Source: an optimization exercise on an open RTL-to-GDS flow (aim: small area and a short achievable clock period). Production flows keep margins and buffers that such runs may drop.
Where RTL was checked, it was by simulation tests only, not by an equivalence proof against the original.
Some runs may be left out. An edit can pass the tests and still lose a function that they never use.
The RTL of runs 2 and 4 was laid out without a check of its function.
No activity file was given, so power comes from the tool's default toggle rates.

**run.sh**
```bash
#!/bin/bash
# synth_recipe.tcl (not shown) runs the flow's synth.tcl, then flattens the netlist and writes it again
# the make line also repeats each setting of config.mk as NAME=value (left out here)
make -C /OpenROAD-flow-scripts/flow DESIGN_CONFIG=/design/flow/config.mk WORK_HOME=/design/flow/orfs CLKGATE_MAP_FILE= SYNTH_SCRIPT=/design/flow/synth_recipe.tcl finish
```
**config.mk**
```make
export PLATFORM = sky130hd
export DESIGN_NAME = cpu
export DESIGN_NICKNAME = cpu
export VERILOG_FILES = /design/flow/design.v
export SDC_FILE = /design/flow/constraint.sdc
export NUM_CORES = 4
export LEC_CHECK = 0
export CAP_MARGIN = 20
export CORE_MARGIN = 2
export CORE_UTILIZATION = 40
export SETUP_SLACK_MARGIN = 5
export SLEW_MARGIN = 20
```
**constraint.sdc**
```tcl
create_clock -name core_clock -period 10.0 [get_ports {clk}]
set_input_delay 2.0000 -clock core_clock [delete_from_list [all_inputs] [get_ports {clk}]]
set_output_delay 2.0000 -clock core_clock [all_outputs]
set_load 0.01 [all_outputs]
```
**design.v**
```verilog
`timescale 1ns / 1ps
module mux2 #(parameter WIDTH=32) (
    input [WIDTH-1:0] d0, d1,
	 input s,
	 output [WIDTH-1:0] out
    );
assign out = s === 1 ? d1 : d0;
endmodule
module mux4 #(parameter WIDTH=32) (
    input [WIDTH-1:0] d0, d1, d2, d3,
	 input [1:0] s,
	 output reg [WIDTH-1:0] out
	 );
always @(*)
case (s)
	2'b00: out = d0;
	2'b01: out = d1;
	2'b10: out = d2;
	2'b11: out = d3;
	default: out = 0;
endcase
endmodule 
module mux8 #(parameter WIDTH=32) (
    input [WIDTH-1:0] d0, d1, d2, d3, d4, d5, d6, d7,
	 input [2:0] s,
	 output reg [WIDTH-1:0] out
	 );
always @(*)
case (s)
	3'b000: out = d0;
	3'b001: out = d1;
	3'b010: out = d2;
	3'b011: out = d3;
	3'b100: out = d4;
	3'b101: out = d5;
	3'b110: out = d6;
	3'b111: out = d7;
	default: out = 0;
endcase
endmodule 
`timescale 1ns / 1ps
module adder(
    input [31:0] A,
    input [31:0] B,
    output [31:0] Out
    );
assign Out = A + B;
endmodule
`timescale 1ns / 1ps
module alu(
    input [31:0] A,
    input [31:0] B,
    input [3:0] Op,
    output reg [31:0] Out,
	 output Overflow
    );
reg t32;
assign Overflow = t32 ^ Out[31];
always @(*) begin
t32 = 1'b0;
case (Op)
	4'b0000: {t32, Out} = {A[31], A} + {B[31], B};
	4'b0001: {t32, Out} = {A[31], A} - {B[31], B};
	4'b0010: Out = A & B;
	4'b0011: Out = A | B;
	4'b0100: Out = B >> A[4:0];
	4'b0101: Out = $signed(B) >>> A[4:0];
	4'b0110: Out = B << A[4:0];
	4'b0111: Out = $signed($signed(A) < $signed(B)) ? 1 : 0;
	4'b1000: Out = A < B ? 1 : 0;
	4'b1001: Out = ~(A | B);
	4'b1010: Out = A ^ B;
	4'b1011: Out = A;
	4'b1100: Out = B;
	4'b1101: Out = (B << 32 - A[4:0])| (B >> A[4:0]);
	default: Out = 32'b0;
endcase
end
endmodule
`timescale 1ns / 1ps
module cmp(
    input [31:0] Rs,
    input [31:0] Rt,
    input [3:0] Op,
    output reg Jump
    );
always @(*) begin
case (Op)
	0: Jump = ($signed(Rs) == $signed(Rt)) ? 1 : 0;
	1: Jump = ($signed(Rs) >= 0) ? 1 : 0;
	2: Jump = ($signed(Rs) > 0) ? 1 : 0;
	3: Jump = ($signed(Rs) <= 0) ? 1 : 0;
	4: Jump = ($signed(Rs) < 0) ? 1 : 0;
	5: Jump = ($signed(Rs) != $signed(Rt)) ? 1 : 0;
	default: Jump = (Rs == Rt) ? 1 : 0;
endcase
end
endmodule
`timescale 1ns / 1ps
module ext(
    input [15:0] In,
    output reg [31:0] Out,
    input [1:0] Op
    );
always @(*)
case (Op)
	2'b00: begin
		Out = {{16{In[15]}}, In};
	end
	2'b01: begin
		Out = {{16{1'b0}}, In};
	end
	2'b10: begin
		Out = {In, {16{1'b0}}};
	end
	2'b11: begin
		Out = {{16{In[15]}}, In} << 2;
	end
	default: Out = 32'b0;
endcase
endmodule
`timescale 1ns / 1ps
module npc(
    input [31:0] PC,
    input [25:0] Add,
	 input [1:0] npcOp,
	 input Jump,
    output reg [31:0] NPC
    );
wire [31:0] PC4;
assign PC4 = PC + 4;
always @(*) begin
case (npcOp)
	0: begin
		if (Jump)
			NPC = PC + 4 + ({{16{Add[15]}}, Add[15:0]} << 2);
		else
			NPC = PC + 8;
	end
	1: NPC = {PC4[31:28], Add, 2'b00};
	default: NPC = 32'h3000;
endcase
end
endmodule
`timescale 1ns / 1ps
module grf(
    input [4:0] RA1,
    input [4:0] RA2,
    input [4:0] WA,
    input [31:0] WD,
    output [31:0] RD1,
    output [31:0] RD2,
    input Reset,
    input clk,
    input WE,
	 input [31:0] PC
    );
reg [31:0] R[0:31];
assign RD1 = R[RA1];
assign RD2 = R[RA2];
integer i;
always @(posedge clk) begin
	if (Reset) begin
		for (i = 0; i < 32; i = i + 1)
			R[i] <= 0;
	end else if (WE && WA != 5'b00000) begin
		R[WA] <= WD;
	end
end
endmodule
`timescale 1ns / 1ps
module dmInput(
		input [1:0] A,
		input [2:0] DMIOp,
		input [31:0] WD,
		input [31:0] DM_Out,
		output reg [31:0] DMIn
		);
wire [31:0] MUX_SB_Out;
mux4 MUX_SB(.out(MUX_SB_Out), .s(A[1:0]),
				.d0({DM_Out[31:8], WD[7:0]}), .d1({DM_Out[31:16], WD[7:0], DM_Out[7:0]}),
				.d2({DM_Out[31:24], WD[7:0], DM_Out[15:0]}), .d3({WD[7:0], DM_Out[23:0]}) );
wire [31:0] MUX_SH_Out;
mux2 MUX_SH(.out(MUX_SH_Out), .s(A[1]),
				.d0( {DM_Out[31:16], WD[15:0]} ),
				.d1( {WD[15:0], DM_Out[15:0]} )
				);
always @(*) begin
case (DMIOp)
	0: DMIn = WD;
	1: DMIn = MUX_SB_Out;
	2: DMIn = MUX_SH_Out;
	default: DMIn = WD;
endcase
end						  
endmodule
module dmOutput(
		input [1:0] A,
		input [2:0] DMOOp,
		input [31:0] RD,
		output reg [31:0] DMOut
		);
wire [31:0] MUX_LB_Out;
mux4 MUX_LB(.out(MUX_LB_Out), .s(A[1:0]),
			   .d0({{24{RD[7]}}, RD[7:0]}),
			   .d1({{24{RD[15]}}, RD[15:8]}),
			   .d2({{24{RD[23]}}, RD[23:16]}),
			   .d3({{24{RD[31]}}, RD[31:24]})
				);
wire [31:0] MUX_LBU_Out;
mux4 MUX_LBU(.out(MUX_LBU_Out), .s(A[1:0]),
			   .d0({{24{1'b0}}, RD[7:0]}),
			   .d1({{24{1'b0}}, RD[15:8]}),
			   .d2({{24{1'b0}}, RD[23:16]}),
			   .d3({{24{1'b0}}, RD[31:24]})
				);
wire [31:0] MUX_LH_Out;
mux2 MUX_LH(.out(MUX_LH_Out), .s(A[1]),
				.d0( {{16{RD[15]}}, RD[15:0]} ),
				.d1( {{16{RD[31]}}, RD[31:16]} )
				);
wire [31:0] MUX_LHU_Out;
mux2 MUX_LHU(.out(MUX_LHU_Out), .s(A[1]),
				.d0( {{16{1'b0}}, RD[15:0]} ),
				.d1( {{16{1'b0}}, RD[31:16]} )
				);
always @(*)
case (DMOOp)
	0: DMOut = RD;
	1: DMOut = MUX_LBU_Out;
	2: DMOut = MUX_LB_Out;
	3: DMOut = MUX_LHU_Out;
	4: DMOut = MUX_LH_Out;
	default: DMOut = RD;
endcase
endmodule
`timescale 1ns / 1ps
module pc(
    input [31:0] NPC,
    output reg [31:0] PC,
    input clk,
	 input stall,
    input Reset
    );
always @(posedge clk) begin
	if (Reset)
		PC <= 32'h0000_3000;
	else if (!stall)
		PC <= NPC;
end
endmodule
`timescale 1ns / 1ps
module exceptionF(
	 input [31:0] PC_F,
	 output Exc_F,
	 output [4:0] ExcCode_F
    );
wire overflow = !(
					(PC_F >= 32'h0000_3000 && PC_F <= 32'h0000_4FFF) 
					) ? 1 : 0;
wire not_align = PC_F[1:0] != 0;
assign Exc_F = overflow || not_align;
assign ExcCode_F = Exc_F ? 4 : 5'b0;
endmodule
module exceptionD(
	 input [31:0] IR,
	 output Exc_D,
	 output [4:0] ExcCode_D
    );
wire normal = (IR[31:26] >= 2 && IR[31:26] <= 15) ||
				  (IR[31:26] == 32) || (IR[31:26] == 33) ||
				  (IR[31:26] == 35) || (IR[31:26] == 36) || (IR[31:26] == 37) ||
				  (IR[31:26] == 40) || (IR[31:26] == 41) ||
				  (IR[31:26] == 43);
wire rs = (IR[31:26] == 16) && (
			  IR[25:21] == 0 ||
			  IR[25:21] == 4 
			 );
wire eret = IR == 32'b010000_1000_0000_0000_0000_0000_011000;
wire rt = (IR[31:26] == 1) && (
			  IR[20:16] == 0 ||
			  IR[20:16] == 1 
			 );
wire r =  (IR[31:26] == 0) && (
			  IR[5:0] == 0 || IR[5:0] == 2 || IR[5:0] == 3 || IR[5:0] == 4 || IR[5:0] == 6 || IR[5:0] == 7 ||
 IR[5:0] == 8 || IR[5:0] == 9 || IR[5:0] == 12 || IR[5:0] == 13 ||
 IR[5:0] == 32 || IR[5:0] == 33 || IR[5:0] == 34 || IR[5:0] == 35 || IR[5:0] == 36 || IR[5:0] == 37 || IR[5:0] == 38 ||
 IR[5:0] == 39 || IR[5:0] == 42 || IR[5:0] == 43
			 );
assign Exc_D = !(normal || rs || eret || rt || r);
assign ExcCode_D = Exc_D ? 10 : 5'b0;
endmodule
module exceptionE(
	 input [31:0] IR_E,
	 input Overflow,
	 output Exc_E,
	 output [4:0] ExcCode_E
    );
wire cal = IR_E[31:26] == 6'b000000 ? (
						IR_E[5:0] == 6'b100000 	? 1 :
						IR_E[5:0] == 6'b100010 	? 1 :
						0 ) : 
					 IR_E[31:26] == 6'b001000 	? 1 :
					 0;
wire load = IR_E[31:26] == 6'b100011 ? 1 :
				IR_E[31:26] == 6'b100000 ? 1 :
				IR_E[31:26] == 6'b100100 ? 1 :
				IR_E[31:26] == 6'b100001 ? 1 :
				IR_E[31:26] == 6'b100101 ? 1 :
				0;
wire save = IR_E[31:26] == 6'b101011 ? 1 :
				IR_E[31:26] == 6'b101000 ? 1 :
				IR_E[31:26] == 6'b101001 ? 1 :
				0;
assign Exc_E = Overflow === 1 && (cal || load || save);
assign ExcCode_E = cal ? 12 :
						 load ? 4 :
						 save ? 5 :
						 5'b0;
endmodule
module exceptionM(
	 input [31:0] IR_M,
	 input [31:0] A,
	 input RE, WE,
	 output Exc_M,
	 output [4:0] ExcCode_M
    );
wire load = IR_M[31:26] == 6'b100011 ? 1 :
				IR_M[31:26] == 6'b100000 ? 1 :
				IR_M[31:26] == 6'b100100 ? 1 :
				IR_M[31:26] == 6'b100001 ? 1 :
				IR_M[31:26] == 6'b100101 ? 1 :
				0;
wire save = IR_M[31:26] == 6'b101011 ? 1 :
				IR_M[31:26] == 6'b101000 ? 1 :
				IR_M[31:26] == 6'b101001 ? 1 :
				0;
wire AOverflow = !(
					(A >= 32'h0000_0000 && A <= 32'h0000_2FFF) ||
					(A >= 32'h0000_7F00 && A <= 32'h0000_7F0B) ||
					(A >= 32'h0000_7F10 && A <= 32'h0000_7F2B) ||
					(A >= 32'h0000_7F2C && A <= 32'h0000_7F33) ||
					(A >= 32'h0000_7F34 && A <= 32'h0000_7F37) ||
					(A >= 32'h0000_7F38 && A <= 32'h0000_7F3F) ||
					(A >= 32'h0000_7F40 && A <= 32'h0000_7F43) 
					);
wire NowriteA = (A >= 32'h0000_7F08 && A <= 32'h0000_7F0B) ||
					 (A >= 32'h0000_7F18 && A <= 32'h0000_7F1B);
wire illwrite = NowriteA && save;
wire w = IR_M[31:26] == 6'b101011 ||
			IR_M[31:26] == 6'b100011;
wire h = IR_M[31:26] == 6'b101001 ||
			IR_M[31:26] == 6'b100001 ||
			IR_M[31:26] == 6'b100101;
wire timer = (A >= 32'h0000_7F00 && A <= 32'h0000_7F0B) ||
					(A >= 32'h0000_7F10 && A <= 32'h0000_7F1B);
wire illtimer = timer && (IR_M[31:26] == 6'b101001 ||
								  IR_M[31:26] == 6'b101000 || 
								  IR_M[31:26] == 6'b100001 || 
								  IR_M[31:26] == 6'b100101 || 
								  IR_M[31:26] == 6'b100000 ||
								  IR_M[31:26] == 6'b100100
								  );
wire not_align_w = w && A[1:0] != 0;
wire not_align_h = h && A[1:0] != 0 && A[1:0] != 2;
assign Exc_M = (AOverflow || not_align_w || not_align_h || illwrite || illtimer) && (RE || WE);
assign ExcCode_M = load && RE ? 4 :
						 save && WE ? 5 :
						 5'b0;
endmodule
`timescale 1ns / 1ps
module control(
	 input [31:0] IR,
	 output reg [1:0] NPCsel,
	 output reg [1:0] NPCOp,
	 output reg [3:0] CMPOp,
	 output reg [1:0] ExtOp,
	 output reg [1:0] ALUasel,
	 output reg [1:0] ALUbsel,
	 output reg [3:0] ALUOp,
	 output DM_RE,
	 output DM_WE,
	 output [2:0] DMOOp, DMIOp,
	 output reg [2:0] A3sel,
	 output reg [1:0] WDsel,
	 output reg GRF_WE,
	 output reg [1:0] Tnew, Tuse_Rs, Tuse_Rt,
	 output eret,
	 output CP0_WE
    );
assign DM_RE = IR[31:26] == 6'b100011 	? 1 :
				   IR[31:26] == 6'b100000 	? 1 :
				   IR[31:26] == 6'b100100 	? 1 :
				   IR[31:26] == 6'b100001 	? 1 :
				   IR[31:26] == 6'b100101 	? 1 :
				   IR[31:26] == 6'b101000 	? 1 :
				   IR[31:26] == 6'b101001 	? 1 :
			      0;
assign DM_WE = IR[31:26] == 6'b101011 	? 1 :
				   IR[31:26] == 6'b101000 	? 1 :
				   IR[31:26] == 6'b101001 	? 1 :
			      0;
assign DMOOp = IR[31:26] == 6'b100011 	? 0 :
					IR[31:26] == 6'b100000 	? 2 :
					IR[31:26] == 6'b100100	? 1 :
					IR[31:26] == 6'b101011 	? 0 :
					IR[31:26] == 6'b101000		? 0 :
					IR[31:26] == 6'b100001 	? 4 :
					IR[31:26] == 6'b100101 	? 3 :
					32'b0 ;
assign DMIOp = IR[31:26] == 6'b100011 ? 0 :
					IR[31:26] == 6'b100000 ? 0 :
					IR[31:26] == 6'b100100 ? 0 :
					IR[31:26] == 6'b101011 ? 0 :
					IR[31:26] == 6'b101000 ? 1 :
					IR[31:26] == 6'b101001 ? 2 :
					32'b0;
assign eret = IR == 32'b010000_1000_0000_0000_0000_0000_011000;
assign CP0_WE = IR[31:26] == 6'b010000 ? (
						IR[25:21] == 5'b00100	? 1 :
						0 ) : 
					 0;
always @(*) begin
case (IR[31:26])
	6'b000000: begin
		case (IR[5:0]) 
			6'b011000: begin
				NPCsel	= 0;
				NPCOp		= 32'b0;
				CMPOp		= 32'b0;
				ExtOp		= 32'b0;
				ALUasel	= 32'b0;
				ALUbsel	= 32'b0;
				ALUOp		= 32'b0;
				A3sel		= 32'b0;
				WDsel		= 32'b0;
				GRF_WE	= 0;
				Tnew		= 0;
				Tuse_Rs	= 1;
				Tuse_Rt	= 1;
			end		
			6'b011001: begin
				NPCsel	= 0;
				NPCOp		= 32'b0;
				CMPOp		= 32'b0;
				ExtOp		= 32'b0;
				ALUasel	= 32'b0;
				ALUbsel	= 32'b0;
				ALUOp		= 32'b0;
				A3sel		= 32'b0;
				WDsel		= 32'b0;
				GRF_WE	= 0;
				Tnew		= 0;
				Tuse_Rs	= 1;
				Tuse_Rt	= 1;
			end		
			6'b011010: begin
				NPCsel	= 0;
				NPCOp		= 32'b0;
				CMPOp		= 32'b0;
				ExtOp		= 32'b0;
				ALUasel	= 32'b0;
				ALUbsel	= 32'b0;
				ALUOp		= 32'b0;
				A3sel		= 32'b0;
				WDsel		= 32'b0;
				GRF_WE	= 0;
				Tnew		= 0;
				Tuse_Rs	= 1;
				Tuse_Rt	= 1;
			end		
			6'b011011: begin
				NPCsel	= 0;
				NPCOp		= 32'b0;
				CMPOp		= 32'b0;
				ExtOp		= 32'b0;
				ALUasel	= 32'b0;
				ALUbsel	= 32'b0;
				ALUOp		= 32'b0;
				A3sel		= 32'b0;
				WDsel		= 32'b0;
				GRF_WE	= 0;
				Tnew		= 0;
				Tuse_Rs	= 1;
				Tuse_Rt	= 1;
			end		
			6'b010001: begin
				NPCsel	= 0;
				NPCOp		= 32'b0;
				CMPOp		= 32'b0;
				ExtOp		= 32'b0;
				ALUasel	= 32'b0;
				ALUbsel	= 32'b0;
				ALUOp		= 32'b0;
				A3sel		= 32'b0;
				WDsel		= 32'b0;
				GRF_WE	= 0;
				Tnew		= 0;
				Tuse_Rs	= 1;
				Tuse_Rt	= 3;
			end		
			6'b010011: begin
				NPCsel	= 0;
				NPCOp		= 32'b0;
				CMPOp		= 32'b0;
				ExtOp		= 32'b0;
				ALUasel	= 32'b0;
				ALUbsel	= 32'b0;
				ALUOp		= 32'b0;
				A3sel		= 32'b0;
				WDsel		= 32'b0;
				GRF_WE	= 0;
				Tnew		= 0;
				Tuse_Rs	= 1;
				Tuse_Rt	= 3;
			end		
			6'b010000: begin
				NPCsel	= 0;
				NPCOp		= 32'b0;
				CMPOp		= 32'b0;
				ExtOp		= 32'b0;
				ALUasel	= 2;
				ALUbsel	= 32'b0;
				ALUOp		= 4'b1011;
				A3sel		= 0;
				WDsel		= 0;
				GRF_WE	= 1;
				Tnew		= 1;
				Tuse_Rs	= 3;
				Tuse_Rt	= 3;
			end			
			6'b010010: begin
				NPCsel	= 0;
				NPCOp		= 32'b0;
				CMPOp		= 32'b0;
				ExtOp		= 32'b0;
				ALUasel	= 2;
				ALUbsel	= 32'b0;
				ALUOp		= 4'b1011;
				A3sel		= 0;
				WDsel		= 0;
				GRF_WE	= 1;
				Tnew		= 1;
				Tuse_Rs	= 3;
				Tuse_Rt	= 3;
			end	
			6'b001010: begin: movz
				NPCsel	= 0;
				NPCOp		= 32'b0;
				CMPOp		= 32'b0;
				ExtOp		= 32'b0;
				ALUasel	= 0;
				ALUbsel	= 32'b0;
				ALUOp		= 4'b1011;
				A3sel		= 4;
				WDsel		= 0;
				GRF_WE	= 1;
				Tnew		= 1;
				Tuse_Rs	= 1;
				Tuse_Rt	= 1;
			end
			6'b100001: begin: addu
				NPCsel	= 0;
				NPCOp		= 32'b0;
				CMPOp		= 32'b0;
				ExtOp		= 32'b0;
				ALUasel	= 0;
				ALUbsel	= 0;
				ALUOp		= 4'b0000;
				A3sel		= 0;
				WDsel		= 0;
				GRF_WE	= 1;
				Tnew		= 1;
				Tuse_Rs	= 1;
				Tuse_Rt	= 1;
			end	
			6'b100000: begin: add
				NPCsel	= 0;
				NPCOp		= 32'b0;
				CMPOp		= 32'b0;
				ExtOp		= 32'b0;
				ALUasel	= 0;
				ALUbsel	= 0;
				ALUOp		= 4'b0000;
				A3sel		= 0;
				WDsel		= 0;
				GRF_WE	= 1;
				Tnew		= 1;
				Tuse_Rs	= 1;
				Tuse_Rt	= 1;
			end
			6'b100011: begin: subu
				NPCsel	= 0;
				NPCOp		= 32'b0;
				CMPOp		= 32'b0;
				ExtOp		= 32'b0;
				ALUasel	= 0;
				ALUbsel	= 0;
				ALUOp		= 4'b0001;
				A3sel		= 0;
				WDsel		= 0;
				GRF_WE	= 1;
				Tnew		= 1;
				Tuse_Rs	= 1;
				Tuse_Rt	= 1;
			end
			6'b100010: begin: sub
				NPCsel	= 0;
				NPCOp		= 32'b0;
				CMPOp		= 32'b0;
				ExtOp		= 32'b0;
				ALUasel	= 0;
				ALUbsel	= 0;
				ALUOp		= 4'b0001;
				A3sel		= 0;
				WDsel		= 0;
				GRF_WE	= 1;
				Tnew		= 1;
				Tuse_Rs	= 1;
				Tuse_Rt	= 1;
			end
			6'b101010: begin: slt
				NPCsel	= 0;
				NPCOp		= 32'b0;
				CMPOp		= 32'b0;
				ExtOp		= 32'b0;
				ALUasel	= 0;
				ALUbsel	= 0;
				ALUOp		= 4'b0111;
				A3sel		= 0;
				WDsel		= 0;
				GRF_WE	= 1;
				Tnew		= 1;
				Tuse_Rs	= 1;
				Tuse_Rt	= 1;
			end
			6'b101011: begin: sltu
				NPCsel	= 0;
				NPCOp		= 32'b0;
				CMPOp		= 32'b0;
				ExtOp		= 32'b0;
				ALUasel	= 0;
				ALUbsel	= 0;
				ALUOp		= 4'b1000;
				A3sel		= 0;
				WDsel		= 0;
				GRF_WE	= 1;
				Tnew		= 1;
				Tuse_Rs	= 1;
				Tuse_Rt	= 1;
			end
			6'b000000: begin: sll
				NPCsel	= 0;
				NPCOp		= 32'b0;
				CMPOp		= 32'b0;
				ExtOp		= 32'b0;
				ALUasel	= 1;
				ALUbsel	= 0;
				ALUOp		= 4'b0110;
				A3sel		= 0;
				WDsel		= 0;
				GRF_WE	= 1;
				Tnew		= 1;
				Tuse_Rs	= 3;
				Tuse_Rt	= 1;
			end
			6'b000011: begin: sra
				NPCsel	= 0;
				NPCOp		= 32'b0;
				CMPOp		= 32'b0;
				ExtOp		= 32'b0;
				ALUasel	= 1;
				ALUbsel	= 0;
				ALUOp		= 4'b0101;
				A3sel		= 0;
				WDsel		= 0;
				GRF_WE	= 1;
				Tnew		= 1;
				Tuse_Rs	= 3;
				Tuse_Rt	= 1;
			end
			6'b00010: begin: srl
			case (IR[25:21])
				0: begin: R0
					NPCsel	= 0;
					NPCOp		= 32'b0;
					CMPOp		= 32'b0;
					ExtOp		= 32'b0;
					ALUasel	= 1;
					ALUbsel	= 0;
					ALUOp		= 4'b0100;
					A3sel		= 0;
					WDsel		= 0;
					GRF_WE	= 1;
					Tnew		= 1;
					Tuse_Rs	= 3;
					Tuse_Rt	= 1;
				end
				1: begin: R1
					NPCsel	= 0;
					NPCOp		= 32'b0;
					CMPOp		= 32'b0;
					ExtOp		= 32'b0;
					ALUasel	= 1;
					ALUbsel	= 0;
					ALUOp		= 4'b1101;
					A3sel		= 0;
					WDsel		= 0;
					GRF_WE	= 1;
					Tnew		= 1;
					Tuse_Rs	= 3;
					Tuse_Rt	= 1;
				end
				default: begin
					NPCsel	= 0;
					NPCOp		= 32'b0;
					CMPOp		= 32'b0;
					ExtOp		= 32'b0;
					ALUasel	= 32'b0;
					ALUbsel	= 32'b0;
					ALUOp		= 4'b0000;
					A3sel		= 32'b0;
					WDsel		= 32'b0;
					GRF_WE	= 32'b0;
					Tnew		= 0;
					Tuse_Rs	= 3;
					Tuse_Rt	= 3;
				end
			endcase
			end
			6'b100100: begin: and_
				NPCsel	= 0;
				NPCOp		= 32'b0;
				CMPOp		= 32'b0;
				ExtOp		= 32'b0;
				ALUasel	= 0;
				ALUbsel	= 0;
				ALUOp		= 4'b0010;
				A3sel		= 0;
				WDsel		= 0;
				GRF_WE	= 1;
				Tnew		= 1;
				Tuse_Rs	= 1;
				Tuse_Rt	= 1;
			end
			6'b100111: begin: nor_
				NPCsel	= 0;
				NPCOp		= 32'b0;
				CMPOp		= 32'b0;
				ExtOp		= 32'b0;
				ALUasel	= 0;
				ALUbsel	= 0;
				ALUOp		= 4'b1001;
				A3sel		= 0;
				WDsel		= 0;
				GRF_WE	= 1;
				Tnew		= 1;
				Tuse_Rs	= 1;
				Tuse_Rt	= 1;
			end
			6'b100101: begin: or_
				NPCsel	= 0;
				NPCOp		= 32'b0;
				CMPOp		= 32'b0;
				ExtOp		= 32'b0;
				ALUasel	= 0;
				ALUbsel	= 0;
				ALUOp		= 4'b0011;
				A3sel		= 0;
				WDsel		= 0;
				GRF_WE	= 1;
				Tnew		= 1;
				Tuse_Rs	= 1;
				Tuse_Rt	= 1;
			end
			6'b100110: begin: xor_
				NPCsel	= 0;
				NPCOp		= 32'b0;
				CMPOp		= 32'b0;
				ExtOp		= 32'b0;
				ALUasel	= 0;
				ALUbsel	= 0;
				ALUOp		= 4'b1010;
				A3sel		= 0;
				WDsel		= 0;
				GRF_WE	= 1;
				Tnew		= 1;
				Tuse_Rs	= 1;
				Tuse_Rt	= 1;
			end
			6'b000100: begin: sllv
				NPCsel	= 0;
				NPCOp		= 32'b0;
				CMPOp		= 32'b0;
				ExtOp		= 32'b0;
				ALUasel	= 0;
				ALUbsel	= 0;
				ALUOp		= 4'b0110;
				A3sel		= 0;
				WDsel		= 0;
				GRF_WE	= 1;
				Tnew		= 1;
				Tuse_Rs	= 1;
				Tuse_Rt	= 1;
			end
			6'b000111: begin: srav
				NPCsel	= 0;
				NPCOp		= 32'b0;
				CMPOp		= 32'b0;
				ExtOp		= 32'b0;
				ALUasel	= 0;
				ALUbsel	= 0;
				ALUOp		= 4'b0101;
				A3sel		= 0;
				WDsel		= 0;
				GRF_WE	= 1;
				Tnew		= 1;
				Tuse_Rs	= 1;
				Tuse_Rt	= 1;
			end
			6'b000110: begin: srlv
				NPCsel	= 0;
				NPCOp		= 32'b0;
				CMPOp		= 32'b0;
				ExtOp		= 32'b0;
				ALUasel	= 0;
				ALUbsel	= 0;
				ALUOp		= 4'b0100;
				A3sel		= 0;
				WDsel		= 0;
				GRF_WE	= 1;
				Tnew		= 1;
				Tuse_Rs	= 1;
				Tuse_Rt	= 1;
			end
			6'b001001: begin: jalr
				NPCsel	= 2;
				NPCOp		= 32'b0;
				CMPOp		= 32'b0;
				ExtOp		= 32'b0;
				ALUasel	= 32'b0;
				ALUbsel	= 2;
				ALUOp		= 4'b1100;
				A3sel		= 0;
				WDsel		= 0;
				GRF_WE	= 1;
				Tnew		= 0;
				Tuse_Rs	= 0;
				Tuse_Rt	= 3;
			end
			6'b001000: begin: jr
				NPCsel	= 2;
				NPCOp		= 32'b0;
				CMPOp		= 32'b0;
				ExtOp		= 32'b0;
				ALUasel	= 32'b0;
				ALUbsel	= 32'b0;
				ALUOp		= 32'b0;
				A3sel		= 32'b0;
				WDsel		= 32'b0;
				GRF_WE	= 0;
				Tnew		= 0;
				Tuse_Rs	= 0;
				Tuse_Rt	= 3;
			end
			default: begin
				NPCsel	= 0;
				NPCOp		= 32'b0;
				CMPOp		= 32'b0;
				ExtOp		= 32'b0;
				ALUasel	= 32'b0;
				ALUbsel	= 32'b0;
				ALUOp		= 4'b0000;
				A3sel		= 32'b0;
				WDsel		= 32'b0;
				GRF_WE	= 0;
				Tnew		= 0;
				Tuse_Rs	= 3;
				Tuse_Rt	= 3;
			end
		endcase
	end
	6'b000001: begin
		case (IR[20:16]) 
			5'b00001: begin: bgez
				NPCsel	= 1;
				NPCOp		= 0;
				CMPOp		= 1;
				ExtOp		= 32'b0;
				ALUasel	= 32'b0;
				ALUbsel	= 32'b0;
				ALUOp		= 32'b0;
				A3sel		= 32'b0;
				WDsel		= 32'b0;
				GRF_WE	= 32'b0;
				Tnew		= 0;
				Tuse_Rs	= 0;
				Tuse_Rt	= 3;
			end
			5'b00000: begin: bltz
				NPCsel	= 1;
				NPCOp		= 0;
				CMPOp		= 4;
				ExtOp		= 32'b0;
				ALUasel	= 32'b0;
				ALUbsel	= 32'b0;
				ALUOp		= 32'b0;
				A3sel		= 32'b0;
				WDsel		= 32'b0;
				GRF_WE	= 32'b0;
				Tnew		= 0;
				Tuse_Rs	= 0;
				Tuse_Rt	= 3;
			end
			5'b10001: begin: bgezal
				NPCsel	= 1;
				NPCOp		= 0;
				CMPOp		= 1;
				ExtOp		= 32'b0;
				ALUasel	= 32'b0;
				ALUbsel	= 2;
				ALUOp		= 4'b1100;
				A3sel		= 5;
				WDsel		= 0;
				GRF_WE	= 1;
				Tnew		= 1;
				Tuse_Rs	= 0;
				Tuse_Rt	= 0;
			end
			default: begin
				NPCsel	= 0;
				NPCOp		= 32'b0;
				CMPOp		= 32'b0;
				ExtOp		= 32'b0;
				ALUasel	= 32'b0;
				ALUbsel	= 32'b0;
				ALUOp		= 4'b0000;
				A3sel		= 32'b0;
				WDsel		= 32'b0;
				GRF_WE	= 0;
				Tnew		= 0;
				Tuse_Rs	= 3;
				Tuse_Rt	= 3;
			end
		endcase
	end
	6'b011100: begin: special2
	case (IR[5:0])
		0: begin: madd
			NPCsel	= 0;
			NPCOp		= 32'b0;
			CMPOp		= 32'b0;
			ExtOp		= 32'b0;
			ALUasel	= 32'b0;
			ALUbsel	= 32'b0;
			ALUOp		= 32'b0;
			A3sel		= 32'b0;
			WDsel		= 32'b0;
			GRF_WE	= 0;
			Tnew		= 0;
			Tuse_Rs	= 1;
			Tuse_Rt	= 1;
		end		
		1: begin: maddu
			NPCsel	= 0;
			NPCOp		= 32'b0;
			CMPOp		= 32'b0;
			ExtOp		= 32'b0;
			ALUasel	= 32'b0;
			ALUbsel	= 32'b0;
			ALUOp		= 32'b0;
			A3sel		= 32'b0;
			WDsel		= 32'b0;
			GRF_WE	= 0;
			Tnew		= 0;
			Tuse_Rs	= 1;
			Tuse_Rt	= 1;
		end	
		6'b000010: begin: mul
			NPCsel	= 0;
			NPCOp		= 32'b0;
			CMPOp		= 32'b0;
			ExtOp		= 32'b0;
			ALUasel	= 2;
			ALUbsel	= 32'b0;
			ALUOp		= 4'b1011;
			A3sel		= 0;
			WDsel		= 0;
			GRF_WE	= 1;
			Tnew		= 0;
			Tuse_Rs	= 1;
			Tuse_Rt	= 1;
		end
		default: begin
			NPCsel	= 0;
			NPCOp		= 32'b0;
			CMPOp		= 32'b0;
			ExtOp		= 32'b0;
			ALUasel	= 32'b0;
			ALUbsel	= 32'b0;
			ALUOp		= 4'b0000;
			A3sel		= 32'b0;
			WDsel		= 32'b0;
			GRF_WE	= 32'b0;
			Tnew		= 0;
			Tuse_Rs	= 3;
			Tuse_Rt	= 3;
		end
	endcase
	end
	6'b010000: begin: COP0
	case (IR[25:21])
		5'b10000: begin: eret
			NPCsel	= 32'b0;
			NPCOp		= 32'b0;
			CMPOp		= 32'b0;
			ExtOp		= 32'b0;
			ALUasel	= 32'b0;
			ALUbsel	= 32'b0;
			ALUOp		= 4'b0000;
			A3sel		= 32'b0;
			WDsel		= 32'b0;
			GRF_WE	= 0;
			Tnew		= 0;
			Tuse_Rs	= 3;
			Tuse_Rt	= 3;
		end
		5'b00100: begin: mtc0
			NPCsel	= 0;
			NPCOp		= 32'b0;
			CMPOp		= 32'b0;
			ExtOp		= 32'b0;
			ALUasel	= 32'b0;
			ALUbsel	= 32'b0;
			ALUOp		= 32'b0;
			A3sel		= 32'b0;
			WDsel		= 32'b0;
			GRF_WE	= 0;
			Tnew		= 0;
			Tuse_Rs	= 3;
			Tuse_Rt	= 1;
		end
		5'b00000: begin: mfc0
			NPCsel	= 0;
			NPCOp		= 32'b0;
			CMPOp		= 32'b0;
			ExtOp		= 32'b0;
			ALUasel	= 32'b0;
			ALUbsel	= 32'b0;
			ALUOp		= 32'b0;
			A3sel		= 1;
			WDsel		= 3;
			GRF_WE	= 1;
			Tnew		= 2;
			Tuse_Rs	= 3;
			Tuse_Rt	= 3;
		end
		default: begin
			NPCsel	= 0;
			NPCOp		= 32'b0;
			CMPOp		= 32'b0;
			ExtOp		= 32'b0;
			ALUasel	= 32'b0;
			ALUbsel	= 32'b0;
			ALUOp		= 4'b0000;
			A3sel		= 32'b0;
			WDsel		= 32'b0;
			GRF_WE	= 32'b0;
			Tnew		= 0;
			Tuse_Rs	= 3;
			Tuse_Rt	= 3;
		end
	endcase
	end
	6'b101011: begin: sw
		NPCsel	= 0;
		NPCOp		= 32'b0;
		CMPOp		= 32'b0;
		ExtOp		= 0;
		ALUasel	= 0;
	   ALUbsel	= 1;
		ALUOp		= 4'b0000;
		A3sel		= 32'b0;
		WDsel		= 32'b0;
		GRF_WE	= 0;
		Tnew		= 0;
		Tuse_Rs	= 1;
		Tuse_Rt	= 2;
	end
	6'b101000: begin: sb
		NPCsel	= 0;
		NPCOp		= 32'b0;
		CMPOp		= 32'b0;
		ExtOp		= 0;
		ALUasel	= 0;
	   ALUbsel	= 1;
		ALUOp		= 4'b0000;
		A3sel		= 32'b0;
		WDsel		= 32'b0;
		GRF_WE	= 0;
		Tnew		= 0;
		Tuse_Rs	= 1;
		Tuse_Rt	= 1;
	end
	6'b101001: begin: sh
		NPCsel	= 0;
		NPCOp		= 32'b0;
		CMPOp		= 32'b0;
		ExtOp		= 0;
		ALUasel	= 0;
	   ALUbsel	= 1;
		ALUOp		= 4'b0000;
		A3sel		= 32'b0;
		WDsel		= 32'b0;
		GRF_WE	= 0;
		Tnew		= 0;
		Tuse_Rs	= 1;
		Tuse_Rt	= 1;
	end
	6'b100011: begin: lw
		NPCsel	= 0;
		NPCOp		= 32'b0;
		CMPOp		= 32'b0;
		ExtOp		= 0;
		ALUasel	= 0;
	   ALUbsel	= 1;
		ALUOp		= 4'b0000;
		A3sel		= 1;
		WDsel		= 1;
		GRF_WE	= 1;
		Tnew		= 2;
		Tuse_Rs	= 1;
		Tuse_Rt	= 3;
	end
	6'b100000: begin: lb
		NPCsel	= 0;
		NPCOp		= 32'b0;
		CMPOp		= 32'b0;
		ExtOp		= 0;
		ALUasel	= 0;
	   ALUbsel	= 1;
		ALUOp		= 4'b0000;
		A3sel		= 1;
		WDsel		= 1;
		GRF_WE	= 1;
		Tnew		= 2;
		Tuse_Rs	= 1;
		Tuse_Rt	= 3;
	end
	6'b100100: begin: lbu
		NPCsel	= 0;
		NPCOp		= 32'b0;
		CMPOp		= 32'b0;
		ExtOp		= 0;
		ALUasel	= 0;
	   ALUbsel	= 1;
		ALUOp		= 4'b0000;
		A3sel		= 1;
		WDsel		= 1;
		GRF_WE	= 1;
		Tnew		= 2;
		Tuse_Rs	= 1;
		Tuse_Rt	= 3;
	end
	6'b100001: begin: lh
		NPCsel	= 0;
		NPCOp		= 32'b0;
		CMPOp		= 32'b0;
		ExtOp		= 0;
		ALUasel	= 0;
	   ALUbsel	= 1;
		ALUOp		= 4'b0000;
		A3sel		= 1;
		WDsel		= 1;
		GRF_WE	= 1;
		Tnew		= 2;
		Tuse_Rs	= 1;
		Tuse_Rt	= 3;
	end
	6'b100101: begin: lhu
		NPCsel	= 0;
		NPCOp		= 32'b0;
		CMPOp		= 32'b0;
		ExtOp		= 0;
		ALUasel	= 0;
	   ALUbsel	= 1;
		ALUOp		= 4'b0000;
		A3sel		= 1;
		WDsel		= 1;
		GRF_WE	= 1;
		Tnew		= 2;
		Tuse_Rs	= 1;
		Tuse_Rt	= 3;
	end
	6'b001010: begin: slti
		NPCsel	= 0;
		NPCOp		= 32'b0;
		CMPOp		= 32'b0;
		ExtOp		= 0;
		ALUasel	= 0;
	   ALUbsel	= 1;
		ALUOp		= 4'b0111;
		A3sel		= 1;
		WDsel		= 0;
		GRF_WE	= 1;
		Tnew		= 1;
		Tuse_Rs	= 1;
		Tuse_Rt	= 3;
	end
	6'b001011: begin: sltiu
		NPCsel	= 0;
		NPCOp		= 32'b0;
		CMPOp		= 32'b0;
		ExtOp		= 0;
		ALUasel	= 0;
	   ALUbsel	= 1;
		ALUOp		= 4'b1000;
		A3sel		= 1;
		WDsel		= 0;
		GRF_WE	= 1;
		Tnew		= 1;
		Tuse_Rs	= 1;
		Tuse_Rt	= 3;
	end
	6'b001100: begin: andi
		NPCsel	= 0;
		NPCOp		= 32'b0;
		CMPOp		= 32'b0;
		ExtOp		= 1;
		ALUasel	= 0;
	   ALUbsel	= 1;
		ALUOp		= 4'b0010;
		A3sel		= 1;
		WDsel		= 0;
		GRF_WE	= 1;
		Tnew		= 1;
		Tuse_Rs	= 1;
		Tuse_Rt	= 3;
	end
	6'b001101: begin: ori
		NPCsel	= 0;
		NPCOp		= 32'b0;
		CMPOp		= 32'b0;
		ExtOp		= 1;
		ALUasel	= 0;
	   ALUbsel	= 1;
		ALUOp		= 4'b0011;
		A3sel		= 1;
		WDsel		= 0;
		GRF_WE	= 1;
		Tnew		= 1;
		Tuse_Rs	= 1;
		Tuse_Rt	= 3;
	end
	6'b001110: begin: xori
		NPCsel	= 0;
		NPCOp		= 32'b0;
		CMPOp		= 32'b0;
		ExtOp		= 1;
		ALUasel	= 0;
	   ALUbsel	= 1;
		ALUOp		= 4'b1010;
		A3sel		= 1;
		WDsel		= 0;
		GRF_WE	= 1;
		Tnew		= 1;
		Tuse_Rs	= 1;
		Tuse_Rt	= 3;
	end
	6'b001111: begin: lui
		NPCsel	= 0;
		NPCOp		= 32'b0;
		CMPOp		= 32'b0;
		ExtOp		= 2;
		ALUasel	= 32'b0;
	   ALUbsel	= 1;
		ALUOp		= 4'b1100;
		A3sel		= 1;
		WDsel		= 0;
		GRF_WE	= 1;
		Tnew		= 1;
		Tuse_Rs	= 1;
		Tuse_Rt	= 3;
	end
	6'b001001: begin: addiu
		NPCsel	= 0;
		NPCOp		= 32'b0;
		CMPOp		= 32'b0;
		ExtOp		= 0;
		ALUasel	= 0;
	   ALUbsel	= 1;
		ALUOp		= 4'b0000;
		A3sel		= 1;
		WDsel		= 0;
		GRF_WE	= 1;
		Tnew		= 1;
		Tuse_Rs	= 1;
		Tuse_Rt	= 3;
	end
	6'b001000: begin: addi
		NPCsel	= 0;
		NPCOp		= 32'b0;
		CMPOp		= 32'b0;
		ExtOp		= 0;
		ALUasel	= 0;
	   ALUbsel	= 1;
		ALUOp		= 4'b0000;
		A3sel		= 1;
		WDsel		= 0;
		GRF_WE	= 1;
		Tnew		= 1;
		Tuse_Rs	= 1;
		Tuse_Rt	= 3;
	end
	6'b000100: begin: beq
		NPCsel	= 1;
		NPCOp		= 0;
		CMPOp		= 0;
		ExtOp		= 32'b0;
		ALUasel	= 32'b0;
	   ALUbsel	= 32'b0;
		ALUOp		= 32'b0;
		A3sel		= 32'b0;
		WDsel		= 32'b0;
		GRF_WE	= 0;
		Tnew		= 0;
		Tuse_Rs	= 0;
		Tuse_Rt	= 0;
	end
	6'b010100: begin: beql
		NPCsel	= 1;
		NPCOp		= 0;
		CMPOp		= 0;
		ExtOp		= 32'b0;
		ALUasel	= 32'b0;
	   ALUbsel	= 32'b0;
		ALUOp		= 32'b0;
		A3sel		= 32'b0;
		WDsel		= 32'b0;
		GRF_WE	= 0;
		Tnew		= 0;
		Tuse_Rs	= 0;
		Tuse_Rt	= 0;
	end
	6'b000111: begin: bgtz
		NPCsel	= 1;
		NPCOp		= 0;
		CMPOp		= 2;
		ExtOp		= 32'b0;
		ALUasel	= 32'b0;
	   ALUbsel	= 32'b0;
		ALUOp		= 32'b0;
		A3sel		= 32'b0;
		WDsel		= 32'b0;
		GRF_WE	= 0;
		Tnew		= 0;
		Tuse_Rs	= 0;
		Tuse_Rt	= 0;
	end
	6'b000110: begin: blez
		NPCsel	= 1;
		NPCOp		= 0;
		CMPOp		= 3;
		ExtOp		= 32'b0;
		ALUasel	= 32'b0;
	   ALUbsel	= 32'b0;
		ALUOp		= 32'b0;
		A3sel		= 32'b0;
		WDsel		= 32'b0;
		GRF_WE	= 0;
		Tnew		= 0;
		Tuse_Rs	= 0;
		Tuse_Rt	= 0;
	end
	6'b000101: begin: bne
		NPCsel	= 1;
		NPCOp		= 0;
		CMPOp		= 5;
		ExtOp		= 32'b0;
		ALUasel	= 32'b0;
	   ALUbsel	= 32'b0;
		ALUOp		= 32'b0;
		A3sel		= 32'b0;
		WDsel		= 32'b0;
		GRF_WE	= 0;
		Tnew		= 0;
		Tuse_Rs	= 0;
		Tuse_Rt	= 0;
	end
	6'b000010: begin: j
		NPCsel	= 1;
		NPCOp		= 1;
		CMPOp		= 32'b0;
		ExtOp		= 32'b0;
		ALUasel	= 32'b0;
	   ALUbsel	= 32'b0;
		ALUOp		= 32'b0;
		A3sel		= 32'b0;
		WDsel		= 32'b0;
		GRF_WE	= 0;
		Tnew		= 0;
		Tuse_Rs	= 3;
		Tuse_Rt	= 3;
	end
	6'b000011: begin: jal
		NPCsel	= 1;
		NPCOp		= 1;
		CMPOp		= 32'b0;
		ExtOp		= 32'b0;
		ALUasel	= 32'b0;
	   ALUbsel	= 2;
		ALUOp		= 4'b1100;
		A3sel		= 3;
		WDsel		= 0;
		GRF_WE	= 1;
		Tnew		= 0;
		Tuse_Rs	= 3;
		Tuse_Rt	= 3;
	end
	default: begin
		NPCsel	= 0;
		NPCOp		= 32'b0;
		CMPOp		= 32'b0;
		ExtOp		= 32'b0;
		ALUasel	= 32'b0;
	   ALUbsel	= 32'b0;
		ALUOp		= 4'b0000;
		A3sel		= 32'b0;
		WDsel		= 32'b0;
		GRF_WE	= 32'b0;
		Tnew		= 0;
		Tuse_Rs	= 3;
		Tuse_Rt	= 3;
	end
endcase
end
endmodule
`timescale 1ns / 1ps
module forward(
	 input [31:0] IR_D,
	 input [31:0] IR_E,
	 input [31:0] IR_M,
	 input [31:0] IR_W,
	 input RWE_E,
	 input RWE_M,
	 input RWE_W,
	 input [4:0] A3_E, A3_M, A3_W,
	 output reg [1:0] ForwardRS_D,
	 output reg [1:0] ForwardRT_D,
	 output reg [1:0] ForwardRS_E,
	 output reg [1:0] ForwardRT_E,
	 output reg [1:0] ForwardRT_M,
	 output reg Forward_RD1,
	 output reg Forward_RD2,
	 input CP0_WE_E, CP0_WE_M,
	 output reg [1:0] Forward_EPC
    );
always @(*) begin
	if (IR_D == 32'b010000_1000_0000_0000_0000_0000_011000 && CP0_WE_E && IR_E[15:11] == 14)
		Forward_EPC = 1;
	else if (IR_D == 32'b010000_1000_0000_0000_0000_0000_011000 && CP0_WE_M && IR_M[15:11] == 14) 
		Forward_EPC = 2;
	else
		Forward_EPC = 0;
	if ((IR_D[25:21] == A3_W) && (A3_W != 0) && RWE_W)  
		Forward_RD1 = 1;
	else 
		Forward_RD1 = 0;
	if ((IR_D[20:16] == A3_W) && (A3_W != 0) && RWE_W)  
		Forward_RD2 = 1;
	else 
		Forward_RD2 = 0;
	if ((A3_M != 0) && (IR_D[25:21] == A3_M) && RWE_M) begin
		ForwardRS_D = 1;
	end else if ((A3_W != 0) && (IR_D[25:21] == A3_W) && RWE_W) begin
		ForwardRS_D = 2;
	end else if ((A3_E != 0) && (IR_D[25:21] == A3_E) && RWE_E) begin
		ForwardRS_D = 3;
	end else begin
		ForwardRS_D = 0;
	end
	if ((A3_M != 0) && (IR_D[20:16] == A3_M) && RWE_M) begin
		ForwardRT_D = 1;
	end else if ((A3_W != 0) && (IR_D[20:16] == A3_W) && RWE_W) begin
		ForwardRT_D = 2;
	end else if ((A3_E != 0) && (IR_D[20:16] == A3_E) && RWE_E) begin
		ForwardRT_D = 3;
	end else begin
		ForwardRT_D = 0;
	end
	if ((A3_M != 0) && (IR_E[25:21] == A3_M) && RWE_M) begin
		ForwardRS_E = 1;
	end else if ((A3_W != 0) && (IR_E[25:21] == A3_W) && RWE_W) begin
		ForwardRS_E = 2;
	end else begin
		ForwardRS_E = 0;
	end
	if ((A3_M != 0) && (IR_E[20:16] == A3_M) && RWE_M) begin
		ForwardRT_E = 1;
	end else if ((A3_W != 0) && (IR_E[20:16] == A3_W) && RWE_W) begin
		ForwardRT_E = 2;
	end else begin
		ForwardRT_E = 0;
	end
	if ((A3_W != 0) && (IR_M[20:16] == A3_W) && RWE_W) begin
		ForwardRT_M = 1;
	end else begin
		ForwardRT_M = 0;
	end
end
endmodule
`timescale 1ns / 1ps
module pause(
	 input [1:0] Tuse_Rs_D, Tuse_Rt_D,
	 input [1:0] Tnew_E, Tnew_M, Tnew_W,
	 input [31:0] IR_D, IR_E, IR_M, IR_W,
	 input GRF_WE_E, GRF_WE_M, GRF_WE_W,
	 input CP0_WE_E, CP0_WE_M, 
	 input [4:0] A3_E, A3_M, A3_W,
	 input DM_WE_D,
	 input [1:0] WDsel_E,
	 input DM_RE_E,
	 input [1:0] WDsel_M,
	 input DM_RE_M,
	 input [1:0] NPCsel_D,
	 input IntReq,
    output pause
    );
wire eret = 
				(IR_D == 32'b010000_1000_0000_0000_0000_0000_011000 && CP0_WE_E && IR_E[15:11] == 14) ||
				(IR_D == 32'b010000_1000_0000_0000_0000_0000_011000 && CP0_WE_M && IR_M[15:11] == 14) 
				;
wire stall_Rs = 
					((IR_D[25:21] == A3_E) && (A3_E != 0) && (GRF_WE_E) && (Tuse_Rs_D < Tnew_E)) ||
					((IR_D[25:21] == A3_M) && (A3_M != 0) && (GRF_WE_M) && (Tuse_Rs_D < Tnew_M)) ||
					((IR_D[25:21] == A3_W) && (A3_W != 0) && (GRF_WE_W) && (Tuse_Rs_D < Tnew_W)) ;
wire stall_Rt = 
					((IR_D[20:16] == A3_E) && (A3_E != 0) && (GRF_WE_E) && (Tuse_Rt_D < Tnew_E)) ||
					((IR_D[20:16] == A3_M) && (A3_M != 0) && (GRF_WE_M) && (Tuse_Rt_D < Tnew_M)) ||
					((IR_D[20:16] == A3_W) && (A3_W != 0) && (GRF_WE_W) && (Tuse_Rt_D < Tnew_W)) ;
assign pause = !(IntReq === 1) && (eret === 1 || stall_Rs === 1 || stall_Rt === 1);
endmodule
`timescale 1ns / 1ps
module F_D_reg(
    input [31:0] IR_F,
    input [31:0] PC_F,
    input [31:0] PC8_F,
	 input Exc_F, slot_F,
	 input [4:0] ExcCode_F,
    output reg [31:0] IR_D,
    output reg [31:0] PC_D,
    output reg [31:0] PC8_D,
	 output reg Exc_D, slot_D,
	 output reg [4:0] ExcCode_D,
	 input clk,
    input stall,
	 input clr,
	 input reset
    );
always @(posedge clk) begin
	if (reset || clr) begin
		IR_D <= 32'b0;
		PC_D <= 32'b0;
		PC8_D <= 32'b0;
		Exc_D <= 0;
		slot_D <= 0;
	end else
	if (!stall) begin
		IR_D  <= IR_F ;
		PC_D <= PC_F;
		PC8_D <= PC8_F;
		Exc_D <= Exc_F;
		ExcCode_D <= ExcCode_F;
		slot_D <= slot_F;
	end
end
endmodule
module D_E_reg(
    input [31:0] IR_D,
    input [31:0] PC_D,
    input [31:0] PC8_D,
    input [31:0] Rs_D,
    input [31:0] Rt_D,
    input [31:0] Ext_D,
	 input [1:0] Tnew_D,
	 input Jump_D,
	 input pause_D,
	 output reg [31:0] IR_E,
	 output reg [31:0] PC_E,
	 output reg [31:0] PC8_E,
	 output reg [31:0] Rs_E,
	 output reg [31:0] Rt_E,
	 output reg [31:0] Ext_E,
	 output reg [1:0] Tnew_E,
	 output reg Jump_E,
	 output reg pause_E,
	 input Exc_D, slot_D,
	 input [4:0] ExcCode_D,
	 output reg Exc_E, slot_E,
	 output reg [4:0] ExcCode_E,
	 input clk,
	 input clr,
	 input reset,
	 input [1:0] NPCsel_D,
	 input [1:0] NPCOp_D,
	 input [3:0] CMPOp_D,
	 input [1:0] ExtOp_D,
	 input [1:0] ALUasel_D,
	 input [1:0] ALUbsel_D,
	 input [3:0] ALUOp_D,
	 input DM_RE_D,
	 input DM_WE_D,
	 input [2:0] DMOOp_D, DMIOp_D,
	 input [2:0] A3sel_D,
	 input [1:0] WDsel_D,
	 input GRF_WE_D,
	 input [1:0] Tuse_Rs_D, Tuse_Rt_D,
	 input eret_D,
	 input CP0_WE_D,
	 output reg [1:0] NPCsel_E,
	 output reg [1:0] NPCOp_E,
	 output reg [3:0] CMPOp_E,
	 output reg [1:0] ExtOp_E,
	 output reg [1:0] ALUasel_E,
	 output reg [1:0] ALUbsel_E,
	 output reg [3:0] ALUOp_E,
	 output reg DM_RE_E,
	 output reg DM_WE_E,
	 output reg [2:0] DMOOp_E, DMIOp_E,
	 output reg [2:0] A3sel_E,
	 output reg [1:0] WDsel_E,
	 output reg GRF_WE_E,
	 output reg [1:0] Tuse_Rs_E, Tuse_Rt_E,
	 output reg eret_E,
	 output reg CP0_WE_E
    );
always @(posedge clk) begin
	if (reset || clr) begin
		IR_E	<= 32'b0; 
		PC_E	<= 32'b0; 
		PC8_E	<= 32'b0; 
		Rs_E	<= 32'b0; 
		Rt_E	<= 32'b0; 
		Ext_E	<= 32'b0; 
		Tnew_E <= 0;
		Jump_E <= 0;
		Exc_E <= 0;
		slot_E <= 0;
		ExcCode_E <= 0;
		pause_E <= pause_D;
		NPCsel_E <= 0; NPCOp_E <= 0; CMPOp_E <= 0; ExtOp_E <= 0; ALUasel_E <= 0; ALUbsel_E <= 0; ALUOp_E <= 0; DM_RE_E <= 0; DM_WE_E <= 0;
 DMOOp_E <= 0; DMIOp_E <= 0; A3sel_E <= 0; WDsel_E <= 0; GRF_WE_E <= 0; Tuse_Rs_E <= 0; Tuse_Rt_E <= 0; eret_E <= 0; CP0_WE_E <= 0;
	end else begin
		IR_E	<= IR_D; 
		PC_E	<= PC_D; 
		PC8_E	<= PC8_D; 
		Rs_E	<= Rs_D; 
		Rt_E	<= Rt_D; 
		Ext_E	<= Ext_D; 
		Jump_E <= Jump_D;
		Exc_E <= Exc_D;
		slot_E <= slot_D;
		ExcCode_E <= ExcCode_D;
		pause_E <= pause_D;
		if (Tnew_D > 0)
			Tnew_E <= Tnew_D;
		else
			Tnew_E <= 0;
		NPCsel_E <= NPCsel_D; NPCOp_E <= NPCOp_D; CMPOp_E <= CMPOp_D; ExtOp_E <= ExtOp_D; ALUasel_E <= ALUasel_D;
 ALUbsel_E <= ALUbsel_D; ALUOp_E <= ALUOp_D; DM_RE_E <= DM_RE_D; DM_WE_E <= DM_WE_D;
 DMOOp_E <= DMOOp_D; DMIOp_E <= DMIOp_D; A3sel_E <= A3sel_D; WDsel_E <= WDsel_D; GRF_WE_E <= GRF_WE_D; Tuse_Rs_E <= Tuse_Rs_D;
 Tuse_Rt_E <= Tuse_Rt_D; eret_E <= eret_D; CP0_WE_E <= CP0_WE_D;
	end
end
endmodule
module E_M_reg(
    input [31:0] IR_E,
    input [31:0] PC_E,
    input [31:0] PC8_E,
    input [31:0] ALUOut_E,
    input [31:0] Rt_E,
	 input [4:0] A3_E,
	 input [1:0] Tnew_E,
	 input Exc_E, slot_E,
	 input [4:0] ExcCode_E,
	 input pause_E,
	 output reg Exc_M, slot_M,
	 output reg [4:0] ExcCode_M,
	 output reg [31:0] IR_M,
	 output reg [31:0] PC_M,
	 output reg [31:0] PC8_M,
	 output reg [31:0] ALUOut_M,
	 output reg [31:0] Rt_M,
	 output reg [4:0] A3_M,
	 output reg [1:0] Tnew_M,
	 output reg pause_M,
	 input clk,
	 input reset,
	 input [1:0] NPCsel_E,
	 input [1:0] NPCOp_E,
	 input [3:0] CMPOp_E,
	 input [1:0] ExtOp_E,
	 input [1:0] ALUasel_E,
	 input [1:0] ALUbsel_E,
	 input [3:0] ALUOp_E,
	 input DM_RE_E,
	 input DM_WE_E,
	 input [2:0] DMOOp_E, DMIOp_E,
	 input [2:0] A3sel_E,
	 input [1:0] WDsel_E,
	 input GRF_WE_E,
	 input [1:0] Tuse_Rs_E, Tuse_Rt_E,
	 input eret_E,
	 input CP0_WE_E,
	 output reg [1:0] NPCsel_M,
	 output reg [1:0] NPCOp_M,
	 output reg [3:0] CMPOp_M,
	 output reg [1:0] ExtOp_M,
	 output reg [1:0] ALUasel_M,
	 output reg [1:0] ALUbsel_M,
	 output reg [3:0] ALUOp_M,
	 output reg DM_RE_M,
	 output reg DM_WE_M,
	 output reg [2:0] DMOOp_M, DMIOp_M,
	 output reg [2:0] A3sel_M,
	 output reg [1:0] WDsel_M,
	 output reg GRF_WE_M,
	 output reg [1:0] Tuse_Rs_M, Tuse_Rt_M,
	 output reg eret_M,
	 output reg CP0_WE_M
    );
always @(posedge clk) begin
	if (reset) begin
		IR_M	<= 32'b0;
		PC_M <= 32'b0;
		PC8_M <= 32'b0;
		ALUOut_M <= 32'b0;
		Rt_M <= 32'b0;
		Tnew_M <= 0;
		A3_M <= 0;
		Exc_M <= 0;
		slot_M <= 0;
		ExcCode_M <= 0;
		pause_M <= 0;
		NPCsel_M <= 0; NPCOp_M <= 0; CMPOp_M <= 0; ExtOp_M <= 0; ALUasel_M <= 0; ALUbsel_M <= 0; ALUOp_M <= 0; DM_RE_M <= 0; DM_WE_M <= 0;
 DMOOp_M <= 0; DMIOp_M <= 0; A3sel_M <= 0; WDsel_M <= 0; GRF_WE_M <= 0; Tuse_Rs_M <= 0; Tuse_Rt_M <= 0; eret_M <= 0; CP0_WE_M <= 0;
	end else begin
		IR_M	<= 		IR_E;
		PC_M <=       PC_E;
		PC8_M <=       PC8_E;
		ALUOut_M <=    ALUOut_E;
		Rt_M <=        Rt_E;
		A3_M <=	A3_E;
		Exc_M <= Exc_E;
		slot_M <= slot_E;
		ExcCode_M <= ExcCode_E;
		pause_M <= pause_E;
		if (Tnew_E > 0)
			Tnew_M <= Tnew_E - 1;
		else 
			Tnew_M <= 0;
		NPCsel_M <= NPCsel_E; NPCOp_M <= NPCOp_E; CMPOp_M <= CMPOp_E; ExtOp_M <= ExtOp_E; ALUasel_M <= ALUasel_E;
 ALUbsel_M <= ALUbsel_E; ALUOp_M <= ALUOp_E; DM_RE_M <= DM_RE_E; DM_WE_M <= DM_WE_E;
 DMOOp_M <= DMOOp_E; DMIOp_M <= DMIOp_E; A3sel_M <= A3sel_E; WDsel_M <= WDsel_E; GRF_WE_M <= GRF_WE_E; Tuse_Rs_M <= Tuse_Rs_E;
 Tuse_Rt_M <= Tuse_Rt_E; eret_M <= eret_E; CP0_WE_M <= CP0_WE_E;
	end
end
endmodule
module M_W_reg(
    input [31:0] IR_M,
    input [31:0] PC_M,
    input [31:0] PC8_M,
    input [31:0] ALUOut_M,
    input [31:0] DM_M,
    input [31:0] CP0_M,
	 input [4:0] A3_M,
	 input [1:0] Tnew_M,
	 output reg [31:0] IR_W,
	 output reg [31:0] PC_W,
	 output reg [31:0] PC8_W,
	 output reg [31:0] ALUOut_W,
	 output reg [31:0] DM_W,
	 output reg [31:0] CP0_W,
	 output reg [4:0] A3_W,
	 output reg [1:0] Tnew_W,
	 input clk,
	 input reset,
	 input [1:0] NPCsel_M,
	 input [1:0] NPCOp_M,
	 input [3:0] CMPOp_M,
	 input [1:0] ExtOp_M,
	 input [1:0] ALUasel_M,
	 input [1:0] ALUbsel_M,
	 input [3:0] ALUOp_M,
	 input DM_RE_M,
	 input DM_WE_M,
	 input [2:0] DMOOp_M, DMIOp_M,
	 input [2:0] A3sel_M,
	 input [1:0] WDsel_M,
	 input GRF_WE_M,
	 input [1:0] Tuse_Rs_M, Tuse_Rt_M,
	 input eret_M,
	 input CP0_WE_M,
	 output reg [1:0] NPCsel_W,
	 output reg [1:0] NPCOp_W,
	 output reg [3:0] CMPOp_W,
	 output reg [1:0] ExtOp_W,
	 output reg [1:0] ALUasel_W,
	 output reg [1:0] ALUbsel_W,
	 output reg [3:0] ALUOp_W,
	 output reg DM_RE_W,
	 output reg DM_WE_W,
	 output reg [2:0] DMOOp_W, DMIOp_W,
	 output reg [2:0] A3sel_W,
	 output reg [1:0] WDsel_W,
	 output reg GRF_WE_W,
	 output reg [1:0] Tuse_Rs_W, Tuse_Rt_W,
	 output reg eret_W,
	 output reg CP0_WE_W
    );
always @(posedge clk) begin
	if (reset) begin
		IR_W		<= 32'b0;
		PC_W		<= 32'b0;
		PC8_W		<= 32'b0;
		ALUOut_W	<= 32'b0;
		DM_W		<= 32'b0;
		CP0_W		<= 32'b0;
		Tnew_W	<= 0;
		A3_W		<= 0;
		NPCsel_W <= 0; NPCOp_W <= 0; CMPOp_W <= 0; ExtOp_W <= 0; ALUasel_W <= 0; ALUbsel_W <= 0; ALUOp_W <= 0; DM_RE_W <= 0; DM_WE_W <= 0;
 DMOOp_W <= 0; DMIOp_W <= 0; A3sel_W <= 0; WDsel_W <= 0; GRF_WE_W <= 0; Tuse_Rs_W <= 0; Tuse_Rt_W <= 0; eret_W <= 0; CP0_WE_W <= 0;
	end else begin
		IR_W		<= IR_M;
		PC_W		<= PC_M;
		PC8_W		<= PC8_M;
		ALUOut_W	<= ALUOut_M;
		DM_W		<= DM_M;
		CP0_W		<= CP0_M;
		A3_W 		<= A3_M;
		if (Tnew_M > 0)
			Tnew_W <= Tnew_M - 1;
		else 
			Tnew_W <= 0;
		NPCsel_W <= NPCsel_M; NPCOp_W <= NPCOp_M; CMPOp_W <= CMPOp_M; ExtOp_W <= ExtOp_M; ALUasel_W <= ALUasel_M;
 ALUbsel_W <= ALUbsel_M; ALUOp_W <= ALUOp_M; DM_RE_W <= DM_RE_M; DM_WE_W <= DM_WE_M;
 DMOOp_W <= DMOOp_M; DMIOp_W <= DMIOp_M; A3sel_W <= A3sel_M; WDsel_W <= WDsel_M; GRF_WE_W <= GRF_WE_M; Tuse_Rs_W <= Tuse_Rs_M;
 Tuse_Rt_W <= Tuse_Rt_M; eret_W <= eret_M; CP0_WE_W <= CP0_WE_M;
	end
end
endmodule
`timescale 1ns / 1ps
module stageF(
	 input [31:0] PC,
	 input [31:0] Instr,
    output [31:0] IR_F,
    output [31:0] PC4_F,
    output [31:0] PC8_F,
	 input clk,
	 input reset
    );
assign IR_F = Instr;
adder ADD4(.A(PC), .B(32'd4), .Out(PC4_F));
adder ADD8(.A(PC4_F), .B(32'd4), .Out(PC8_F));
endmodule
module stageD(
	 input [4:0] GRF_A1,
	 input [4:0] GRF_A2,
	 output [31:0] GRF_RD1,
	 output [31:0] GRF_RD2,
	 input [31:0] CMP_D1,
	 input [31:0] CMP_D2,
	 input [3:0] CMPOp,
	 input [15:0] Ext_In,
	 output [31:0] Ext_Out,
	 input [1:0] ExtOp,
	 input [31:0] NPC_PC,
	 input [25:0] NPC_Addr,
	 input [1:0] npcOp,
	 output [31:0] NPCOut,
	 input clk,
	 input reset,
	 output Jump,
	 input [4:0] GRF_A3,
	 input [31:0] GRF_WD,
	 input GRF_WE,
	 input [31:0] PC
    );
grf GRF(.RA1(GRF_A1), .RA2(GRF_A2), .WA(GRF_A3), .WD(GRF_WD), .RD1(GRF_RD1), .RD2(GRF_RD2), .Reset(reset), .clk(clk), .WE(GRF_WE), .PC(PC));
cmp CMP(.Rs(CMP_D1), .Rt(CMP_D2), .Op(CMPOp), .Jump(Jump));
ext Ext(.In(Ext_In), .Out(Ext_Out), .Op(ExtOp));
npc NPC(.PC(NPC_PC), .Add(NPC_Addr), .npcOp(npcOp), .Jump(Jump), .NPC(NPCOut));
endmodule
module stageE(
	 input [31:0] ALUa,
	 input [31:0] ALUb,
	 input [3:0] ALUop,
	 output [31:0] ALU_Out,
	 output Overflow,
	 input clk, reset
    );
alu ALU(.A(ALUa), .B(ALUb), .Op(ALUop), .Out(ALU_Out), .Overflow(Overflow));
endmodule
module stageM(
	 input [31:0] DM_A,
	 input [31:0] DM_WD,
	 output [31:0] DM_Out,
	 input DM_RE,
	 input DM_WE,
	 input [2:0] DMIOp,
	 input clk,
	 input reset,
	 input [31:0] PC,
	 output [31:0] dm_addr,
	 output [31:0] dm_wdata,
	 output dm_we,
	 input [31:0] dm_rdata
    );
wire [31:0] DMIn;
dmInput DMInput(.A(DM_A[1:0]), .DMIOp(DMIOp), .WD(DM_WD), .DM_Out(DM_Out), .DMIn(DMIn));
wire [31:0] dm_a = (DM_A >= 32'h0000_0000 && DM_A <= 32'h0000_2fff) ? DM_A : 32'b0;
assign dm_addr = {dm_a[31:2], 2'b00};
assign dm_wdata = DMIn;
assign dm_we = DM_WE;
assign DM_Out = dm_rdata;
endmodule
`timescale 1ns / 1ps
module cp0(
	 input [31:0] IR_M, IR_E, IR_D,
    input [4:0] RA,
    input [4:0] WA,
    input [31:0] DIn,
    output [31:0] DOut,
    input reset, clk,
    input WE,
	input [31:0] PC_M, PC_E, PC_D,
	input Exc,
	input [6:2] ExcCode, 
	input [7:2] HWInt,
	input EXLClr,
	output IntReq,
	output [31:0] EPC,
	input slot_M, slot_E, slot_D, 
	input eret, pause_M, pause_E
    );
reg [31:0] R[12:15];
assign DOut = RA == 12 ? R[12] :
			  RA == 13 ? R[13] :
			  RA == 14 ? {R[14][31:2], {2'b00}} :
			  RA == 15 ? R[15] :
			  32'b0;
assign EPC = R[14];
wire [31:0] CAUSE = R[13];
wire [7:2] IntBit = R[12][15:10] & HWInt;
wire Inte = R[12][0] && !R[12][1] && (|IntBit);
wire slot = pause_M ? (pause_E ? slot_D === 1 : slot_E === 1) : slot_M === 1;
always @(posedge clk) begin
	if (reset) begin
		R[12] <= 32'h0000_ff11;
		R[13] <= 0;
		R[14] <= 0;
		R[15] <= "ZZYC"; 
	end else if (WE) begin
		R[WA] <= DIn;
	end
	if (EXLClr)
		R[12][1] <= 0;
	if (Inte) begin
		R[13][15:10] <= HWInt;
		if (slot) begin
			R[14] <= pause_M ? (pause_E ? PC_D-4 : PC_E-4) : PC_M - 4;
			R[13][31] <= 1;
		end else begin
			R[14] <= pause_M ? (pause_E ? PC_D : PC_E) : PC_M;
		end
		R[12][1] <= 1;
		R[13][6:2] <= 0;
		R[13][9:8] <= 0;
	end else
	if (Exc) begin
		R[13][15:10] <= HWInt;
		if (slot) begin
			R[14] <= pause_M ? (pause_E ? PC_D-4 : PC_E-4) : PC_M - 4;
			R[13][31] <= 1;
		end else begin
			R[14] <= pause_M ? (pause_E ? PC_D : PC_E) : PC_M;
		end
		R[13][6:2] <= ExcCode;
		R[13][9:8] <= 0;
		R[12][1] <= 1;
	end
	if (eret) begin
		R[13][31] <= 0;
	end
end
assign IntReq = Inte;
wire EXL = R[12][1];
endmodule
`timescale 1ns / 1ps
module cpu(
    input clk,
    input reset,
    output [31:0] i_addr,
    input [31:0] i_data,
    output [31:0] dm_addr,
    output [31:0] dm_wdata,
    output dm_we,
    input [31:0] dm_rdata,
    output [31:0] PrAddr,
    output [31:0] PrWD,
    input [31:0] PrRD,
    output PrWE,
    input [7:2] HWInt
    );
reg [31:0] PC;
reg [31:0] IR_D, PC_D;
reg ExcF_D, slot_D;
reg [31:0] Rs_E, Rt_E, PC_E;
reg [15:0] imm_E;
reg aM_E, aW_E, aR_E, aS_E;
reg bM_E, bW_E, bR_E, bXs_E, bXz_E, bXl_E, bX2_E;
reg oSum_E, oLog_E, oSh_E, oSlt_E, oSltu_E, oPC_E;
reg [3:0] lut_E;
reg sub_E, sll_E, sra_E, rot_E;
reg [4:0] A3_E;
reg wrS_E, movz_E;
reg [1:0] Tnew_E;
reg fMt_E, fWt_E;
reg DM_RE_E, DM_WE_E;
reg [2:0] DMOOp_E, DMIOp_E;
reg [1:0] WDsel_E;
reg eret_E, CP0_WE_E;
reg excEn_E;
reg [4:0] excCode_E;
reg ExcD_E, ExcDAdEL_E;
reg slot_E, pause_E;
reg ld_E, w_E, h_E, bh_E;
reg [31:0] ALUOut_M, Rt_M, PC_M;
reg [4:0] A3_M, rd_M;
reg wr_M, Tnew1_M, fWt_M;
reg DM_RE_M, DM_WE_M;
reg [2:0] DMOOp_M, DMIOp_M;
reg [1:0] WDsel_M;
reg eret_M, CP0_WE_M;
reg ExcD_M, excEn_M, sum32_M;
reg [4:0] ExcCode_EM;
reg slot_M, pause_M;
reg ld_M, w_M, h_M, bh_M;
reg [31:0] WD_W;
reg [4:0] A3_W;
reg wr_W, eret_W;
reg [31:0] SR, CAUSE, EPC, PrID;
reg [32*32-1:32] Rv;
wire IntReq = SR[0] & ~SR[1] & (|(SR[15:10] & HWInt));
wire [1:0] NPCsel_D, NPCOp_D, ExtOp_D, ALUasel_D, ALUbsel_D, WDsel_D;
wire [3:0] CMPOp_D, ALUOp_D;
wire DM_RE_D, DM_WE_D, GRF_WE_D, eret_ctl_D, CP0_WE_D;
wire [2:0] DMOOp_D, DMIOp_D, A3sel_D;
wire [1:0] Tnew_D, Tuse_Rs_D, Tuse_Rt_D;
control Control(.IR(IR_D),
	.NPCsel(NPCsel_D), .ExtOp(ExtOp_D), .NPCOp(NPCOp_D), .CMPOp(CMPOp_D),
	.ALUasel(ALUasel_D), .ALUbsel(ALUbsel_D), .ALUOp(ALUOp_D),
	.DM_RE(DM_RE_D), .DM_WE(DM_WE_D), .DMOOp(DMOOp_D), .DMIOp(DMIOp_D),
	.A3sel(A3sel_D), .WDsel(WDsel_D), .GRF_WE(GRF_WE_D),
	.Tnew(Tnew_D), .Tuse_Rs(Tuse_Rs_D), .Tuse_Rt(Tuse_Rt_D),
	.eret(eret_ctl_D), .CP0_WE(CP0_WE_D));
wire Exc_D;
wire [4:0] ExcCode_D_unused;
exceptionD ExceptionD(.IR(IR_D), .Exc_D(Exc_D), .ExcCode_D(ExcCode_D_unused));
wire [5:0] op_D = IR_D[31:26];
wire [5:0] fn_D = IR_D[5:0];
wire [4:0] rs_D = IR_D[25:21];
wire [4:0] rt_D = IR_D[20:16];
wire [4:0] rd_D = IR_D[15:11];
wire eret_D = IR_D == 32'b010000_1000_0000_0000_0000_0000_011000;
wire cal_D  = (op_D == 6'b000000) ? (fn_D == 6'b100000 || fn_D == 6'b100010) : (op_D == 6'b001000);
wire load_D = op_D == 6'b100011 || op_D == 6'b100000 || op_D == 6'b100100 || op_D == 6'b100001 || op_D == 6'b100101;
wire save_D = op_D == 6'b101011 || op_D == 6'b101000 || op_D == 6'b101001;
wire w_D    = op_D == 6'b101011 || op_D == 6'b100011;
wire h_D    = op_D == 6'b101001 || op_D == 6'b100001 || op_D == 6'b100101;
wire bh_D   = op_D == 6'b101001 || op_D == 6'b101000 || op_D == 6'b100001 || op_D == 6'b100101 || op_D == 6'b100000 || op_D == 6'b100100;
function [31:0] grf_read(input [4:0] a);
	integer k;
	begin
		grf_read = 32'b0;
		for (k = 1; k < 32; k = k + 1)
			grf_read = grf_read | (Rv[k*32 +: 32] & {32{a == k}});
	end
endfunction
reg [31:0] RP1_D, RP2_D;
wire [31:0] GRF_RD1 = RP1_D;
wire [31:0] GRF_RD2 = RP2_D;
wire [31:0] fRt_E;
wire wrE = wrS_E & (~movz_E | (fRt_E == 32'b0));
wire [31:0] PC8_E = PC_E + 32'd8;
wire mM_s = wr_M & (A3_M == rs_D);
wire mW_s = wr_W & (A3_W == rs_D);
wire mE_s = wrE  & (A3_E == rs_D);
wire mM_t = wr_M & (A3_M == rt_D);
wire mW_t = wr_W & (A3_W == rt_D);
wire mE_t = wrE  & (A3_E == rt_D);
wire [4:0] rs_F = i_data[25:21];
wire [4:0] rt_F = i_data[20:16];
wire [31:0] rdF1 = (wr_W & (A3_W == rs_F)) ? WD_W : grf_read(rs_F);
wire [31:0] rdF2 = (wr_W & (A3_W == rt_F)) ? WD_W : grf_read(rt_F);
always @(posedge clk) begin
	RP1_D <= pause ? (mW_s ? WD_W : RP1_D) : rdF1;
	RP2_D <= pause ? (mW_t ? WD_W : RP2_D) : rdF2;
end
wire [31:0] MF_RS_D = mM_s ? ALUOut_M : mW_s ? WD_W : mE_s ? PC8_E : GRF_RD1;
wire [31:0] MF_RT_D = mM_t ? ALUOut_M : mW_t ? WD_W : mE_t ? PC8_E : GRF_RD2;
reg Jump_D;
always @(*) begin
	case (CMPOp_D)
	1: Jump_D = ~MF_RS_D[31];
	2: Jump_D = ~MF_RS_D[31] & (MF_RS_D != 32'b0);
	3: Jump_D = MF_RS_D[31] | (MF_RS_D == 32'b0);
	4: Jump_D = MF_RS_D[31];
	5: Jump_D = MF_RS_D != MF_RT_D;
	default: Jump_D = MF_RS_D == MF_RT_D;
	endcase
end
wire [31:0] PC4_F = PC + 32'd4;
wire [31:0] PC4_D = PC_D + 32'd4;
wire [31:0] BrT_D = PC4_D + {{14{IR_D[15]}}, IR_D[15:0], 2'b00};
wire [31:0] PC8_D = PC_D + 32'd8;
reg [31:0] NPC_base;
always @(*) begin
	if (eret_D) NPC_base = EPC;
	else if (IntReq) NPC_base = 32'h0000_4180;
	else case (NPCsel_D)
	0: NPC_base = PC4_F;
	1: NPC_base = (NPCOp_D == 2'd0) ? PC8_D : (NPCOp_D == 2'd1) ? {PC4_D[31:28], IR_D[25:0], 2'b00} : 32'h3000;
	2: NPC_base = MF_RS_D;
	default: NPC_base = 32'b0;
	endcase
end
wire take_br = ~eret_D & ~IntReq & (NPCsel_D == 2'd1) & (NPCOp_D == 2'd0) & Jump_D;
wire [31:0] NPC = take_br ? BrT_D : NPC_base;
wire eret_stall = eret_D & ((CP0_WE_E & (imm_E[15:11] == 5'd14)) | (CP0_WE_M & (rd_M == 5'd14)));
wire stall_Rs = (mE_s & (Tuse_Rs_D < Tnew_E)) | (mM_s & (Tuse_Rs_D < {1'b0, Tnew1_M}));
wire stall_Rt = (mE_t & (Tuse_Rt_D < Tnew_E)) | (mM_t & (Tuse_Rt_D < {1'b0, Tnew1_M}));
wire pause = ~IntReq & (eret_stall | stall_Rs | stall_Rt);
wire eret_nop = eret_D & ~pause;
reg [4:0] A3c_D;
always @(*) begin
	case (A3sel_D)
	0: A3c_D = rd_D;
	1: A3c_D = rt_D;
	2: A3c_D = rs_D;
	3: A3c_D = 5'd31;
	4: A3c_D = rd_D;
	5: A3c_D = 5'd31;
	default: A3c_D = 5'd0;
	endcase
end
wire wrS_D = GRF_WE_D & (A3c_D != 5'd0) & ((A3sel_D != 3'd5) | Jump_D);
assign i_addr = PC;
wire Exc_F = !(PC >= 32'h0000_3000 && PC <= 32'h0000_4FFF) || (PC[1:0] != 2'b00);
always @(posedge clk) begin
	if (reset)
		PC <= 32'h0000_3000;
	else if (!pause)
		PC <= NPC;
end
always @(posedge clk) begin
	if (reset || IntReq || eret_nop) begin
		IR_D <= 32'b0;
		PC_D <= 32'b0;
		ExcF_D <= 1'b0;
		slot_D <= 1'b0;
	end else if (!pause) begin
		IR_D <= i_data;
		PC_D <= PC;
		ExcF_D <= Exc_F;
		slot_D <= NPCsel_D != 2'b0;
	end
end
wire flushE = reset | IntReq | pause;
wire fMs_n = wrE & (A3_E == rs_D);
wire fWs_n = wr_M & (A3_M == rs_D);
wire fMt_n = wrE & (A3_E == rt_D);
wire fWt_n = wr_M & (A3_M == rt_D);
always @(posedge clk) begin
	Rs_E <= MF_RS_D;
	Rt_E <= MF_RT_D;
	imm_E <= IR_D[15:0];
	aM_E <= (ALUasel_D == 2'd0) & fMs_n;
	aW_E <= (ALUasel_D == 2'd0) & ~fMs_n & fWs_n;
	aR_E <= (ALUasel_D == 2'd0) & ~fMs_n & ~fWs_n;
	aS_E <= ALUasel_D == 2'd1;
	bM_E <= (ALUbsel_D == 2'd0) & fMt_n;
	bW_E <= (ALUbsel_D == 2'd0) & ~fMt_n & fWt_n;
	bR_E <= (ALUbsel_D == 2'd0) & ~fMt_n & ~fWt_n;
	bXs_E <= (ALUbsel_D == 2'd1) & (ExtOp_D == 2'd0);
	bXz_E <= (ALUbsel_D == 2'd1) & (ExtOp_D == 2'd1);
	bXl_E <= (ALUbsel_D == 2'd1) & (ExtOp_D == 2'd2);
	bX2_E <= (ALUbsel_D == 2'd1) & (ExtOp_D == 2'd3);
	oSum_E <= (ALUOp_D == 4'b0000) | (ALUOp_D == 4'b0001);
	oLog_E <= (ALUOp_D == 4'b0010) | (ALUOp_D == 4'b0011) | (ALUOp_D == 4'b1001) |
	          (ALUOp_D == 4'b1010) | (ALUOp_D == 4'b1011) | ((ALUOp_D == 4'b1100) & (ALUbsel_D != 2'd2));
	oSh_E <= (ALUOp_D == 4'b0100) | (ALUOp_D == 4'b0101) | (ALUOp_D == 4'b0110) | (ALUOp_D == 4'b1101);
	oSlt_E <= ALUOp_D == 4'b0111;
	oSltu_E <= ALUOp_D == 4'b1000;
	oPC_E <= (ALUOp_D == 4'b1100) & (ALUbsel_D == 2'd2);
	case (ALUOp_D)
	4'b0010: lut_E <= 4'b1000;
	4'b0011: lut_E <= 4'b1110;
	4'b1001: lut_E <= 4'b0001;
	4'b1010: lut_E <= 4'b0110;
	4'b1011: lut_E <= 4'b1100;
	default: lut_E <= 4'b1010;
	endcase
	sub_E <= (ALUOp_D == 4'b0001) | (ALUOp_D == 4'b0111) | (ALUOp_D == 4'b1000);
	sll_E <= ALUOp_D == 4'b0110;
	sra_E <= ALUOp_D == 4'b0101;
	rot_E <= ALUOp_D == 4'b1101;
	A3_E <= A3c_D;
	movz_E <= A3sel_D == 3'd4;
	Tnew_E <= Tnew_D;
	fMt_E <= fMt_n;
	fWt_E <= fWt_n;
	DMOOp_E <= DMOOp_D;
	DMIOp_E <= DMIOp_D;
	WDsel_E <= WDsel_D;
	ExcDAdEL_E <= ExcF_D;
	ld_E <= load_D;
	w_E <= w_D;
	h_E <= h_D;
	bh_E <= bh_D;
	excCode_E <= cal_D ? 12 : load_D ? 4 : save_D ? 5 : 5'd0;
	pause_E <= pause;
	if (flushE) begin
		PC_E <= 32'b0;
		wrS_E <= 1'b0;
		DM_RE_E <= 1'b0;
		DM_WE_E <= 1'b0;
		eret_E <= 1'b0;
		CP0_WE_E <= 1'b0;
		excEn_E <= 1'b0;
		ExcD_E <= 1'b0;
		slot_E <= 1'b0;
	end else begin
		PC_E <= PC_D;
		wrS_E <= wrS_D;
		DM_RE_E <= DM_RE_D;
		DM_WE_E <= DM_WE_D;
		eret_E <= eret_ctl_D;
		CP0_WE_E <= CP0_WE_D;
		excEn_E <= cal_D | load_D | save_D;
		ExcD_E <= ExcF_D | Exc_D;
		slot_E <= slot_D;
	end
end
assign fRt_E = fMt_E ? ALUOut_M : fWt_E ? WD_W : Rt_E;
wire [31:0] ALUa = ({32{aM_E}} & ALUOut_M) | ({32{aW_E}} & WD_W) | ({32{aR_E}} & Rs_E) |
                   ({32{aS_E}} & {27'b0, imm_E[10:6]});
wire [31:0] ALUb = ({32{bM_E}} & ALUOut_M) | ({32{bW_E}} & WD_W) | ({32{bR_E}} & Rt_E) |
                   ({32{bXs_E}} & {{16{imm_E[15]}}, imm_E}) |
                   ({32{bXz_E}} & {16'b0, imm_E}) |
                   ({32{bXl_E}} & {imm_E, 16'b0}) |
                   ({32{bX2_E}} & {{14{imm_E[15]}}, imm_E, 2'b00});
wire [32:0] sA = {ALUa[31], ALUa};
wire [32:0] sB = {ALUb[31], ALUb} ^ {33{sub_E}};
wire [32:0] sum = sA + sB + {32'b0, sub_E};
wire slt_r = sum[32];
wire sltu_r = sum[32] ^ ALUa[31] ^ ALUb[31];
function [31:0] rev32(input [31:0] x);
	integer k;
	begin
		for (k = 0; k < 32; k = k + 1) rev32[k] = x[31 - k];
	end
endfunction
wire [31:0] shLo = sll_E ? rev32(ALUb) : ALUb;
wire [31:0] shHi = rot_E ? ALUb : (sra_E ? {32{ALUb[31]}} : 32'b0);
wire [63:0] shF = {shHi, shLo} >> ALUa[4:0];
wire [31:0] shR = sll_E ? rev32(shF[31:0]) : shF[31:0];
reg [31:0] logR;
integer li;
always @(*)
	for (li = 0; li < 32; li = li + 1)
		logR[li] = lut_E[{ALUa[li], ALUb[li]}];
wire [31:0] ALU_Out = ({32{oSum_E}} & sum[31:0]) | ({32{oLog_E}} & logR) | ({32{oSh_E}} & shR) |
                      {31'b0, (oSlt_E & slt_r) | (oSltu_E & sltu_r)} | ({32{oPC_E}} & PC8_E);
wire flushM = reset | IntReq;
always @(posedge clk) begin
	ALUOut_M <= ALU_Out;
	Rt_M <= fRt_E;
	A3_M <= A3_E;
	rd_M <= imm_E[15:11];
	Tnew1_M <= Tnew_E == 2'd2;
	fWt_M <= fMt_E;
	DMOOp_M <= DMOOp_E;
	DMIOp_M <= DMIOp_E;
	WDsel_M <= WDsel_E;
	ld_M <= ld_E;
	w_M <= w_E;
	h_M <= h_E;
	bh_M <= bh_E;
	ExcCode_EM <= ExcD_E ? (ExcDAdEL_E ? 4 : 10) : excCode_E;
	sum32_M <= sum[32];
	if (flushM) begin
		PC_M <= 32'b0;
		wr_M <= 1'b0;
		DM_RE_M <= 1'b0;
		DM_WE_M <= 1'b0;
		eret_M <= 1'b0;
		CP0_WE_M <= 1'b0;
		ExcD_M <= 1'b0;
		excEn_M <= 1'b0;
		slot_M <= 1'b0;
		pause_M <= 1'b0;
	end else begin
		PC_M <= PC_E;
		wr_M <= wrE;
		DM_RE_M <= DM_RE_E;
		DM_WE_M <= DM_WE_E;
		eret_M <= eret_E;
		CP0_WE_M <= CP0_WE_E;
		ExcD_M <= ExcD_E;
		excEn_M <= excEn_E;
		slot_M <= slot_E;
		pause_M <= pause_E;
	end
end
wire [31:0] fRt_M = fWt_M ? WD_W : Rt_M;
wire [31:0] A_M = ALUOut_M;
wire Pr = A_M > 32'h0000_4FFF;
wire inDM = A_M <= 32'h0000_2FFF;
assign PrAddr = {A_M[31:2], 2'b00};
assign PrWD = fRt_M;
assign PrWE = DM_WE_M & ~IntReq;
assign dm_addr = inDM ? {A_M[31:2], 2'b00} : 32'b0;
assign dm_we = DM_WE_M & ~IntReq & ~Pr;
reg [31:0] DMIn;
always @(*) begin
	case (DMIOp_M)
	1: case (A_M[1:0])
		0: DMIn = {dm_rdata[31:8], fRt_M[7:0]};
		1: DMIn = {dm_rdata[31:16], fRt_M[7:0], dm_rdata[7:0]};
		2: DMIn = {dm_rdata[31:24], fRt_M[7:0], dm_rdata[15:0]};
		default: DMIn = {fRt_M[7:0], dm_rdata[23:0]};
	   endcase
	2: DMIn = A_M[1] ? {fRt_M[15:0], dm_rdata[15:0]} : {dm_rdata[31:16], fRt_M[15:0]};
	default: DMIn = fRt_M;
	endcase
end
assign dm_wdata = DMIn;
wire [31:0] Bridge_Out = Pr ? PrRD : dm_rdata;
reg [31:0] DMOut;
wire [7:0] lbyte = A_M[1] ? (A_M[0] ? Bridge_Out[31:24] : Bridge_Out[23:16]) : (A_M[0] ? Bridge_Out[15:8] : Bridge_Out[7:0]);
wire [15:0] lhalf = A_M[1] ? Bridge_Out[31:16] : Bridge_Out[15:0];
always @(*) begin
	case (DMOOp_M)
	1: DMOut = {24'b0, lbyte};
	2: DMOut = {{24{lbyte[7]}}, lbyte};
	3: DMOut = {16'b0, lhalf};
	4: DMOut = {{16{lhalf[15]}}, lhalf};
	default: DMOut = Bridge_Out;
	endcase
end
wire AOk = (A_M <= 32'h0000_2FFF) ||
           (A_M >= 32'h0000_7F00 && A_M <= 32'h0000_7F0B) ||
           (A_M >= 32'h0000_7F10 && A_M <= 32'h0000_7F43);
wire NowriteA = (A_M >= 32'h0000_7F08 && A_M <= 32'h0000_7F0B) ||
                (A_M >= 32'h0000_7F18 && A_M <= 32'h0000_7F1B);
wire timer = (A_M >= 32'h0000_7F00 && A_M <= 32'h0000_7F0B) ||
             (A_M >= 32'h0000_7F10 && A_M <= 32'h0000_7F1B);
wire memop_M = DM_RE_M | DM_WE_M;
wire Exc_M = memop_M & (~AOk | (w_M & (A_M[1:0] != 2'b00)) | (h_M & A_M[0]) |
                        (NowriteA & ~ld_M) | (timer & bh_M));
wire [4:0] ExcCode_M = ld_M ? 4 : 5;
wire [4:0] RA = rd_M;
wire [31:0] CP0_Out = (RA == 5'd12) ? SR :
                      (RA == 5'd13) ? CAUSE :
                      (RA == 5'd14) ? {EPC[31:2], 2'b00} :
                      (RA == 5'd15) ? PrID : 32'b0;
wire Exc_EM = ExcD_M | (excEn_M & (sum32_M ^ ALUOut_M[31]));
wire Exc = Exc_EM | Exc_M;
wire [4:0] ExcCode = Exc_EM ? ExcCode_EM : ExcCode_M;
wire slot = pause_M ? (pause_E ? slot_D : slot_E) : slot_M;
wire [31:0] pcSel = pause_M ? (pause_E ? PC_D : PC_E) : PC_M;
wire [31:0] epcNew = slot ? pcSel - 32'd4 : pcSel;
wire CP0_WE = CP0_WE_M & ~IntReq;
always @(posedge clk) begin
	if (reset) begin
		SR <= 32'h0000_ff11;
		CAUSE <= 32'b0;
		EPC <= 32'b0;
		PrID <= "ZZYC";
	end else if (CP0_WE) begin
		if (RA == 5'd12) SR <= fRt_M;
		if (RA == 5'd13) CAUSE <= fRt_M;
		if (RA == 5'd14) EPC <= fRt_M;
		if (RA == 5'd15) PrID <= fRt_M;
	end
	if (eret_W)
		SR[1] <= 1'b0;
	if (IntReq | Exc) begin
		CAUSE[15:10] <= HWInt;
		EPC <= epcNew;
		if (slot) CAUSE[31] <= 1'b1;
		SR[1] <= 1'b1;
		CAUSE[6:2] <= IntReq ? 0 : ExcCode;
		CAUSE[9:8] <= 2'b0;
	end
	if (eret_M)
		CAUSE[31] <= 1'b0;
end
reg [31:0] WD_M;
always @(*) begin
	case (WDsel_M)
	1: WD_M = DMOut;
	3: WD_M = CP0_Out;
	default: WD_M = A_M;
	endcase
end
always @(posedge clk) begin
	WD_W <= WD_M;
	A3_W <= A3_M;
	if (flushM) begin
		wr_W <= 1'b0;
		eret_W <= 1'b0;
	end else begin
		wr_W <= wr_M;
		eret_W <= eret_M;
	end
end
wire [31:0] WD_G = WD_W & {32{~reset}};
genvar gi;
generate
	for (gi = 1; gi < 32; gi = gi + 1) begin : regs
		always @(posedge clk)
			if (reset | (wr_W & (A3_W == gi)))
				Rv[gi*32 +: 32] <= WD_G;
	end
endgenerate
endmodule
```
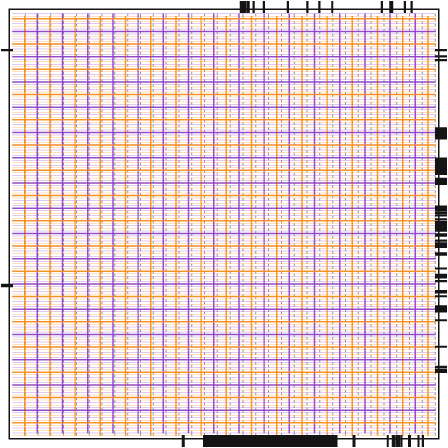
**Above:** run 1 (supply network).
Pins as bars on the die edge. Tap cells in gray.
| net | color |
|---|---|
| VSS | orange |
| VDD | purple |
met4 straps: 33
signal pins: 266
Die W: 461.0 µm
die height: 461.0 µm
CORE AREA: 207300 µm²
Worst VDD drop: 0.2049 mV

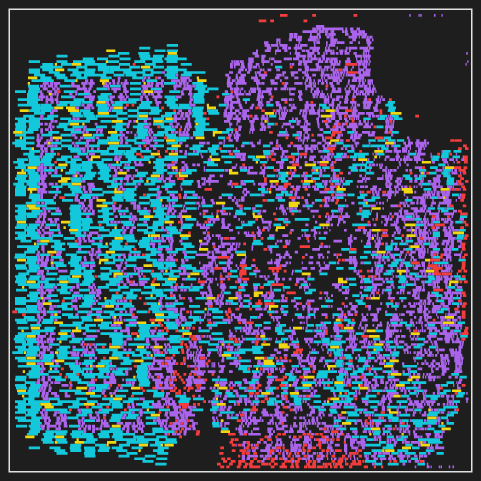
**Above:** run 1 (cells colored by class).
Scale: 1 px per µm.
| class | color | cells | share of their area |
|---|---|---|---|
| remaining buffers and delay cells | red | 729 | 7.1% |
| remaining logic cells | purple | 5613 | 41% |
| clock drivers and dummy loads | yellow | 317 | 6.0% |
| registers | cyan | 1625 | 46% |
Seq/total area: 44.01%
final instance area: 99110 µm²

==> impl_metrics.csv, run 1 <==
group,metric,value,unit
worst_setup_path,critPathTopFamily,"compound AO/OA/AOI/OAI gates",
cts,holdBufCountCts,0,
layout,mostFrequentLayoutCells,"1099 x edfxtp_1, 610 x nand2_1, 516 x a22oi_1",
worst_setup_path,max_stage_delay,0.60,ns
synthesis,postSynthAreaPerCell,10.49,µm²
worst_setup_path,worstPathRequired,10.75,ns
worst_setup_path,crit_buf_inv,7,
run,drv_cap,0,
grt,gr-usage-met3,15.26,%
synthesis,synth_xor_area_share,3.062,%
floorplanning,die_area,212500,µm²
grt,grt_busiest_layer,"met2",
drt,drc,0,
layout,postLayoutCoreUtil,47.82,%
timing,rsz0062_at_grt,"true",
drt,firstDrtPassIters,14,
place,place.gp.congestion,1.056,
drt,route.met3.wl,68070,µm
floorplanning,ios,266,
synthesis,synth_edf_count,1099,
layout,area_growth,18.65,%
min_path,hold_end,"WDsel_M[1]",
grt,overflow,0,
power,p_comb_share,38.9,%
cts,post-cts-setup-buffers,70,
timing,fin_tns_setup,0,ns
drt,drt_iter0_markers,15870,
layout,ff_latch_area,43620,µm²
power,internal_power,0.01617,W
synthesis,synth_top_flop_cell,"edfxtp_1",
synthesis,synth_top_family_by_area,"compound AO/OA/AOI/OAI gates",
worst_setup_path,cp-start-kind,"flip-flop",
layout,largest_register,"Rv",
synthesis,async_flop_share,0,%
min_path,min-delay-start,"WDsel_E[1]",
power,powerDensity,286.5,nW/µm²
layout,diodes,40,
power,comb_power,0.0110,W
synthesis,synth_top_cells_by_count,"1099 x edfxtp_1, 627 x nand2_1, 600 x clkbuf_1",
cts,cts_resized,464,
synthesis,yosysWarningCount,2,
layout,nets,8319,
place,dp_cells,10640,
synthesis,synth_top_area_share,39.51,%
worst_setup_path,r2r_cells,22,
timing,final_max_slew_viol_count,0,
worst_setup_path,worst-setup-path-type,"flip-flop to flip-flop",
timing,finalWorstSetupSlack,4.430,ns
worst_setup_path,cp-startpoint,"ALUOut_M[15]",
layout,multi_input_cells,5477,
cts,htreeDepth,4,
grt,grt_pass1_vias,74420,
outcome,status,"no timing/DRC/antenna violations",
synthesis,synthMostInstantiatedCell,"edfxtp_1",
layout,multi_input_area_share,39.20,%
power,power.switching,0.01222,W
cts,clk_path_buf_depth,3,
grt,antenna_found_initial,64,
worst_setup_path,r2r_end,"PC[23]",
layout,largest_reg_flops,992,
power,seq-power,0.0107,W
cts,cts_tree,"built",
timing,fin_crit_sh,55.70,%
place,pre_cts_ws,3.072,ns
worst_setup_path,worst-path-stages,22,
timing,slew_headroom,15.70,%
drt,wl_met2,192600,µm
timing,finalHoldViolCount,0,
worst_setup_path,crit_chain,"nand2_1 -> o21ai_1 -> nor4_4 -> nand4_1 -> o21a_1 -> buf_12 -> nor2_4 -> buf_6 -> buf_12 -> buf_12 -> o21ai_0 -> o21ai_1 -> xor2_1 -> nor4b_4 -> and3_4 -> a311o_2 -> a21oi_4 -> buf_12 -> buf_12 -> buf_4 -> nor2_1 -> a2111oi_4",
grt,met1_usage,50.55,%
worst_setup_path,end_kind,"flip-flop",
place,portBuffers,243,
worst_setup_path,r2r-start,"ALUOut_M[15]",
place,dp_hpwl,303600,µm
worst_setup_path,endpoint,"PC[23]",
floorplanning,taps,2788,
cts,clkSlewWorstSetupHoldPaths,0.06,ns
synthesis,yosys.area_share.simple,11.93,%
power,p_sw_share,43.04,%
min_path,hold_depth,0,
synthesis,ys_types,94,
place,postPlaceCellArea,90230,µm²
power,power,0.02840,W
layout,clock_area_share,5.746,%
synthesis,syn-cell-area,83530,µm²
synthesis,syn_inst,7960,
worst_setup_path,crit_fanout,12,
synthesis,synth-seq-area-share,52.11,%
worst_setup_path,arrival,6.32,ns
layout,fin_cells,11110,
layout,inv_count,136,
worst_setup_path,r2r_setup_slack,4.43,ns
synthesis,ys_seq_elements,1625,
layout,clkbuf_count,235,
layout,seq_cell_count,1625,
grt,grt_pass1_wl,626700,µm
layout,dominant_cells,"flip-flops and latches",
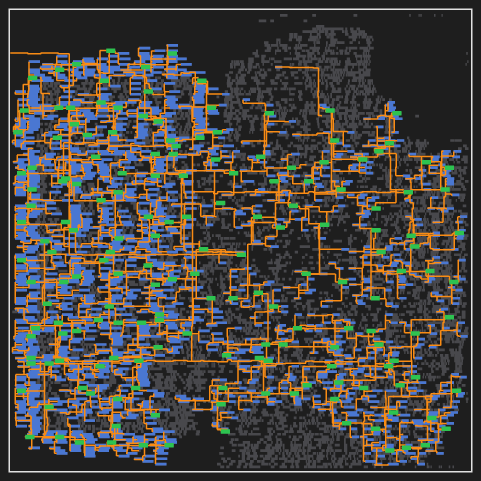
**Above:** run 1 (clock distribution).
Scale: 1 px per µm.
[flip-flops] blue | count: 1625
[clock-net drivers] green | count: 174
[clock wires] orange | length: 21.2 mm
routed clock nets: 175
flops lie: spread over the die
worst skew pair latency: 0.89 ns
clk_skew: 0.05526 ns
clock network power share: 23.4%
Clk. pwr: 0.00664 W

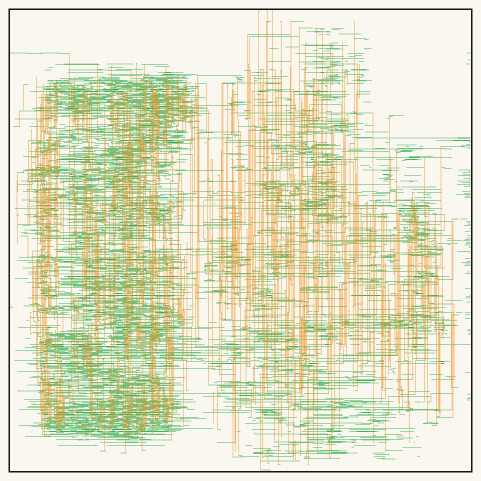
**Above:** run 1 (metal layers overlaid).
Scale: 1 px per µm. Only two layers are drawn.
| layer | color | wire length |
|---|---|---|
| M4 | orange | 52.6 mm |
| M3 | green | 68.1 mm |
via count: 80840
overall routed net length: 471000 µm
Tot GR Track Use: 42.70%
drt wl/cell: 42.39 µm

**Run 1: the whole layout, all layers**

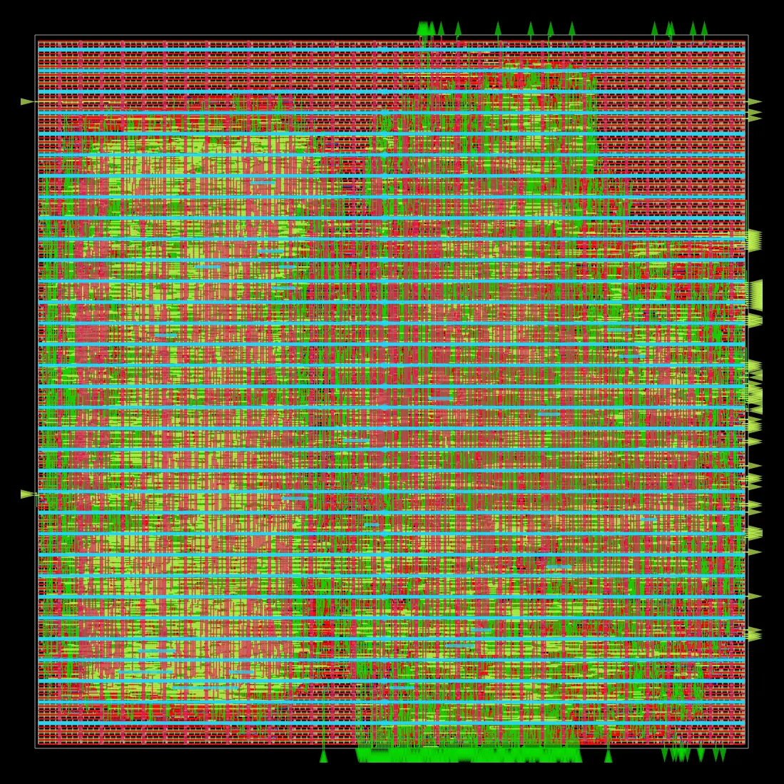

==> run 2, diff against run 1 <==
--- a/design.v
+++ b/design.v
@@ -2018,13 +2018,10 @@
 reg [31:0] Rs_E, Rt_E, PC_E;
 reg [15:0] imm_E;
-reg aM_E, aW_E, aR_E, aS_E;
-reg bM_E, bW_E, bR_E, bXs_E, bXz_E, bXl_E, bX2_E;
-reg oSum_E, oLog_E, oSh_E, oSlt_E, oSltu_E, oPC_E;
-reg [3:0] lut_E;
-reg sub_E, sll_E, sra_E, rot_E;
+reg [3:0] ALUOp_E;
+reg [1:0] ALUasel_E, ALUbsel_E, ExtOp_E;
 reg [4:0] A3_E;
 reg wrS_E, movz_E;
 reg [1:0] Tnew_E;
-reg fMt_E, fWt_E;
+reg fMs_E, fWs_E, fMt_E, fWt_E;
 reg DM_RE_E, DM_WE_E;
 reg [2:0] DMOOp_E, DMIOp_E;
@@ -2178,47 +2175,19 @@
 end
 wire flushE = reset | IntReq | pause;
-wire fMs_n = wrE & (A3_E == rs_D);
-wire fWs_n = wr_M & (A3_M == rs_D);
-wire fMt_n = wrE & (A3_E == rt_D);
-wire fWt_n = wr_M & (A3_M == rt_D);
 always @(posedge clk) begin
 	Rs_E <= MF_RS_D;
 	Rt_E <= MF_RT_D;
 	imm_E <= IR_D[15:0];
-	aM_E <= (ALUasel_D == 2'd0) & fMs_n;
-	aW_E <= (ALUasel_D == 2'd0) & ~fMs_n & fWs_n;
-	aR_E <= (ALUasel_D == 2'd0) & ~fMs_n & ~fWs_n;
-	aS_E <= ALUasel_D == 2'd1;
-	bM_E <= (ALUbsel_D == 2'd0) & fMt_n;
-	bW_E <= (ALUbsel_D == 2'd0) & ~fMt_n & fWt_n;
-	bR_E <= (ALUbsel_D == 2'd0) & ~fMt_n & ~fWt_n;
-	bXs_E <= (ALUbsel_D == 2'd1) & (ExtOp_D == 2'd0);
-	bXz_E <= (ALUbsel_D == 2'd1) & (ExtOp_D == 2'd1);
-	bXl_E <= (ALUbsel_D == 2'd1) & (ExtOp_D == 2'd2);
-	bX2_E <= (ALUbsel_D == 2'd1) & (ExtOp_D == 2'd3);
-	oSum_E <= (ALUOp_D == 4'b0000) | (ALUOp_D == 4'b0001);
-	oLog_E <= (ALUOp_D == 4'b0010) | (ALUOp_D == 4'b0011) | (ALUOp_D == 4'b1001) |
-	          (ALUOp_D == 4'b1010) | (ALUOp_D == 4'b1011) | ((ALUOp_D == 4'b1100) & (ALUbsel_D != 2'd2));
-	oSh_E <= (ALUOp_D == 4'b0100) | (ALUOp_D == 4'b0101) | (ALUOp_D == 4'b0110) | (ALUOp_D == 4'b1101);
-	oSlt_E <= ALUOp_D == 4'b0111;
-	oSltu_E <= ALUOp_D == 4'b1000;
-	oPC_E <= (ALUOp_D == 4'b1100) & (ALUbsel_D == 2'd2);
-	case (ALUOp_D)
-	4'b0010: lut_E <= 4'b1000;
-	4'b0011: lut_E <= 4'b1110;
-	4'b1001: lut_E <= 4'b0001;
-	4'b1010: lut_E <= 4'b0110;
-	4'b1011: lut_E <= 4'b1100;
-	default: lut_E <= 4'b1010;
-	endcase
-	sub_E <= (ALUOp_D == 4'b0001) | (ALUOp_D == 4'b0111) | (ALUOp_D == 4'b1000);
-	sll_E <= ALUOp_D == 4'b0110;
-	sra_E <= ALUOp_D == 4'b0101;
-	rot_E <= ALUOp_D == 4'b1101;
+	ALUOp_E <= ALUOp_D;
+	ALUasel_E <= ALUasel_D;
+	ALUbsel_E <= ALUbsel_D;
+	ExtOp_E <= ExtOp_D;
 	A3_E <= A3c_D;
 	movz_E <= A3sel_D == 3'd4;
 	Tnew_E <= Tnew_D;
-	fMt_E <= fMt_n;
-	fWt_E <= fWt_n;
+	fMs_E <= wrE & (A3_E == rs_D);
+	fWs_E <= wr_M & (A3_M == rs_D);
+	fMt_E <= wrE & (A3_E == rt_D);
+	fWt_E <= wr_M & (A3_M == rt_D);
 	DMOOp_E <= DMOOp_D;
 	DMIOp_E <= DMIOp_D;
@@ -2253,15 +2222,22 @@
 	end
 end
+wire [31:0] fRs_E = fMs_E ? ALUOut_M : fWs_E ? WD_W : Rs_E;
 assign fRt_E = fMt_E ? ALUOut_M : fWt_E ? WD_W : Rt_E;
-wire [31:0] ALUa = ({32{aM_E}} & ALUOut_M) | ({32{aW_E}} & WD_W) | ({32{aR_E}} & Rs_E) |
-                   ({32{aS_E}} & {27'b0, imm_E[10:6]});
-wire [31:0] ALUb = ({32{bM_E}} & ALUOut_M) | ({32{bW_E}} & WD_W) | ({32{bR_E}} & Rt_E) |
-                   ({32{bXs_E}} & {{16{imm_E[15]}}, imm_E}) |
-                   ({32{bXz_E}} & {16'b0, imm_E}) |
-                   ({32{bXl_E}} & {imm_E, 16'b0}) |
-                   ({32{bX2_E}} & {{14{imm_E[15]}}, imm_E, 2'b00});
+reg [31:0] Ext_E;
+always @(*) begin
+	case (ExtOp_E)
+	0: Ext_E = {{16{imm_E[15]}}, imm_E};
+	1: Ext_E = {16'b0, imm_E};
+	2: Ext_E = {imm_E, 16'b0};
+	default: Ext_E = {{14{imm_E[15]}}, imm_E, 2'b00};
+	endcase
+end
+wire [31:0] ALUa = (ALUasel_E == 2'd0) ? fRs_E : (ALUasel_E == 2'd1) ? {27'b0, imm_E[10:6]} : 32'b0;
+wire [31:0] ALUb = (ALUbsel_E == 2'd0) ? fRt_E : (ALUbsel_E == 2'd1) ? Ext_E : 32'b0;
+wire [31:0] passB = (ALUbsel_E == 2'd2) ? PC8_E : ALUb;
+wire subop = (ALUOp_E == 4'b0001) | (ALUOp_E == 4'b0111) | (ALUOp_E == 4'b1000);
 wire [32:0] sA = {ALUa[31], ALUa};
-wire [32:0] sB = {ALUb[31], ALUb} ^ {33{sub_E}};
-wire [32:0] sum = sA + sB + {32'b0, sub_E};
+wire [32:0] sB = {ALUb[31], ALUb} ^ {33{subop}};
+wire [32:0] sum = sA + sB + {32'b0, subop};
 wire slt_r = sum[32];
 wire sltu_r = sum[32] ^ ALUa[31] ^ ALUb[31];
@@ -2272,15 +2248,31 @@
 	end
 endfunction
-wire [31:0] shLo = sll_E ? rev32(ALUb) : ALUb;
-wire [31:0] shHi = rot_E ? ALUb : (sra_E ? {32{ALUb[31]}} : 32'b0);
+wire isll = ALUOp_E == 4'b0110;
+wire isra = ALUOp_E == 4'b0101;
+wire irot = ALUOp_E == 4'b1101;
+wire [31:0] shLo = isll ? rev32(ALUb) : ALUb;
+wire [31:0] shHi = irot ? ALUb : (isra ? {32{ALUb[31]}} : 32'b0);
 wire [63:0] shF = {shHi, shLo} >> ALUa[4:0];
-wire [31:0] shR = sll_E ? rev32(shF[31:0]) : shF[31:0];
-reg [31:0] logR;
-integer li;
-always @(*)
-	for (li = 0; li < 32; li = li + 1)
-		logR[li] = lut_E[{ALUa[li], ALUb[li]}];
-wire [31:0] ALU_Out = ({32{oSum_E}} & sum[31:0]) | ({32{oLog_E}} & logR) | ({32{oSh_E}} & shR) |
-                      {31'b0, (oSlt_E & slt_r) | (oSltu_E & sltu_r)} | ({32{oPC_E}} & PC8_E);
+wire [31:0] shR = isll ? rev32(shF[31:0]) : shF[31:0];
+reg [31:0] ALU_Out;
+always @(*) begin
+	case (ALUOp_E)
+	4'b0000: ALU_Out = sum[31:0];
+	4'b0001: ALU_Out = sum[31:0];
+	4'b0010: ALU_Out = ALUa & ALUb;
+	4'b0011: ALU_Out = ALUa | ALUb;
+	4'b0100: ALU_Out = shR;
+	4'b0101: ALU_Out = shR;
+	4'b0110: ALU_Out = shR;
+	4'b0111: ALU_Out = {31'b0, slt_r};
+	4'b1000: ALU_Out = {31'b0, sltu_r};
+	4'b1001: ALU_Out = ~(ALUa | ALUb);
+	4'b1010: ALU_Out = ALUa ^ ALUb;
+	4'b1011: ALU_Out = ALUa;
+	4'b1100: ALU_Out = passB;
+	4'b1101: ALU_Out = shR;
+	default: ALU_Out = 32'b0;
+	endcase
+end
 wire flushM = reset | IntReq;
 always @(posedge clk) begin
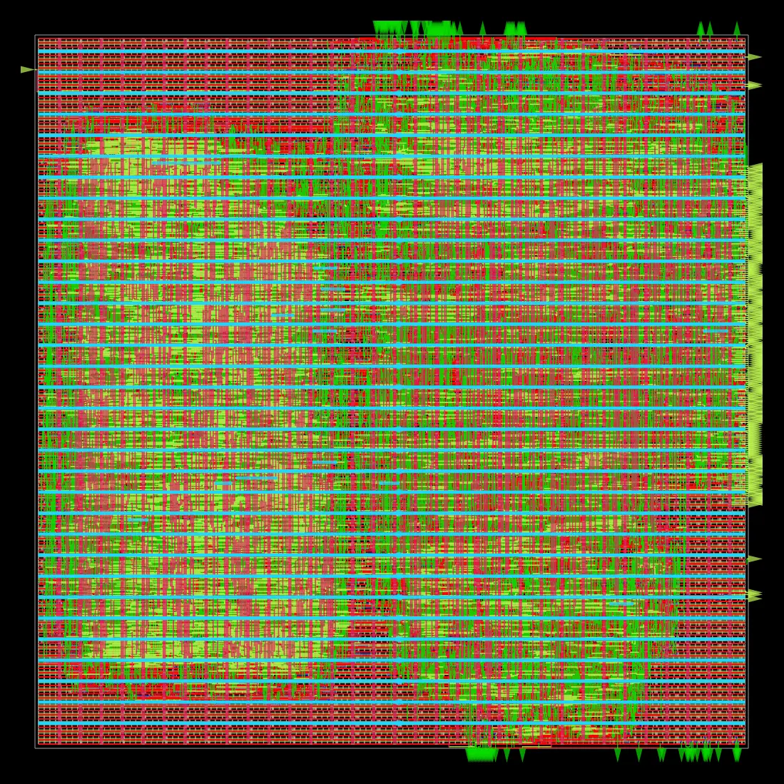
**Above:** run 2 (the whole layout, all layers).
final instance area: 100400 µm²
Non-Filler Instances: 11330
Die ar.: 213500 µm²
overall routed net length: 462500 µm
Die W: 462.1 µm

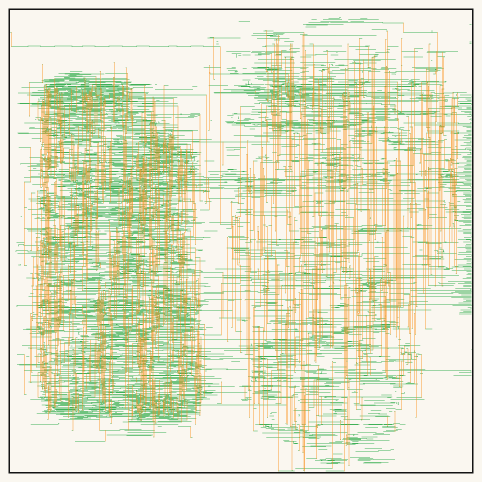
**Above:** run 2 (metal layers overlaid).
Scale: 1 px per µm. Only two layers are drawn.
| layer | color | wire length |
|---|---|---|
| M3 | green | 67.1 mm |
| M4 | orange | 45.8 mm |
drt wl/cell: 40.82 µm
via count: 80630
Tot GR Track Use: 41.73%

==> run 2 against run 1 <==
  * Global-route usage decreased by 0.97 points
  * Clock-buffer cell count decreased by 15
  * Register-to-register slack got worse by 0.12 ns
  * Combinational power increased by 8%
  * Sequential power about the same
  * Fmax decreased by 2.1%
  * Flip-flop and latch count decreased by 13
  * Non-clock buffer count increased by 39
  * Critical path depth increased by 1
==> impl_metrics.csv, run 2 <==
group,metric,value,unit
layout,diodes,19,
power,clkPwrFrac,24.5,%
synthesis,ys_types,101,
timing,rsz0062_at_grt,"true",
worst_setup_path,crit_buf_inv,3,
outcome,status,"no timing/DRC/antenna violations",
timing,slew_headroom,17.63,%
worst_setup_path,r2r_setup_slack,4.31,ns
power,internal_power,0.01722,W
grt,grt_pass1_vias,74340,
layout,clkbuf_count,220,
drt,drt_iter0_markers,14830,
worst_setup_path,cp-startpoint,"fWt_E",
synthesis,async_flop_share,0,%
grt,antenna_found_initial,33,
worst_setup_path,critPathTopFamily,"compound AO/OA/AOI/OAI gates",
worst_setup_path,worst-path-stages,23,
power,power,0.02973,W
layout,area_growth,19.58,%
drt,wl_met2,190400,µm
cts,clkSlewWorstSetupHoldPaths,0.06,ns
place,place.gp.congestion,1.028,
layout,ff_latch_area,43360,µm²
worst_setup_path,worst-setup-path-type,"flip-flop to flip-flop",
power,seq-power,0.0105,W
synthesis,synth_top_cells_by_count,"1099 x edfxtp_1, 678 x nand2_1, 617 x nor2_1",
grt,gr-usage-met3,14.53,%
cts,htreeDepth,4,
place,pre_cts_ws,2.728,ns
worst_setup_path,cp-start-kind,"flip-flop",
synthesis,synth_xor_area_share,2.984,%
layout,inv_count,188,
run,drv_cap,0,
layout,clock_area_share,6.421,%
synthesis,synth_top_family_by_area,"compound AO/OA/AOI/OAI gates",
synthesis,synth_top_area_share,39.32,%
layout,nets,8597,
worst_setup_path,r2r_end,"ALUOut_M[31]",
synthesis,synthMostInstantiatedCell,"edfxtp_1",
synthesis,ys_seq_elements,1612,
worst_setup_path,r2r-start,"fWt_E",
worst_setup_path,max_stage_delay,0.88,ns
layout,largest_register,"Rv",
layout,dominant_cells,"flip-flops and latches",
place,postPlaceCellArea,90710,µm²
power,ir_drop,0.2312,mV
min_path,min-delay-start,"DMOOp_E[1]",
drt,drc,0,
timing,finalHoldViolCount,0,
synthesis,yosysWarningCount,2,
timing,fin_crit_sh,56.88,%
floorplanning,ios,266,
place,dp_cells,10830,
synthesis,syn-cell-area,83930,µm²
timing,finalWorstSetupSlack,4.312,ns
min_path,hold_depth,0,
timing,fin_tns_setup,0,ns
layout,postLayoutCoreUtil,47.99,%
grt,grt_pass1_wl,618200,µm
worst_setup_path,end_kind,"flip-flop",
cts,clk_path_buf_depth,3,
layout,seq_cell_count,1612,
floorplanning,taps,2805,
cts,cts_resized,453,
grt,grt_busiest_layer,"met2",
place,portBuffers,243,
grt,overflow,0,
grt,met1_usage,50.75,%
synthesis,synth_top_flop_cell,"edfxtp_1",
drt,route.met3.wl,67140,µm
cts,holdBufCountCts,0,
min_path,hold_end,"DMOOp_M[1]",
synthesis,postSynthAreaPerCell,10.33,µm²
layout,largest_reg_flops,992,
layout,sh_seq_area,43.21,%
**Run 2: cells colored by class**

Scale: 1 px per µm.
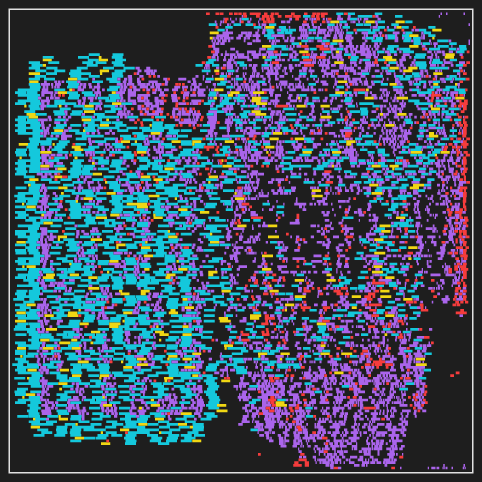

==> run 3, diff against run 2 <==
--- a/design.v
+++ b/design.v
@@ -2018,10 +2018,14 @@
 reg [31:0] Rs_E, Rt_E, PC_E;
 reg [15:0] imm_E;
-reg [3:0] ALUOp_E;
-reg [1:0] ALUasel_E, ALUbsel_E, ExtOp_E;
+reg aM_E, aW_E, aR_E, aS_E;
+reg hM_E, hW_E, hR_E, hS_E;
+reg bM_E, bW_E, bR_E, bXs_E, bXz_E, bXl_E, bX2_E, bZ_E;
+reg oSum_E, oLog_E, oSh_E, oSlt_E, oSltu_E, oPC_E;
+reg [3:0] lut_E;
+reg sub_E, sll_E, sra_E, rot_E;
 reg [4:0] A3_E;
 reg wrS_E, movz_E;
 reg [1:0] Tnew_E;
-reg fMs_E, fWs_E, fMt_E, fWt_E;
+reg fMt_E, fWt_E;
 reg DM_RE_E, DM_WE_E;
 reg [2:0] DMOOp_E, DMIOp_E;
@@ -2049,5 +2053,6 @@
 reg [31:0] SR, CAUSE, EPC, PrID;
 reg [32*32-1:32] Rv;
-wire IntReq = SR[0] & ~SR[1] & (|(SR[15:10] & HWInt));
+reg [7:2] IntMask;
+wire IntReq = |(IntMask & HWInt);
 wire [1:0] NPCsel_D, NPCOp_D, ExtOp_D, ALUasel_D, ALUbsel_D, WDsel_D;
 wire [3:0] CMPOp_D, ALUOp_D;
@@ -2071,4 +2076,6 @@
 wire [4:0] rd_D = IR_D[15:11];
 wire eret_D = IR_D == 32'b010000_1000_0000_0000_0000_0000_011000;
+wire [4:0] rs_F = i_data[25:21];
+wire [4:0] rt_F = i_data[20:16];
 wire cal_D  = (op_D == 6'b000000) ? (fn_D == 6'b100000 || fn_D == 6'b100010) : (op_D == 6'b001000);
 wire load_D = op_D == 6'b100011 || op_D == 6'b100000 || op_D == 6'b100100 || op_D == 6'b100001 || op_D == 6'b100101;
@@ -2091,12 +2098,13 @@
 wire wrE = wrS_E & (~movz_E | (fRt_E == 32'b0));
 wire [31:0] PC8_E = PC_E + 32'd8;
-wire mM_s = wr_M & (A3_M == rs_D);
-wire mW_s = wr_W & (A3_W == rs_D);
-wire mE_s = wrE  & (A3_E == rs_D);
-wire mM_t = wr_M & (A3_M == rt_D);
-wire mW_t = wr_W & (A3_W == rt_D);
-wire mE_t = wrE  & (A3_E == rt_D);
-wire [4:0] rs_F = i_data[25:21];
-wire [4:0] rt_F = i_data[20:16];
+reg sM_s, sW_s, sE_s, sM_t, sW_t, sE_t;
+wire mM_s = sM_s;
+wire mW_s = sW_s;
+wire mE_s = sE_s;
+wire mM_t = sM_t;
+wire mW_t = sW_t;
+wire mE_t = sE_t;
+wire mEd_s = wrE & (A3_E == rs_D);
+wire mEd_t = wrE & (A3_E == rt_D);
 wire [31:0] rdF1 = (wr_W & (A3_W == rs_F)) ? WD_W : grf_read(rs_F);
 wire [31:0] rdF2 = (wr_W & (A3_W == rt_F)) ? WD_W : grf_read(rt_F);
@@ -2136,6 +2144,6 @@
 wire [31:0] NPC = take_br ? BrT_D : NPC_base;
 wire eret_stall = eret_D & ((CP0_WE_E & (imm_E[15:11] == 5'd14)) | (CP0_WE_M & (rd_M == 5'd14)));
-wire stall_Rs = (mE_s & (Tuse_Rs_D < Tnew_E)) | (mM_s & (Tuse_Rs_D < {1'b0, Tnew1_M}));
-wire stall_Rt = (mE_t & (Tuse_Rt_D < Tnew_E)) | (mM_t & (Tuse_Rt_D < {1'b0, Tnew1_M}));
+wire stall_Rs = (mEd_s & (Tuse_Rs_D < Tnew_E)) | (mM_s & (Tuse_Rs_D < {1'b0, Tnew1_M}));
+wire stall_Rt = (mEd_t & (Tuse_Rt_D < Tnew_E)) | (mM_t & (Tuse_Rt_D < {1'b0, Tnew1_M}));
 wire pause = ~IntReq & (eret_stall | stall_Rs | stall_Rt);
 wire eret_nop = eret_D & ~pause;
@@ -2153,4 +2161,17 @@
 end
 wire wrS_D = GRF_WE_D & (A3c_D != 5'd0) & ((A3sel_D != 3'd5) | Jump_D);
+wire link_D = GRF_WE_D & (A3c_D != 5'd0) & (A3sel_D != 3'd5) & (Tnew_D == 2'd0);
+always @(posedge clk) begin
+	if (reset || IntReq || eret_nop) begin
+		sM_s <= 1'b0; sW_s <= 1'b0; sE_s <= 1'b0;
+		sM_t <= 1'b0; sW_t <= 1'b0; sE_t <= 1'b0;
+	end else if (pause) begin
+		sM_s <= mEd_s; sW_s <= wr_M & (A3_M == rs_D); sE_s <= 1'b0;
+		sM_t <= mEd_t; sW_t <= wr_M & (A3_M == rt_D); sE_t <= 1'b0;
+	end else begin
+		sM_s <= wrE & (A3_E == rs_F); sW_s <= wr_M & (A3_M == rs_F); sE_s <= link_D & (A3c_D == rs_F);
+		sM_t <= wrE & (A3_E == rt_F); sW_t <= wr_M & (A3_M == rt_F); sE_t <= link_D & (A3c_D == rt_F);
+	end
+end
 assign i_addr = PC;
 wire Exc_F = !(PC >= 32'h0000_3000 && PC <= 32'h0000_4FFF) || (PC[1:0] != 2'b00);
@@ -2175,19 +2196,53 @@
 end
 wire flushE = reset | IntReq | pause;
+wire shop_D = (ALUOp_D == 4'b0100) | (ALUOp_D == 4'b0101) | (ALUOp_D == 4'b0110) | (ALUOp_D == 4'b1101);
+wire fMs_n = mEd_s;
+wire fWs_n = wr_M & (A3_M == rs_D);
+wire fMt_n = mEd_t;
+wire fWt_n = wr_M & (A3_M == rt_D);
 always @(posedge clk) begin
 	Rs_E <= MF_RS_D;
 	Rt_E <= MF_RT_D;
 	imm_E <= IR_D[15:0];
-	ALUOp_E <= ALUOp_D;
-	ALUasel_E <= ALUasel_D;
-	ALUbsel_E <= ALUbsel_D;
-	ExtOp_E <= ExtOp_D;
+	aM_E <= (ALUasel_D == 2'd0) & fMs_n;
+	aW_E <= (ALUasel_D == 2'd0) & ~fMs_n & fWs_n;
+	aR_E <= (ALUasel_D == 2'd0) & ~fMs_n & ~fWs_n;
+	aS_E <= ALUasel_D == 2'd1;
+	hM_E <= shop_D & (ALUasel_D == 2'd0) & fMs_n;
+	hW_E <= shop_D & (ALUasel_D == 2'd0) & ~fMs_n & fWs_n;
+	hR_E <= shop_D & (ALUasel_D == 2'd0) & ~fMs_n & ~fWs_n;
+	hS_E <= shop_D & (ALUasel_D == 2'd1);
+	bM_E <= (ALUbsel_D == 2'd0) & fMt_n;
+	bW_E <= (ALUbsel_D == 2'd0) & ~fMt_n & fWt_n;
+	bR_E <= (ALUbsel_D == 2'd0) & ~fMt_n & ~fWt_n;
+	bXs_E <= (ALUbsel_D == 2'd1) & (ExtOp_D == 2'd0);
+	bXz_E <= (ALUbsel_D == 2'd1) & (ExtOp_D == 2'd1);
+	bXl_E <= (ALUbsel_D == 2'd1) & (ExtOp_D == 2'd2);
+	bX2_E <= (ALUbsel_D == 2'd1) & (ExtOp_D == 2'd3);
+	bZ_E <= (ALUbsel_D[1] == 1'b1) & ((ALUOp_D == 4'b0001) | (ALUOp_D == 4'b0111) | (ALUOp_D == 4'b1000));
+	oSum_E <= (ALUOp_D == 4'b0000) | (ALUOp_D == 4'b0001);
+	oLog_E <= (ALUOp_D == 4'b0010) | (ALUOp_D == 4'b0011) | (ALUOp_D == 4'b1001) |
+	          (ALUOp_D == 4'b1010) | (ALUOp_D == 4'b1011) | ((ALUOp_D == 4'b1100) & (ALUbsel_D != 2'd2));
+	oSh_E <= shop_D;
+	oSlt_E <= ALUOp_D == 4'b0111;
+	oSltu_E <= ALUOp_D == 4'b1000;
+	oPC_E <= (ALUOp_D == 4'b1100) & (ALUbsel_D == 2'd2);
+	case (ALUOp_D)
+	4'b0010: lut_E <= 4'b1000;
+	4'b0011: lut_E <= 4'b1110;
+	4'b1001: lut_E <= 4'b0001;
+	4'b1010: lut_E <= 4'b0110;
+	4'b1011: lut_E <= 4'b1100;
+	default: lut_E <= 4'b1010;
+	endcase
+	sub_E <= (ALUOp_D == 4'b0001) | (ALUOp_D == 4'b0111) | (ALUOp_D == 4'b1000);
+	sll_E <= ALUOp_D == 4'b0110;
+	sra_E <= ALUOp_D == 4'b0101;
+	rot_E <= ALUOp_D == 4'b1101;
 	A3_E <= A3c_D;
 	movz_E <= A3sel_D == 3'd4;
 	Tnew_E <= Tnew_D;
-	fMs_E <= wrE & (A3_E == rs_D);
-	fWs_E <= wr_M & (A3_M == rs_D);
-	fMt_E <= wrE & (A3_E == rt_D);
-	fWt_E <= wr_M & (A3_M == rt_D);
+	fMt_E <= fMt_n;
+	fWt_E <= fWt_n;
 	DMOOp_E <= DMOOp_D;
 	DMIOp_E <= DMIOp_D;
@@ -2222,24 +2277,19 @@
 	end
 end
-wire [31:0] fRs_E = fMs_E ? ALUOut_M : fWs_E ? WD_W : Rs_E;
 assign fRt_E = fMt_E ? ALUOut_M : fWt_E ? WD_W : Rt_E;
-reg [31:0] Ext_E;
-always @(*) begin
-	case (ExtOp_E)
-	0: Ext_E = {{16{imm_E[15]}}, imm_E};
-	1: Ext_E = {16'b0, imm_E};
-	2: Ext_E = {imm_E, 16'b0};
-	default: Ext_E = {{14{imm_E[15]}}, imm_E, 2'b00};
-	endcase
-end
-wire [31:0] ALUa = (ALUasel_E == 2'd0) ? fRs_E : (ALUasel_E == 2'd1) ? {27'b0, imm_E[10:6]} : 32'b0;
-wire [31:0] ALUb = (ALUbsel_E == 2'd0) ? fRt_E : (ALUbsel_E == 2'd1) ? Ext_E : 32'b0;
-wire [31:0] passB = (ALUbsel_E == 2'd2) ? PC8_E : ALUb;
-wire subop = (ALUOp_E == 4'b0001) | (ALUOp_E == 4'b0111) | (ALUOp_E == 4'b1000);
+wire [31:0] ALUa = ({32{aM_E}} & ALUOut_M) | ({32{aW_E}} & WD_W) | ({32{aR_E}} & Rs_E) |
+                   ({32{aS_E}} & {27'b0, imm_E[10:6]});
+wire [31:0] SX = {32{sub_E}};
+wire [31:0] ALUbx = ({32{bM_E}} & (ALUOut_M ^ SX)) | ({32{bW_E}} & (WD_W ^ SX)) | ({32{bR_E}} & (Rt_E ^ SX)) |
+                    ({32{bXs_E}} & ({{16{imm_E[15]}}, imm_E} ^ SX)) |
+                    ({32{bXz_E}} & ({16'b0, imm_E} ^ SX)) |
+                    ({32{bXl_E}} & ({imm_E, 16'b0} ^ SX)) |
+                    ({32{bX2_E}} & ({{14{imm_E[15]}}, imm_E, 2'b00} ^ SX)) |
+                    {32{bZ_E}};
 wire [32:0] sA = {ALUa[31], ALUa};
-wire [32:0] sB = {ALUb[31], ALUb} ^ {33{subop}};
-wire [32:0] sum = sA + sB + {32'b0, subop};
+wire [32:0] sB = {ALUbx[31], ALUbx};
+wire [32:0] sum = sA + sB + {32'b0, sub_E};
 wire slt_r = sum[32];
-wire sltu_r = sum[32] ^ ALUa[31] ^ ALUb[31];
+wire sltu_r = sum[32] ^ ALUa[31] ^ ALUbx[31] ^ sub_E;
 function [31:0] rev32(input [31:0] x);
 	integer k;
@@ -2248,31 +2298,17 @@
 	end
 endfunction
-wire isll = ALUOp_E == 4'b0110;
-wire isra = ALUOp_E == 4'b0101;
-wire irot = ALUOp_E == 4'b1101;
-wire [31:0] shLo = isll ? rev32(ALUb) : ALUb;
-wire [31:0] shHi = irot ? ALUb : (isra ? {32{ALUb[31]}} : 32'b0);
-wire [63:0] shF = {shHi, shLo} >> ALUa[4:0];
-wire [31:0] shR = isll ? rev32(shF[31:0]) : shF[31:0];
-reg [31:0] ALU_Out;
-always @(*) begin
-	case (ALUOp_E)
-	4'b0000: ALU_Out = sum[31:0];
-	4'b0001: ALU_Out = sum[31:0];
-	4'b0010: ALU_Out = ALUa & ALUb;
-	4'b0011: ALU_Out = ALUa | ALUb;
-	4'b0100: ALU_Out = shR;
-	4'b0101: ALU_Out = shR;
-	4'b0110: ALU_Out = shR;
-	4'b0111: ALU_Out = {31'b0, slt_r};
-	4'b1000: ALU_Out = {31'b0, sltu_r};
-	4'b1001: ALU_Out = ~(ALUa | ALUb);
-	4'b1010: ALU_Out = ALUa ^ ALUb;
-	4'b1011: ALU_Out = ALUa;
-	4'b1100: ALU_Out = passB;
-	4'b1101: ALU_Out = shR;
-	default: ALU_Out = 32'b0;
-	endcase
-end
+wire [31:0] shLo = sll_E ? rev32(fRt_E) : fRt_E;
+wire [31:0] shHi = rot_E ? fRt_E : (sra_E ? {32{fRt_E[31]}} : 32'b0);
+wire [4:0] shamt = ({5{hM_E}} & ALUOut_M[4:0]) | ({5{hW_E}} & WD_W[4:0]) | ({5{hR_E}} & Rs_E[4:0]) |
+                   ({5{hS_E}} & imm_E[10:6]);
+wire [63:0] shF = {shHi, shLo} >> shamt;
+wire [31:0] shR = sll_E ? rev32(shF[31:0]) : shF[31:0];
+reg [31:0] logR;
+integer li;
+always @(*)
+	for (li = 0; li < 32; li = li + 1)
+		logR[li] = lut_E[{ALUa[li], ALUbx[li]}];
+wire [31:0] ALU_Out = ({32{oSum_E}} & sum[31:0]) | ({32{oLog_E}} & logR) | ({32{oSh_E}} & shR) |
+                      {31'b0, (oSlt_E & slt_r) | (oSltu_E & sltu_r)} | ({32{oPC_E}} & PC8_E);
 wire flushM = reset | IntReq;
 always @(posedge clk) begin
@@ -2375,23 +2411,34 @@
 wire [31:0] epcNew = slot ? pcSel - 32'd4 : pcSel;
 wire CP0_WE = CP0_WE_M & ~IntReq;
+reg [31:0] SR_n;
+always @(*) begin
+	SR_n = SR;
+	if (reset)
+		SR_n = 32'h0000_ff11;
+	else if (CP0_WE && (RA == 5'd12))
+		SR_n = fRt_M;
+	if (eret_W)
+		SR_n[1] = 1'b0;
+	if (IntReq | Exc)
+		SR_n[1] = 1'b1;
+end
+always @(posedge clk) begin
+	SR <= SR_n;
+	IntMask <= SR_n[15:10] & {6{SR_n[0] & ~SR_n[1]}};
+end
 always @(posedge clk) begin
 	if (reset) begin
-		SR <= 32'h0000_ff11;
 		CAUSE <= 32'b0;
 		EPC <= 32'b0;
 		PrID <= "ZZYC";
 	end else if (CP0_WE) begin
-		if (RA == 5'd12) SR <= fRt_M;
 		if (RA == 5'd13) CAUSE <= fRt_M;
 		if (RA == 5'd14) EPC <= fRt_M;
 		if (RA == 5'd15) PrID <= fRt_M;
 	end
-	if (eret_W)
-		SR[1] <= 1'b0;
 	if (IntReq | Exc) begin
 		CAUSE[15:10] <= HWInt;
 		EPC <= epcNew;
 		if (slot) CAUSE[31] <= 1'b1;
-		SR[1] <= 1'b1;
 		CAUSE[6:2] <= IntReq ? 0 : ExcCode;
 		CAUSE[9:8] <= 2'b0;
==> flow/run.sh (new file) <==
#!/bin/bash
set -euo pipefail
bash standard.sh MATCH_CELL_FOOTPRINT=0 SETUP_SLACK_MARGIN=5.6 finish > standard.log 2>&1
==> standard.sh (new file) <==
#!/bin/bash
# synth_recipe.tcl (not shown) runs the flow's synth.tcl, then flattens the netlist and writes it again
# the make line also repeats each setting of config.mk as NAME=value (left out here)
make -C /OpenROAD-flow-scripts/flow DESIGN_CONFIG=/design/flow/config.mk WORK_HOME=/design/flow/orfs CLKGATE_MAP_FILE= SYNTH_SCRIPT=/design/flow/synth_recipe.tcl "${@:-finish}"
--- a/config.mk
+++ b/config.mk
@@ -9,4 +9,3 @@
 export CORE_MARGIN = 2
 export CORE_UTILIZATION = 40
-export SETUP_SLACK_MARGIN = 5
 export SLEW_MARGIN = 20
removed: run.sh
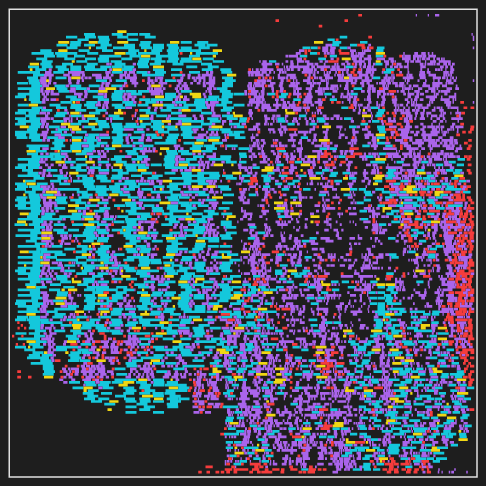
**Above:** run 3 (cells colored by class).
Scale: 1 px per µm.
| class | color | cells | share of their area |
|---|---|---|---|
| clock drivers and dummy loads | yellow | 326 | 6.3% |
| registers | cyan | 1642 | 44% |
| remaining logic cells | purple | 5788 | 41% |
| remaining buffers and delay cells | red | 955 | 8.8% |
Core Util, Final: 49.23%
Seq/total area: 42.14%
final instance area: 104500 µm²
FP Rows: 169

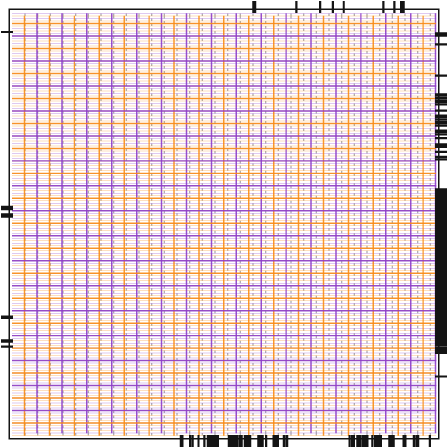
**Above:** run 3 (supply network).
Pins as bars on the die edge. Tap cells in gray.
| net | color |
|---|---|
| VDD | purple |
| VSS | orange |
met5 straps: 33
met1 rails: 170
tap cells: 2821
signal pins: 266
CORE AREA: 212300 µm²
die height: 466.3 µm
Worst VDD drop: 0.2036 mV

==> run 3 against run 2 <==
  * Register-to-register slack improved by 1.1 ns
  * Routed wire length increased by 5.8%
  * Worst hold slack got worse by 0.027 ns
  * Fmax increased by 13%
  * Critical endpoint is now dm_we
==> impl_metrics.csv, run 3 <==
group,metric,value,unit
outcome,status,"no timing/DRC/antenna violations",
timing,slew_headroom,16.23,%
place,postPlaceCellArea,92330,µm²
timing,finalWorstSetupSlack,4.964,ns
worst_setup_path,cp-startpoint,"HWInt[3]",
synthesis,postSynthAreaPerCell,10.50,µm²
worst_setup_path,r2r_setup_slack,5.38,ns
drt,vias,84560,
place,pre_cts_ws,2.575,ns
layout,ff_latch_area,44040,µm²
synthesis,async_flop_share,0,%
cts,cts_resized,770,
layout,fin_cells,11560,
synthesis,syn-cell-area,85490,µm²
synthesis,synth_top_area_share,38.60,%
synthesis,synth_top_family_by_area,"compound AO/OA/AOI/OAI gates",
worst_setup_path,critPathTopFamily,"simple AND/OR/NAND/NOR gates",
drt,route.met3.wl,73330,µm
min_path,min-delay-start,"w_E",
timing,rsz0062_at_grt,"true",
drt,drt_iter0_markers,16350,
synthesis,ys_types,104,
min_path,hold_depth,0,
synthesis,ys_seq_elements,1642,
worst_setup_path,r2r_end,"ALUOut_M[0]",
grt,overflow,0,
layout,nets,8740,
layout,inv_count,264,
floorplanning,die_w,466.3,µm
grt,antenna_found_initial,36,
layout,largest_register,"Rv",
worst_setup_path,worst-path-stages,7,
floorplanning,die_area,217400,µm²
layout,diodes,26,
synthesis,synth_xor_area_share,2.828,%
timing,fin_crit_sh,50.36,%
layout,seq_cell_count,1642,
cts,clk_path_buf_depth,3,
place,dp_cells,10870,
worst_setup_path,max_stage_delay,0.23,ns
layout,largest_reg_flops,992,
place,place.gp.congestion,1.035,
run,drv_cap,0,
drt,drc,0,
synthesis,synth_top_cells_by_count,"1099 x edfxtp_1, 620 x nand2_1, 571 x clkbuf_1",
cts,clkSlewWorstSetupHoldPaths,0.06,ns
synthesis,synth_top_flop_cell,"edfxtp_1",
cts,htreeDepth,4,
synthesis,synthMostInstantiatedCell,"edfxtp_1",
timing,finalHoldViolCount,0,
worst_setup_path,crit_buf_inv,3,
grt,gr-usage-met3,17.00,%
worst_setup_path,worst-setup-path-type,"input pin to primary output",
synthesis,yosysWarningCount,2,
place,portBuffers,243,
drt,routed_wl,489600,µm
worst_setup_path,r2r-start,"aM_E",
grt,grt_util_all_layers,43.00,%
grt,grt_pass1_vias,78080,
drt,wl_met2,198700,µm
layout,area_growth,22.25,%
**Run 3: the whole layout, all layers**

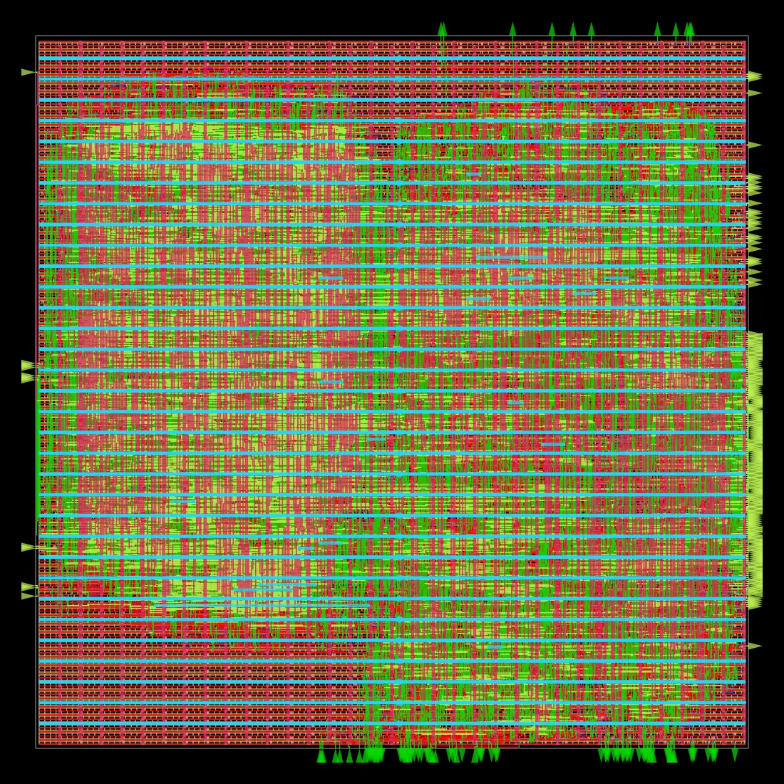

--- run 4: outline of the changes from run 3 ---
design.v: 2477 -> 2260 lines; modules unchanged: 28
  cpu: edited, 478 -> 261 lines
==> run.sh (new file) <==
#!/bin/bash
# synth_recipe.tcl (not shown) runs the flow's synth.tcl, then flattens the netlist and writes it again
# the make line also repeats each setting of config.mk as NAME=value (left out here)
make -C /OpenROAD-flow-scripts/flow DESIGN_CONFIG=/design/flow/config.mk WORK_HOME=/design/flow/orfs CLKGATE_MAP_FILE= SYNTH_SCRIPT=/design/flow/synth_recipe.tcl finish
--- a/config.mk
+++ b/config.mk
@@ -6,6 +6,8 @@
 export NUM_CORES = 4
 export LEC_CHECK = 0
+export ABC_CLOCK_PERIOD_IN_PS = 5000
 export CAP_MARGIN = 20
 export CORE_MARGIN = 2
 export CORE_UTILIZATION = 40
+export SETUP_SLACK_MARGIN = 4
 export SLEW_MARGIN = 20
removed: flow/run.sh
removed: standard.sh
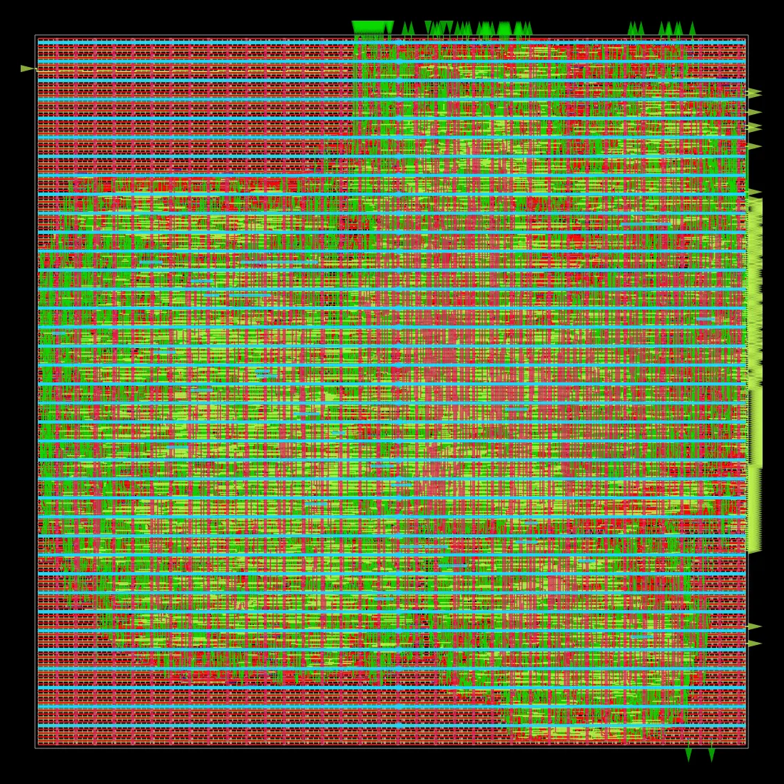
**Above:** run 4 (the whole layout, all layers).
final instance area: 123900 µm²
Die W: 511.3 µm
Die ar.: 261400 µm²

==> run 4 against run 3 <==
  * Still clean on timing, DRC and antenna
  * Flip-flop and latch count rose by 176
  * Worst hold slack improved by 0.12 ns
  * Clock skew rose by 0.013 ns
  * Utilization fell by 0.91 points
  * Synthesized cell count rose by 22%
  * Die area rose by 20%
  * Clock power rose by 3.2%
  * Clock-buffer cell count rose by 36
  * Critical path type is now flip-flop to flip-flop
  * Critical endpoint is now ProgramC.PC[12]
==> impl_metrics.csv, run 4 <==
group,metric,value,unit
outcome,status,"no timing/DRC/antenna violations",
timing,rsz0062_at_grt,"true",
run,drv_cap,0,
grt,overflow,0,
worst_setup_path,crit_buf_inv,12,
place,pre_cts_ws,0.8103,ns
worst_setup_path,crit_fanout,8,
layout,nets,10540,
layout,inv_count,228,
cts,clkSlewWorstSetupHoldPaths,0.06,ns
timing,finalWorstSetupSlack,3.021,ns
grt,gr-usage-met3,12.36,%
layout,ff_latch_area,48010,µm²
layout,multi_input_cells,7027,
floorplanning,core-area,256500,µm²
drt,drt_iter0_markers,14120,
power,ir_drop,0.1893,mV
synthesis,synth_top_cells_by_count,"1773 x nor2_1, 1152 x edfxtp_1, 858 x nand2_1",
synthesis,synthMostInstantiatedCell,"nor2_1",
place,dp_cells,13010,
cts,clk_path_buf_depth,3,
layout,sh_seq_area,38.74,%
worst_setup_path,worst-path-stages,32,
timing,fin_crit_sh,69.79,%
synthesis,ys_types,97,
synthesis,synth_top_flop_cell,"edfxtp_1",
worst_setup_path,r2r-start,"M_W.ALUOut_W[0]",
drt,viasPerCell,6.545,
layout,postLayoutCoreUtil,48.31,%
timing,finalHoldViolCount,0,
layout,buf_share,8.245,%
synthesis,syn-cell-area,102900,µm²
layout,diodes,23,
min_path,hp-class,"flip-flop to flip-flop",
cts,htreeDepth,4,
synthesis,ys_seq_elements,1818,
min_path,hold_depth,1,
layout,fin_cells,13860,
grt,antenna_found_initial,64,
power,largestPowerGroup,"combinational logic",
drt,wl_met2,209600,µm
cts,cts_resized,562,
worst_setup_path,max_stage_delay,0.43,ns
floorplanning,rows,186,
grt,met1_usage,45.18,%
synthesis,synth_top_area_share,33.60,%
place,postPlaceCellArea,109400,µm²
drt,firstDrtPassIters,9,
layout,largest_reg_flops,1024,
grt,grt_pass1_vias,85960,
worst_setup_path,r2r_setup_slack,3.02,ns
cts,numCtsBuffers,194,
power,p_leak,43.19,nW
layout,multi_input_area_share,43.53,%
layout,area_growth,20.36,%
synthesis,yosysWarningCount,30,
drt,route.met3.wl,68310,µm
synthesis,synth_xor_area_share,2.110,%
synthesis,postSynthAreaPerCell,10.33,µm²
drt,drc,0,
synthesis,async_flop_share,0,%
place,place.gp.congestion,1.052,
place,portBuffers,243,
worst_setup_path,critPathTopFamily,"buffers and inverters",
layout,seq_cell_count,1818,
layout,largest_register,"D.GRF.R",
worst_setup_path,cp-startpoint,"M_W.ALUOut_W[0]",
min_path,min-delay-start,"E_M.PC8_M[17]",
worst_setup_path,worst-setup-path-type,"flip-flop to flip-flop",
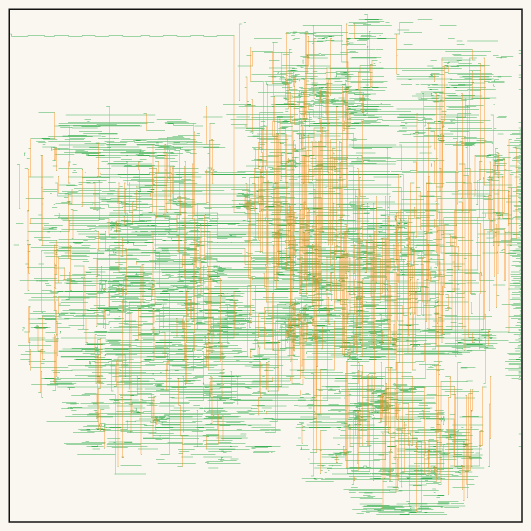
**Above:** run 4 (metal layers overlaid).
Scale: 1 px per µm. Only two layers are drawn.
| layer | color | wire length |
|---|---|---|
| M4 | orange | 36.5 mm |
| M3 | green | 68.3 mm |
drt wl/cell: 35.31 µm
via count: 90680
Tot GR Track Use: 35.99%
overall routed net length: 489300 µm


==> notes/layouts.md <==
Pictures saved along the way, in no particular order.

Clock distribution.
Scale: 1 px per µm.
(a)
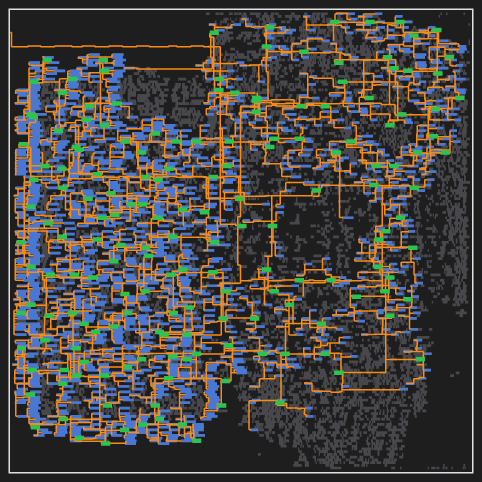
(b)
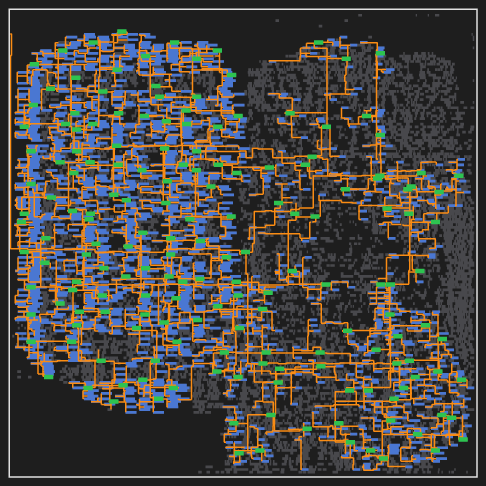
(c)
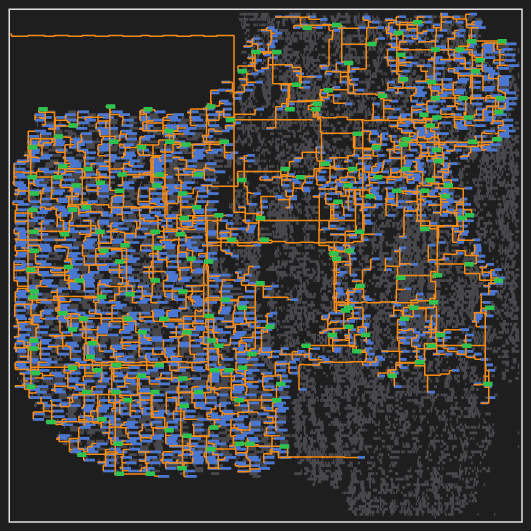
- run 3 = (b)
- run 4 = (c)
- run 2 = (a)
The one with the largest die is (c).

-- separate check: timing with driven ports --
In the flow no input, the clock included, has a driving cell. The finished layouts below were timed again as built, in two steps. Step 1 sets driving cells, clkbuf_16 on the clock port and buf_2 on the other inputs (assumed; they add their load-dependent delay and slew). Step 2, shift: input delay + t, output delay - t, t = (earliest + latest rising clock arrival at the registers) / 2. This alone moves slack from input paths to output paths. a / b / c = ideal ports / drivers / drivers and shift; a / b = the first two.
run | shift t [ns] | slack for setup (ns) | worst slew at a driven data input, ns
run 1 | 0.964 | 4.430 / 4.430 / 3.844 | 0.09
run 2 | 0.943 | 4.312 / 4.312 / 3.961 | 0.10
run 3 | 0.972 | 4.964 / 4.933 / 4.538 | 0.11
run 4 | 0.956 | 3.021 / 3.021 / 3.021 | 0.08
After both steps every run listed still meets setup and hold. The setup slack of run 1, which loses most, moves by 0.000 ns with the drivers and by -0.586 ns with both steps.
